Source: an optimization exercise on an open RTL-to-GDS flow (aim: small area and a short achievable clock period). Production flows keep margins and buffers that such runs may drop.
Function was checked by simulation only, so behaviour that the tests miss may differ from the original.
The series may have gaps, and a smaller design here may also do less where the tests do not look.

**Run 1: local utilization**

16 x 16 tiles, from dark blue (low) to red (high), 0 to 100% covered.
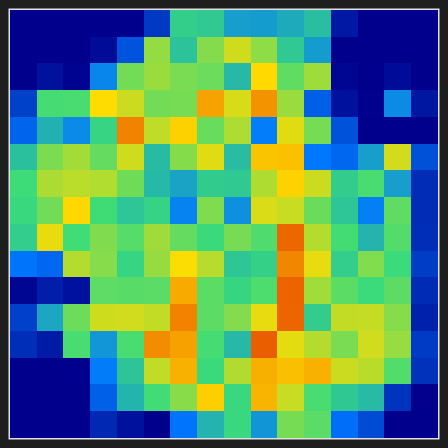
**Run 1: top view of the die**

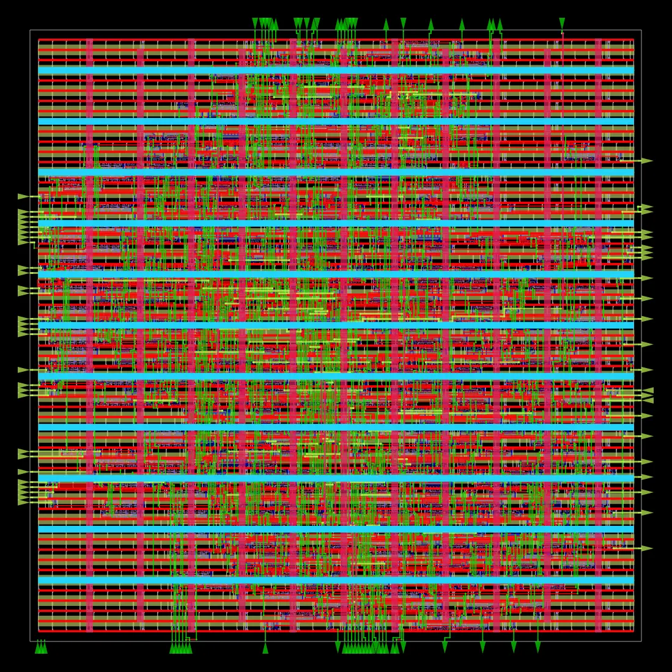
**Run 1: sequential cells coloured by netlist name**

Other sequential cells in the stronger grey, the rest of the logic in the fainter grey.
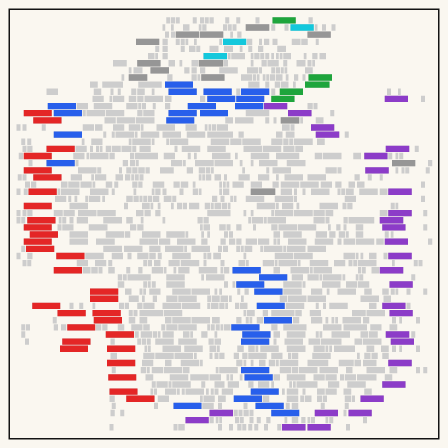
File: flow/design.v
module nn #(parameter SIZE = 32) (
    input [SIZE-1:0] input_1,
    input [SIZE-1:0] input_2,
    input clk,
    input resetn,
    input enable,
    output [SIZE-1:0] final_output,
    output reg total_ovf,
    output reg total_zero,
    output [2:0] ovf_fsm_stage,
    output [2:0] zero_fsm_stage
);
    localparam [4:0] S_PRE = 5'd0, S_IN = 5'd1, S_OUT = 5'd2, S_POST = 5'd3,
                     S_IDLE = 5'd4, S_DEACT = 5'd8, S_LOAD = 5'd15;
    reg [4:0] st, nst;
    reg is_pre;          
    reg [28:0] fo_hi;    
    reg fo_2;            
    reg fo_lo;           
    assign final_output = {fo_hi, fo_2, fo_lo, fo_lo};
    reg [2:0] ostg_n, zstg_n;
    assign ovf_fsm_stage = ~ostg_n;
    assign zero_fsm_stage = ~zstg_n;
    reg [4:0] nst0, nst1;
    always @(*) begin
        case (st)
            S_DEACT: begin nst0 = S_DEACT; nst1 = fo_2 ? S_PRE : S_LOAD; end
            S_IDLE:  begin nst0 = S_DEACT; nst1 = S_PRE; end
            S_PRE:   begin nst0 = S_IN;    nst1 = S_IN; end
            S_IN:    begin nst0 = S_OUT;   nst1 = S_OUT; end
            S_OUT:   begin nst0 = S_POST;  nst1 = S_POST; end
            S_POST:  begin nst0 = S_IDLE;  nst1 = S_IDLE; end
            default: begin nst0 = st + 5'd1; nst1 = st + 5'd1; end
        endcase
    end
    always @(*) nst = enable ? nst1 : nst0;
    wire pre0 = (nst0 == S_PRE), pre1 = (nst1 == S_PRE);
    always @(posedge clk or negedge resetn)
        if (!resetn) begin
            st <= S_DEACT;
            is_pre <= 1'b0;
        end else begin
            st <= nst;
            is_pre <= enable ? pre1 : pre0;
        end
    reg signed [29:0] X;
    reg signed [30:0] Y;
    reg zxy;
    wire zin = ~|input_1[31:2] | ~|input_2[31:1];
    always @(posedge clk) begin
        zxy <= zin;
        if (is_pre) begin
            X <= input_1[31:2];
            Y <= input_2[31:1];
        end
    end
    wire x3, y3, x4, y4, xq, yq;
    assign x3 = (~X[29] | (X[28] | (X[27] & (X[26] | (X[25] & (X[24] | (X[23] & (X[22] | (X[21] & (X[20] | (X[19] & (X[18] | (X[17] & (X[16] | (X[15] & (X[14] | (X[13] & (X[12] | (X[11] & (X[10] | (X[9] & (X[8] | (X[7] & (X[6] | (X[5] & (X[4] | (X[3] & (X[2] & (X[1] | (X[0] | 1'b1))))))))))))))))))))))))))))))
        & (X[29] | (~X[28] | (~X[27] & (~X[26] | (~X[25] & (~X[24] | (~X[23] & (~X[22] | (~X[21] & (~X[20] | (~X[19] & (~X[18] | (~X[17] & (~X[16] | (~X[15] & (~X[14] | (~X[13] & (~X[12] | (~X[11] & (~X[10] | (~X[9] & (~X[8] | (~X[7] & (~X[6] | (~X[5] & (~X[4] | (~X[3] & (~X[2] | (~X[1] & (~X[0] | 1'b1))))))))))))))))))))))))))))));
    assign y3 = (~Y[30] | (Y[29] & (Y[28] | (Y[27] | (Y[26] & (Y[25] & (Y[24] | (Y[23] | (Y[22] & (Y[21] & (Y[20] | (Y[19] | (Y[18] & (Y[17] & (Y[16] | (Y[15] | (Y[14] & (Y[13] & (Y[12] | (Y[11] | (Y[10] & (Y[9] & (Y[8] | (Y[7] | (Y[6] & (Y[5] & (Y[4] | (Y[3] | (Y[2] & (Y[1] & (Y[0] & 1'b1)))))))))))))))))))))))))))))))
        & (Y[30] | (~Y[29] & (~Y[28] | (~Y[27] | (~Y[26] & (~Y[25] & (~Y[24] | (~Y[23] | (~Y[22] & (~Y[21] & (~Y[20] | (~Y[19] | (~Y[18] & (~Y[17] & (~Y[16] | (~Y[15] | (~Y[14] & (~Y[13] & (~Y[12] | (~Y[11] | (~Y[10] & (~Y[9] & (~Y[8] | (~Y[7] | (~Y[6] & (~Y[5] & (~Y[4] | (~Y[3] | (~Y[2] & (~Y[1] & (~Y[0] | 1'b1)))))))))))))))))))))))))))))));
    assign x4 = (~X[29] | (X[28] & (X[27] & (X[26] & (X[25] | (X[24] & (X[23] | (X[22] & (X[21] | (X[20] & (X[19] | (X[18] & (X[17] | (X[16] & (X[15] | (X[14] & (X[13] | (X[12] & (X[11] | (X[10] & (X[9] | (X[8] & (X[7] | (X[6] & (X[5] | (X[4] & (X[3] | (X[2] & (X[1] & (X[0] | 1'b1))))))))))))))))))))))))))))))
        & (X[29] | (~X[28] & (~X[27] & (~X[26] & (~X[25] | (~X[24] & (~X[23] | (~X[22] & (~X[21] | (~X[20] & (~X[19] | (~X[18] & (~X[17] | (~X[16] & (~X[15] | (~X[14] & (~X[13] | (~X[12] & (~X[11] | (~X[10] & (~X[9] | (~X[8] & (~X[7] | (~X[6] & (~X[5] | (~X[4] & (~X[3] | (~X[2] & (~X[1] | (~X[0] | 1'b1))))))))))))))))))))))))))))));
    assign y4 = (~Y[30] | (Y[29] & (Y[28] & (Y[27] & (Y[26] & (Y[25] | (Y[24] & (Y[23] | (Y[22] & (Y[21] & (Y[20] & (Y[19] | (Y[18] | (Y[17] | (Y[16] | (Y[15] & (Y[14] | (Y[13] & (Y[12] | (Y[11] | (Y[10] | (Y[9] & (Y[8] & (Y[7] & (Y[6] & (Y[5] | (Y[4] & (Y[3] & (Y[2] | (Y[1] | (Y[0] | 1'b1)))))))))))))))))))))))))))))))
        & (Y[30] | (~Y[29] & (~Y[28] & (~Y[27] & (~Y[26] & (~Y[25] | (~Y[24] & (~Y[23] | (~Y[22] & (~Y[21] & (~Y[20] & (~Y[19] | (~Y[18] | (~Y[17] | (~Y[16] | (~Y[15] & (~Y[14] | (~Y[13] & (~Y[12] | (~Y[11] | (~Y[10] | (~Y[9] & (~Y[8] & (~Y[7] & (~Y[6] & (~Y[5] | (~Y[4] & (~Y[3] | (~Y[2] & (~Y[1] & (~Y[0] | 1'b1)))))))))))))))))))))))))))))));
    assign xq = (~X[29] | (X[28] & (X[27] & (X[26] & (X[25] | (X[24] | (X[23] | (X[22] & (X[21] & (X[20] & (X[19] | (X[18] | (X[17] | (X[16] & (X[15] & (X[14] & (X[13] | (X[12] | (X[11] | (X[10] & (X[9] & (X[8] & (X[7] | (X[6] | (X[5] | (X[4] & (X[3] & (X[2] & (X[1] & (X[0] | 1'b1))))))))))))))))))))))))))))))
        & (X[29] | (~X[28] & (~X[27] & (~X[26] & (~X[25] | (~X[24] | (~X[23] | (~X[22] & (~X[21] & (~X[20] & (~X[19] | (~X[18] | (~X[17] | (~X[16] & (~X[15] & (~X[14] & (~X[13] | (~X[12] | (~X[11] | (~X[10] & (~X[9] & (~X[8] & (~X[7] | (~X[6] | (~X[5] | (~X[4] & (~X[3] & (~X[2] | (~X[1] & (~X[0] & 1'b1))))))))))))))))))))))))))))));
    assign yq = (~Y[30] | (Y[29] & (Y[28] & (Y[27] & (Y[26] | (Y[25] | (Y[24] & (Y[23] & (Y[22] | (Y[21] | (Y[20] & (Y[19] & (Y[18] | (Y[17] | (Y[16] & (Y[15] & (Y[14] | (Y[13] | (Y[12] & (Y[11] & (Y[10] | (Y[9] | (Y[8] & (Y[7] & (Y[6] | (Y[5] | (Y[4] & (Y[3] & (Y[2] | (Y[1] & (Y[0] & 1'b1)))))))))))))))))))))))))))))))
        & (Y[30] | (~Y[29] & (~Y[28] & (~Y[27] & (~Y[26] | (~Y[25] | (~Y[24] & (~Y[23] & (~Y[22] | (~Y[21] | (~Y[20] & (~Y[19] & (~Y[18] | (~Y[17] | (~Y[16] & (~Y[15] & (~Y[14] | (~Y[13] | (~Y[12] & (~Y[11] & (~Y[10] | (~Y[9] | (~Y[8] & (~Y[7] & (~Y[6] | (~Y[5] | (~Y[4] & (~Y[3] & (~Y[2] | (~Y[1] | (~Y[0] | 1'b1)))))))))))))))))))))))))))))));
    wire [26:0] xs = X[26:0];
    wire [27:0] yv = Y[27:0];
    wire [31:0] ssum;             
    wire [31:0] vsum;             
    wire ok32 = (ssum[31:30] == 2'b00) || (ssum[31:30] == 2'b11);   
    wire ok30 = (ssum[31:28] == 4'h0) || (ssum[31:28] == 4'hf);     
    wire v_ok = (vsum[31:29] == 3'b000) || (vsum[31:29] == 3'b111);
    reg qovf, qzero, ok32r, ok30r;
    wire ovf3 = ~(x3 & y3);
    wire quirk = ostg_n[2];    
    wire ovf4 = quirk ? qovf : ~(x4 & y4 & ok32r);
    wire zero4 = quirk & qzero;         
    wire ovf5 = total_ovf | ~ok30r;
    always @(posedge clk) begin
        ok32r <= ok32;
        ok30r <= ok30;
    end
    always @(posedge clk or negedge resetn) begin
        if (!resetn) begin
            total_ovf <= 1'b0;
            ostg_n <= 3'd0;
        end else begin
            case (st)
                S_DEACT: if (enable) begin
                    total_ovf <= 1'b0; ostg_n <= 3'd0;
                end
                S_IN:   if (ovf3) begin total_ovf <= 1'b1; ostg_n <= ~3'd3; end
                S_OUT:  if (ovf4) begin total_ovf <= 1'b1; ostg_n <= ~3'd4; end
                S_POST: if (ovf5) begin total_ovf <= 1'b1; ostg_n <= ~3'd5; end
                default: ;
            endcase
        end
    end
    reg tz_o;
    reg [2:0] zs_o;
    always @(*) begin
        tz_o = total_zero;
        zs_o = zstg_n;
        case (st)
            S_DEACT: if (enable) begin tz_o = 1'b0; zs_o = 3'd0; end
            S_IN:    if (!ovf3 && zxy) begin tz_o = 1'b1; zs_o = ~3'd3; end
            S_OUT:   if (!ovf4 && zero4) begin tz_o = 1'b1; zs_o = ~3'd4; end
            default: ;
        endcase
    end
    wire zpre = is_pre & zin;
    always @(posedge clk or negedge resetn) begin
        if (!resetn) begin
            total_zero <= 1'b0;
            zstg_n <= 3'd0;
        end else begin
            total_zero <= zpre | tz_o;
            zstg_n <= zpre ? ~3'd2 : zs_o;
        end
    end
    always @(posedge clk or negedge resetn) begin
        if (!resetn) begin
            fo_hi <= 29'd0;
            fo_2 <= 1'b0;
            fo_lo <= 1'b0;
        end else if (st == S_POST) begin
            fo_2 <= 1'b1;
            fo_hi <= ovf5 ? {29{1'b1}} : ssum[28:0];
            fo_lo <= ovf5;
        end
    end
    always @(posedge clk or negedge resetn) begin
        if (!resetn) begin
            qovf <= 1'b0;
            qzero <= 1'b1;
        end else if (st == S_IN && !ovf3) begin
            qovf <= ~(xq & yq & v_ok);
            qzero <= 1'b0;
        end
    end
  wire wS_1;
  wire wS_2;
  assign wS_1 = xs[0] ^ xs[1];
  assign wS_2 = xs[0] | xs[1];
  wire wS_3;
  wire wS_4;
  wS_fa uwS_3 (xs[1], xs[2], yv[1], wS_3, wS_4);
  wire wS_5;
  wire wS_6;
  assign wS_5 = xs[2] ^ xs[3];
  assign wS_6 = xs[2] | xs[3];
  wire wS_7;
  wire wS_8;
  wS_ha uwS_7 (yv[2], yv[3], wS_7, wS_8);
  wire wS_9;
  wire wS_10;
  assign wS_9 = xs[3] ^ xs[4];
  assign wS_10 = xs[3] | xs[4];
  wire wS_11;
  wire wS_12;
  wS_fa uwS_11 (yv[3], yv[4], yv[7], wS_11, wS_12);
  wire wS_13;
  wire wS_14;
  assign wS_13 = xs[4] ^ xs[5];
  assign wS_14 = xs[4] | xs[5];
  wire wS_15;
  wire wS_16;
  wS_fa uwS_15 (yv[4], yv[5], yv[8], wS_15, wS_16);
  wire wS_17;
  wire wS_18;
  assign wS_17 = xs[5] ^ xs[6];
  assign wS_18 = xs[5] | xs[6];
  wire wS_19;
  wire wS_20;
  wS_fa uwS_19 (yv[5], yv[6], yv[9], wS_19, wS_20);
  wire wS_21;
  wire wS_22;
  assign wS_21 = xs[6] ^ xs[7];
  assign wS_22 = xs[6] | xs[7];
  wire wS_23;
  wire wS_24;
  wS_fa uwS_23 (yv[6], yv[7], yv[10], wS_23, wS_24);
  wire wS_25;
  wire wS_26;
  assign wS_25 = xs[7] ^ xs[8];
  assign wS_26 = xs[7] | xs[8];
  wire wS_27;
  wire wS_28;
  wS_fa uwS_27 (yv[7], yv[8], yv[11], wS_27, wS_28);
  wire wS_29;
  wire wS_30;
  assign wS_29 = xs[8] ^ xs[9];
  assign wS_30 = xs[8] | xs[9];
  wire wS_31;
  wire wS_32;
  wS_fa uwS_31 (yv[8], yv[9], yv[12], wS_31, wS_32);
  wire wS_33;
  wire wS_34;
  assign wS_33 = xs[9] ^ xs[10];
  assign wS_34 = xs[9] | xs[10];
  wire wS_35;
  wire wS_36;
  wS_fa uwS_35 (yv[9], yv[10], yv[13], wS_35, wS_36);
  wire wS_37;
  wire wS_38;
  assign wS_37 = xs[10] ^ xs[11];
  assign wS_38 = xs[10] | xs[11];
  wire wS_39;
  wire wS_40;
  wS_fa uwS_39 (yv[10], yv[11], yv[14], wS_39, wS_40);
  wire wS_41;
  wire wS_42;
  assign wS_41 = xs[11] ^ xs[12];
  assign wS_42 = xs[11] | xs[12];
  wire wS_43;
  wire wS_44;
  wS_fa uwS_43 (yv[11], yv[12], yv[15], wS_43, wS_44);
  wire wS_45;
  wire wS_46;
  assign wS_45 = xs[12] ^ xs[13];
  assign wS_46 = xs[12] | xs[13];
  wire wS_47;
  wire wS_48;
  wS_fa uwS_47 (yv[12], yv[13], yv[16], wS_47, wS_48);
  wire wS_49;
  wire wS_50;
  assign wS_49 = xs[13] ^ xs[14];
  assign wS_50 = xs[13] | xs[14];
  wire wS_51;
  wire wS_52;
  wS_fa uwS_51 (yv[13], yv[14], yv[17], wS_51, wS_52);
  wire wS_53;
  wire wS_54;
  assign wS_53 = xs[14] ^ xs[15];
  assign wS_54 = xs[14] | xs[15];
  wire wS_55;
  wire wS_56;
  wS_fa uwS_55 (yv[14], yv[15], yv[18], wS_55, wS_56);
  wire wS_57;
  wire wS_58;
  assign wS_57 = xs[15] ^ xs[16];
  assign wS_58 = xs[15] | xs[16];
  wire wS_59;
  wire wS_60;
  wS_fa uwS_59 (yv[15], yv[16], yv[19], wS_59, wS_60);
  wire wS_61;
  wire wS_62;
  assign wS_61 = xs[16] ^ xs[17];
  assign wS_62 = xs[16] | xs[17];
  wire wS_63;
  wire wS_64;
  wS_fa uwS_63 (yv[16], yv[17], yv[20], wS_63, wS_64);
  wire wS_65;
  wire wS_66;
  assign wS_65 = xs[17] ^ xs[18];
  assign wS_66 = xs[17] | xs[18];
  wire wS_67;
  wire wS_68;
  wS_fa uwS_67 (yv[17], yv[18], yv[21], wS_67, wS_68);
  wire wS_69;
  wire wS_70;
  assign wS_69 = xs[18] ^ xs[19];
  assign wS_70 = xs[18] | xs[19];
  wire wS_71;
  wire wS_72;
  wS_fa uwS_71 (yv[18], yv[19], yv[22], wS_71, wS_72);
  wire wS_73;
  wire wS_74;
  assign wS_73 = xs[19] ^ xs[20];
  assign wS_74 = xs[19] | xs[20];
  wire wS_75;
  wire wS_76;
  wS_fa uwS_75 (yv[19], yv[20], yv[23], wS_75, wS_76);
  wire wS_77;
  wire wS_78;
  assign wS_77 = xs[20] ^ xs[21];
  assign wS_78 = xs[20] | xs[21];
  wire wS_79;
  wire wS_80;
  wS_fa uwS_79 (yv[20], yv[21], yv[24], wS_79, wS_80);
  wire wS_81;
  wire wS_82;
  assign wS_81 = xs[21] ^ xs[22];
  assign wS_82 = xs[21] | xs[22];
  wire wS_83;
  wire wS_84;
  wS_fa uwS_83 (yv[21], yv[22], yv[25], wS_83, wS_84);
  wire wS_85;
  wire wS_86;
  assign wS_85 = xs[22] ^ xs[23];
  assign wS_86 = xs[22] | xs[23];
  wire wS_87;
  wire wS_88;
  wS_fa uwS_87 (yv[22], yv[23], yv[26], wS_87, wS_88);
  wire wS_89;
  wire wS_90;
  wS_fa uwS_89 (xs[23], xs[24], yv[23], wS_89, wS_90);
  wire wS_91;
  wire wS_92;
  assign wS_91 = yv[24] ^ yv[27];
  assign wS_92 = yv[24] & ~yv[27];
  wire wS_93;
  wire wS_94;
  assign wS_93 = xs[24] ^ xs[25];
  assign wS_94 = xs[24] | xs[25];
  wire wS_95;
  wire wS_96;
  wS_ha uwS_95 (yv[24], yv[25], wS_95, wS_96);
  wire wS_97;
  wire wS_98;
  wS_fa uwS_97 (xs[25], yv[25], yv[26], wS_97, wS_98);
  wire wS_99;
  wire wS_100;
  assign wS_99 = yv[26] ^ xs[26];
  assign wS_100 = yv[26] | ~xs[26];
  wire wS_101;
  wire wS_102;
  assign wS_101 = xs[0] ^ yv[0];
  assign wS_102 = xs[0] | yv[0];
  wire wS_103;
  wire wS_104;
  wS_fa uwS_103 (yv[0], yv[1], yv[4], wS_103, wS_104);
  wire wS_105;
  wire wS_106;
  wS_fa uwS_105 (yv[2], yv[5], wS_3, wS_105, wS_106);
  wire wS_107;
  wire wS_108;
  wS_fa uwS_107 (yv[6], wS_7, wS_4, wS_107, wS_108);
  wire wS_109;
  wire wS_110;
  wS_fa uwS_109 (wS_11, wS_6, wS_8, wS_109, wS_110);
  wire wS_111;
  wire wS_112;
  wS_fa uwS_111 (wS_15, wS_10, wS_12, wS_111, wS_112);
  wire wS_113;
  wire wS_114;
  wS_fa uwS_113 (wS_19, wS_14, wS_16, wS_113, wS_114);
  wire wS_115;
  wire wS_116;
  wS_fa uwS_115 (wS_23, wS_18, wS_20, wS_115, wS_116);
  wire wS_117;
  wire wS_118;
  wS_fa uwS_117 (wS_27, wS_22, wS_24, wS_117, wS_118);
  wire wS_119;
  wire wS_120;
  wS_fa uwS_119 (wS_31, wS_26, wS_28, wS_119, wS_120);
  wire wS_121;
  wire wS_122;
  wS_fa uwS_121 (wS_35, wS_30, wS_32, wS_121, wS_122);
  wire wS_123;
  wire wS_124;
  wS_fa uwS_123 (wS_39, wS_34, wS_36, wS_123, wS_124);
  wire wS_125;
  wire wS_126;
  wS_fa uwS_125 (wS_43, wS_38, wS_40, wS_125, wS_126);
  wire wS_127;
  wire wS_128;
  wS_fa uwS_127 (wS_47, wS_42, wS_44, wS_127, wS_128);
  wire wS_129;
  wire wS_130;
  wS_fa uwS_129 (wS_51, wS_46, wS_48, wS_129, wS_130);
  wire wS_131;
  wire wS_132;
  wS_fa uwS_131 (wS_55, wS_50, wS_52, wS_131, wS_132);
  wire wS_133;
  wire wS_134;
  wS_fa uwS_133 (wS_59, wS_54, wS_56, wS_133, wS_134);
  wire wS_135;
  wire wS_136;
  wS_fa uwS_135 (wS_63, wS_58, wS_60, wS_135, wS_136);
  wire wS_137;
  wire wS_138;
  wS_fa uwS_137 (wS_67, wS_62, wS_64, wS_137, wS_138);
  wire wS_139;
  wire wS_140;
  wS_fa uwS_139 (wS_71, wS_66, wS_68, wS_139, wS_140);
  wire wS_141;
  wire wS_142;
  wS_fa uwS_141 (wS_75, wS_70, wS_72, wS_141, wS_142);
  wire wS_143;
  wire wS_144;
  wS_fa uwS_143 (wS_79, wS_74, wS_76, wS_143, wS_144);
  wire wS_145;
  wire wS_146;
  wS_fa uwS_145 (wS_83, wS_78, wS_80, wS_145, wS_146);
  wire wS_147;
  wire wS_148;
  wS_fa uwS_147 (wS_87, wS_82, wS_84, wS_147, wS_148);
  wire wS_149;
  wire wS_150;
  wS_fa uwS_149 (wS_89, wS_86, wS_88, wS_149, wS_150);
  wire wS_151;
  wire wS_152;
  wS_fa uwS_151 (wS_95, wS_90, wS_92, wS_151, wS_152);
  wire wS_153;
  wire wS_154;
  wS_fa uwS_153 (wS_97, wS_94, wS_96, wS_153, wS_154);
  wire wS_155;
  wire wS_156;
  wS_ha uwS_155 (wS_99, wS_98, wS_155, wS_156);
  wire wS_157;
  wire wS_158;
  assign wS_157 = wS_100 ^ yv[27];
  assign wS_158 = wS_100 | ~yv[27];
  wire wS_159;
  wire wS_160;
  wS_ha uwS_159 (wS_103, wS_102, wS_159, wS_160);
  wire wS_161;
  wire wS_162;
  wS_fa uwS_161 (wS_2, wS_105, wS_104, wS_161, wS_162);
  wire wS_163;
  wire wS_164;
  wS_fa uwS_163 (wS_107, wS_106, ~wS_5, wS_163, wS_164);
  wire wS_165;
  wire wS_166;
  wS_fa uwS_165 (wS_109, wS_108, ~wS_9, wS_165, wS_166);
  wire wS_167;
  wire wS_168;
  wS_fa uwS_167 (wS_111, wS_110, ~wS_13, wS_167, wS_168);
  wire wS_169;
  wire wS_170;
  wS_fa uwS_169 (wS_113, wS_112, ~wS_17, wS_169, wS_170);
  wire wS_171;
  wire wS_172;
  wS_fa uwS_171 (wS_115, wS_114, ~wS_21, wS_171, wS_172);
  wire wS_173;
  wire wS_174;
  wS_fa uwS_173 (wS_117, wS_116, ~wS_25, wS_173, wS_174);
  wire wS_175;
  wire wS_176;
  wS_fa uwS_175 (wS_119, wS_118, ~wS_29, wS_175, wS_176);
  wire wS_177;
  wire wS_178;
  wS_fa uwS_177 (wS_121, wS_120, ~wS_33, wS_177, wS_178);
  wire wS_179;
  wire wS_180;
  wS_fa uwS_179 (wS_123, wS_122, ~wS_37, wS_179, wS_180);
  wire wS_181;
  wire wS_182;
  wS_fa uwS_181 (wS_125, wS_124, ~wS_41, wS_181, wS_182);
  wire wS_183;
  wire wS_184;
  wS_fa uwS_183 (wS_127, wS_126, ~wS_45, wS_183, wS_184);
  wire wS_185;
  wire wS_186;
  wS_fa uwS_185 (wS_129, wS_128, ~wS_49, wS_185, wS_186);
  wire wS_187;
  wire wS_188;
  wS_fa uwS_187 (wS_131, wS_130, ~wS_53, wS_187, wS_188);
  wire wS_189;
  wire wS_190;
  wS_fa uwS_189 (wS_133, wS_132, ~wS_57, wS_189, wS_190);
  wire wS_191;
  wire wS_192;
  wS_fa uwS_191 (wS_135, wS_134, ~wS_61, wS_191, wS_192);
  wire wS_193;
  wire wS_194;
  wS_fa uwS_193 (wS_137, wS_136, ~wS_65, wS_193, wS_194);
  wire wS_195;
  wire wS_196;
  wS_fa uwS_195 (wS_139, wS_138, ~wS_69, wS_195, wS_196);
  wire wS_197;
  wire wS_198;
  wS_fa uwS_197 (wS_141, wS_140, ~wS_73, wS_197, wS_198);
  wire wS_199;
  wire wS_200;
  wS_fa uwS_199 (wS_143, wS_142, ~wS_77, wS_199, wS_200);
  wire wS_201;
  wire wS_202;
  wS_fa uwS_201 (wS_145, wS_144, ~wS_81, wS_201, wS_202);
  wire wS_203;
  wire wS_204;
  wS_fa uwS_203 (wS_147, wS_146, ~wS_85, wS_203, wS_204);
  wire wS_205;
  wire wS_206;
  wS_fa uwS_205 (wS_149, wS_148, ~wS_91, wS_205, wS_206);
  wire wS_207;
  wire wS_208;
  wS_fa uwS_207 (wS_151, wS_150, ~wS_93, wS_207, wS_208);
  wire wS_209;
  wire wS_210;
  wS_fa uwS_209 (wS_153, wS_152, ~xs[26], wS_209, wS_210);
  wire wS_211;
  wire wS_212;
  wS_fa uwS_211 (wS_155, wS_154, ~yv[27], wS_211, wS_212);
  wire wS_213;
  wire wS_214;
  wS_ha uwS_213 (wS_157, wS_156, wS_213, wS_214);
  wire [31:0] wS_a = {wS_213, wS_211, wS_209, wS_207, wS_205, wS_203, wS_201, wS_199, wS_197, wS_195, wS_193, wS_191, wS_189, wS_187, wS_185, wS_183, wS_181, wS_179, wS_177, wS_175, wS_173, wS_171, wS_169, wS_167, wS_165, wS_163, wS_161, ~wS_1, yv[3], yv[2], yv[1], yv[0]};
  wire [31:0] wS_b = {wS_212, wS_210, wS_208, wS_206, wS_204, wS_202, wS_200, wS_198, wS_196, wS_194, wS_192, wS_190, wS_188, wS_186, wS_184, wS_182, wS_180, wS_178, wS_176, wS_174, wS_172, wS_170, wS_168, wS_166, wS_164, wS_162, wS_160, wS_159, ~wS_101, 1'b1, 1'b1, 1'b0};
  wire [31:0] wS_p0 = wS_a ^ wS_b;
  wire [31:0] wS_g0 = wS_a & wS_b;
  wire wS_G0_1 = wS_g0[1] | (wS_p0[1] & wS_g0[0]);
  wire wS_P0_1 = wS_p0[1] & wS_p0[0];
  wire wS_G0_3 = wS_g0[3] | (wS_p0[3] & wS_g0[2]);
  wire wS_P0_3 = wS_p0[3] & wS_p0[2];
  wire wS_G0_5 = wS_g0[5] | (wS_p0[5] & wS_g0[4]);
  wire wS_P0_5 = wS_p0[5] & wS_p0[4];
  wire wS_G0_7 = wS_g0[7] | (wS_p0[7] & wS_g0[6]);
  wire wS_P0_7 = wS_p0[7] & wS_p0[6];
  wire wS_G0_9 = wS_g0[9] | (wS_p0[9] & wS_g0[8]);
  wire wS_P0_9 = wS_p0[9] & wS_p0[8];
  wire wS_G0_11 = wS_g0[11] | (wS_p0[11] & wS_g0[10]);
  wire wS_P0_11 = wS_p0[11] & wS_p0[10];
  wire wS_G0_13 = wS_g0[13] | (wS_p0[13] & wS_g0[12]);
  wire wS_P0_13 = wS_p0[13] & wS_p0[12];
  wire wS_G0_15 = wS_g0[15] | (wS_p0[15] & wS_g0[14]);
  wire wS_P0_15 = wS_p0[15] & wS_p0[14];
  wire wS_G0_17 = wS_g0[17] | (wS_p0[17] & wS_g0[16]);
  wire wS_P0_17 = wS_p0[17] & wS_p0[16];
  wire wS_G0_19 = wS_g0[19] | (wS_p0[19] & wS_g0[18]);
  wire wS_P0_19 = wS_p0[19] & wS_p0[18];
  wire wS_G0_21 = wS_g0[21] | (wS_p0[21] & wS_g0[20]);
  wire wS_P0_21 = wS_p0[21] & wS_p0[20];
  wire wS_G0_23 = wS_g0[23] | (wS_p0[23] & wS_g0[22]);
  wire wS_P0_23 = wS_p0[23] & wS_p0[22];
  wire wS_G0_25 = wS_g0[25] | (wS_p0[25] & wS_g0[24]);
  wire wS_P0_25 = wS_p0[25] & wS_p0[24];
  wire wS_G0_27 = wS_g0[27] | (wS_p0[27] & wS_g0[26]);
  wire wS_P0_27 = wS_p0[27] & wS_p0[26];
  wire wS_G0_29 = wS_g0[29] | (wS_p0[29] & wS_g0[28]);
  wire wS_P0_29 = wS_p0[29] & wS_p0[28];
  wire wS_G0_31 = wS_g0[31] | (wS_p0[31] & wS_g0[30]);
  wire wS_P0_31 = wS_p0[31] & wS_p0[30];
  wire wS_G1_3 = wS_G0_3 | (wS_P0_3 & wS_G0_1);
  wire wS_P1_3 = wS_P0_3 & wS_P0_1;
  wire wS_G1_7 = wS_G0_7 | (wS_P0_7 & wS_G0_5);
  wire wS_P1_7 = wS_P0_7 & wS_P0_5;
  wire wS_G1_11 = wS_G0_11 | (wS_P0_11 & wS_G0_9);
  wire wS_P1_11 = wS_P0_11 & wS_P0_9;
  wire wS_G1_15 = wS_G0_15 | (wS_P0_15 & wS_G0_13);
  wire wS_P1_15 = wS_P0_15 & wS_P0_13;
  wire wS_G1_19 = wS_G0_19 | (wS_P0_19 & wS_G0_17);
  wire wS_P1_19 = wS_P0_19 & wS_P0_17;
  wire wS_G1_23 = wS_G0_23 | (wS_P0_23 & wS_G0_21);
  wire wS_P1_23 = wS_P0_23 & wS_P0_21;
  wire wS_G1_27 = wS_G0_27 | (wS_P0_27 & wS_G0_25);
  wire wS_P1_27 = wS_P0_27 & wS_P0_25;
  wire wS_G1_31 = wS_G0_31 | (wS_P0_31 & wS_G0_29);
  wire wS_P1_31 = wS_P0_31 & wS_P0_29;
  wire wS_G2_7 = wS_G1_7 | (wS_P1_7 & wS_G1_3);
  wire wS_P2_7 = wS_P1_7 & wS_P1_3;
  wire wS_G2_15 = wS_G1_15 | (wS_P1_15 & wS_G1_11);
  wire wS_P2_15 = wS_P1_15 & wS_P1_11;
  wire wS_G2_23 = wS_G1_23 | (wS_P1_23 & wS_G1_19);
  wire wS_P2_23 = wS_P1_23 & wS_P1_19;
  wire wS_G2_31 = wS_G1_31 | (wS_P1_31 & wS_G1_27);
  wire wS_P2_31 = wS_P1_31 & wS_P1_27;
  wire wS_G3_15 = wS_G2_15 | (wS_P2_15 & wS_G2_7);
  wire wS_P3_15 = wS_P2_15 & wS_P2_7;
  wire wS_G3_31 = wS_G2_31 | (wS_P2_31 & wS_G2_23);
  wire wS_P3_31 = wS_P2_31 & wS_P2_23;
  wire wS_G4_31 = wS_G3_31 | (wS_P3_31 & wS_G3_15);
  wire wS_P4_31 = wS_P3_31 & wS_P3_15;
  wire wS_G5_23 = wS_G2_23 | (wS_P2_23 & wS_G3_15);
  wire wS_P5_23 = wS_P2_23 & wS_P3_15;
  wire wS_G6_11 = wS_G1_11 | (wS_P1_11 & wS_G2_7);
  wire wS_P6_11 = wS_P1_11 & wS_P2_7;
  wire wS_G6_19 = wS_G1_19 | (wS_P1_19 & wS_G3_15);
  wire wS_P6_19 = wS_P1_19 & wS_P3_15;
  wire wS_G6_27 = wS_G1_27 | (wS_P1_27 & wS_G5_23);
  wire wS_P6_27 = wS_P1_27 & wS_P5_23;
  wire wS_G7_5 = wS_G0_5 | (wS_P0_5 & wS_G1_3);
  wire wS_P7_5 = wS_P0_5 & wS_P1_3;
  wire wS_G7_9 = wS_G0_9 | (wS_P0_9 & wS_G2_7);
  wire wS_P7_9 = wS_P0_9 & wS_P2_7;
  wire wS_G7_13 = wS_G0_13 | (wS_P0_13 & wS_G6_11);
  wire wS_P7_13 = wS_P0_13 & wS_P6_11;
  wire wS_G7_17 = wS_G0_17 | (wS_P0_17 & wS_G3_15);
  wire wS_P7_17 = wS_P0_17 & wS_P3_15;
  wire wS_G7_21 = wS_G0_21 | (wS_P0_21 & wS_G6_19);
  wire wS_P7_21 = wS_P0_21 & wS_P6_19;
  wire wS_G7_25 = wS_G0_25 | (wS_P0_25 & wS_G5_23);
  wire wS_P7_25 = wS_P0_25 & wS_P5_23;
  wire wS_G7_29 = wS_G0_29 | (wS_P0_29 & wS_G6_27);
  wire wS_P7_29 = wS_P0_29 & wS_P6_27;
  wire wS_G8_2 = wS_g0[2] | (wS_p0[2] & wS_G0_1);
  wire wS_P8_2 = wS_p0[2] & wS_P0_1;
  wire wS_G8_4 = wS_g0[4] | (wS_p0[4] & wS_G1_3);
  wire wS_P8_4 = wS_p0[4] & wS_P1_3;
  wire wS_G8_6 = wS_g0[6] | (wS_p0[6] & wS_G7_5);
  wire wS_P8_6 = wS_p0[6] & wS_P7_5;
  wire wS_G8_8 = wS_g0[8] | (wS_p0[8] & wS_G2_7);
  wire wS_P8_8 = wS_p0[8] & wS_P2_7;
  wire wS_G8_10 = wS_g0[10] | (wS_p0[10] & wS_G7_9);
  wire wS_P8_10 = wS_p0[10] & wS_P7_9;
  wire wS_G8_12 = wS_g0[12] | (wS_p0[12] & wS_G6_11);
  wire wS_P8_12 = wS_p0[12] & wS_P6_11;
  wire wS_G8_14 = wS_g0[14] | (wS_p0[14] & wS_G7_13);
  wire wS_P8_14 = wS_p0[14] & wS_P7_13;
  wire wS_G8_16 = wS_g0[16] | (wS_p0[16] & wS_G3_15);
  wire wS_P8_16 = wS_p0[16] & wS_P3_15;
  wire wS_G8_18 = wS_g0[18] | (wS_p0[18] & wS_G7_17);
  wire wS_P8_18 = wS_p0[18] & wS_P7_17;
  wire wS_G8_20 = wS_g0[20] | (wS_p0[20] & wS_G6_19);
  wire wS_P8_20 = wS_p0[20] & wS_P6_19;
  wire wS_G8_22 = wS_g0[22] | (wS_p0[22] & wS_G7_21);
  wire wS_P8_22 = wS_p0[22] & wS_P7_21;
  wire wS_G8_24 = wS_g0[24] | (wS_p0[24] & wS_G5_23);
  wire wS_P8_24 = wS_p0[24] & wS_P5_23;
  wire wS_G8_26 = wS_g0[26] | (wS_p0[26] & wS_G7_25);
  wire wS_P8_26 = wS_p0[26] & wS_P7_25;
  wire wS_G8_28 = wS_g0[28] | (wS_p0[28] & wS_G6_27);
  wire wS_P8_28 = wS_p0[28] & wS_P6_27;
  wire wS_G8_30 = wS_g0[30] | (wS_p0[30] & wS_G7_29);
  wire wS_P8_30 = wS_p0[30] & wS_P7_29;
  wire [31:0] wsum_t;
  assign wsum_t[0] = wS_p0[0];
  assign wsum_t[1] = wS_p0[1] ^ wS_g0[0];
  assign wsum_t[2] = wS_p0[2] ^ wS_G0_1;
  assign wsum_t[3] = wS_p0[3] ^ wS_G8_2;
  assign wsum_t[4] = wS_p0[4] ^ wS_G1_3;
  assign wsum_t[5] = wS_p0[5] ^ wS_G8_4;
  assign wsum_t[6] = wS_p0[6] ^ wS_G7_5;
  assign wsum_t[7] = wS_p0[7] ^ wS_G8_6;
  assign wsum_t[8] = wS_p0[8] ^ wS_G2_7;
  assign wsum_t[9] = wS_p0[9] ^ wS_G8_8;
  assign wsum_t[10] = wS_p0[10] ^ wS_G7_9;
  assign wsum_t[11] = wS_p0[11] ^ wS_G8_10;
  assign wsum_t[12] = wS_p0[12] ^ wS_G6_11;
  assign wsum_t[13] = wS_p0[13] ^ wS_G8_12;
  assign wsum_t[14] = wS_p0[14] ^ wS_G7_13;
  assign wsum_t[15] = wS_p0[15] ^ wS_G8_14;
  assign wsum_t[16] = wS_p0[16] ^ wS_G3_15;
  assign wsum_t[17] = wS_p0[17] ^ wS_G8_16;
  assign wsum_t[18] = wS_p0[18] ^ wS_G7_17;
  assign wsum_t[19] = wS_p0[19] ^ wS_G8_18;
  assign wsum_t[20] = wS_p0[20] ^ wS_G6_19;
  assign wsum_t[21] = wS_p0[21] ^ wS_G8_20;
  assign wsum_t[22] = wS_p0[22] ^ wS_G7_21;
  assign wsum_t[23] = wS_p0[23] ^ wS_G8_22;
  assign wsum_t[24] = wS_p0[24] ^ wS_G5_23;
  assign wsum_t[25] = wS_p0[25] ^ wS_G8_24;
  assign wsum_t[26] = wS_p0[26] ^ wS_G7_25;
  assign wsum_t[27] = wS_p0[27] ^ wS_G8_26;
  assign wsum_t[28] = wS_p0[28] ^ wS_G6_27;
  assign wsum_t[29] = wS_p0[29] ^ wS_G8_28;
  assign wsum_t[30] = wS_p0[30] ^ wS_G7_29;
  assign wsum_t[31] = wS_p0[31] ^ wS_G8_30;
    assign ssum = wsum_t;
  wire vS_1;
  wire vS_2;
  assign vS_1 = xs[23] ^ xs[26];
  assign vS_2 = xs[23] | ~xs[26];
  wire vS_3;
  wire vS_4;
  vS_ha uvS_3 (xs[0], xs[3], vS_3, vS_4);
  wire vS_5;
  wire vS_6;
  vS_fa uvS_5 (xs[1], xs[4], ~yv[2], vS_5, vS_6);
  wire vS_7;
  wire vS_8;
  vS_fa uvS_7 (xs[2], xs[5], ~yv[3], vS_7, vS_8);
  wire vS_9;
  wire vS_10;
  vS_fa uvS_9 (xs[3], xs[6], ~yv[4], vS_9, vS_10);
  wire vS_11;
  wire vS_12;
  vS_fa uvS_11 (xs[4], xs[7], ~yv[5], vS_11, vS_12);
  wire vS_13;
  wire vS_14;
  vS_fa uvS_13 (xs[5], xs[8], ~yv[6], vS_13, vS_14);
  wire vS_15;
  wire vS_16;
  vS_fa uvS_15 (xs[6], xs[9], ~yv[7], vS_15, vS_16);
  wire vS_17;
  wire vS_18;
  vS_fa uvS_17 (xs[7], xs[10], ~yv[8], vS_17, vS_18);
  wire vS_19;
  wire vS_20;
  vS_fa uvS_19 (xs[8], xs[11], ~yv[9], vS_19, vS_20);
  wire vS_21;
  wire vS_22;
  vS_fa uvS_21 (xs[9], xs[12], ~yv[10], vS_21, vS_22);
  wire vS_23;
  wire vS_24;
  vS_fa uvS_23 (xs[10], xs[13], ~yv[11], vS_23, vS_24);
  wire vS_25;
  wire vS_26;
  vS_fa uvS_25 (xs[11], xs[14], ~yv[12], vS_25, vS_26);
  wire vS_27;
  wire vS_28;
  vS_fa uvS_27 (xs[12], xs[15], ~yv[13], vS_27, vS_28);
  wire vS_29;
  wire vS_30;
  vS_fa uvS_29 (xs[13], xs[16], ~yv[14], vS_29, vS_30);
  wire vS_31;
  wire vS_32;
  vS_fa uvS_31 (xs[14], xs[17], ~yv[15], vS_31, vS_32);
  wire vS_33;
  wire vS_34;
  vS_fa uvS_33 (xs[15], xs[18], ~yv[16], vS_33, vS_34);
  wire vS_35;
  wire vS_36;
  vS_fa uvS_35 (xs[16], xs[19], ~yv[17], vS_35, vS_36);
  wire vS_37;
  wire vS_38;
  vS_fa uvS_37 (xs[17], xs[20], ~yv[18], vS_37, vS_38);
  wire vS_39;
  wire vS_40;
  vS_fa uvS_39 (xs[18], xs[21], ~yv[19], vS_39, vS_40);
  wire vS_41;
  wire vS_42;
  vS_fa uvS_41 (xs[19], xs[22], ~yv[20], vS_41, vS_42);
  wire vS_43;
  wire vS_44;
  vS_fa uvS_43 (xs[20], xs[23], ~yv[21], vS_43, vS_44);
  wire vS_45;
  wire vS_46;
  vS_fa uvS_45 (xs[21], xs[24], ~yv[22], vS_45, vS_46);
  wire vS_47;
  wire vS_48;
  vS_fa uvS_47 (xs[22], xs[25], ~yv[23], vS_47, vS_48);
  wire vS_49;
  wire vS_50;
  assign vS_49 = vS_1 ^ yv[24];
  assign vS_50 = vS_1 & ~yv[24];
  wire vS_51;
  wire vS_52;
  vS_fa uvS_51 (xs[24], yv[27], vS_2, vS_51, vS_52);
  wire vS_53;
  wire vS_54;
  assign vS_53 = xs[25] ^ yv[26];
  assign vS_54 = xs[25] | ~yv[26];
  wire vS_55;
  wire vS_56;
  assign vS_55 = yv[27] ^ xs[26];
  assign vS_56 = yv[27] | ~xs[26];
  wire vS_57;
  wire vS_58;
  assign vS_57 = xs[0] ^ yv[0];
  assign vS_58 = xs[0] | ~yv[0];
  wire vS_59;
  wire vS_60;
  assign vS_59 = xs[1] ^ yv[1];
  assign vS_60 = xs[1] | ~yv[1];
  wire vS_61;
  wire vS_62;
  vS_fa uvS_61 (~xs[2], yv[0], yv[2], vS_61, vS_62);
  wire vS_63;
  wire vS_64;
  vS_fa uvS_63 (~vS_3, yv[1], yv[3], vS_63, vS_64);
  wire vS_65;
  wire vS_66;
  vS_fa uvS_65 (vS_5, vS_4, ~yv[4], vS_65, vS_66);
  wire vS_67;
  wire vS_68;
  vS_fa uvS_67 (vS_7, vS_6, ~yv[5], vS_67, vS_68);
  wire vS_69;
  wire vS_70;
  vS_fa uvS_69 (vS_9, vS_8, ~yv[6], vS_69, vS_70);
  wire vS_71;
  wire vS_72;
  vS_fa uvS_71 (vS_11, vS_10, ~yv[7], vS_71, vS_72);
  wire vS_73;
  wire vS_74;
  vS_fa uvS_73 (vS_13, vS_12, ~yv[8], vS_73, vS_74);
  wire vS_75;
  wire vS_76;
  vS_fa uvS_75 (vS_15, vS_14, ~yv[9], vS_75, vS_76);
  wire vS_77;
  wire vS_78;
  vS_fa uvS_77 (vS_17, vS_16, ~yv[10], vS_77, vS_78);
  wire vS_79;
  wire vS_80;
  vS_fa uvS_79 (vS_19, vS_18, ~yv[11], vS_79, vS_80);
  wire vS_81;
  wire vS_82;
  vS_fa uvS_81 (vS_21, vS_20, ~yv[12], vS_81, vS_82);
  wire vS_83;
  wire vS_84;
  vS_fa uvS_83 (vS_23, vS_22, ~yv[13], vS_83, vS_84);
  wire vS_85;
  wire vS_86;
  vS_fa uvS_85 (vS_25, vS_24, ~yv[14], vS_85, vS_86);
  wire vS_87;
  wire vS_88;
  vS_fa uvS_87 (vS_27, vS_26, ~yv[15], vS_87, vS_88);
  wire vS_89;
  wire vS_90;
  vS_fa uvS_89 (vS_29, vS_28, ~yv[16], vS_89, vS_90);
  wire vS_91;
  wire vS_92;
  vS_fa uvS_91 (vS_31, vS_30, ~yv[17], vS_91, vS_92);
  wire vS_93;
  wire vS_94;
  vS_fa uvS_93 (vS_33, vS_32, ~yv[18], vS_93, vS_94);
  wire vS_95;
  wire vS_96;
  vS_fa uvS_95 (vS_35, vS_34, ~yv[19], vS_95, vS_96);
  wire vS_97;
  wire vS_98;
  vS_fa uvS_97 (vS_37, vS_36, ~yv[20], vS_97, vS_98);
  wire vS_99;
  wire vS_100;
  vS_fa uvS_99 (vS_39, vS_38, ~yv[21], vS_99, vS_100);
  wire vS_101;
  wire vS_102;
  vS_fa uvS_101 (vS_41, vS_40, ~yv[22], vS_101, vS_102);
  wire vS_103;
  wire vS_104;
  vS_fa uvS_103 (vS_43, vS_42, ~yv[23], vS_103, vS_104);
  wire vS_105;
  wire vS_106;
  vS_fa uvS_105 (vS_45, vS_44, ~yv[24], vS_105, vS_106);
  wire vS_107;
  wire vS_108;
  vS_fa uvS_107 (vS_47, vS_46, ~yv[25], vS_107, vS_108);
  wire vS_109;
  wire vS_110;
  vS_fa uvS_109 (~vS_48, yv[26], vS_49, vS_109, vS_110);
  wire vS_111;
  wire vS_112;
  vS_fa uvS_111 (vS_51, vS_50, ~yv[25], vS_111, vS_112);
  wire vS_113;
  wire vS_114;
  vS_ha uvS_113 (vS_53, vS_52, vS_113, vS_114);
  wire vS_115;
  wire vS_116;
  vS_ha uvS_115 (vS_55, vS_54, vS_115, vS_116);
  wire [31:0] vS_a = {1'b1, vS_56, vS_115, vS_113, vS_111, ~vS_109, vS_107, vS_105, vS_103, vS_101, vS_99, vS_97, vS_95, vS_93, vS_91, vS_89, vS_87, vS_85, vS_83, vS_81, vS_79, vS_77, vS_75, vS_73, vS_71, vS_69, vS_67, vS_65, ~vS_63, ~vS_61, vS_59, vS_57};
  wire [31:0] vS_b = {1'b0, vS_116, vS_114, vS_112, ~vS_110, vS_108, vS_106, vS_104, vS_102, vS_100, vS_98, vS_96, vS_94, vS_92, vS_90, vS_88, vS_86, vS_84, vS_82, vS_80, vS_78, vS_76, vS_74, vS_72, vS_70, vS_68, vS_66, ~vS_64, ~vS_62, vS_60, vS_58, 1'b0};
  wire [31:0] vS_p0 = vS_a ^ vS_b;
  wire [31:0] vS_g0 = vS_a & vS_b;
  wire vS_G0_1 = vS_g0[1] | (vS_p0[1] & vS_g0[0]);
  wire vS_P0_1 = vS_p0[1] & vS_p0[0];
  wire vS_G0_3 = vS_g0[3] | (vS_p0[3] & vS_g0[2]);
  wire vS_P0_3 = vS_p0[3] & vS_p0[2];
  wire vS_G0_5 = vS_g0[5] | (vS_p0[5] & vS_g0[4]);
  wire vS_P0_5 = vS_p0[5] & vS_p0[4];
  wire vS_G0_7 = vS_g0[7] | (vS_p0[7] & vS_g0[6]);
  wire vS_P0_7 = vS_p0[7] & vS_p0[6];
  wire vS_G0_9 = vS_g0[9] | (vS_p0[9] & vS_g0[8]);
  wire vS_P0_9 = vS_p0[9] & vS_p0[8];
  wire vS_G0_11 = vS_g0[11] | (vS_p0[11] & vS_g0[10]);
  wire vS_P0_11 = vS_p0[11] & vS_p0[10];
  wire vS_G0_13 = vS_g0[13] | (vS_p0[13] & vS_g0[12]);
  wire vS_P0_13 = vS_p0[13] & vS_p0[12];
  wire vS_G0_15 = vS_g0[15] | (vS_p0[15] & vS_g0[14]);
  wire vS_P0_15 = vS_p0[15] & vS_p0[14];
  wire vS_G0_17 = vS_g0[17] | (vS_p0[17] & vS_g0[16]);
  wire vS_P0_17 = vS_p0[17] & vS_p0[16];
  wire vS_G0_19 = vS_g0[19] | (vS_p0[19] & vS_g0[18]);
  wire vS_P0_19 = vS_p0[19] & vS_p0[18];
  wire vS_G0_21 = vS_g0[21] | (vS_p0[21] & vS_g0[20]);
  wire vS_P0_21 = vS_p0[21] & vS_p0[20];
  wire vS_G0_23 = vS_g0[23] | (vS_p0[23] & vS_g0[22]);
  wire vS_P0_23 = vS_p0[23] & vS_p0[22];
  wire vS_G0_25 = vS_g0[25] | (vS_p0[25] & vS_g0[24]);
  wire vS_P0_25 = vS_p0[25] & vS_p0[24];
  wire vS_G0_27 = vS_g0[27] | (vS_p0[27] & vS_g0[26]);
  wire vS_P0_27 = vS_p0[27] & vS_p0[26];
  wire vS_G0_29 = vS_g0[29] | (vS_p0[29] & vS_g0[28]);
  wire vS_P0_29 = vS_p0[29] & vS_p0[28];
  wire vS_G0_31 = vS_g0[31] | (vS_p0[31] & vS_g0[30]);
  wire vS_P0_31 = vS_p0[31] & vS_p0[30];
  wire vS_G1_3 = vS_G0_3 | (vS_P0_3 & vS_G0_1);
  wire vS_P1_3 = vS_P0_3 & vS_P0_1;
  wire vS_G1_7 = vS_G0_7 | (vS_P0_7 & vS_G0_5);
  wire vS_P1_7 = vS_P0_7 & vS_P0_5;
  wire vS_G1_11 = vS_G0_11 | (vS_P0_11 & vS_G0_9);
  wire vS_P1_11 = vS_P0_11 & vS_P0_9;
  wire vS_G1_15 = vS_G0_15 | (vS_P0_15 & vS_G0_13);
  wire vS_P1_15 = vS_P0_15 & vS_P0_13;
  wire vS_G1_19 = vS_G0_19 | (vS_P0_19 & vS_G0_17);
  wire vS_P1_19 = vS_P0_19 & vS_P0_17;
  wire vS_G1_23 = vS_G0_23 | (vS_P0_23 & vS_G0_21);
  wire vS_P1_23 = vS_P0_23 & vS_P0_21;
  wire vS_G1_27 = vS_G0_27 | (vS_P0_27 & vS_G0_25);
  wire vS_P1_27 = vS_P0_27 & vS_P0_25;
  wire vS_G1_31 = vS_G0_31 | (vS_P0_31 & vS_G0_29);
  wire vS_P1_31 = vS_P0_31 & vS_P0_29;
  wire vS_G2_7 = vS_G1_7 | (vS_P1_7 & vS_G1_3);
  wire vS_P2_7 = vS_P1_7 & vS_P1_3;
  wire vS_G2_15 = vS_G1_15 | (vS_P1_15 & vS_G1_11);
  wire vS_P2_15 = vS_P1_15 & vS_P1_11;
  wire vS_G2_23 = vS_G1_23 | (vS_P1_23 & vS_G1_19);
  wire vS_P2_23 = vS_P1_23 & vS_P1_19;
  wire vS_G2_31 = vS_G1_31 | (vS_P1_31 & vS_G1_27);
  wire vS_P2_31 = vS_P1_31 & vS_P1_27;
  wire vS_G3_15 = vS_G2_15 | (vS_P2_15 & vS_G2_7);
  wire vS_P3_15 = vS_P2_15 & vS_P2_7;
  wire vS_G3_31 = vS_G2_31 | (vS_P2_31 & vS_G2_23);
  wire vS_P3_31 = vS_P2_31 & vS_P2_23;
  wire vS_G4_31 = vS_G3_31 | (vS_P3_31 & vS_G3_15);
  wire vS_P4_31 = vS_P3_31 & vS_P3_15;
  wire vS_G5_23 = vS_G2_23 | (vS_P2_23 & vS_G3_15);
  wire vS_P5_23 = vS_P2_23 & vS_P3_15;
  wire vS_G6_11 = vS_G1_11 | (vS_P1_11 & vS_G2_7);
  wire vS_P6_11 = vS_P1_11 & vS_P2_7;
  wire vS_G6_19 = vS_G1_19 | (vS_P1_19 & vS_G3_15);
  wire vS_P6_19 = vS_P1_19 & vS_P3_15;
  wire vS_G6_27 = vS_G1_27 | (vS_P1_27 & vS_G5_23);
  wire vS_P6_27 = vS_P1_27 & vS_P5_23;
  wire vS_G7_5 = vS_G0_5 | (vS_P0_5 & vS_G1_3);
  wire vS_P7_5 = vS_P0_5 & vS_P1_3;
  wire vS_G7_9 = vS_G0_9 | (vS_P0_9 & vS_G2_7);
  wire vS_P7_9 = vS_P0_9 & vS_P2_7;
  wire vS_G7_13 = vS_G0_13 | (vS_P0_13 & vS_G6_11);
  wire vS_P7_13 = vS_P0_13 & vS_P6_11;
  wire vS_G7_17 = vS_G0_17 | (vS_P0_17 & vS_G3_15);
  wire vS_P7_17 = vS_P0_17 & vS_P3_15;
  wire vS_G7_21 = vS_G0_21 | (vS_P0_21 & vS_G6_19);
  wire vS_P7_21 = vS_P0_21 & vS_P6_19;
  wire vS_G7_25 = vS_G0_25 | (vS_P0_25 & vS_G5_23);
  wire vS_P7_25 = vS_P0_25 & vS_P5_23;
  wire vS_G7_29 = vS_G0_29 | (vS_P0_29 & vS_G6_27);
  wire vS_P7_29 = vS_P0_29 & vS_P6_27;
  wire vS_G8_2 = vS_g0[2] | (vS_p0[2] & vS_G0_1);
  wire vS_P8_2 = vS_p0[2] & vS_P0_1;
  wire vS_G8_4 = vS_g0[4] | (vS_p0[4] & vS_G1_3);
  wire vS_P8_4 = vS_p0[4] & vS_P1_3;
  wire vS_G8_6 = vS_g0[6] | (vS_p0[6] & vS_G7_5);
  wire vS_P8_6 = vS_p0[6] & vS_P7_5;
  wire vS_G8_8 = vS_g0[8] | (vS_p0[8] & vS_G2_7);
  wire vS_P8_8 = vS_p0[8] & vS_P2_7;
  wire vS_G8_10 = vS_g0[10] | (vS_p0[10] & vS_G7_9);
  wire vS_P8_10 = vS_p0[10] & vS_P7_9;
  wire vS_G8_12 = vS_g0[12] | (vS_p0[12] & vS_G6_11);
  wire vS_P8_12 = vS_p0[12] & vS_P6_11;
  wire vS_G8_14 = vS_g0[14] | (vS_p0[14] & vS_G7_13);
  wire vS_P8_14 = vS_p0[14] & vS_P7_13;
  wire vS_G8_16 = vS_g0[16] | (vS_p0[16] & vS_G3_15);
  wire vS_P8_16 = vS_p0[16] & vS_P3_15;
  wire vS_G8_18 = vS_g0[18] | (vS_p0[18] & vS_G7_17);
  wire vS_P8_18 = vS_p0[18] & vS_P7_17;
  wire vS_G8_20 = vS_g0[20] | (vS_p0[20] & vS_G6_19);
  wire vS_P8_20 = vS_p0[20] & vS_P6_19;
  wire vS_G8_22 = vS_g0[22] | (vS_p0[22] & vS_G7_21);
  wire vS_P8_22 = vS_p0[22] & vS_P7_21;
  wire vS_G8_24 = vS_g0[24] | (vS_p0[24] & vS_G5_23);
  wire vS_P8_24 = vS_p0[24] & vS_P5_23;
  wire vS_G8_26 = vS_g0[26] | (vS_p0[26] & vS_G7_25);
  wire vS_P8_26 = vS_p0[26] & vS_P7_25;
  wire vS_G8_28 = vS_g0[28] | (vS_p0[28] & vS_G6_27);
  wire vS_P8_28 = vS_p0[28] & vS_P6_27;
  wire vS_G8_30 = vS_g0[30] | (vS_p0[30] & vS_G7_29);
  wire vS_P8_30 = vS_p0[30] & vS_P7_29;
  wire [31:0] vsum_t;
  assign vsum_t[0] = vS_p0[0];
  assign vsum_t[1] = vS_p0[1] ^ vS_g0[0];
  assign vsum_t[2] = vS_p0[2] ^ vS_G0_1;
  assign vsum_t[3] = vS_p0[3] ^ vS_G8_2;
  assign vsum_t[4] = vS_p0[4] ^ vS_G1_3;
  assign vsum_t[5] = vS_p0[5] ^ vS_G8_4;
  assign vsum_t[6] = vS_p0[6] ^ vS_G7_5;
  assign vsum_t[7] = vS_p0[7] ^ vS_G8_6;
  assign vsum_t[8] = vS_p0[8] ^ vS_G2_7;
  assign vsum_t[9] = vS_p0[9] ^ vS_G8_8;
  assign vsum_t[10] = vS_p0[10] ^ vS_G7_9;
  assign vsum_t[11] = vS_p0[11] ^ vS_G8_10;
  assign vsum_t[12] = vS_p0[12] ^ vS_G6_11;
  assign vsum_t[13] = vS_p0[13] ^ vS_G8_12;
  assign vsum_t[14] = vS_p0[14] ^ vS_G7_13;
  assign vsum_t[15] = vS_p0[15] ^ vS_G8_14;
  assign vsum_t[16] = vS_p0[16] ^ vS_G3_15;
  assign vsum_t[17] = vS_p0[17] ^ vS_G8_16;
  assign vsum_t[18] = vS_p0[18] ^ vS_G7_17;
  assign vsum_t[19] = vS_p0[19] ^ vS_G8_18;
  assign vsum_t[20] = vS_p0[20] ^ vS_G6_19;
  assign vsum_t[21] = vS_p0[21] ^ vS_G8_20;
  assign vsum_t[22] = vS_p0[22] ^ vS_G7_21;
  assign vsum_t[23] = vS_p0[23] ^ vS_G8_22;
  assign vsum_t[24] = vS_p0[24] ^ vS_G5_23;
  assign vsum_t[25] = vS_p0[25] ^ vS_G8_24;
  assign vsum_t[26] = vS_p0[26] ^ vS_G7_25;
  assign vsum_t[27] = vS_p0[27] ^ vS_G8_26;
  assign vsum_t[28] = vS_p0[28] ^ vS_G6_27;
  assign vsum_t[29] = vS_p0[29] ^ vS_G8_28;
  assign vsum_t[30] = vS_p0[30] ^ vS_G7_29;
  assign vsum_t[31] = vS_p0[31] ^ vS_G8_30;
    assign vsum = vsum_t;
endmodule
module wS_fa(input a, input b, input c, output s, output co);
  assign s = a ^ b ^ c;
  assign co = (a & b) | (a & c) | (b & c);
endmodule
module wS_ha(input a, input b, output s, output co);
  assign s = a ^ b;
  assign co = a & b;
endmodule
module vS_fa(input a, input b, input c, output s, output co);
  assign s = a ^ b ^ c;
  assign co = (a & b) | (a & c) | (b & c);
endmodule
module vS_ha(input a, input b, output s, output co);
  assign s = a ^ b;
  assign co = a & b;
endmodule
File: flow/config.mk
export PLATFORM = sky130hd
export DESIGN_NAME = nn
export DESIGN_NICKNAME = nn
export VERILOG_FILES = /design/flow/design.v
export SDC_FILE = /design/flow/constraint.sdc
export NUM_CORES = 4
export LEC_CHECK = 0
export CAP_MARGIN = 20
export CORE_MARGIN = 2
export CORE_UTILIZATION = 40
export SLEW_MARGIN = 20
export SYNTH_HIERARCHICAL = 1
File: flow/standard.sh
#!/bin/bash
# synth_recipe.tcl (not shown) runs the flow's synth.tcl, then flattens the netlist and writes it again
# the make line also repeats each setting of config.mk as NAME=value (left out here)
make -C /OpenROAD-flow-scripts/flow DESIGN_CONFIG=/design/flow/config.mk WORK_HOME=/design/flow/orfs CLKGATE_MAP_FILE= SYNTH_SCRIPT=/design/flow/synth_recipe.tcl "${@:-finish}"
File: flow/flow/run.sh
#!/bin/bash
# Standard ORFS layout (standard.sh), with two changes to how it is made:
#  - port buffers are sky130_fd_sc_hd__buf_2 instead of the resizer's default pick
#    (a slow delay buffer), so the input and output paths are not padded;
#  - timing repair aims at a setup margin below the clock period, so paths are
#    repaired toward the period the design can reach rather than only to 21 ns.
# Synthesis is the standard one, unchanged. Each tool's log stays under orfs/logs.
set -euo pipefail
bash standard.sh synth > make_synth.log 2>&1
export BUFFER_PORTS_ARGS="-buffer_cell sky130_fd_sc_hd__buf_2"
export SETUP_SLACK_MARGIN=15.5
bash standard.sh > make_layout.log 2>&1
File: flow/constraint.sdc
create_clock -name core_clock -period 21.0 [get_ports {clk}]
set_input_delay 4.2000 -clock core_clock [delete_from_list [all_inputs] [get_ports {clk}]]
set_output_delay 4.2000 -clock core_clock [all_outputs]
set_load 0.01 [all_outputs]
==> flow_summary.ini, run 1 <==
[run_status]
run_status = complete, no violations

[critical_path]
start_kind = input port
reg2reg_depth = 19
crit_path_start = input_2[7]
crit_cells = 8
crit_path_max_incr_delay_ps = 370
cp_common_cell = nand2_1
r2r_end = ok30r$_DFF_P_
required_ps = 21280
crit_path_top_delay_cell = nor4_1
ff2ff_setup_slack_ps = 15750
crit_path_end = total_zero$_DFF_PN0_
critPathArrivalTime_ps = 5690
worstPathCellList = buf_2 > nor4_1 > nand4_1 > o22ai_2 > nand2_1 > nand2_1 > a21oi_1 > o31ai_1
crit_buf_inv = 1
endpoint_kind = register
critPathTopFamily = simple AND/OR/NAND/NOR gates
crit_type = input port to register
worstPathMaxFanout = 3
timing.rr.start = Y[9]$_DFFE_PP_

[logic_synthesis]
netlist_area_sq_mm = 0.0101
synth_ff_type = edfxtp_1
ys_seq_elements = 111
synth_cells = 896
synth_top_family_by_area = adder cells
synth-compound-area-share_pct = 12.2
syn_nets = 1205
ys_async_sr_fraction_pct = 42.3
synth_xor_area_share_pct = 1.64
yosys_warnings = 7
ys_seq_area_share_pct = 30.3
synth-adder-area-share_pct = 40.2
synth_cell_types = 66
synthSimpleGateAreaFrac_pct = 9.54
synth-edff-count = 61
syn_area_per_cell_sq_um = 11.3
muxShareOfSynthArea_pct = 0.396

[clocking]
post_cts_buffers = 6
max-clock-path-buffers = 2
cts.reportedPaths.clkPinSlew_ps = 80
tritoncts = yes
cts-buffers-inserted = 9
cts_resized = 3
clock_sinks = 111
clk_latency_ps = 370
htree_levels = 3
ctsHoldBuffers = 0
clock-root-buffer = clkbuf_16

[global_route]
use_met1_pct = 28.9
grt_usage_pct = 19.3
grt_use_met3_pct = 1.90
met2_usage_pct = 29.9
busiest_layer = met2
grt_pass1_vias = 7260
grt_pass1_wl_um = 39300
grt_overflow = 0
grt_max_degree = 64
antenna_found_initial = 0

[hold_path]
min_path_cells = 1
min_from = qzero$_DFFE_PN1P_
hold_end = qzero$_DFFE_PN1P_
min_path_type = register to register

[timing]
grt_setup_unrepaired = true
finalSetupTns_ps = 0
fin_skew_ps = 14.9
period_needed_ps = 5410
setup_viol = 0
tightest_slew_ps = 901
max_freq_mhz = 185
slew_headroom_pct = 39.9
period_share_pct = 25.8
hold_viol = 0
slew_viol_final = 0

[detailed_routing]
dr.pass1.iters = 5
drt-vias-per-instance = 5.29
ant_nets = 0
drt_iter0_markers = 543
drc = 0
drt_wl_total_um = 24400
dr_total_vias = 7226
drt-met1-wl_um = 11800
route.met3.wl_um = 1010
wl_per_cell_um = 17.8
wl_met2_um = 11100
top_layer = met4

[cells_and_area]
syn_to_final_growth_pct = 14.9
largest_register_ffs = 31
top_register = Y
finalNetCount = 1341
drive_above_1_share_pct = 17.8
num_antenna_cells = 0
fin_cells = 1367
final_cell_mix = inv_1 (140), fa_1 (134), buf_2 (103)
largestRegisters = Y x31, X x30, fo_hi x29
layout_commonest_cell = inv_1

[place]
routabilityCongestion = 0.877
io_buffers = 103
dp.cells = 1321
post-dp-hpwl_um = 19600

[flow_run]
maxCapViolCount = 0

[die]
start_util_pct = 40.4
fp.coreArea_sq_mm = 0.0250
dieArea_sq_mm = 0.0266
## Picture notes: 'local utilization'
nearly empty tiles	15%
emptiest ninth of the die	north-east
fullest tile	89%
mean over tiles	42%

## Picture notes: 'top view of the die'
die width: 163 um
I/O Pins: 107
Die H: 163 um
row count: 58

## Picture notes: 'sequential cells coloured by netlist name'
colour	name in the netlist	placed flops
green	st	5
red	X	30
cyan	ostg_n	3
purple	fo_hi	29
blue	Y	31
not coloured	13
Finished Core Util: 46.5%
register area: 0.00307 sq mm
Seq/total area: 26.4%

==> run 1: cell usage after synthesis (15+ instances only) <==
library cell | count | area [sq um]
fa_1 | 139 | 2780
nand3_1 | 15 | 75.1
dfrtp_1 | 45 | 1130
o21ai_0 | 31 | 155
edfxtp_1 | 61 | 1830
nor2_1 | 47 | 176
ha_1 | 103 | 1290
nand2_1 | 38 | 143
a21oi_1 | 50 | 250
nand4_1 | 15 | 93.8
inv_1 | 140 | 526
nor4_1 | 26 | 163
xnor2_1 | 15 | 131
==> run 1: cell type report <==
class,instances,area [sq um]
timing repair buffer,136,763
clock inverter,6,53.8
fill,2368,13400
clock buffer,10,229
tap,330,413
sequential,111,3070
inverter,140,526
multi-input combinational,634,6580
==> run 1: per-stage QoR <==
| step | hold WS (ps) | utilization, % | cell area, sq um | setup WS (ps) |
|---|---|---|---|---|
| 2_1_floorplan | 451 | - | 10100 | 15790 |
| 3_3_place_gp | 468 | 44.0 | 11000 | 15060 |
| 3_5_place_dp | 474 | 44.0 | 11000 | 15090 |
| 4_1_cts | 487 | 45.4 | 11400 | 15490 |
| 5_1_grt | 491 | 46.5 | 11600 | 15450 |
| 6_report | 487 | 46.5 | 11600 | 15590 |
## Run 2: what changed since run 1
--- a/flow/config.mk
+++ b/flow/config.mk
@@ -9,3 +9,3 @@
 export CORE_MARGIN = 2
-export CORE_UTILIZATION = 40
+export CORE_UTILIZATION = 60
 export SLEW_MARGIN = 20
**Run 2: sequential cells coloured by netlist name**

Other sequential cells in the stronger grey, the rest of the logic in the fainter grey.
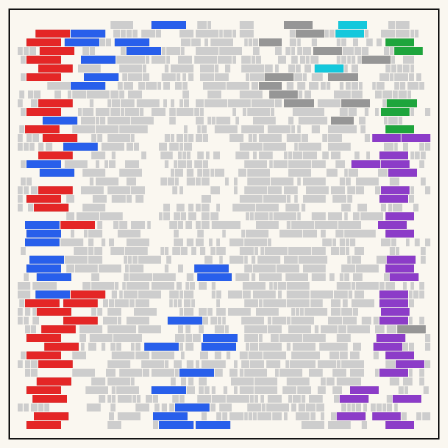
colour	name in the netlist	placed flops
blue	Y	31
cyan	ostg_n	3
green	st	5
red	X	30
purple	fo_hi	29
Seq/total area: 26.9%
Finished Core Util: 69.2%

**Run 2: local utilization**

13 x 13 tiles, from dark blue (low) to red (high), 0 to 100% covered.
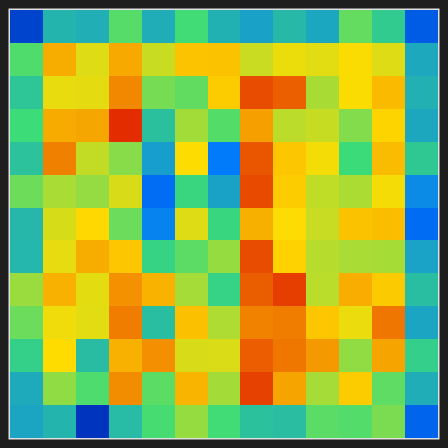
mean over tiles	62%
densest ninth of the die	south
tiles over 75% full	31%

==> run 2 against run 1 <==
  * Still clean
  * Synthesized area is the same
  * Cell count shrank 8.9%
  * First-iteration DRC count shrank 13%
  * Critical path type unchanged
  * Largest cell class unchanged
==> flow_summary.ini, run 2 <==
[run_status]
run_status = complete, no violations

[cells_and_area]
multi_input_gates = 634
multi_input_area_share_pct = 57.6
buf_share_pct = 6.11
largest_register_ffs = 31
seqCellArea_sq_mm = 0.00307
syn_to_final_growth_pct = 12.9
clock_area_share_pct = 2.40
largestRegisters = Y x31, X x30, fo_hi x29
final_cell_mix = inv_1 (140), fa_1 (138), ha_1 (101), buf_2 (101), edfxtp_1 (61)
nClkBuffers = 10
fin_area_sq_mm = 0.0114
top_register = Y
multi_input_comb_area_sq_mm = 0.00658
nFillCells = 1242
seq_cell_count = 111
dominant_cells = multi-input combinational cells
finalNetCount = 1329
num_antenna_cells = 0
nonClockBufferCount = 124
layout_commonest_cell = inv_1
drive_above_1_share_pct = 16.5
inverters_excl_clock = 140

[flow_run]
maxCapViolCount = 0

[logic_synthesis]
synthTopCellsByCount = inv_1 (140), fa_1 (139), ha_1 (103)
synthTopCellsByArea = fa_1 (27%), edfxtp_1 (18%), ha_1 (13%)
netlist_area_sq_mm = 0.0101
ys_seq_elements = 111
synth-edff-count = 61
synth_area_leader_cell = fa_1
synth_ff_type = edfxtp_1
syn_nets = 1205
yosys_warnings = 7
ys_async_sr_fraction_pct = 42.3
synth_top_area_share_pct = 27.5
synth_cell_types = 66

[clocking]
clk_latency_ps = 360
ctsHoldBuffers = 0
cts_resized = 5
clock_sinks = 111
max-clock-path-buffers = 2
cts.reportedPaths.clkPinSlew_ps = 80
post_cts_buffers = 7
tritoncts = yes
clock-root-buffer = clkbuf_16

[critical_path]
crit_type = input port to register
required_ps = 21280
worstPathCellList = buf_6 > nor4_4 > nand4_1 > o22ai_4 > nand2_2 > nand2_2 > a21oi_2 > o31ai_1
worstPathMaxFanout = 3
critPathArrivalTime_ps = 5670
cp_common_cell = nand2_2
crit_path_max_incr_delay_ps = 350
endpoint_kind = register
critPathTopFamily = simple AND/OR/NAND/NOR gates
crit_path_top_delay_cell = o22ai_4
crit_buf_inv = 1

[die]
die_h_um = 134
fp.coreArea_sq_mm = 0.0165
dieArea_sq_mm = 0.0179
start_util_pct = 61.3
fp.dieW_um = 134
pin_count = 107
row_count = 47
well_tap_count = 220

[detailed_routing]
drt_iter0_markers = 475
drt_wl_total_um = 24000
top_layer = met4
drt-met1-wl_um = 10500
dr_total_vias = 7372
route.met3.wl_um = 1560
dr.pass1.iters = 5
wl_met2_um = 11400
drt-vias-per-instance = 5.92
ant_nets = 0
wl_per_cell_um = 19.3
drc = 0

[place]
io_buffers = 103
place_area_sq_mm = 0.0109
dp_slack_ps = 14790
routabilityCongestion = 0.886
post-dp-hpwl_um = 19500

[timing]
fin_skew_ps = 12.2
hold_viol = 0
slew_headroom_pct = 44.7
grt_setup_unrepaired = false
fin_ws_ps = 15610
slew_viol_final = 0
finalSetupTns_ps = 0
whs_ps = 490
max_freq_mhz = 186
tightest_slew_ps = 829

[global_route]
busiest_layer = met2
grt_use_met3_pct = 3.51
antenna_found_initial = 0
met2_usage_pct = 46.3
use_met1_pct = 39.9
grt_usage_pct = 28.4
grt_pass1_wl_um = 39400
grt_overflow = 0

[hold_path]
min_path_type = register to register
-- run 2: cell counts after synthesis --
No cell type changed its count.
-- run 2: cells by family (layout without fill, tap and decap cells) --
kind of cell	count (synthesis)	count (layout)	share of synthesized area, %
simple gates	188	188	9.54
buf+inv	151	280	5.71
mux	4	4	0.396
fa+ha+maj	242	242	40.2
xor+xnor	19	19	1.64
compound gates	181	181	12.2
flops	111	111	30.3
-- run 2: worst paths after layout --
check / startpoint / end / slack, ps / cells after the start
setup / recovery: input_2[13] / total_zero$_DFF_PN0_ / 15610 / 8
max in group asynchronous: resetn / is_pre$_DFF_PN0_ / 16670 / 2
hold / removal: qzero$_DFFE_PN1P_ / qzero$_DFFE_PN1P_ / 490 / 1
hold reg to reg: qzero$_DFFE_PN1P_ / qzero$_DFFE_PN1P_ / 490 / 1
min in group asynchronous: resetn / fo_hi[2]$_DFFE_PN0P_ / 3900 / 2
setup reg to reg: Y[16]$_DFFE_PP_ / ok30r$_DFF_P_ / 15800 / 18
-- run 2: per-stage QoR --
stage          instances
6_report            1245
5_1_grt             1245
4_1_cts             1233
3_5_place_dp        1210
3_3_place_gp        1210
2_1_floorplan        896
## Run 3: what changed since run 2
==> flow/flow/run.sh (replaced) <==
#!/bin/bash
# Standard ORFS layout (standard.sh), with changes to how it is made only:
#  - port buffers: buf_1 on inputs, buf_2 on outputs (flow/ports.tcl) instead of
#    the resizer's default pick (a slow delay buffer);
#  - timing repair aims at a setup margin below the clock period, so paths are
#    repaired toward the period the design can reach rather than only to 21 ns.
# Synthesis is the standard one, unchanged. Each tool's log stays under orfs/logs;
# make's own output goes to make_*.log here.
set -euo pipefail
here=$(pwd)
bash standard.sh synth > make_synth.log 2>&1
export DONT_BUFFER_PORTS=1
export PRE_GLOBAL_PLACE_TCL=$here/flow/ports.tcl
export SETUP_SLACK_MARGIN=15.75
bash standard.sh > make_layout.log 2>&1
==> flow/flow/ports.tcl (new file) <==
# Port buffers (sourced before global placement, in place of ORFS's own
# buffer_ports call): every input and output port still gets a buffer.
buffer_ports -inputs -buffer_cell sky130_fd_sc_hd__buf_1
buffer_ports -outputs -buffer_cell sky130_fd_sc_hd__buf_2
--- a/flow/config.mk
+++ b/flow/config.mk
@@ -10,2 +10,5 @@
 export CORE_UTILIZATION = 60
+export CTS_BUF_LIST = sky130_fd_sc_hd__clkbuf_8
+export CTS_CLUSTER_DIAMETER = 100
+export CTS_CLUSTER_SIZE = 40
 export SLEW_MARGIN = 20
**Run 3: top view of the die**

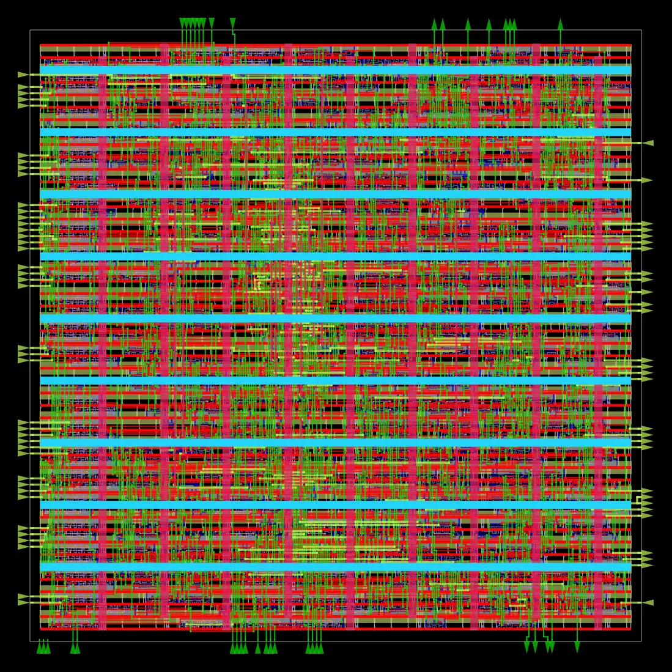
Die H: 134 um
row count: 47

**Run 3: sequential cells coloured by netlist name**

Other sequential cells in the stronger grey, the rest of the logic in the fainter grey.
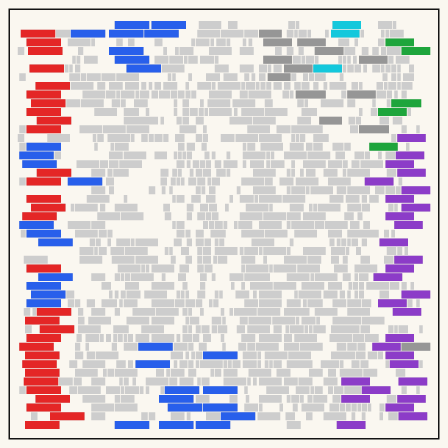
Seq/total area: 28.2%
Finished Core Util: 66.0%

==> run 3 against run 2 <==
  * Critical path type unchanged
  * Still clean on timing, DRC and antenna
  * Critical path depth down 1
  * Sequential share of layout area increased by 1.3 points
  * Setup slack better by 110 ps
  * Synthesized cell count is the same
  * Non-clock buffer count is 92 lower
==> flow_summary.ini, run 3 <==
[timing]
max_freq_mhz = 190
finalSetupTns_ps = 0
setup_viol = 0
fin_skew_ps = 16.2
slew_viol_final = 0
period_share_pct = 25.1
grt_setup_unrepaired = true
slew_headroom_pct = 46.5
whs_ps = 492
hold_viol = 0
period_needed_ps = 5280
fin_ws_ps = 15720
tightest_slew_ps = 802

[global_route]
antenna_found_initial = 0
grt_pass1_vias = 7572
grt_max_degree = 64
grt_overflow = 0
grt_pass1_wl_um = 39000
busiest_layer = met2
met2_usage_pct = 45.5
use_met1_pct = 41.0
grt_use_met3_pct = 4.08
grt_usage_pct = 28.4

[die]
start_util_pct = 61.3
dieArea_sq_mm = 0.0179
pin_count = 107
fp.coreArea_sq_mm = 0.0165
fp.dieW_um = 134

[cells_and_area]
largest_register_ffs = 31
multi_input_comb_area_sq_mm = 0.00660
num_antenna_cells = 0
finalNetCount = 1237
nFillCells = 1291
final_cell_mix = inv_1 (141), fa_1 (136), ha_1 (100)
syn_to_final_growth_pct = 7.79
fin_cells = 1153
fin_area_sq_mm = 0.0109
top_register = Y
drive_above_1_share_pct = 8.57
layout_commonest_cell = inv_1
seqCellArea_sq_mm = 0.00307
largestRegisters = Y x31, X x30, fo_hi x29

[place]
post-dp-hpwl_um = 19200
dp_slack_ps = 14730
routabilityCongestion = 0.943
place_area_sq_mm = 0.0104
dp.cells = 1106
io_buffers = 103

[detailed_routing]
drt-vias-per-instance = 6.14
drt_iter0_markers = 504
ant_nets = 0
dr_total_vias = 7081
wl_met2_um = 11100
drc = 0
drt-met1-wl_um = 10800
top_layer = met4
route.met3.wl_um = 1510
drt_wl_total_um = 23900
dr.pass1.iters = 5
wl_per_cell_um = 20.8

[critical_path]
start_kind = input port
critPathArrivalTime_ps = 5590
crit_type = input port to register
crit_cells = 7
reg2reg_depth = 19
crit_buf_inv = 0
endpoint_kind = register
crit_path_top_delay_cell = nor4_1
critPathTopFamily = simple AND/OR/NAND/NOR gates
worstPathCellList = nor4_1 > nand4_1 > o22ai_4 > nand2_2 > nand2_1 > a21oi_1 > o31ai_1
crit_path_start = input_2[23]
timing.rr.start = Y[6]$_DFFE_PP_
worstPathMaxFanout = 3
crit_path_end = total_zero$_DFF_PN0_
r2r_end = ok30r$_DFF_P_
ff2ff_setup_slack_ps = 15920
crit_path_max_incr_delay_ps = 490
required_ps = 21310

[logic_synthesis]
synth_cells = 896
syn_nets = 1205
synthTopCellsByArea = fa_1 (27%), edfxtp_1 (18%), ha_1 (13%)
yosys_warnings = 7
synthTopCellsByCount = inv_1 (140), fa_1 (139), ha_1 (103)
synth-edff-count = 61
synth_top_area_share_pct = 27.5
ys_async_sr_fraction_pct = 42.3
synthMostInstantiatedCell = inv_1
synth_ff_type = edfxtp_1
syn_area_per_cell_sq_um = 11.3
ys_seq_area_share_pct = 30.3
synth_area_leader_cell = fa_1
netlist_area_sq_mm = 0.0101
ys_seq_elements = 111
synth_cell_types = 66

[clocking]
ctsHoldBuffers = 0
clock-root-buffer = clkbuf_8
clk_latency_ps = 400
cts_resized = 13
max-clock-path-buffers = 2
tritoncts = yes
cts-buffers-inserted = 9
clock_sinks = 111
post_cts_buffers = 20
cts.reportedPaths.clkPinSlew_ps = 120
htree_levels = 3

[flow_run]
maxCapViolCount = 0

[hold_path]
min_path_type = register to register

[run_status]
run_status = complete, no violations
-- run 3: cells by family after synthesis --
kind of cell / synth area share (%)
buffers and inverters: 5.71
AO/OA/AOI/OAI: 12.2
AND/OR/NAND/NOR: 9.54
flip-flops: 30.3
multiplexers: 0.396
adder cells (fa/ha/maj): 40.2
XOR/XNOR: 1.64
-- run 3: how the worst min path moves through the flow --
stage / from / end / slack [ps] / depth (start not counted)
floorplan: fo_2$_DFFE_PN0P_ / fo_2$_DFFE_PN0P_ / 450 / 1
global placement: qzero$_DFFE_PN1P_ / qzero$_DFFE_PN1P_ / 470 / 1
detailed placement: qzero$_DFFE_PN1P_ / qzero$_DFFE_PN1P_ / 470 / 1
CTS: qzero$_DFFE_PN1P_ / qzero$_DFFE_PN1P_ / 490 / 1
global route: qzero$_DFFE_PN1P_ / qzero$_DFFE_PN1P_ / 500 / 1
finish: qzero$_DFFE_PN1P_ / qzero$_DFFE_PN1P_ / 490 / 1
-- run 3: area by class of cell --
type                            count  area share, %
Clock buffer                        9           1.14
Multi-Input combinational cell    634           60.4
Sequential cell                   111           28.2
Inverter                          140           4.82
Clock inverter                      7          0.722
Timing Repair Buffer               32           2.20
Tap cell                          220           2.52
## Run 4: what changed since run 3
--- a/flow/design.v
+++ b/flow/design.v
@@ -16,2 +16,3 @@
     reg is_pre;          
+    reg is_idle;         
     reg [28:0] fo_hi;    
@@ -41,2 +42,3 @@
             is_pre <= 1'b0;
+            is_idle <= 1'b0;
         end else begin
@@ -44,2 +46,3 @@
             is_pre <= enable ? pre1 : pre0;
+            is_idle <= (st == S_POST);
         end
@@ -48,3 +51,4 @@
     reg zxy;
-    wire zin = ~|input_1[31:2] | ~|input_2[31:1];
+    wire zin, zpre;
+    nn_zdet ZD (.a(input_1[31:2]), .b(input_2[31:1]), .en(is_pre), .z(zin), .zen(zpre));
     always @(posedge clk) begin
@@ -72,3 +76,3 @@
     wire [31:0] ssum;             
-    wire [31:0] vsum;             
+    wire [31:29] vsum;
     wire ok32 = (ssum[31:30] == 2'b00) || (ssum[31:30] == 2'b11);   
@@ -76,3 +80,3 @@
     wire v_ok = (vsum[31:29] == 3'b000) || (vsum[31:29] == 3'b111);
-    reg qovf, qzero, ok32r, ok30r;
+    reg qovf, qzero, ok32r, ok30r, n3;
     wire ovf3 = ~(x3 & y3);
@@ -114,3 +118,2 @@
     end
-    wire zpre = is_pre & zin;
     always @(posedge clk or negedge resetn) begin
@@ -135,2 +138,4 @@
     end
+    always @(posedge clk)
+        if (st == S_IN) n3 <= ~ovf3;
     always @(posedge clk or negedge resetn) begin
@@ -139,3 +144,3 @@
             qzero <= 1'b1;
-        end else if (st == S_IN && !ovf3) begin
+        end else if (is_idle && n3) begin
             qovf <= ~(xq & yq & v_ok);
@@ -824,154 +829,47 @@
   vS_ha uvS_115 (vS_55, vS_54, vS_115, vS_116);
-  wire [31:0] vS_a = {1'b1, vS_56, vS_115, vS_113, vS_111, ~vS_109, vS_107, vS_105, vS_103, vS_101, vS_99, vS_97, vS_95, vS_93, vS_91, vS_89, vS_87, vS_85, vS_83, vS_81, vS_79, vS_77, vS_75, vS_73, vS_71, vS_69, vS_67, vS_65, ~vS_63, ~vS_61, vS_59, vS_57};
-  wire [31:0] vS_b = {1'b0, vS_116, vS_114, vS_112, ~vS_110, vS_108, vS_106, vS_104, vS_102, vS_100, vS_98, vS_96, vS_94, vS_92, vS_90, vS_88, vS_86, vS_84, vS_82, vS_80, vS_78, vS_76, vS_74, vS_72, vS_70, vS_68, vS_66, ~vS_64, ~vS_62, vS_60, vS_58, 1'b0};
-  wire [31:0] vS_p0 = vS_a ^ vS_b;
-  wire [31:0] vS_g0 = vS_a & vS_b;
-  wire vS_G0_1 = vS_g0[1] | (vS_p0[1] & vS_g0[0]);
-  wire vS_P0_1 = vS_p0[1] & vS_p0[0];
-  wire vS_G0_3 = vS_g0[3] | (vS_p0[3] & vS_g0[2]);
-  wire vS_P0_3 = vS_p0[3] & vS_p0[2];
-  wire vS_G0_5 = vS_g0[5] | (vS_p0[5] & vS_g0[4]);
-  wire vS_P0_5 = vS_p0[5] & vS_p0[4];
-  wire vS_G0_7 = vS_g0[7] | (vS_p0[7] & vS_g0[6]);
-  wire vS_P0_7 = vS_p0[7] & vS_p0[6];
-  wire vS_G0_9 = vS_g0[9] | (vS_p0[9] & vS_g0[8]);
-  wire vS_P0_9 = vS_p0[9] & vS_p0[8];
-  wire vS_G0_11 = vS_g0[11] | (vS_p0[11] & vS_g0[10]);
-  wire vS_P0_11 = vS_p0[11] & vS_p0[10];
-  wire vS_G0_13 = vS_g0[13] | (vS_p0[13] & vS_g0[12]);
-  wire vS_P0_13 = vS_p0[13] & vS_p0[12];
-  wire vS_G0_15 = vS_g0[15] | (vS_p0[15] & vS_g0[14]);
-  wire vS_P0_15 = vS_p0[15] & vS_p0[14];
-  wire vS_G0_17 = vS_g0[17] | (vS_p0[17] & vS_g0[16]);
-  wire vS_P0_17 = vS_p0[17] & vS_p0[16];
-  wire vS_G0_19 = vS_g0[19] | (vS_p0[19] & vS_g0[18]);
-  wire vS_P0_19 = vS_p0[19] & vS_p0[18];
-  wire vS_G0_21 = vS_g0[21] | (vS_p0[21] & vS_g0[20]);
-  wire vS_P0_21 = vS_p0[21] & vS_p0[20];
-  wire vS_G0_23 = vS_g0[23] | (vS_p0[23] & vS_g0[22]);
-  wire vS_P0_23 = vS_p0[23] & vS_p0[22];
-  wire vS_G0_25 = vS_g0[25] | (vS_p0[25] & vS_g0[24]);
-  wire vS_P0_25 = vS_p0[25] & vS_p0[24];
-  wire vS_G0_27 = vS_g0[27] | (vS_p0[27] & vS_g0[26]);
-  wire vS_P0_27 = vS_p0[27] & vS_p0[26];
-  wire vS_G0_29 = vS_g0[29] | (vS_p0[29] & vS_g0[28]);
-  wire vS_P0_29 = vS_p0[29] & vS_p0[28];
-  wire vS_G0_31 = vS_g0[31] | (vS_p0[31] & vS_g0[30]);
-  wire vS_P0_31 = vS_p0[31] & vS_p0[30];
-  wire vS_G1_3 = vS_G0_3 | (vS_P0_3 & vS_G0_1);
-  wire vS_P1_3 = vS_P0_3 & vS_P0_1;
-  wire vS_G1_7 = vS_G0_7 | (vS_P0_7 & vS_G0_5);
-  wire vS_P1_7 = vS_P0_7 & vS_P0_5;
-  wire vS_G1_11 = vS_G0_11 | (vS_P0_11 & vS_G0_9);
-  wire vS_P1_11 = vS_P0_11 & vS_P0_9;
-  wire vS_G1_15 = vS_G0_15 | (vS_P0_15 & vS_G0_13);
-  wire vS_P1_15 = vS_P0_15 & vS_P0_13;
-  wire vS_G1_19 = vS_G0_19 | (vS_P0_19 & vS_G0_17);
-  wire vS_P1_19 = vS_P0_19 & vS_P0_17;
-  wire vS_G1_23 = vS_G0_23 | (vS_P0_23 & vS_G0_21);
-  wire vS_P1_23 = vS_P0_23 & vS_P0_21;
-  wire vS_G1_27 = vS_G0_27 | (vS_P0_27 & vS_G0_25);
-  wire vS_P1_27 = vS_P0_27 & vS_P0_25;
-  wire vS_G1_31 = vS_G0_31 | (vS_P0_31 & vS_G0_29);
-  wire vS_P1_31 = vS_P0_31 & vS_P0_29;
-  wire vS_G2_7 = vS_G1_7 | (vS_P1_7 & vS_G1_3);
-  wire vS_P2_7 = vS_P1_7 & vS_P1_3;
-  wire vS_G2_15 = vS_G1_15 | (vS_P1_15 & vS_G1_11);
-  wire vS_P2_15 = vS_P1_15 & vS_P1_11;
-  wire vS_G2_23 = vS_G1_23 | (vS_P1_23 & vS_G1_19);
-  wire vS_P2_23 = vS_P1_23 & vS_P1_19;
-  wire vS_G2_31 = vS_G1_31 | (vS_P1_31 & vS_G1_27);
-  wire vS_P2_31 = vS_P1_31 & vS_P1_27;
-  wire vS_G3_15 = vS_G2_15 | (vS_P2_15 & vS_G2_7);
-  wire vS_P3_15 = vS_P2_15 & vS_P2_7;
-  wire vS_G3_31 = vS_G2_31 | (vS_P2_31 & vS_G2_23);
-  wire vS_P3_31 = vS_P2_31 & vS_P2_23;
-  wire vS_G4_31 = vS_G3_31 | (vS_P3_31 & vS_G3_15);
-  wire vS_P4_31 = vS_P3_31 & vS_P3_15;
-  wire vS_G5_23 = vS_G2_23 | (vS_P2_23 & vS_G3_15);
-  wire vS_P5_23 = vS_P2_23 & vS_P3_15;
-  wire vS_G6_11 = vS_G1_11 | (vS_P1_11 & vS_G2_7);
-  wire vS_P6_11 = vS_P1_11 & vS_P2_7;
-  wire vS_G6_19 = vS_G1_19 | (vS_P1_19 & vS_G3_15);
-  wire vS_P6_19 = vS_P1_19 & vS_P3_15;
-  wire vS_G6_27 = vS_G1_27 | (vS_P1_27 & vS_G5_23);
-  wire vS_P6_27 = vS_P1_27 & vS_P5_23;
-  wire vS_G7_5 = vS_G0_5 | (vS_P0_5 & vS_G1_3);
-  wire vS_P7_5 = vS_P0_5 & vS_P1_3;
-  wire vS_G7_9 = vS_G0_9 | (vS_P0_9 & vS_G2_7);
-  wire vS_P7_9 = vS_P0_9 & vS_P2_7;
-  wire vS_G7_13 = vS_G0_13 | (vS_P0_13 & vS_G6_11);
-  wire vS_P7_13 = vS_P0_13 & vS_P6_11;
-  wire vS_G7_17 = vS_G0_17 | (vS_P0_17 & vS_G3_15);
-  wire vS_P7_17 = vS_P0_17 & vS_P3_15;
-  wire vS_G7_21 = vS_G0_21 | (vS_P0_21 & vS_G6_19);
-  wire vS_P7_21 = vS_P0_21 & vS_P6_19;
-  wire vS_G7_25 = vS_G0_25 | (vS_P0_25 & vS_G5_23);
-  wire vS_P7_25 = vS_P0_25 & vS_P5_23;
-  wire vS_G7_29 = vS_G0_29 | (vS_P0_29 & vS_G6_27);
-  wire vS_P7_29 = vS_P0_29 & vS_P6_27;
-  wire vS_G8_2 = vS_g0[2] | (vS_p0[2] & vS_G0_1);
-  wire vS_P8_2 = vS_p0[2] & vS_P0_1;
-  wire vS_G8_4 = vS_g0[4] | (vS_p0[4] & vS_G1_3);
-  wire vS_P8_4 = vS_p0[4] & vS_P1_3;
-  wire vS_G8_6 = vS_g0[6] | (vS_p0[6] & vS_G7_5);
-  wire vS_P8_6 = vS_p0[6] & vS_P7_5;
-  wire vS_G8_8 = vS_g0[8] | (vS_p0[8] & vS_G2_7);
-  wire vS_P8_8 = vS_p0[8] & vS_P2_7;
-  wire vS_G8_10 = vS_g0[10] | (vS_p0[10] & vS_G7_9);
-  wire vS_P8_10 = vS_p0[10] & vS_P7_9;
-  wire vS_G8_12 = vS_g0[12] | (vS_p0[12] & vS_G6_11);
-  wire vS_P8_12 = vS_p0[12] & vS_P6_11;
-  wire vS_G8_14 = vS_g0[14] | (vS_p0[14] & vS_G7_13);
-  wire vS_P8_14 = vS_p0[14] & vS_P7_13;
-  wire vS_G8_16 = vS_g0[16] | (vS_p0[16] & vS_G3_15);
-  wire vS_P8_16 = vS_p0[16] & vS_P3_15;
-  wire vS_G8_18 = vS_g0[18] | (vS_p0[18] & vS_G7_17);
-  wire vS_P8_18 = vS_p0[18] & vS_P7_17;
-  wire vS_G8_20 = vS_g0[20] | (vS_p0[20] & vS_G6_19);
-  wire vS_P8_20 = vS_p0[20] & vS_P6_19;
-  wire vS_G8_22 = vS_g0[22] | (vS_p0[22] & vS_G7_21);
-  wire vS_P8_22 = vS_p0[22] & vS_P7_21;
-  wire vS_G8_24 = vS_g0[24] | (vS_p0[24] & vS_G5_23);
-  wire vS_P8_24 = vS_p0[24] & vS_P5_23;
-  wire vS_G8_26 = vS_g0[26] | (vS_p0[26] & vS_G7_25);
-  wire vS_P8_26 = vS_p0[26] & vS_P7_25;
-  wire vS_G8_28 = vS_g0[28] | (vS_p0[28] & vS_G6_27);
-  wire vS_P8_28 = vS_p0[28] & vS_P6_27;
-  wire vS_G8_30 = vS_g0[30] | (vS_p0[30] & vS_G7_29);
-  wire vS_P8_30 = vS_p0[30] & vS_P7_29;
-  wire [31:0] vsum_t;
-  assign vsum_t[0] = vS_p0[0];
-  assign vsum_t[1] = vS_p0[1] ^ vS_g0[0];
-  assign vsum_t[2] = vS_p0[2] ^ vS_G0_1;
-  assign vsum_t[3] = vS_p0[3] ^ vS_G8_2;
-  assign vsum_t[4] = vS_p0[4] ^ vS_G1_3;
-  assign vsum_t[5] = vS_p0[5] ^ vS_G8_4;
-  assign vsum_t[6] = vS_p0[6] ^ vS_G7_5;
-  assign vsum_t[7] = vS_p0[7] ^ vS_G8_6;
-  assign vsum_t[8] = vS_p0[8] ^ vS_G2_7;
-  assign vsum_t[9] = vS_p0[9] ^ vS_G8_8;
-  assign vsum_t[10] = vS_p0[10] ^ vS_G7_9;
-  assign vsum_t[11] = vS_p0[11] ^ vS_G8_10;
-  assign vsum_t[12] = vS_p0[12] ^ vS_G6_11;
-  assign vsum_t[13] = vS_p0[13] ^ vS_G8_12;
-  assign vsum_t[14] = vS_p0[14] ^ vS_G7_13;
-  assign vsum_t[15] = vS_p0[15] ^ vS_G8_14;
-  assign vsum_t[16] = vS_p0[16] ^ vS_G3_15;
-  assign vsum_t[17] = vS_p0[17] ^ vS_G8_16;
-  assign vsum_t[18] = vS_p0[18] ^ vS_G7_17;
-  assign vsum_t[19] = vS_p0[19] ^ vS_G8_18;
-  assign vsum_t[20] = vS_p0[20] ^ vS_G6_19;
-  assign vsum_t[21] = vS_p0[21] ^ vS_G8_20;
-  assign vsum_t[22] = vS_p0[22] ^ vS_G7_21;
-  assign vsum_t[23] = vS_p0[23] ^ vS_G8_22;
-  assign vsum_t[24] = vS_p0[24] ^ vS_G5_23;
-  assign vsum_t[25] = vS_p0[25] ^ vS_G8_24;
-  assign vsum_t[26] = vS_p0[26] ^ vS_G7_25;
-  assign vsum_t[27] = vS_p0[27] ^ vS_G8_26;
-  assign vsum_t[28] = vS_p0[28] ^ vS_G6_27;
-  assign vsum_t[29] = vS_p0[29] ^ vS_G8_28;
-  assign vsum_t[30] = vS_p0[30] ^ vS_G7_29;
-  assign vsum_t[31] = vS_p0[31] ^ vS_G8_30;
-    assign vsum = vsum_t;
+  wire vS_c1 = (vS_57 & 1'b0) | (vS_57 & 1'b0) | (1'b0 & 1'b0);
+  wire vS_c2 = (vS_59 & vS_58) | (vS_59 & vS_c1) | (vS_58 & vS_c1);
+  wire vS_c3 = (~vS_61 & vS_60) | (~vS_61 & vS_c2) | (vS_60 & vS_c2);
+  wire vS_c4 = (~vS_63 & ~vS_62) | (~vS_63 & vS_c3) | (~vS_62 & vS_c3);
+  wire vS_c5 = (vS_65 & ~vS_64) | (vS_65 & vS_c4) | (~vS_64 & vS_c4);
+  wire vS_c6 = (vS_67 & vS_66) | (vS_67 & vS_c5) | (vS_66 & vS_c5);
+  wire vS_c7 = (vS_69 & vS_68) | (vS_69 & vS_c6) | (vS_68 & vS_c6);
+  wire vS_c8 = (vS_71 & vS_70) | (vS_71 & vS_c7) | (vS_70 & vS_c7);
+  reg vS_cr8;
+  always @(posedge clk) vS_cr8 <= vS_c8;
+  wire vS_c9 = (vS_73 & vS_72) | (vS_73 & vS_cr8) | (vS_72 & vS_cr8);
+  wire vS_c10 = (vS_75 & vS_74) | (vS_75 & vS_c9) | (vS_74 & vS_c9);
+  wire vS_c11 = (vS_77 & vS_76) | (vS_77 & vS_c10) | (vS_76 & vS_c10);
+  wire vS_c12 = (vS_79 & vS_78) | (vS_79 & vS_c11) | (vS_78 & vS_c11);
+  wire vS_c13 = (vS_81 & vS_80) | (vS_81 & vS_c12) | (vS_80 & vS_c12);
+  wire vS_c14 = (vS_83 & vS_82) | (vS_83 & vS_c13) | (vS_82 & vS_c13);
+  wire vS_c15 = (vS_85 & vS_84) | (vS_85 & vS_c14) | (vS_84 & vS_c14);
+  wire vS_c16 = (vS_87 & vS_86) | (vS_87 & vS_c15) | (vS_86 & vS_c15);
+  reg vS_cr16;
+  always @(posedge clk) vS_cr16 <= vS_c16;
+  wire vS_c17 = (vS_89 & vS_88) | (vS_89 & vS_cr16) | (vS_88 & vS_cr16);
+  wire vS_c18 = (vS_91 & vS_90) | (vS_91 & vS_c17) | (vS_90 & vS_c17);
+  wire vS_c19 = (vS_93 & vS_92) | (vS_93 & vS_c18) | (vS_92 & vS_c18);
+  wire vS_c20 = (vS_95 & vS_94) | (vS_95 & vS_c19) | (vS_94 & vS_c19);
+  wire vS_c21 = (vS_97 & vS_96) | (vS_97 & vS_c20) | (vS_96 & vS_c20);
+  wire vS_c22 = (vS_99 & vS_98) | (vS_99 & vS_c21) | (vS_98 & vS_c21);
+  wire vS_c23 = (vS_101 & vS_100) | (vS_101 & vS_c22) | (vS_100 & vS_c22);
+  wire vS_c24 = (vS_103 & vS_102) | (vS_103 & vS_c23) | (vS_102 & vS_c23);
+  reg vS_cr24;
+  always @(posedge clk) vS_cr24 <= vS_c24;
+  wire vS_c25 = (vS_105 & vS_104) | (vS_105 & vS_cr24) | (vS_104 & vS_cr24);
+  wire vS_c26 = (vS_107 & vS_106) | (vS_107 & vS_c25) | (vS_106 & vS_c25);
+  wire vS_c27 = (~vS_109 & vS_108) | (~vS_109 & vS_c26) | (vS_108 & vS_c26);
+  wire vS_c28 = (vS_111 & ~vS_110) | (vS_111 & vS_c27) | (~vS_110 & vS_c27);
+  wire vS_c29 = (vS_113 & vS_112) | (vS_113 & vS_c28) | (vS_112 & vS_c28);
+  wire vS_s29 = vS_115 ^ vS_114 ^ vS_c29;
+  wire vS_c30 = (vS_115 & vS_114) | (vS_115 & vS_c29) | (vS_114 & vS_c29);
+  wire vS_s30 = vS_56 ^ vS_116 ^ vS_c30;
+  wire vS_c31 = (vS_56 & vS_116) | (vS_56 & vS_c30) | (vS_116 & vS_c30);
+  wire vS_s31 = 1'b1 ^ 1'b0 ^ vS_c31;
+    assign vsum = {vS_s31, vS_s30, vS_s29};
+endmodule
+module nn_zdet(input [29:0] a, input [30:0] b, input en, output z, output zen);
+  assign z = ~|a | ~|b;
+  assign zen = en & z;
 endmodule
==> flow/flow/run.sh (replaced) <==
#!/bin/bash
# Standard ORFS layout (standard.sh), with two changes to how it is made:
#  - port buffers are sky130_fd_sc_hd__buf_2 instead of the resizer's default pick
#    (a slow delay buffer), so the input and output paths are not padded;
#  - timing repair aims at a setup margin below the clock period, so paths are
#    repaired toward the period the design can reach rather than only to 21 ns.
# Synthesis is the standard one, unchanged. Each tool's log stays under orfs/logs.
set -euo pipefail
bash standard.sh synth > make_synth.log 2>&1
export BUFFER_PORTS_ARGS="-buffer_cell sky130_fd_sc_hd__buf_2"
export SETUP_SLACK_MARGIN=15.5
bash standard.sh > make_layout.log 2>&1
--- a/flow/config.mk
+++ b/flow/config.mk
@@ -10,5 +10,2 @@
 export CORE_UTILIZATION = 60
-export CTS_BUF_LIST = sky130_fd_sc_hd__clkbuf_8
-export CTS_CLUSTER_DIAMETER = 100
-export CTS_CLUSTER_SIZE = 40
 export SLEW_MARGIN = 20
removed: flow/flow/ports.tcl
**Run 4: sequential cells coloured by netlist name**

Other sequential cells in the stronger grey, the rest of the logic in the fainter grey.
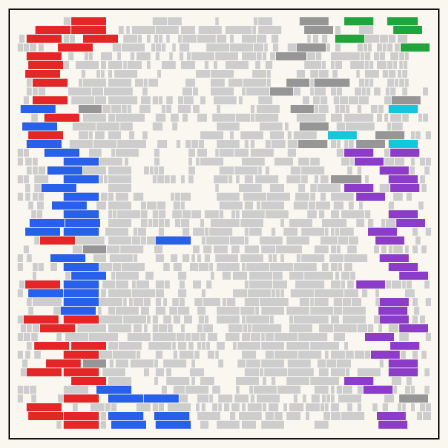
colour	name in the netlist	placed flops
green	st	5
cyan	ostg_n	3
blue	Y	31
purple	fo_hi	29
red	X	30
not coloured	18
Seq/total area: 27.5%
register area: 0.00319 sq mm

**Run 4: local utilization**

13 x 13 tiles, from dark blue (low) to red (high), 0 to 100% covered.
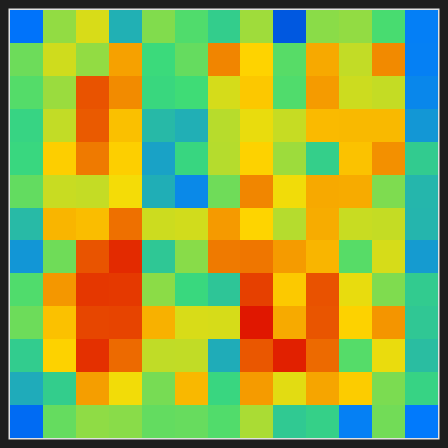
tiles over 75% full	36%
fullest tile	97%
mean over tiles	64%

==> run 4 against run 3 <==
  * Setup slack worse by 150 ps
  * Global-route usage increased by 0.44 points
  * Clock skew rose by 1.8 ps
  * Fmax decreased by 2.8%
==> flow_summary.ini, run 4 <==
[run_status]
run_status = complete, no violations

[timing]
fin_skew_ps = 18.0
period_needed_ps = 5430
setup_viol = 0
period_share_pct = 25.8
slew_headroom_pct = 41.7
finalSetupTns_ps = 0

[die]
row_count = 47
dieArea_sq_mm = 0.0176
pin_count = 107
die_h_um = 133

[cells_and_area]
finalNetCount = 1292
num_antenna_cells = 0
final_util_pct = 70.7
largest_register_ffs = 31
top_register = Y
layout_commonest_cell = inv_1
final_cell_mix = inv_1 (139), fa_1 (137), buf_2 (103)
largestRegisters = Y x31, X x30, fo_hi x29

[logic_synthesis]
synth_ff_type = edfxtp_1
synth_xor_area_share_pct = 1.76
synth-adder-area-share_pct = 39.5
synthTopCellsByArea = fa_1 (28%), edfxtp_1 (19%), dfrtp_1 (12%)
syn_nets = 1149
ys_seq_elements = 116
synthSimpleGateAreaFrac_pct = 8.88
synth-edff-count = 62
ys_seq_area_share_pct = 32.1
synthTopCellsByCount = fa_1 (140), inv_1 (139), ha_1 (75)

[critical_path]
worstPathCellList = buf_2 > nor4_2 > nand4_1 > o22ai_2 > and2_1 > nor2_1 > a22oi_1
crit_path_start = input_2[2]
r2r_end = ok30r$_DFF_P_
ff2ff_setup_slack_ps = 15690
reg2reg_depth = 20
crit_buf_inv = 1
worstPathMaxFanout = 5
crit_path_max_incr_delay_ps = 370
timing.rr.start = Y[10]$_DFFE_PP_
crit_path_top_delay_cell = nor4_2
crit_type = input port to register
crit_path_end = zstg_n[0]$_DFFE_PN0P_
endpoint_kind = register
required_ps = 21330

[hold_path]
hold_end = qzero$_DFFE_PN1P_
min_path_type = register to register
min_from = qzero$_DFFE_PN1P_

[global_route]
grt_overflow = 0
antenna_found_initial = 1
grt_max_degree = 63
grt_pass1_vias = 7657

[clocking]
cts_resized = 7
clk_latency_ps = 430
cts-buffers-inserted = 17
ctsHoldBuffers = 0
clock_sinks = 116
htree_levels = 4
clock-root-buffer = clkbuf_16

[detailed_routing]
ant_nets = 0
drt-vias-per-instance = 5.96
wl_per_cell_um = 19.6
drc = 0
drt_iter0_markers = 591
dr.pass1.iters = 5
dr_total_vias = 7409

[flow_run]
maxCapViolCount = 0

[place]
io_buffers = 103
[run 4: cell types whose count changed in the layout (fill, tap and decap cells not counted), moves of 9 or more]
cell       change
ha_1          -29
clkbuf_16     +17
clkbuf_8       -9
buf_2        +103
nand2_1       -14
maj3_2        +12
o21ai_0       -12
[run 4: cell type report]
cell class	count	area, sq um	share of cell area, %
Sequential cell	116	3190	27.5
Inverter	143	537	4.63
Clock inverter	15	133	1.14
Multi-Input combinational cell	597	6290	54.2
Tap cell	220	275	2.37
Clock buffer	17	425	3.67
Timing Repair Buffer	135	759	6.54
[run 4: per-layer routing]
metal | wire length (um) | track usage, % | up-vias
met1 | 10800 | 41.5 | 3708
li1 | - | - | 3333
met4 | 577 | 9.92 | 0
met2 | 11400 | 45.1 | 320
met3 | 1560 | 4.87 | 48
met5 | 0 | 0 | -
[run 4: stage by stage]
step	hold WS (ps)	instance area (sq um)	setup slack (ps)	std cells
4_1_cts	507	11400	15500	1225
3_5_place_dp	497	10700	14780	1181
5_1_grt	512	11600	15420	1243
2_1_floorplan	473	9940	15730	867
3_3_place_gp	483	10700	14740	1181
6_report	503	11600	15570	1243
## Run 5: what changed since run 4
--- a/flow/flow/run.sh
+++ b/flow/flow/run.sh
@@ -10,3 +10,3 @@
 export BUFFER_PORTS_ARGS="-buffer_cell sky130_fd_sc_hd__buf_2"
-export SETUP_SLACK_MARGIN=15.5
+export SETUP_SLACK_MARGIN=15.75
 bash standard.sh > make_layout.log 2>&1
**Run 5: local utilization**

13 x 13 tiles, from dark blue (low) to red (high), 0 to 100% covered.
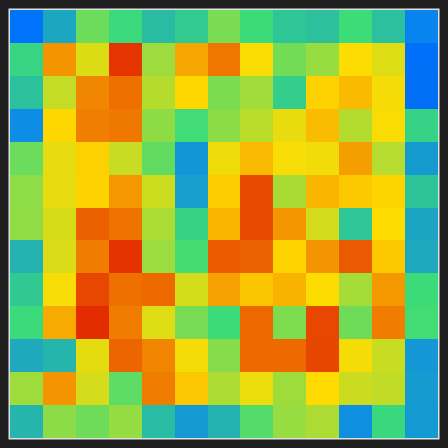
mean over tiles	65%
fullest tile	95%
tiles over 75% full	34%

**Run 5: sequential cells coloured by netlist name**

Other sequential cells in the stronger grey, the rest of the logic in the fainter grey.
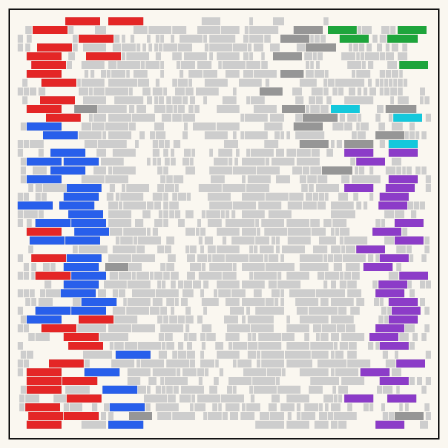
Seq/total area: 27.1%
register area: 0.00319 sq mm
Finished Core Util: 71.7%

==> run 5 against run 4 <==
  * Synthesized cell count unchanged
  * Clock skew fell by 0.71 ps
  * First-iteration DRC count is 14% higher
  * Highest routed layer unchanged
==> flow_summary.ini, run 5 <==
[global_route]
grt_pass1_vias = 7843
grt_pass1_wl_um = 40400
grt_overflow = 0

[flow_run]
maxCapViolCount = 0

[place]
routabilityCongestion = 0.926
io_buffers = 103
post-dp-hpwl_um = 18300

[hold_path]
min_path_cells = 1
min_from = qzero$_DFFE_PN1P_
min_path_type = register to register

[cells_and_area]
multi_input_comb_area_sq_mm = 0.00642
layout_commonest_cell = inv_1
multi_input_gates = 597
drive_above_1_share_pct = 22.8
buf_share_pct = 6.88
nFillCells = 1175
largestRegisters = Y x31, X x30, fo_hi x29
top_register = Y
largest_register_ffs = 31
dominant_cells = multi-input combinational cells
num_antenna_cells = 0
seq_cell_count = 116
inverters_excl_clock = 143
nonClockBufferCount = 139

[die]
fp.dieW_um = 133
dieArea_sq_mm = 0.0176
well_tap_count = 220
fp.coreArea_sq_mm = 0.0164
row_count = 47
die_h_um = 133

[logic_synthesis]
synth_cell_types = 66
synth-compound-area-share_pct = 11.5
yosys_warnings = 7
netlist_area_sq_mm = 0.00994
synth_ff_type = edfxtp_1
ys_async_sr_fraction_pct = 41.4
synthMostInstantiatedCell = fa_1
synth-edff-count = 62
syn_area_per_cell_sq_um = 11.5
synth_top_family_by_area = adder cells
synth_top_area_share_pct = 28.2
synthTopCellsByCount = fa_1 (140), inv_1 (139), ha_1 (75)
ys_seq_area_share_pct = 32.1
synth_xor_area_share_pct = 1.76
synth_cells = 867
synthSimpleGateAreaFrac_pct = 8.88
synth-adder-area-share_pct = 39.5

[detailed_routing]
ant_nets = 0
dr_total_vias = 7403
drc = 0
wl_per_cell_um = 19.8
drt_wl_total_um = 24600

[critical_path]
crit_type = input port to register
crit_buf_inv = 1
r2r_end = ok30r$_DFF_P_
crit_cells = 7
critPathArrivalTime_ps = 5550
endpoint_kind = register
crit_path_end = zstg_n[0]$_DFFE_PN0P_
timing.rr.start = Y[8]$_DFFE_PP_
ff2ff_setup_slack_ps = 15850

[run_status]
run_status = complete, no violations

[timing]
period_share_pct = 24.9
grt_setup_unrepaired = true
setup_viol = 0
max_freq_mhz = 191
period_needed_ps = 5230
fin_ws_ps = 15770
hold_viol = 0

[clocking]
htree_levels = 4
clock-root-buffer = clkbuf_16
run 5: routing by layer:
layer | part of all wire (%) | wire, um | vias up | GRT usage (%)
met1 | 45 | 11100 | 3661 | 42.5
li1 | - | - | 3339 | -
met2 | 46 | 11200 | 346 | 45.5
met3 | 6.8 | 1690 | 57 | 5.94
met4 | 2.7 | 667 | 0 | 11.8
met5 | 0 | 0 | - | 0
run 5: per-stage QoR:
stage | area [sq um] | hold WS (ps) | std cells
after global routing | 11800 | 513 | 1247
after global placement | 10700 | 483 | 1181
after floorplan | 9960 | 473 | 867
final | 11800 | 497 | 1247
after detailed placement | 10700 | 491 | 1181
after CTS | 11700 | 501 | 1241
run 5: Yosys stat by module (local to each module, per instance):
module   flops+latches  cells inside
wS_fa                0             1
vS_fa                0             1
nn                 116           713
nn_zdet              0            22
wS_ha                0             1
vS_ha                0             1
run 5: timing repair:
item / 4_1_cts / 5_1_grt
resized for setup: 33 / 12
endpoints found under the setup margin: 8 / 6
pin swaps: 25 / 27
buffers inserted: 28 / 6
## Run 6: what changed since run 5
==> flow/flow/run.sh (replaced) <==
#!/bin/bash
# Standard ORFS layout (standard.sh), with changes to how it is made only:
#  - port buffers: buf_1 on inputs, buf_2 on outputs (flow/ports.tcl) instead of
#    the resizer's default pick (a slow delay buffer);
#  - timing repair aims at a setup margin below the clock period, so paths are
#    repaired toward the period the design can reach rather than only to 21 ns.
# Synthesis is the standard one, unchanged. Each tool's log stays under orfs/logs;
# make's own output goes to make_*.log here.
set -euo pipefail
here=$(pwd)
bash standard.sh synth > make_synth.log 2>&1
export DONT_BUFFER_PORTS=1
export PRE_GLOBAL_PLACE_TCL=$here/flow/ports.tcl
export SETUP_SLACK_MARGIN=15.85
bash standard.sh > make_layout.log 2>&1
==> flow/flow/ports.tcl (new file) <==
# Port buffers (sourced before global placement, in place of ORFS's own
# buffer_ports call): every input and output port still gets a buffer.
buffer_ports -inputs -buffer_cell sky130_fd_sc_hd__buf_1
buffer_ports -outputs -buffer_cell sky130_fd_sc_hd__buf_2
--- a/flow/config.mk
+++ b/flow/config.mk
@@ -10,2 +10,5 @@
 export CORE_UTILIZATION = 60
+export CTS_BUF_LIST = sky130_fd_sc_hd__clkbuf_8
+export CTS_CLUSTER_DIAMETER = 100
+export CTS_CLUSTER_SIZE = 40
 export SLEW_MARGIN = 20
**Run 6: signal wires on met3**

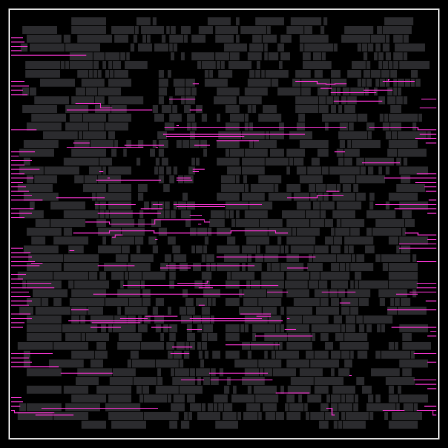
longest straight run	66.2 um
main direction	horizontal
wire length on this layer	1710 um
nets with wire on the layer	146
Routed Wire Length: 24000 um
met3 Use GR: 6.32%
vias: 6941

**Run 6: top view of the die**

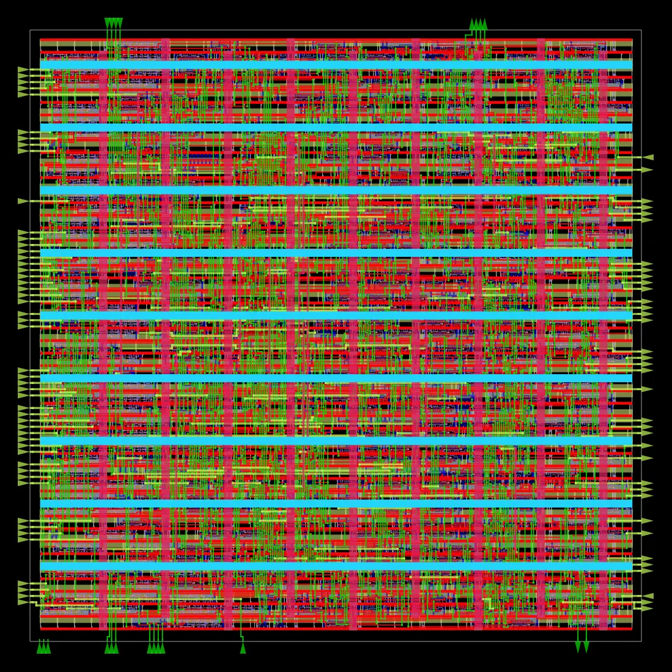
Die H: 133 um
die area: 0.0176 sq mm
die width: 133 um
Layout Cells excl Fill: 1151

==> run 6 against run 5 <==
  * Utilization is 3.9 points lower
  * Still clean on timing, DRC and antenna
  * Cell count fell by 7.7%
  * Worst hold slack gained 4.8 ps
  * Largest cell class unchanged
  * Setup slack better by 19 ps
==> flow_summary.ini, run 6 <==
[cells_and_area]
multi_input_comb_area_sq_mm = 0.00641
syn_to_final_growth_pct = 11.9
multi_input_area_share_pct = 57.7
inverters_excl_clock = 143
final_cell_mix = fa_1 (135), inv_1 (133), ha_1 (67)
drive_above_1_share_pct = 15.0
seq_share_pct = 28.7
seqCellArea_sq_mm = 0.00319
layout_commonest_cell = fa_1
top_register = Y
largest_register_ffs = 31
final_util_pct = 67.7
multi_input_gates = 597

[global_route]
antenna_found_initial = 0
met2_usage_pct = 45.3
grt_pass1_wl_um = 39600
grt_pass1_vias = 7608
grt_max_degree = 63
grt_overflow = 0
use_met1_pct = 41.8

[critical_path]
critPathArrivalTime_ps = 5520
reg2reg_depth = 20
r2r_end = ok30r$_DFF_P_
crit_type = register to register
crit_buf_inv = 2
crit_path_max_incr_delay_ps = 590
required_ps = 21310
crit_cells = 20
critPathTopFamily = adder cells
worstPathMaxFanout = 3

[clocking]
clk_latency_ps = 450
cts.reportedPaths.clkPinSlew_ps = 80
clock-root-buffer = clkbuf_8
htree_levels = 4
clock_sinks = 116
cts-buffers-inserted = 17
tritoncts = yes

[hold_path]
min_from = qzero$_DFFE_PN1P_
hold_end = qzero$_DFFE_PN1P_

[timing]
fin_skew_ps = 28.4
max_freq_mhz = 192
period_needed_ps = 5210
grt_setup_unrepaired = true
fin_ws_ps = 15790
period_share_pct = 24.8

[logic_synthesis]
synth-compound-area-share_pct = 11.5
synthTopCellsByArea = fa_1 (28%), edfxtp_1 (19%), dfrtp_1 (12%)
ys_async_sr_fraction_pct = 41.4
synthSimpleGateAreaFrac_pct = 8.88
synth_top_family_by_area = adder cells
syn_area_per_cell_sq_um = 11.5
synth_area_leader_cell = fa_1
synthMostInstantiatedCell = fa_1
ys_seq_elements = 116
synth_ff_type = edfxtp_1
synth_cell_types = 66

[flow_run]
maxCapViolCount = 0

[place]
routabilityCongestion = 0.896
dp.cells = 1077

[detailed_routing]
wl_met2_um = 11100
top_layer = met4
drt-met1-wl_um = 10700
dr.pass1.iters = 5
drt_iter0_markers = 583

[run_status]
run_status = complete, no violations

[die]
well_tap_count = 220
start_util_pct = 60.6
row_count = 47
pin_count = 107
run 6: worst max path at each step:
stage / startpoint / endpoint / slack [ps]
6_report: Y[9]$_DFFE_PP_ / ok30r$_DFF_P_ / 15790
5_1_grt: Y[9]$_DFFE_PP_ / ok30r$_DFF_P_ / 15570
4_1_cts: input_1[4] / zstg_n[0]$_DFFE_PN0P_ / 15810
3_5_place_dp: input_1[3] / zstg_n[0]$_DFFE_PN0P_ / 14870
3_3_place_gp: input_1[3] / zstg_n[0]$_DFFE_PN0P_ / 14900
2_1_floorplan: input_2[15] / zstg_n[0]$_DFFE_PN0P_ / 15770
run 6: modules after synthesis, one instance, submodules excluded:
module,times used,flip-flops and latches
vS_ha,3,0
nn_zdet,1,0
nn,1,116
wS_fa,75,0
wS_ha,5,0
vS_fa,49,0
run 6: timing repair:
item,CTS,global route
setup buffers,37,5
pin swaps,28,24
hold buffers,0,0
setup endpoints to repair,9,11
resized for setup,28,16
## Run 7: what changed since run 6
--- a/flow/flow/run.sh
+++ b/flow/flow/run.sh
@@ -13,3 +13,3 @@
 export PRE_GLOBAL_PLACE_TCL=$here/flow/ports.tcl
-export SETUP_SLACK_MARGIN=15.85
+export SETUP_SLACK_MARGIN=15.65
 bash standard.sh > make_layout.log 2>&1
**Run 7: cell sizes after repair**

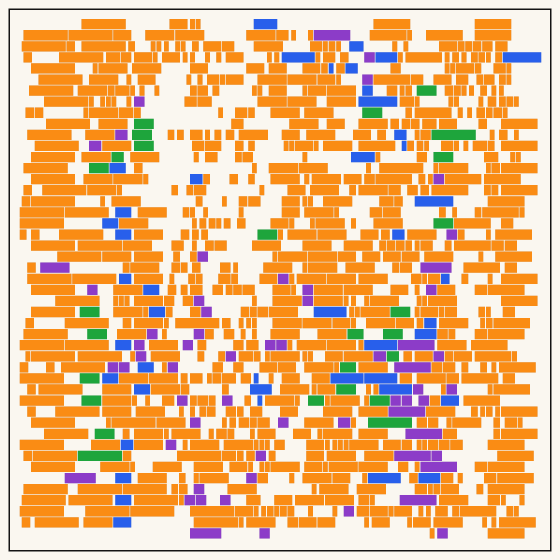
colour	size	cells	share
green	_6 and larger	26	2.8%
blue	_2 cells	44	4.7%
purple	_3 and _4 cells	61	6.5%
orange	_0 and _1 cells	801	86%
P&R area growth vs syn: 12.2%
Design Area, Final: 0.0111 sq mm
nonclk buf count: 44
final setup margin: 15720 ps

**Run 7: local utilization**

13 x 13 tiles, from dark blue (low) to red (high), 0 to 100% covered.
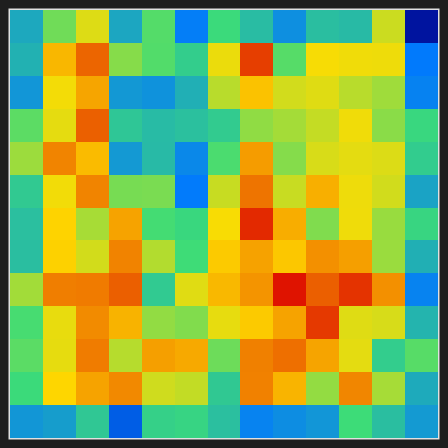
mean over tiles	62%
tiles over 75% full	29%
fullest tile	98%

==> run 7 against run 6 <==
  * Global-route usage is essentially flat
  * Worst hold slack lost 5.5 ps
  * Largest cell class unchanged
  * Fmax shrank 1.4%
  * Highest routed layer is now met5
==> flow_summary.ini, run 7 <==
[run_status]
run_status = complete, no violations

[cells_and_area]
largestRegisters = Y x31, X x30, fo_hi x29
finalNetCount = 1201
num_antenna_cells = 0
top_register = Y
drive_above_1_share_pct = 14.1
final_util_pct = 67.9
layout_commonest_cell = inv_1
final_cell_mix = inv_1 (138), fa_1 (133), ha_1 (67)
largest_register_ffs = 31
fin_cells = 1152

[critical_path]
worstPathCellList = fa_1 > fa_1 > fa_1 > ha_4 > o21a_1 > o221ai_1 > o22ai_2 > nand2_2 > a31oi_4 > a221o_1 > a41oi_2 > a211o_1 > fa_2 > xnor2_2 > xor2_1 > inv_1 > ha_4 > nand3_2 > o21ai_2
crit_cells = 19
reg2reg_depth = 19
crit_buf_inv = 1
worstPathMaxFanout = 5
timing.rr.start = X[1]$_DFFE_PP_
crit_path_start = X[1]$_DFFE_PP_
crit_type = register to register
crit_path_max_incr_delay_ps = 590
endpoint_kind = register
r2r_end = ok30r$_DFF_P_
critPathArrivalTime_ps = 5600
start_kind = register
critPathTopFamily = adder cells
required_ps = 21320
crit_path_end = ok30r$_DFF_P_
crit_path_top_delay_cell = fa_1
ff2ff_setup_slack_ps = 15720
cp_common_cell = fa_1

[hold_path]
min_path_cells = 1
min_path_type = register to register
hold_end = qzero$_DFFE_PN1P_
min_from = qzero$_DFFE_PN1P_

[detailed_routing]
dr_total_vias = 7009
drt_wl_total_um = 24300
wl_per_cell_um = 21.1
drt_iter0_markers = 565
drc = 0
drt-vias-per-instance = 6.08
dr.pass1.iters = 4
ant_nets = 0

[logic_synthesis]
synth_area_leader_cell = fa_1
synthTopCellsByArea = fa_1 (28%), edfxtp_1 (19%), dfrtp_1 (12%)
ys_seq_elements = 116
synth_top_area_share_pct = 28.2
synthTopCellsByCount = fa_1 (140), inv_1 (139), ha_1 (75)
synthMostInstantiatedCell = fa_1
syn_nets = 1149
yosys_warnings = 7
synth-edff-count = 62
synth_cell_types = 66
syn_area_per_cell_sq_um = 11.5
synth-adder-area-share_pct = 39.5
netlist_area_sq_mm = 0.00994
ys_async_sr_fraction_pct = 41.4
ys_seq_area_share_pct = 32.1
synth_ff_type = edfxtp_1
synth-compound-area-share_pct = 11.5
synth_xor_area_share_pct = 1.76
synthSimpleGateAreaFrac_pct = 8.88
synth_top_family_by_area = adder cells
synth_cells = 867
muxShareOfSynthArea_pct = 0.302

[clocking]
cts-buffers-inserted = 17
tritoncts = yes
htree_levels = 4
max-clock-path-buffers = 2
cts.reportedPaths.clkPinSlew_ps = 80
clock-root-buffer = clkbuf_8
clock_sinks = 116
ctsHoldBuffers = 0
clk_latency_ps = 450

[die]
dieArea_sq_mm = 0.0176
start_util_pct = 60.6
pin_count = 107
fp.coreArea_sq_mm = 0.0164
row_count = 47
fp.dieW_um = 133
die_h_um = 133

[global_route]
grt_usage_pct = 29.3
grt_max_degree = 63
grt_pass1_wl_um = 39500
grt_pass1_vias = 7679
antenna_found_initial = 1
grt_overflow = 0

[timing]
setup_viol = 0
fin_skew_ps = 23.2
period_share_pct = 25.1
hold_viol = 0
finalSetupTns_ps = 0
slew_viol_final = 0
tightest_slew_ps = 837
grt_setup_unrepaired = true
max_freq_mhz = 189
whs_ps = 496
slew_headroom_pct = 43.9
period_needed_ps = 5280

[flow_run]
maxCapViolCount = 0

[place]
routabilityCongestion = 0.890
dp_slack_ps = 14820
io_buffers = 103
post-dp-hpwl_um = 18600
dp.cells = 1077
place_area_sq_mm = 0.0102
## run 7: cell families (layout without fill, tap and decap cells)
group                    after synthesis  in the layout
adder cells (fa/ha/maj)              232            232
AND/OR/NAND/NOR                      177            177
AO/OA/AOI/OAI                        165            165
buffers and inverters                154            219
flip-flops                           116            116
XOR/XNOR                              20             20
multiplexers                           3              3
## run 7: layer usage
layer / vias up / share of wire (%) / GRT usage [%]
met4: 2 / 1.8 / 9.08
met2: 309 / 46 / 45.2
met3: 39 / 6.7 / 6.93
li1: 3137 / - / -
met5: - / 0.049 / 0
met1: 3522 / 45 / 41.6
## run 7: layout make-up
class,count,area [sq um]
fillers,1220,5260
multi-input cells,597,6380
clock inverters,14,176
well taps,220,275
repair buffers,44,342
flip-flops and latches,116,3190
clock buffers,18,248
inverters,143,537
## run 7: timing repair
action / 4_1_cts / 5_1_grt
endpoints found under the setup margin: 6 / 3
resized for setup: 18 / 21
buffers inserted: 25 / 18
pin swaps: 18 / 33
## Run 8: what changed since run 7
--- a/flow/flow/run.sh
+++ b/flow/flow/run.sh
@@ -13,3 +13,3 @@
 export PRE_GLOBAL_PLACE_TCL=$here/flow/ports.tcl
-export SETUP_SLACK_MARGIN=15.65
+export SETUP_SLACK_MARGIN=15.75
 bash standard.sh > make_layout.log 2>&1
--- a/flow/config.mk
+++ b/flow/config.mk
@@ -9,3 +9,3 @@
 export CORE_MARGIN = 2
-export CORE_UTILIZATION = 60
+export CORE_UTILIZATION = 70
 export CTS_BUF_LIST = sky130_fd_sc_hd__clkbuf_8
**Run 8: cell sizes after repair**

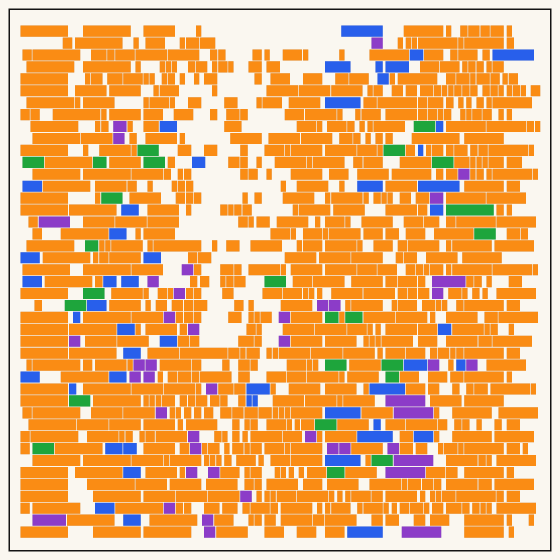
P&R area growth vs syn: 9.81%
final setup margin: 15780 ps
Design Area, Final: 0.0109 sq mm
nonclk buf count: 33

**Run 8: local utilization**

12 x 12 tiles, from dark blue (low) to red (high), 0 to 100% covered.
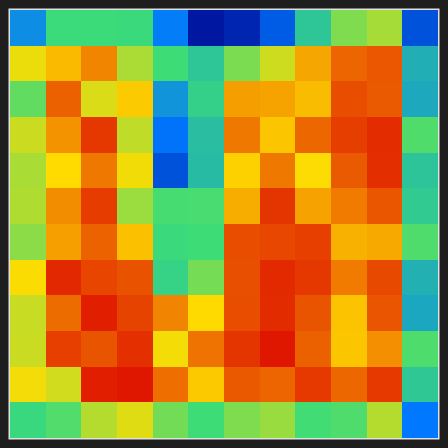
fullest tile	98%
emptiest ninth of the die	north
tiles over 75% full	53%

==> run 8 against run 7 <==
  * Still clean
  * Count of clock-buffer cells in the layout is 1 lower
  * Via count is 2.2% higher
  * Critical endpoint unchanged
==> flow_summary.ini, run 8 <==
[run_status]
run_status = complete, no violations

[cells_and_area]
final_util_pct = 78.6
largestRegisters = Y x31, X x30, fo_hi x29
final_cell_mix = inv_1 (139), fa_1 (134), ha_1 (70)
top_register = Y
fin_cells = 1101
finalNetCount = 1190
largest_register_ffs = 31
num_antenna_cells = 0
layout_commonest_cell = inv_1

[logic_synthesis]
synthTopCellsByCount = fa_1 (140), inv_1 (139), ha_1 (75)
synth-adder-area-share_pct = 39.5
yosys_warnings = 7
synth-edff-count = 62
ys_seq_area_share_pct = 32.1
muxShareOfSynthArea_pct = 0.302
synth_cell_types = 66
synthMostInstantiatedCell = fa_1
synth-compound-area-share_pct = 11.5
synth_top_family_by_area = adder cells
syn_area_per_cell_sq_um = 11.5
synth_top_area_share_pct = 28.2
synthTopCellsByArea = fa_1 (28%), edfxtp_1 (19%), dfrtp_1 (12%)
syn_nets = 1149
netlist_area_sq_mm = 0.00994
ys_seq_elements = 116
ys_async_sr_fraction_pct = 41.4
synthSimpleGateAreaFrac_pct = 8.88
synth_ff_type = edfxtp_1
synth_area_leader_cell = fa_1

[critical_path]
crit_type = register to register
cp_common_cell = fa_1
start_kind = register
endpoint_kind = register
critPathArrivalTime_ps = 5550
worstPathMaxFanout = 4
crit_path_end = ok30r$_DFF_P_
reg2reg_depth = 20
crit_buf_inv = 2
r2r_end = ok30r$_DFF_P_
critPathTopFamily = adder cells
crit_cells = 20
crit_path_start = Y[8]$_DFFE_PP_
timing.rr.start = Y[8]$_DFFE_PP_
ff2ff_setup_slack_ps = 15780
worstPathCellList = buf_6 > fa_1 > fa_1 > fa_1 > ha_1 > and2_1 > a221oi_2 > o21bai_1 > a21oi_2 > a31oi_4 > a221o_1 > a41oi_2 > a211o_1 > fa_2 > xnor2_2 > xor2_1 > inv_1 > ha_1 > nand3_1 > o21ai_0
required_ps = 21330
crit_path_top_delay_cell = fa_1

[timing]
max_freq_mhz = 192
tightest_slew_ps = 887
period_needed_ps = 5220
whs_ps = 506
setup_viol = 0
fin_skew_ps = 22.2
finalSetupTns_ps = 0
slew_viol_final = 0
grt_setup_unrepaired = true
period_share_pct = 24.8

[place]
dp.cells = 1037
dp_slack_ps = 14900
io_buffers = 103
post-dp-hpwl_um = 18500
routabilityCongestion = 0.912

[clocking]
ctsHoldBuffers = 0
clock_sinks = 116
cts.reportedPaths.clkPinSlew_ps = 90
tritoncts = yes
cts-buffers-inserted = 17
clk_latency_ps = 460
max-clock-path-buffers = 2
htree_levels = 4
clock-root-buffer = clkbuf_8

[detailed_routing]
drt_iter0_markers = 640
ant_nets = 0
drc = 0
dr_total_vias = 7166
wl_per_cell_um = 22.8
dr.pass1.iters = 6
drt_wl_total_um = 25100
drt-vias-per-instance = 6.51

[global_route]
grt_max_degree = 63
grt_usage_pct = 34.8
grt_overflow = 0
grt_pass1_vias = 7562
grt_pass1_wl_um = 39000

[hold_path]
min_path_type = register to register
min_path_cells = 1
min_from = qzero$_DFFE_PN1P_
hold_end = qzero$_DFFE_PN1P_

[flow_run]
maxCapViolCount = 0

[die]
fp.dieW_um = 123
fp.coreArea_sq_mm = 0.0139
start_util_pct = 71.6
pin_count = 107
die_h_um = 123
## run 8: kinds of logic (layout without fill, tap and decap cells)
logic type      after synthesis  count (layout)
fa+ha+maj                   232             232
simple gates                177             177
compound gates              165             165
buf+inv                     154             208
flops                       116             116
xor+xnor                     20              20
mux                           3               3
## run 8: timing repair
| action | CTS | global route |
|---|---|---|
| gates resized for setup | 12 | 15 |
| pin swaps | 4 | 25 |
| setup buffers | 23 | 9 |
| setup endpoints to repair | 6 | 4 |
## run 8: cell type report
class                           instances  area, sq um
Sequential cell                       116         3190
Fill cell                             815         2970
Clock buffer                           17          234
Inverter                              143          537
Timing Repair Buffer                   33          255
Tap cell                              180          225
Clock inverter                         15          130
Multi-Input combinational cell        597         6340
## run 8: worst reg2reg max path, delay by kind of cell, from the launching register on
kind / cells / cell delay [ps]
fa+ha+maj: 6 / 2180
compound gates: 8 / 1540
flops: 1 / 540
xor+xnor: 2 / 320
simple gates: 2 / 260
buf+inv: 2 / 250
## run 8: per-layer routing
layer,GRT usage (%),routed length (um),part of all wire [%]
met5,0,0,0
met4,10.7,672,2.7
met1,46.7,10200,41
met2,54.9,11800,47
met3,10.9,2460,9.8
## Run 9: what changed since run 8
--- a/flow/config.mk
+++ b/flow/config.mk
@@ -9,3 +9,3 @@
 export CORE_MARGIN = 2
-export CORE_UTILIZATION = 70
+export CORE_UTILIZATION = 50
 export CTS_BUF_LIST = sky130_fd_sc_hd__clkbuf_8
**Run 9: cell sizes after repair**

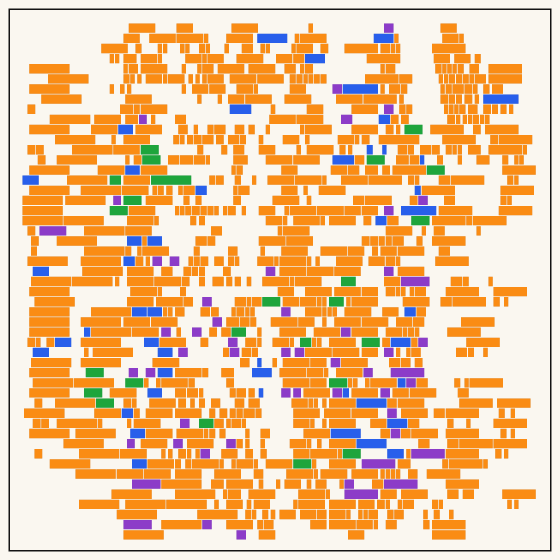
colour	size	cells	share
purple	_3 and _4 cells	53	5.7%
blue	_2 cells	46	5.0%
orange	_0 and _1 cells	806	87%
green	_6 and larger	24	2.6%
final setup margin: 15660 ps
Design Area, Final: 0.0111 sq mm
P&R area growth vs syn: 11.5%
nonclk buf count: 41

**Run 9: top view of the die**

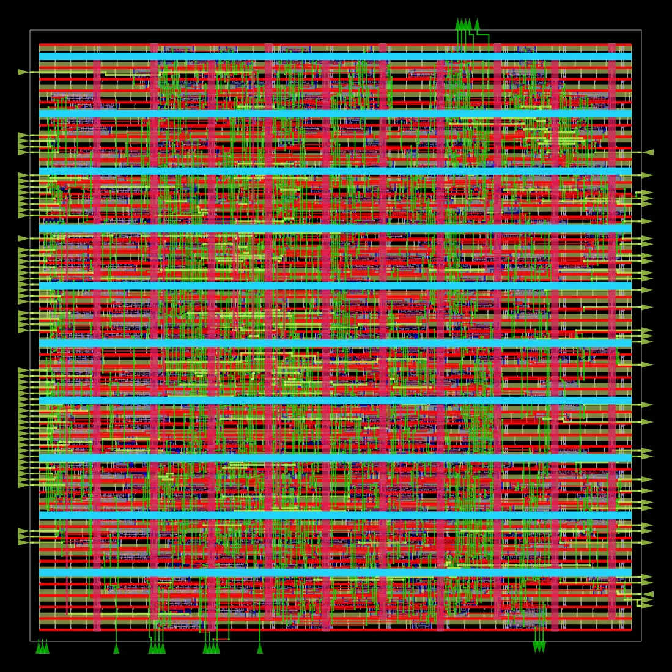
Finished Core Util: 56.9%
row count: 51
Layout Cells excl Fill: 1194
Routed Wire Length: 24100 um
Die H: 145 um

==> run 9 against run 8 <==
  * Routed wire length decreased by 4.0%
  * Setup slack got worse by 120 ps
  * Still clean
  * Critical path type unchanged
  * Sequential share of layout area decreased by 0.44 points
  * First-iteration DRC count decreased by 19%
  * Register-to-register slack got worse by 120 ps
  * Sequential cell count unchanged
  * Synthesized area unchanged
  * Worst hold slack got worse by 8.0 ps
  * Critical path depth decreased by 1
  * Cell count increased by 8.4%
==> flow_summary.ini, run 9 <==
[place]
io_buffers = 103
dp_slack_ps = 14770
routabilityCongestion = 0.899

[global_route]
busiest_layer = met1
grt_usage_pct = 24.0
grt_pass1_vias = 7247
grt_use_met3_pct = 5.28
use_met1_pct = 35.9
grt_pass1_wl_um = 39400
met2_usage_pct = 35.0
antenna_found_initial = 0
grt_overflow = 0

[critical_path]
critPathTopFamily = adder cells
cp_common_cell = fa_1
start_kind = register
crit_path_start = Y[8]$_DFFE_PP_
reg2reg_depth = 19
worstPathCellList = buf_4 > fa_1 > fa_1 > fa_1 > ha_4 > o21a_1 > o2111ai_2 > o22ai_2 > nand2_2 > a31oi_4 > a221o_1 > a41oi_2 > a211o_1 > fa_2 > xnor2_2 > xor2_1 > inv_1 > ha_2 > inv_1
r2r_end = ok32r$_DFF_P_
crit_path_top_delay_cell = fa_1
ff2ff_setup_slack_ps = 15660
required_ps = 21340
endpoint_kind = register
crit_path_max_incr_delay_ps = 550
worstPathMaxFanout = 4

[cells_and_area]
final_cell_mix = inv_1 (140), fa_1 (136), ha_1 (69)
seqCellArea_sq_mm = 0.00319
largestRegisters = Y x31, X x30, fo_hi x29
layout_commonest_cell = inv_1
drive_above_1_share_pct = 13.2
multi_input_comb_area_sq_mm = 0.00635
nFillCells = 1647
num_antenna_cells = 0

[logic_synthesis]
synth_xor_area_share_pct = 1.76
muxShareOfSynthArea_pct = 0.302
yosys_warnings = 7
ys_async_sr_fraction_pct = 41.4
synth_cell_types = 66
synthTopCellsByArea = fa_1 (28%), edfxtp_1 (19%), dfrtp_1 (12%)
ys_seq_area_share_pct = 32.1
syn_nets = 1149
synth_top_area_share_pct = 28.2
synthTopCellsByCount = fa_1 (140), inv_1 (139), ha_1 (75)
netlist_area_sq_mm = 0.00994
syn_area_per_cell_sq_um = 11.5
synth_area_leader_cell = fa_1
synth_ff_type = edfxtp_1
ys_seq_elements = 116
synth_top_family_by_area = adder cells

[run_status]
run_status = complete, no violations

[detailed_routing]
dr.pass1.iters = 7
wl_per_cell_um = 20.2
drt_iter0_markers = 518
route.met3.wl_um = 1830
wl_met2_um = 10600
ant_nets = 0
dr_total_vias = 6935

[hold_path]
min_from = qzero$_DFFE_PN1P_
min_path_type = register to register

[die]
fp.dieW_um = 145
start_util_pct = 51.1
dieArea_sq_mm = 0.0210

[timing]
period_needed_ps = 5340
hold_viol = 0
period_share_pct = 25.4
grt_setup_unrepaired = true
tightest_slew_ps = 902
max_freq_mhz = 187
slew_headroom_pct = 39.5
whs_ps = 498
slew_viol_final = 0
fin_skew_ps = 22.3
setup_viol = 0

[clocking]
cts-buffers-inserted = 17
htree_levels = 4
tritoncts = yes
clk_latency_ps = 450
ctsHoldBuffers = 0
max-clock-path-buffers = 2
clock_sinks = 116
[run 9: cell counts after synthesis]
Identical to the previous run, type by type.
[run 9: what timing repair did]
item,4_1_cts,5_1_grt
setup endpoints to repair,7,4
pin swaps,28,18
endpoints found under the hold margin,0,0
resized for setup,24,7
buffers inserted,25,15
[run 9: worst min path at each step]
stage,slack [ps],end,depth (start not counted)
6_report,500,qzero$_DFFE_PN1P_,1
3_5_place_dp,490,qzero$_DFFE_PN1P_,1
5_1_grt,500,qzero$_DFFE_PN1P_,1
3_3_place_gp,480,qzero$_DFFE_PN1P_,1
4_1_cts,500,qzero$_DFFE_PN1P_,1
2_1_floorplan,470,qzero$_DFFE_PN1P_,1
[run 9: cells by family after synthesis]
| logic type | count (synthesis) |
|---|---|
| xor gates and xnor gates | 20 |
| muxes | 3 |
| and+or+nand+nor | 177 |
| adders and majority gates | 232 |
| AOI/OAI and AO/OA | 165 |
| buffers and inverters | 154 |
| DFF | 116 |
[run 9: layout make-up]
cell class              instances  share of cell area [%]
well taps                     265                    2.99
clock buffers                  17                    2.11
inverters                     143                    4.85
repair buffers                 41                    2.91
clock inverters                15                    1.04
flip-flops and latches        116                    28.8
multi-input cells             597                    57.3
## Run 10: what changed since run 9
--- a/flow/config.mk
+++ b/flow/config.mk
@@ -9,3 +9,3 @@
 export CORE_MARGIN = 2
-export CORE_UTILIZATION = 50
+export CORE_UTILIZATION = 60
 export CTS_BUF_LIST = sky130_fd_sc_hd__clkbuf_8
**Run 10: signal wires on met3**

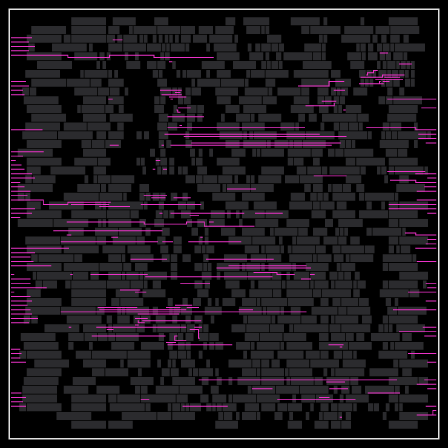
main direction	horizontal
nets with wire on the layer	163
wire length on this layer	1790 um
longest straight run	75.9 um
share of all routed wire	7.6%
met3 Use GR: 7.24%
Routed Wire Length: 23500 um
vias: 6849

**Run 10: sequential cells coloured by netlist name**

Other sequential cells in the stronger grey, the rest of the logic in the fainter grey.
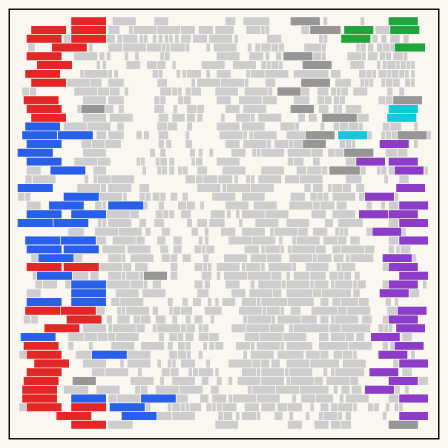
Seq/total area: 28.9%

==> run 10 against run 9 <==
  * Still clean on timing, DRC and antenna
  * Clock skew up 5.9 ps
  * Fmax up 3.0%
  * Synthesized area stayed put
  * Count of clock-buffer cells in the layout stayed put
  * Utilization is 10 points higher
  * Critical path depth fell by 13
  * Die area down 16%
  * Largest cell class unchanged
==> flow_summary.ini, run 10 <==
[run_status]
run_status = complete, no violations

[timing]
tightest_slew_ps = 831
setup_viol = 0
slew_headroom_pct = 44.2
period_share_pct = 24.7
hold_viol = 0
finalSetupTns_ps = 0
max_freq_mhz = 193
fin_skew_ps = 28.1
grt_setup_unrepaired = true

[clocking]
clk_latency_ps = 460
clock_sinks = 116
cts.reportedPaths.clkPinSlew_ps = 80
cts-buffers-inserted = 17
max-clock-path-buffers = 2
tritoncts = yes
post_cts_buffers = 22
htree_levels = 4
ctsHoldBuffers = 0
cts_resized = 12

[global_route]
grt_usage_pct = 28.1
use_met1_pct = 40.9
grt_overflow = 0
grt_max_degree = 63
met2_usage_pct = 42.7
grt_pass1_vias = 7415
antenna_found_initial = 0

[critical_path]
required_ps = 21350
worstPathCellList = nor4_1 > nand4_1 > o22ai_4 > and2_2 > nor2_1 > a22oi_1
start_kind = input port
crit_type = input port to register
crit_path_top_delay_cell = nor4_1
crit_buf_inv = 0
endpoint_kind = register
crit_path_max_incr_delay_ps = 370
critPathArrivalTime_ps = 5540
worstPathMaxFanout = 5

[hold_path]
min_path_type = register to register

[die]
start_util_pct = 60.6
pin_count = 107
row_count = 47
die_h_um = 133
well_tap_count = 220
fp.coreArea_sq_mm = 0.0164
dieArea_sq_mm = 0.0176
fp.dieW_um = 133

[logic_synthesis]
synth_top_area_share_pct = 28.2
ys_async_sr_fraction_pct = 41.4
synth_top_family_by_area = adder cells
synthSimpleGateAreaFrac_pct = 8.88
ys_seq_elements = 116
syn_area_per_cell_sq_um = 11.5
synth_cells = 867
synth-compound-area-share_pct = 11.5
muxShareOfSynthArea_pct = 0.302
synth_area_leader_cell = fa_1
synthTopCellsByCount = fa_1 (140), inv_1 (139), ha_1 (75)
synth-adder-area-share_pct = 39.5
synth_cell_types = 66
netlist_area_sq_mm = 0.00994
ys_seq_area_share_pct = 32.1
synth_xor_area_share_pct = 1.76
synthTopCellsByArea = fa_1 (28%), edfxtp_1 (19%), dfrtp_1 (12%)
syn_nets = 1149
synthMostInstantiatedCell = fa_1

[cells_and_area]
syn_to_final_growth_pct = 10.9
drive_above_1_share_pct = 13.1
finalNetCount = 1190
multi_input_comb_area_sq_mm = 0.00637
final_cell_mix = inv_1 (138), fa_1 (133), ha_1 (68)
nonClockBufferCount = 33
top_register = Y
largestRegisters = Y x31, X x30, fo_hi x29
nFillCells = 1224
multi_input_gates = 597
dominant_cells = multi-input combinational cells
fin_cells = 1141
seqCellArea_sq_mm = 0.00319
nClkBuffers = 17
buf_share_pct = 2.32
largest_register_ffs = 31
layout_commonest_cell = inv_1
final_util_pct = 67.1
seq_cell_count = 116
num_antenna_cells = 0

[detailed_routing]
dr.pass1.iters = 6
drt-vias-per-instance = 6.00
route.met3.wl_um = 1790
drt-met1-wl_um = 10900
drc = 0
top_layer = met4
wl_per_cell_um = 20.6
drt_iter0_markers = 576

[place]
io_buffers = 103
routabilityCongestion = 0.902
post-dp-hpwl_um = 18100
dp.cells = 1077

[flow_run]
maxCapViolCount = 0
run 10: cell types whose count changed in the layout (fill, tap and decap cells not counted), sizes merged:
| cell | delta |
|---|---|
| buf | -8 |
| bufinv | +1 |
| clkinv | +4 |
| inv | -5 |
run 10: worst paths after layout:
path | cells after the start | from | to | slack [ps]
max | 6 | input_1[2] | zstg_n[0]$_DFFE_PN0P_ | 15810
max in group asynchronous | 0 | resetn | st[3]$_DFF_PN1_ | 17370
min | 1 | qzero$_DFFE_PN1P_ | qzero$_DFFE_PN1P_ | 500
max reg2reg | 19 | Y[8]$_DFFE_PP_ | ok30r$_DFF_P_ | 15840
min reg2reg | 1 | qzero$_DFFE_PN1P_ | qzero$_DFFE_PN1P_ | 500
min in group asynchronous | 0 | resetn | fo_hi[6]$_DFFE_PN0P_ | 3420
run 10: through the flow:
step                      setup slack, ps  area, sq um  hold WS, ps
after CTS                           15750        10800          500
after global routing                15570        11000          511
final                               15810        11000          497
after floorplan                     15750         9960          473
after detailed placement            14820        10200          491
after global placement              14880        10200          483
## Run 11: what changed since run 10
--- a/flow/flow/run.sh
+++ b/flow/flow/run.sh
@@ -14,2 +14,4 @@
 export SETUP_SLACK_MARGIN=15.75
+# Clock tree without dummy balancing loads.
+export CTS_ARGS="-sink_clustering_enable -repair_clock_nets -sink_clustering_size 40 -sink_clustering_max_diameter 100 -buf_list sky130_fd_sc_hd__clkbuf_8 -root_buf sky130_fd_sc_hd__clkbuf_8 -dont_use_dummy_load"
 bash standard.sh > make_layout.log 2>&1
**Run 11: cell sizes after repair**

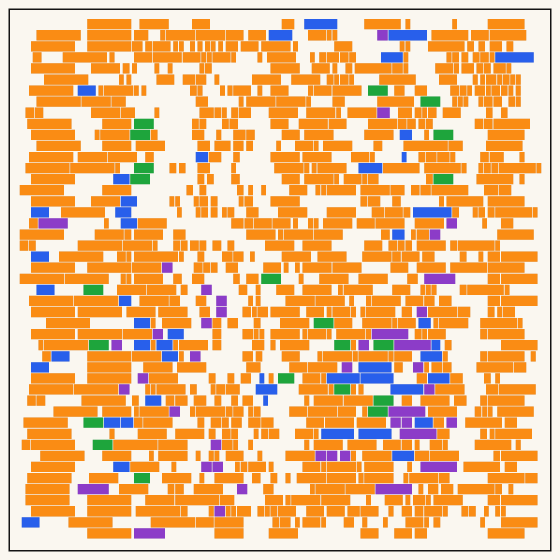
colour	size	cells	share
purple	_3 and _4 cells	41	4.5%
blue	_2 cells	47	5.2%
orange	_0 and _1 cells	798	88%
green	_6 and larger	21	2.3%
Design Area, Final: 0.0109 sq mm
nonclk buf count: 34
P&R area growth vs syn: 9.62%
final setup margin: 15820 ps

**Run 11: top view of the die**

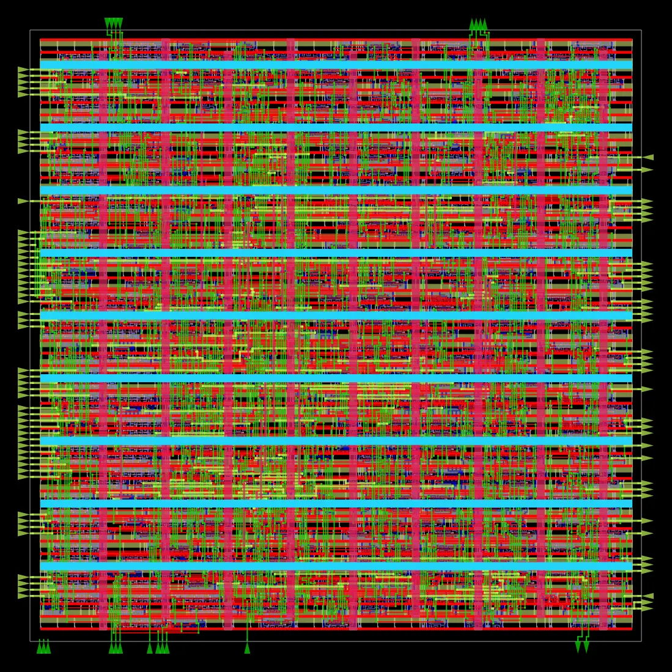
row count: 47
Layout Cells excl Fill: 1127

==> run 11 against run 10 <==
  * Register-to-register slack worse by 20 ps
  * Sequential cell count did not move
  * Synthesized area unchanged
  * Routed wire length grew 1.3%
  * First-iteration DRC count is 2.8% higher
  * Clock skew is 6.2 ps higher
  * Largest cell class unchanged
==> flow_summary.ini, run 11 <==
[critical_path]
crit_cells = 20
endpoint_kind = register
required_ps = 21300
critPathArrivalTime_ps = 5480
crit_path_end = ok30r$_DFF_P_
worstPathCellList = buf_6 > fa_1 > fa_1 > fa_2 > ha_4 > a21o_1 > a221oi_2 > o21bai_1 > a21oi_2 > a31oi_4 > a221o_1 > a41oi_2 > a211o_1 > fa_2 > xnor2_2 > xor2_1 > inv_1 > ha_1 > nand3_1 > o21ai_1
crit_path_top_delay_cell = fa_2
worstPathMaxFanout = 4
crit_buf_inv = 2
critPathTopFamily = adder cells
crit_path_max_incr_delay_ps = 580
timing.rr.start = Y[9]$_DFFE_PP_
ff2ff_setup_slack_ps = 15820
start_kind = register
r2r_end = ok30r$_DFF_P_
crit_type = register to register
crit_path_start = Y[9]$_DFFE_PP_

[timing]
tightest_slew_ps = 838
whs_ps = 496
setup_viol = 0
hold_viol = 0
fin_skew_ps = 34.3
period_needed_ps = 5180
period_share_pct = 24.7
slew_headroom_pct = 43.8
slew_viol_final = 0
grt_setup_unrepaired = true
finalSetupTns_ps = 0
max_freq_mhz = 193

[clocking]
cts-buffers-inserted = 17
clock_sinks = 116
max-clock-path-buffers = 2
htree_levels = 4
clk_latency_ps = 440
ctsHoldBuffers = 0
clock-root-buffer = clkbuf_8
tritoncts = yes
cts.reportedPaths.clkPinSlew_ps = 70

[global_route]
grt_usage_pct = 28.1
grt_pass1_vias = 7410
grt_pass1_wl_um = 38300
grt_max_degree = 63
grt_overflow = 0
antenna_found_initial = 0

[run_status]
run_status = complete, no violations

[cells_and_area]
final_util_pct = 66.4
largest_register_ffs = 31
nFillCells = 1245
largestRegisters = Y x31, X x30, fo_hi x29
layout_commonest_cell = inv_1
final_cell_mix = inv_1 (139), fa_1 (133), ha_1 (68)
top_register = Y
num_antenna_cells = 0
drive_above_1_share_pct = 12.0
finalNetCount = 1191

[detailed_routing]
drt_wl_total_um = 23800
drt-vias-per-instance = 6.09
drt_iter0_markers = 592
drc = 0
dr.pass1.iters = 5
wl_per_cell_um = 21.1
ant_nets = 0
dr_total_vias = 6859

[place]
dp_slack_ps = 14820
dp.cells = 1077
post-dp-hpwl_um = 18100
place_area_sq_mm = 0.0102
io_buffers = 103
routabilityCongestion = 0.902

[die]
dieArea_sq_mm = 0.0176
fp.coreArea_sq_mm = 0.0164
fp.dieW_um = 133
pin_count = 107
die_h_um = 133
start_util_pct = 60.6

[logic_synthesis]
ys_seq_area_share_pct = 32.1
synth_cells = 867
synthTopCellsByCount = fa_1 (140), inv_1 (139), ha_1 (75)
synth_ff_type = edfxtp_1
synthMostInstantiatedCell = fa_1
netlist_area_sq_mm = 0.00994
synth_cell_types = 66
synth-edff-count = 62
ys_async_sr_fraction_pct = 41.4
synth_top_area_share_pct = 28.2
synth_area_leader_cell = fa_1
ys_seq_elements = 116
synthTopCellsByArea = fa_1 (28%), edfxtp_1 (19%), dfrtp_1 (12%)
yosys_warnings = 7
syn_area_per_cell_sq_um = 11.5

[hold_path]
hold_end = qzero$_DFFE_PN1P_
min_from = qzero$_DFFE_PN1P_
min_path_type = register to register
min_path_cells = 1

[flow_run]
maxCapViolCount = 0
run 11: cell counts after synthesis:
Identical to the previous run, type by type.
run 11: layer usage:
| metal | wire (um) | track usage (%) |
|---|---|---|
| met5 | 0 | 0 |
| met4 | 453 | 8.42 |
| met3 | 1920 | 7.13 |
| met2 | 10600 | 42.4 |
| met1 | 10800 | 40.8 |
run 11: cells by family (layout without fill, tap and decap cells):
| kind of cell | after synthesis | in the layout | synth area share (%) |
|---|---|---|---|
| compound gates | 165 | 165 | 11.5 |
| fa+ha+maj | 232 | 232 | 39.5 |
| mux | 3 | 3 | 0.302 |
| simple gates | 177 | 177 | 8.88 |
| xor+xnor | 20 | 20 | 1.76 |
| flops | 116 | 116 | 32.1 |
| buf+inv | 154 | 194 | 5.93 |
run 11: final cells by class:
class	count	area, sq um	area share (%)
multi-input cells	597	6390	58.7
flip-flops and latches	116	3190	29.3
inverters	143	537	4.93
well taps	220	275	2.53
repair buffers	34	270	2.48
clock buffers	17	234	2.15
run 11: repair_timing:
action / in CTS / in global routing
setup buffers: 24 / 9
resized for setup: 13 / 24
pin swaps: 6 / 38
endpoints found under the setup margin: 7 / 3
## Run 12: what changed since run 11
--- a/flow/flow/run.sh
+++ b/flow/flow/run.sh
@@ -15,3 +15,3 @@
 # Clock tree without dummy balancing loads.
-export CTS_ARGS="-sink_clustering_enable -repair_clock_nets -sink_clustering_size 40 -sink_clustering_max_diameter 100 -buf_list sky130_fd_sc_hd__clkbuf_8 -root_buf sky130_fd_sc_hd__clkbuf_8 -dont_use_dummy_load"
+export CTS_ARGS="-sink_clustering_enable -repair_clock_nets -sink_clustering_size 40 -sink_clustering_max_diameter 100 -buf_list {sky130_fd_sc_hd__clkbuf_4 sky130_fd_sc_hd__clkbuf_8} -root_buf sky130_fd_sc_hd__clkbuf_8 -dont_use_dummy_load"
 bash standard.sh > make_layout.log 2>&1
**Run 12: local utilization**

13 x 13 tiles, from dark blue (low) to red (high), 0 to 100% covered.
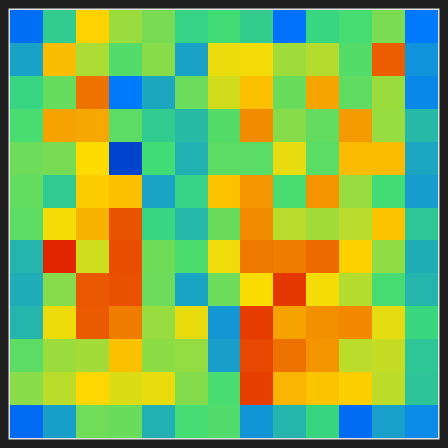
fullest tile	96%
tiles over 75% full	27%
mean over tiles	60%

**Run 12: signal wires on met3**

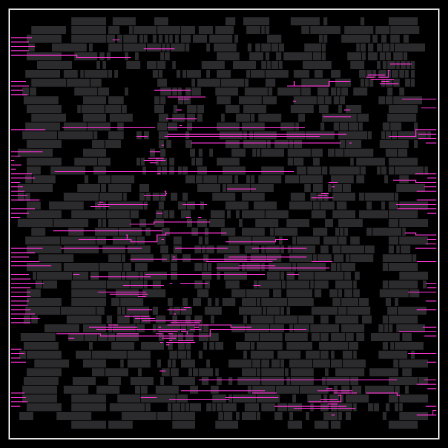
met3 Use GR: 7.13%
vias: 6859
Routed Wire Length: 23800 um

==> run 12 against run 11 <==
  * Clock skew did not move
  * Non-clock buffer count is the same
  * Sequential share of layout area unchanged
  * Setup slack stayed put
  * Cell count stayed put
  * Worst hold slack unchanged
  * Synthesized area did not move
  * Die area did not move
  * First-iteration DRC count is the same
  * Critical path type unchanged
==> flow_summary.ini, run 12 <==
[logic_synthesis]
synth_xor_area_share_pct = 1.76
synth_cell_types = 66
synth-adder-area-share_pct = 39.5
synthTopCellsByCount = fa_1 (140), inv_1 (139), ha_1 (75)
netlist_area_sq_mm = 0.00994
syn_area_per_cell_sq_um = 11.5
synthMostInstantiatedCell = fa_1
synthSimpleGateAreaFrac_pct = 8.88
synth-compound-area-share_pct = 11.5
synth-edff-count = 62
muxShareOfSynthArea_pct = 0.302
synth_ff_type = edfxtp_1
synth_area_leader_cell = fa_1
synth_cells = 867
ys_seq_area_share_pct = 32.1
syn_nets = 1149
yosys_warnings = 7

[place]
dp_slack_ps = 14820
io_buffers = 103
dp.cells = 1077
routabilityCongestion = 0.902
post-dp-hpwl_um = 18100
place_area_sq_mm = 0.0102

[timing]
fin_skew_ps = 34.3
slew_viol_final = 0
setup_viol = 0
period_needed_ps = 5180
fin_ws_ps = 15820
grt_setup_unrepaired = true
max_freq_mhz = 193
hold_viol = 0
tightest_slew_ps = 838
slew_headroom_pct = 43.8
finalSetupTns_ps = 0

[detailed_routing]
dr.pass1.iters = 5
drt-vias-per-instance = 6.09
wl_per_cell_um = 21.1
ant_nets = 0
drt_iter0_markers = 592
drc = 0

[cells_and_area]
multi_input_area_share_pct = 58.7
final_cell_mix = inv_1 (139), fa_1 (133), ha_1 (68)
fin_area_sq_mm = 0.0109
fin_cells = 1127
layout_commonest_cell = inv_1
seq_cell_count = 116
largestRegisters = Y x31, X x30, fo_hi x29
clock_area_share_pct = 2.15
inverters_excl_clock = 143
seq_share_pct = 29.3
finalNetCount = 1191
buf_share_pct = 2.48
multi_input_comb_area_sq_mm = 0.00639
largest_register_ffs = 31
nonClockBufferCount = 34
seqCellArea_sq_mm = 0.00319
top_register = Y
final_util_pct = 66.4
nFillCells = 1245

[clocking]
max-clock-path-buffers = 2
clock_sinks = 116
clk_latency_ps = 440
clock-root-buffer = clkbuf_8
htree_levels = 4
cts-buffers-inserted = 17
cts.reportedPaths.clkPinSlew_ps = 70
tritoncts = yes
ctsHoldBuffers = 0

[global_route]
grt_max_degree = 63
antenna_found_initial = 0
grt_pass1_wl_um = 38300

[die]
fp.coreArea_sq_mm = 0.0164
die_h_um = 133
dieArea_sq_mm = 0.0176
start_util_pct = 60.6
pin_count = 107
well_tap_count = 220
row_count = 47
fp.dieW_um = 133

[hold_path]
min_from = qzero$_DFFE_PN1P_
min_path_cells = 1
min_path_type = register to register

[critical_path]
crit_path_start = Y[9]$_DFFE_PP_
reg2reg_depth = 20
ff2ff_setup_slack_ps = 15820
crit_path_top_delay_cell = fa_2
crit_path_end = ok30r$_DFF_P_
start_kind = register
crit_type = register to register
worstPathCellList = buf_6 > fa_1 > fa_1 > fa_2 > ha_4 > a21o_1 > a221oi_2 > o21bai_1 > a21oi_2 > a31oi_4 > a221o_1 > a41oi_2 > a211o_1 > fa_2 > xnor2_2 > xor2_1 > inv_1 > ha_1 > nand3_1 > o21ai_1
crit_cells = 20
crit_buf_inv = 2
r2r_end = ok30r$_DFF_P_
endpoint_kind = register
critPathTopFamily = adder cells

[run_status]
run_status = complete, no violations

[flow_run]
maxCapViolCount = 0
-- run 12: cell counts in the layout (fill, tap and decap cells not counted) --
Identical to the previous run, type by type.
-- run 12: cells by family (layout without fill, tap and decap cells) --
logic type | after synthesis | count (layout)
AND/OR/NAND/NOR | 177 | 177
adder cells (fa/ha/maj) | 232 | 232
XOR/XNOR | 20 | 20
buffers and inverters | 154 | 194
AO/OA/AOI/OAI | 165 | 165
multiplexers | 3 | 3
flip-flops | 116 | 116
-- run 12: per-module statistics from Yosys (local to each module, per instance) --
module / flip-flops and latches / cell area (sq um) / cells inside
nn_zdet: 0 / 146 / 22
nn: 116 / 7210 / 713
vS_ha: 0 / 12.5 / 1
wS_ha: 0 / 12.5 / 1
vS_fa: 0 / 20.0 / 1
wS_fa: 0 / 20.0 / 1
-- run 12: what timing repair did --
action	4_1_cts	5_1_grt
endpoints found under the setup margin	7	3
gates cloned	0	0
pin swaps	6	38
setup buffers	24	9
gates resized for setup	13	24
-- run 12: layer usage --
metal	track usage (%)	share of wire (%)
met1	40.8	45
met3	7.13	8.1
met2	42.4	45
met4	8.42	1.9
met5	0	0
## Run 13: what changed since run 12
==> flow/flow/run.sh (replaced) <==
#!/bin/bash
# Standard ORFS layout (standard.sh) at the design's clock period and
# constraints, with changes to how it is made only:
#  - port buffers: every input gets a sky130_fd_sc_hd__buf_1 and every output a
#    sky130_fd_sc_hd__buf_2 (flow/ports.tcl, run before global placement in
#    place of ORFS's own buffer_ports call, whose default pick is a slow delay buffer);
#  - timing repair aims at a setup margin of 15.75 ns, so paths are repaired toward
#    the period the design can reach rather than only to 21 ns;
#  - clock tree: clkbuf_8 buffers (root and leaves) and no dummy balancing loads.
# Synthesis is the standard one, unchanged (bash standard.sh synth). Each tool's
# log stays under orfs/logs; make's own output goes to make_*.log here.
set -euo pipefail
here=$(pwd)
bash standard.sh synth > make_synth.log 2>&1
export DONT_BUFFER_PORTS=1
export PRE_GLOBAL_PLACE_TCL=$here/flow/ports.tcl
export SETUP_SLACK_MARGIN=15.8
export CTS_ARGS="-sink_clustering_enable -repair_clock_nets -sink_clustering_size 40 -sink_clustering_max_diameter 100 -buf_list sky130_fd_sc_hd__clkbuf_8 -root_buf sky130_fd_sc_hd__clkbuf_8 -dont_use_dummy_load"
bash standard.sh > make_layout.log 2>&1
**Run 13: sequential cells coloured by netlist name**

Other sequential cells in the stronger grey, the rest of the logic in the fainter grey.
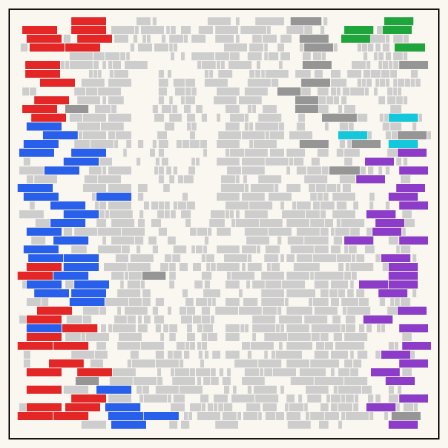
colour	name in the netlist	placed flops
green	st	5
cyan	ostg_n	3
purple	fo_hi	29
red	X	30
blue	Y	31
Finished Core Util: 66.8%
Seq/total area: 29.1%
register area: 0.00319 sq mm

**Run 13: cell sizes after repair**

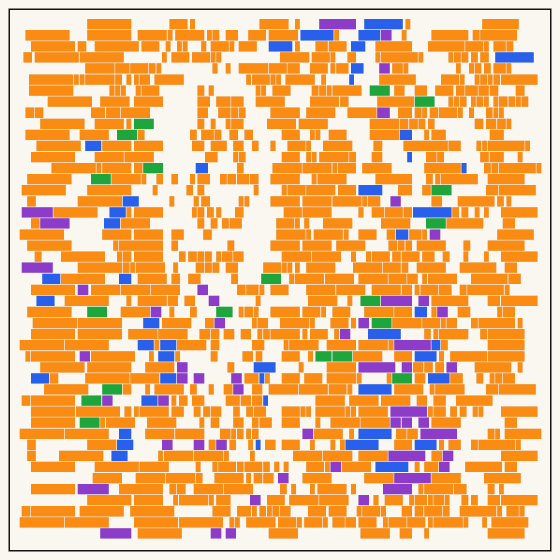
final setup margin: 15800 ps
P&R area growth vs syn: 10.3%

==> run 13 against run 12 <==
  * Die area unchanged
  * First-iteration DRC count fell by 5.2%
  * Critical path depth down 1
  * Still clean on timing, DRC and antenna
  * Global-route usage rose by 0.81 points
  * Sequential share of layout area shrank 0.18 points
  * Fmax shrank 0.39%
  * Highest routed layer unchanged
  * Setup slack lost 20 ps
==> flow_summary.ini, run 13 <==
[cells_and_area]
largestRegisters = Y x31, X x30, fo_hi x29
fin_cells = 1133
inverters_excl_clock = 143
multi_input_comb_area_sq_mm = 0.00642
num_antenna_cells = 0
nFillCells = 1261
top_register = Y
finalNetCount = 1197
multi_input_area_share_pct = 58.6
final_cell_mix = inv_1 (136), fa_1 (134), ha_1 (67)
largest_register_ffs = 31
nClkBuffers = 17
fin_area_sq_mm = 0.0110
seq_cell_count = 116
buf_share_pct = 2.81
dominant_cells = multi-input combinational cells
multi_input_gates = 597
nonClockBufferCount = 40
clock_area_share_pct = 2.13
layout_commonest_cell = inv_1

[logic_synthesis]
syn_nets = 1149
synth_top_area_share_pct = 28.2
ys_seq_area_share_pct = 32.1
ys_seq_elements = 116
synth_area_leader_cell = fa_1
ys_async_sr_fraction_pct = 41.4
synth-edff-count = 62
syn_area_per_cell_sq_um = 11.5
yosys_warnings = 7
synth_cells = 867
netlist_area_sq_mm = 0.00994
synthTopCellsByCount = fa_1 (140), inv_1 (139), ha_1 (75)

[timing]
whs_ps = 499
tightest_slew_ps = 841
grt_setup_unrepaired = true
slew_headroom_pct = 43.6
period_share_pct = 24.8
hold_viol = 0
max_freq_mhz = 192
fin_skew_ps = 32.1
period_needed_ps = 5200
slew_viol_final = 0
finalSetupTns_ps = 0
setup_viol = 0

[detailed_routing]
drc = 0
wl_per_cell_um = 21.2
dr_total_vias = 6902
drt_wl_total_um = 24000
ant_nets = 0
drt-vias-per-instance = 6.09
dr.pass1.iters = 5
drt_iter0_markers = 561

[clocking]
cts.reportedPaths.clkPinSlew_ps = 90
cts_resized = 21
clk_latency_ps = 450
clock_sinks = 116
ctsHoldBuffers = 0
tritoncts = yes
htree_levels = 4
cts-buffers-inserted = 17
clock-root-buffer = clkbuf_8
post_cts_buffers = 29

[critical_path]
reg2reg_depth = 19
r2r_end = ok30r$_DFF_P_
worstPathMaxFanout = 4
timing.rr.start = Y[12]$_DFFE_PP_
critPathArrivalTime_ps = 5500
start_kind = register
required_ps = 21300
crit_path_start = Y[12]$_DFFE_PP_
ff2ff_setup_slack_ps = 15800
endpoint_kind = register
crit_path_end = ok30r$_DFF_P_

[die]
pin_count = 107
start_util_pct = 60.6
dieArea_sq_mm = 0.0176
die_h_um = 133
fp.dieW_um = 133
fp.coreArea_sq_mm = 0.0164

[global_route]
grt_max_degree = 63
grt_usage_pct = 28.9
grt_pass1_vias = 7470
grt_pass1_wl_um = 39100
grt_overflow = 0

[hold_path]
min_path_cells = 1
min_from = qzero$_DFFE_PN1P_
hold_end = qzero$_DFFE_PN1P_
min_path_type = register to register

[place]
io_buffers = 103
dp.cells = 1077
routabilityCongestion = 0.896
post-dp-hpwl_um = 18300

[run_status]
run_status = complete, no violations
run 13: critical path, cell delays in order, from the launching register on:
cell and delay, ps:
edfxtp_1 520, buf_4 200, fa_1 540, fa_1 570
fa_1 550, ha_1 320, inv_1 40, o21bai_1 170
a21oi_2 110, a31oi_4 190, a221o_1 210, a41oi_2 130
a211o_1 340, fa_2 380, xnor2_2 170, xor2_1 220
inv_1 110, ha_4 170, nand3_2 60, o21ai_2 50
run 13: metrics by stage:
step	util (%)	setup slack, ps
2_1_floorplan	-	15770
3_5_place_dp	62.2	14870
4_1_cts	65.8	15780
6_report	66.8	15800
5_1_grt	66.8	15590
3_3_place_gp	62.2	14900
run 13: kinds of logic after synthesis:
family	count (synthesis)	share of synthesized area, %
adder cells (fa/ha/maj)	232	39.5
AND/OR/NAND/NOR	177	8.88
AO/OA/AOI/OAI	165	11.5
buffers and inverters	154	5.93
flip-flops	116	32.1
XOR/XNOR	20	1.76
multiplexers	3	0.302
run 13: metal layers:
layer  GRT usage (%)  vias up  part of all wire (%)
met5               0        -                     0
met4            9.44        0                   2.3
met3            5.86       35                   6.4
met2            44.4      278                    46
met1            41.9     3480                    45
li1                -     3109                     -
## Run 14: what changed since run 13
--- a/flow/flow/run.sh
+++ b/flow/flow/run.sh
@@ -16,3 +16,3 @@
 export PRE_GLOBAL_PLACE_TCL=$here/flow/ports.tcl
-export SETUP_SLACK_MARGIN=15.8
+export SETUP_SLACK_MARGIN=15.7
 export CTS_ARGS="-sink_clustering_enable -repair_clock_nets -sink_clustering_size 40 -sink_clustering_max_diameter 100 -buf_list sky130_fd_sc_hd__clkbuf_8 -root_buf sky130_fd_sc_hd__clkbuf_8 -dont_use_dummy_load"
**Run 14: top view of the die**

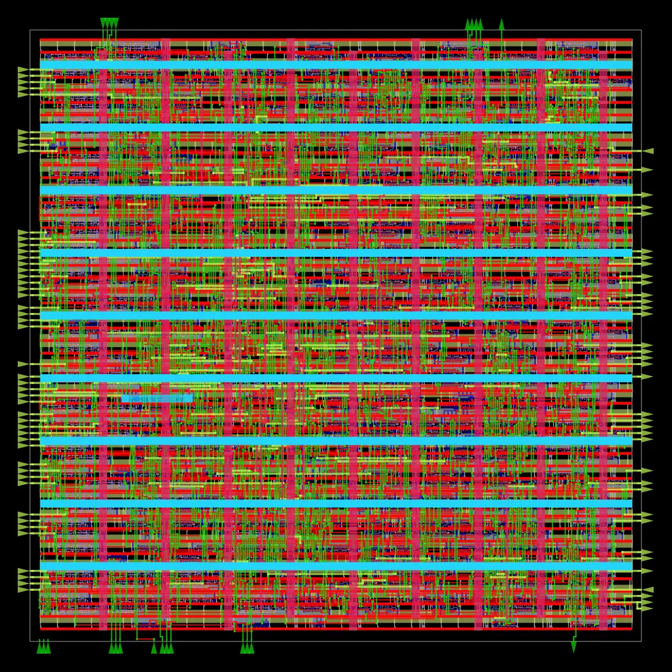
Design Area, Final: 0.0109 sq mm
Die H: 133 um

**Run 14: cell sizes after repair**

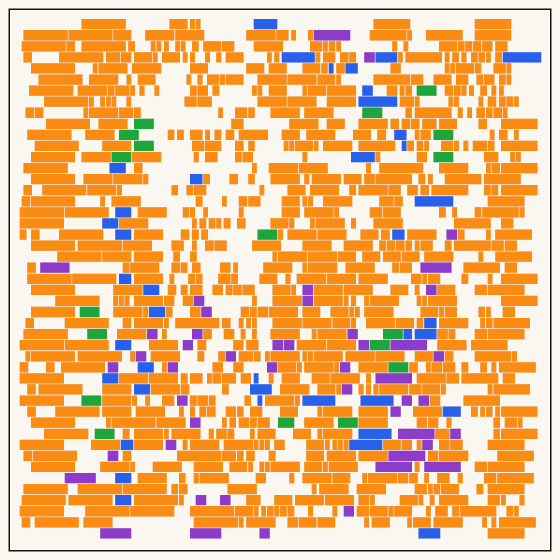
final setup margin: 15680 ps
nonclk buf count: 36
P&R area growth vs syn: 9.44%

==> run 14 against run 13 <==
  * Critical path depth rose by 1
  * Cell count decreased by 0.35%
  * Routed wire length is 0.18% higher
  * Utilization is 0.53 points lower
  * Register-to-register slack worse by 120 ps
  * First-iteration DRC count shrank 16%
  * Global-route usage grew 0.21 points
  * Still clean on timing, DRC and antenna
  * Worst hold slack lost 3.9 ps
  * Count of clock-buffer cells in the layout unchanged
==> flow_summary.ini, run 14 <==
[cells_and_area]
seq_cell_count = 116
top_register = Y
clock_area_share_pct = 2.15
layout_commonest_cell = inv_1
fin_cells = 1129
seqCellArea_sq_mm = 0.00319
largestRegisters = Y x31, X x30, fo_hi x29
inverters_excl_clock = 143
multi_input_comb_area_sq_mm = 0.00637
largest_register_ffs = 31
nClkBuffers = 17
drive_above_1_share_pct = 11.6
final_util_pct = 66.3
buf_share_pct = 2.52
finalNetCount = 1193

[place]
dp_slack_ps = 14820
post-dp-hpwl_um = 18600
io_buffers = 103
routabilityCongestion = 0.890

[clocking]
max-clock-path-buffers = 2
htree_levels = 4
cts.reportedPaths.clkPinSlew_ps = 70
clock_sinks = 116
ctsHoldBuffers = 0
tritoncts = yes
cts_resized = 25
cts-buffers-inserted = 17
clock-root-buffer = clkbuf_8

[timing]
period_needed_ps = 5320
slew_viol_final = 0
setup_viol = 0
period_share_pct = 25.4
slew_headroom_pct = 44.6
max_freq_mhz = 188
fin_skew_ps = 33.0
hold_viol = 0
finalSetupTns_ps = 0
whs_ps = 495

[global_route]
grt_use_met3_pct = 6.40
busiest_layer = met2
grt_pass1_wl_um = 39300
grt_usage_pct = 29.2
grt_max_degree = 63
grt_overflow = 0
antenna_found_initial = 1
met2_usage_pct = 45.0
grt_pass1_vias = 7643

[critical_path]
crit_path_end = ok30r$_DFF_P_
r2r_end = ok30r$_DFF_P_
timing.rr.start = Y[8]$_DFFE_PP_
worstPathMaxFanout = 4
start_kind = register
critPathArrivalTime_ps = 5640
crit_buf_inv = 2
crit_path_start = Y[8]$_DFFE_PP_
critPathTopFamily = adder cells
ff2ff_setup_slack_ps = 15680
crit_path_top_delay_cell = fa_1
crit_cells = 20
worstPathCellList = buf_4 > fa_1 > fa_1 > fa_2 > ha_4 > nand2_1 > o211a_1 > o22ai_2 > nand2_2 > a31oi_4 > a221o_1 > a41oi_2 > a211o_1 > fa_2 > xnor2_2 > xor2_1 > inv_1 > ha_4 > nand3_1 > o21ai_2

[die]
row_count = 47
dieArea_sq_mm = 0.0176
well_tap_count = 220
start_util_pct = 60.6
pin_count = 107

[logic_synthesis]
synth_cells = 867
synth_area_leader_cell = fa_1
yosys_warnings = 7
syn_nets = 1149
ys_async_sr_fraction_pct = 41.4
synth_top_area_share_pct = 28.2
syn_area_per_cell_sq_um = 11.5
ys_seq_area_share_pct = 32.1
synthTopCellsByCount = fa_1 (140), inv_1 (139), ha_1 (75)
netlist_area_sq_mm = 0.00994
synth_ff_type = edfxtp_1
synth_cell_types = 66

[detailed_routing]
top_layer = met5
dr.pass1.iters = 5
dr_total_vias = 6968
wl_met2_um = 11100
route.met3.wl_um = 1700
drt-met1-wl_um = 10800
drt_iter0_markers = 470
wl_per_cell_um = 21.3

[run_status]
run_status = complete, no violations

[hold_path]
min_path_type = register to register
[run 14: cell types whose count changed in the layout (fill, tap and decap cells not counted), sizes merged]
cell  before  now
buf       40   36
[run 14: kinds of logic after synthesis]
| group | after synthesis | share of synthesized area [%] |
|---|---|---|
| buffers and inverters | 154 | 5.93 |
| muxes | 3 | 0.302 |
| and+or+nand+nor | 177 | 8.88 |
| AOI/OAI and AO/OA | 165 | 11.5 |
| DFF | 116 | 32.1 |
| xor gates and xnor gates | 20 | 1.76 |
| adders and majority gates | 232 | 39.5 |
[run 14: worst min-delay path by stage]
stage	from	end	slack [ps]	cells past startpoint
global placement	qzero$_DFFE_PN1P_	qzero$_DFFE_PN1P_	480	1
CTS	qzero$_DFFE_PN1P_	qzero$_DFFE_PN1P_	500	1
global route	qzero$_DFFE_PN1P_	qzero$_DFFE_PN1P_	500	1
detailed placement	qzero$_DFFE_PN1P_	qzero$_DFFE_PN1P_	490	1
floorplan	qzero$_DFFE_PN1P_	qzero$_DFFE_PN1P_	470	1
finish	qzero$_DFFE_PN1P_	qzero$_DFFE_PN1P_	500	1
## Run 15: what changed since run 14
--- a/flow/flow/run.sh
+++ b/flow/flow/run.sh
@@ -16,3 +16,3 @@
 export PRE_GLOBAL_PLACE_TCL=$here/flow/ports.tcl
-export SETUP_SLACK_MARGIN=15.7
+export SETUP_SLACK_MARGIN=15.75
 export CTS_ARGS="-sink_clustering_enable -repair_clock_nets -sink_clustering_size 40 -sink_clustering_max_diameter 100 -buf_list sky130_fd_sc_hd__clkbuf_8 -root_buf sky130_fd_sc_hd__clkbuf_8 -dont_use_dummy_load"
**Run 15: sequential cells coloured by netlist name**

Other sequential cells in the stronger grey, the rest of the logic in the fainter grey.
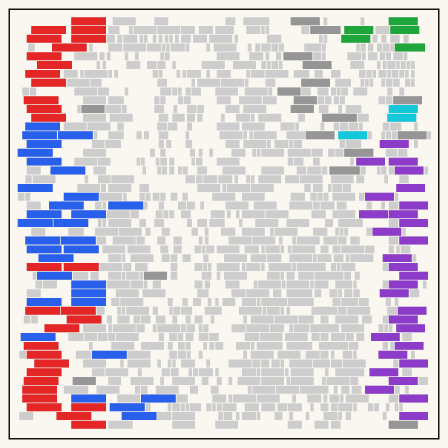
colour	name in the netlist	placed flops
red	X	30
blue	Y	31
cyan	ostg_n	3
purple	fo_hi	29
green	st	5
not coloured	18

==> run 15 against run 14 <==
  * Non-clock buffer count shrank 2
  * Synthesized cell count unchanged
  * Design area increased by 0.16%
  * Fmax is 2.8% higher
  * Critical endpoint unchanged
  * Routed wire length is 1.2% lower
  * Global-route usage is 1.0 points lower
  * Highest routed layer is now met4
  * Setup slack improved by 140 ps
  * Die area is the same
  * Sequential share of layout area barely moved
==> flow_summary.ini, run 15 <==
[run_status]
run_status = complete, no violations

[place]
dp.cells = 1077
post-dp-hpwl_um = 18100
place_area_sq_mm = 0.0102
io_buffers = 103
routabilityCongestion = 0.902
dp_slack_ps = 14820

[critical_path]
critPathArrivalTime_ps = 5480
r2r_end = ok30r$_DFF_P_
worstPathCellList = buf_6 > fa_1 > fa_1 > fa_2 > ha_4 > a21o_1 > a221oi_2 > o21bai_1 > a21oi_2 > a31oi_4 > a221o_1 > a41oi_2 > a211o_1 > fa_2 > xnor2_2 > xor2_1 > inv_1 > ha_1 > nand3_1 > o21ai_1
timing.rr.start = Y[9]$_DFFE_PP_
crit_path_max_incr_delay_ps = 580
crit_type = register to register
crit_path_start = Y[9]$_DFFE_PP_
crit_path_end = ok30r$_DFF_P_
required_ps = 21300
worstPathMaxFanout = 4
crit_path_top_delay_cell = fa_2
reg2reg_depth = 20
ff2ff_setup_slack_ps = 15820
critPathTopFamily = adder cells
start_kind = register
endpoint_kind = register
crit_cells = 20
crit_buf_inv = 2

[hold_path]
min_path_cells = 1
min_path_type = register to register
hold_end = qzero$_DFFE_PN1P_
min_from = qzero$_DFFE_PN1P_

[global_route]
grt_max_degree = 63
grt_pass1_vias = 7410
grt_use_met3_pct = 7.13
grt_usage_pct = 28.1
busiest_layer = met2
use_met1_pct = 40.8
antenna_found_initial = 0
grt_overflow = 0
grt_pass1_wl_um = 38300
met2_usage_pct = 42.4

[clocking]
tritoncts = yes
cts.reportedPaths.clkPinSlew_ps = 70
htree_levels = 4
clock_sinks = 116
clk_latency_ps = 440
ctsHoldBuffers = 0
max-clock-path-buffers = 2
clock-root-buffer = clkbuf_8
cts-buffers-inserted = 17

[logic_synthesis]
ys_async_sr_fraction_pct = 41.4
syn_area_per_cell_sq_um = 11.5
syn_nets = 1149
ys_seq_area_share_pct = 32.1
synth-edff-count = 62
synth_top_area_share_pct = 28.2
synth_area_leader_cell = fa_1
synthTopCellsByArea = fa_1 (28%), edfxtp_1 (19%), dfrtp_1 (12%)
netlist_area_sq_mm = 0.00994
synthTopCellsByCount = fa_1 (140), inv_1 (139), ha_1 (75)
ys_seq_elements = 116
synth_cells = 867
synth_ff_type = edfxtp_1
synthMostInstantiatedCell = fa_1
synth_cell_types = 66
yosys_warnings = 7

[cells_and_area]
final_util_pct = 66.4
num_antenna_cells = 0
top_register = Y
syn_to_final_growth_pct = 9.62
largestRegisters = Y x31, X x30, fo_hi x29
final_cell_mix = inv_1 (139), fa_1 (133), ha_1 (68)
fin_cells = 1127
largest_register_ffs = 31
fin_area_sq_mm = 0.0109
finalNetCount = 1191
layout_commonest_cell = inv_1

[detailed_routing]
dr.pass1.iters = 5
drt-met1-wl_um = 10800
route.met3.wl_um = 1920
dr_total_vias = 6859
ant_nets = 0
wl_met2_um = 10600
drc = 0
drt_iter0_markers = 592
wl_per_cell_um = 21.1
drt-vias-per-instance = 6.09
drt_wl_total_um = 23800
top_layer = met4

[timing]
grt_setup_unrepaired = true
tightest_slew_ps = 838
finalSetupTns_ps = 0
fin_skew_ps = 34.3
whs_ps = 496
period_needed_ps = 5180
slew_viol_final = 0
hold_viol = 0
slew_headroom_pct = 43.8
period_share_pct = 24.7
fin_ws_ps = 15820
max_freq_mhz = 193
setup_viol = 0

[die]
die_h_um = 133
dieArea_sq_mm = 0.0176
start_util_pct = 60.6
row_count = 47
fp.coreArea_sq_mm = 0.0164
fp.dieW_um = 133
pin_count = 107

[flow_run]
maxCapViolCount = 0
run 15: repair_timing:
action / 4_1_cts / 5_1_grt
setup buffers: 24 / 9
setup endpoints to repair: 7 / 3
resized for setup: 13 / 24
cloned: 0 / 0
pin swaps: 6 / 38
run 15: cell families (layout without fill, tap and decap cells):
family	Yosys count	in the layout	synth area share, %
fa+ha+maj	232	232	39.5
xor+xnor	20	20	1.76
flops	116	116	32.1
mux	3	3	0.302
buf+inv	154	194	5.93
compound gates	165	165	11.5
simple gates	177	177	8.88
run 15: modules after synthesis (local to each module, per instance):
module   area (sq um)  cells  flops+latches  copies in the design
nn               7210    713            116                     1
nn_zdet           146     22              0                     1
vS_fa            20.0      1              0                    49
wS_fa            20.0      1              0                    75
vS_ha            12.5      1              0                     3
wS_ha            12.5      1              0                     5
run 15: final cells by class:
type / instances / area, sq um
well taps: 220 / 275
multi-input cells: 597 / 6390
inverters: 143 / 537
fillers: 1245 / 5520
repair buffers: 34 / 270
flip-flops and latches: 116 / 3190
clock buffers: 17 / 234

==> notes/layouts.md <==
Pictures saved along the way, in no particular order.

Signal wires on met3.
Plate I
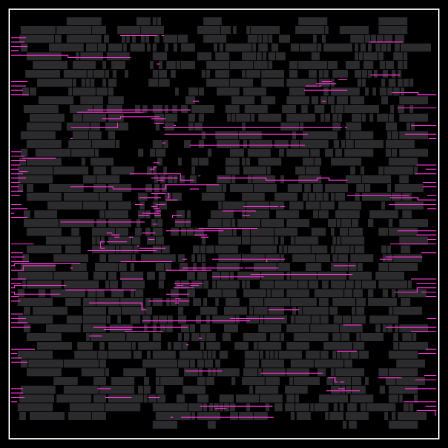
Plate II
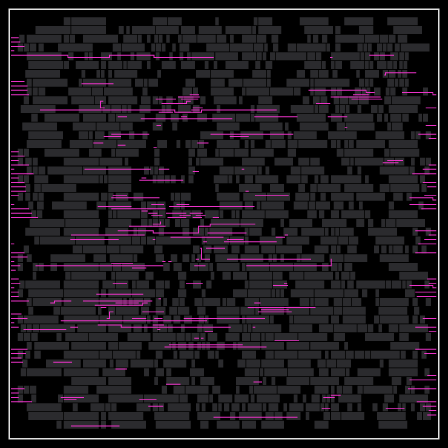
Plate III
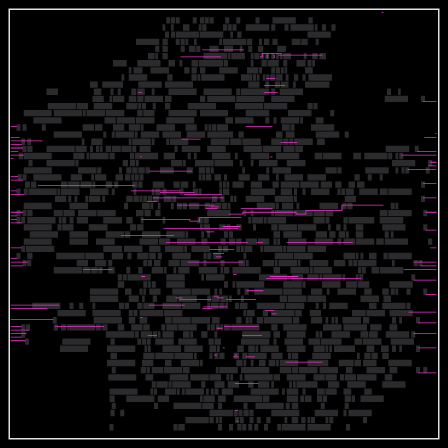
Plate IV
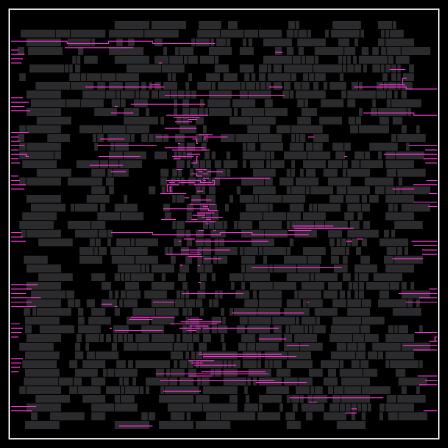
Plate V
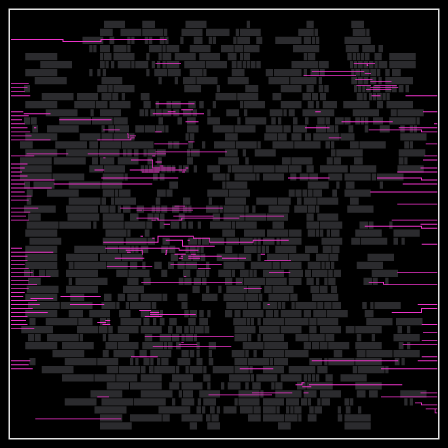
Plate VI
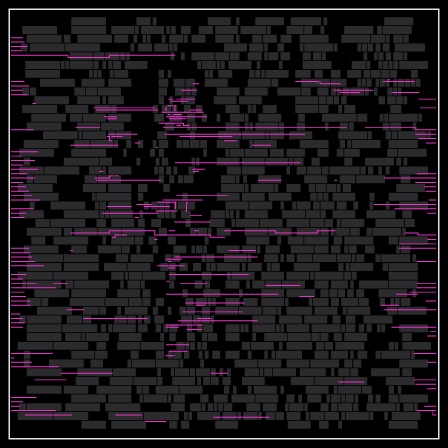
Plate I -> run 7
Plate III -> run 1
Plate II -> run 4
Plate IV -> run 3
Plate VI -> run 13
Plate V -> run 9

Key to Plate II:
longest straight run	45.1 um
nets with wire on the layer	178
wire length on this layer	1560 um
main direction	horizontal

==> re-timing with driven ports <==
How much do the figures lean on ideal ports? The routed layouts below were timed once more, with nothing changed but the port constraints.
Step 1: set_driving_cell puts a clkbuf_16 on clk and a buf_2 on each other input, an assumption about the parent block.
Step 2 times the ports against the registers' clock, not the clock port: input delays grow and output delays shrink by t, the midpoint of the rising clock arrivals with the driver on.
Slacks: ideal / step 1 / step 2; pairs: ideal / step 1.
run	t, ns	slack for setup (ns)	hold WS [ns]
run 1	0.411	15.591 / 15.615 / 15.204	0.487 / 0.487 / 0.487
run 2	0.402	15.610 / 15.625 / 15.222	0.490 / 0.490 / 0.490
run 3	0.432	15.723 / 15.730 / 15.298	0.492 / 0.492 / 0.492
run 4	0.467	15.572 / 15.594 / 15.127	0.503 / 0.503 / 0.503
run 5	0.464	15.775 / 15.747 / 15.323	0.497 / 0.497 / 0.497
run 6	0.476	15.794 / 15.794 / 15.381	0.501 / 0.501 / 0.501
run 7	0.469	15.719 / 15.719 / 15.317	0.496 / 0.496 / 0.496
run 8	0.490	15.783 / 15.761 / 15.335	0.506 / 0.506 / 0.506
run 9	0.487	15.662 / 15.662 / 15.336	0.498 / 0.498 / 0.498
run 10	0.482	15.815 / 15.807 / 15.325	0.497 / 0.497 / 0.497
run 11	0.465	15.821 / 15.789 / 15.384	0.496 / 0.496 / 0.496
run 12	0.465	15.821 / 15.789 / 15.384	0.496 / 0.496 / 0.496
run 13	0.472	15.800 / 15.790 / 15.318	0.499 / 0.499 / 0.499
run 14	0.458	15.676 / 15.676 / 15.304	0.495 / 0.495 / 0.495
run 15	0.465	15.821 / 15.789 / 15.384	0.496 / 0.496 / 0.496
After both steps setup and hold are still met in every run listed. For run 10, which loses most, drivers alone change the setup slack by -0.008 ns; drivers and shift together by -0.490 ns.
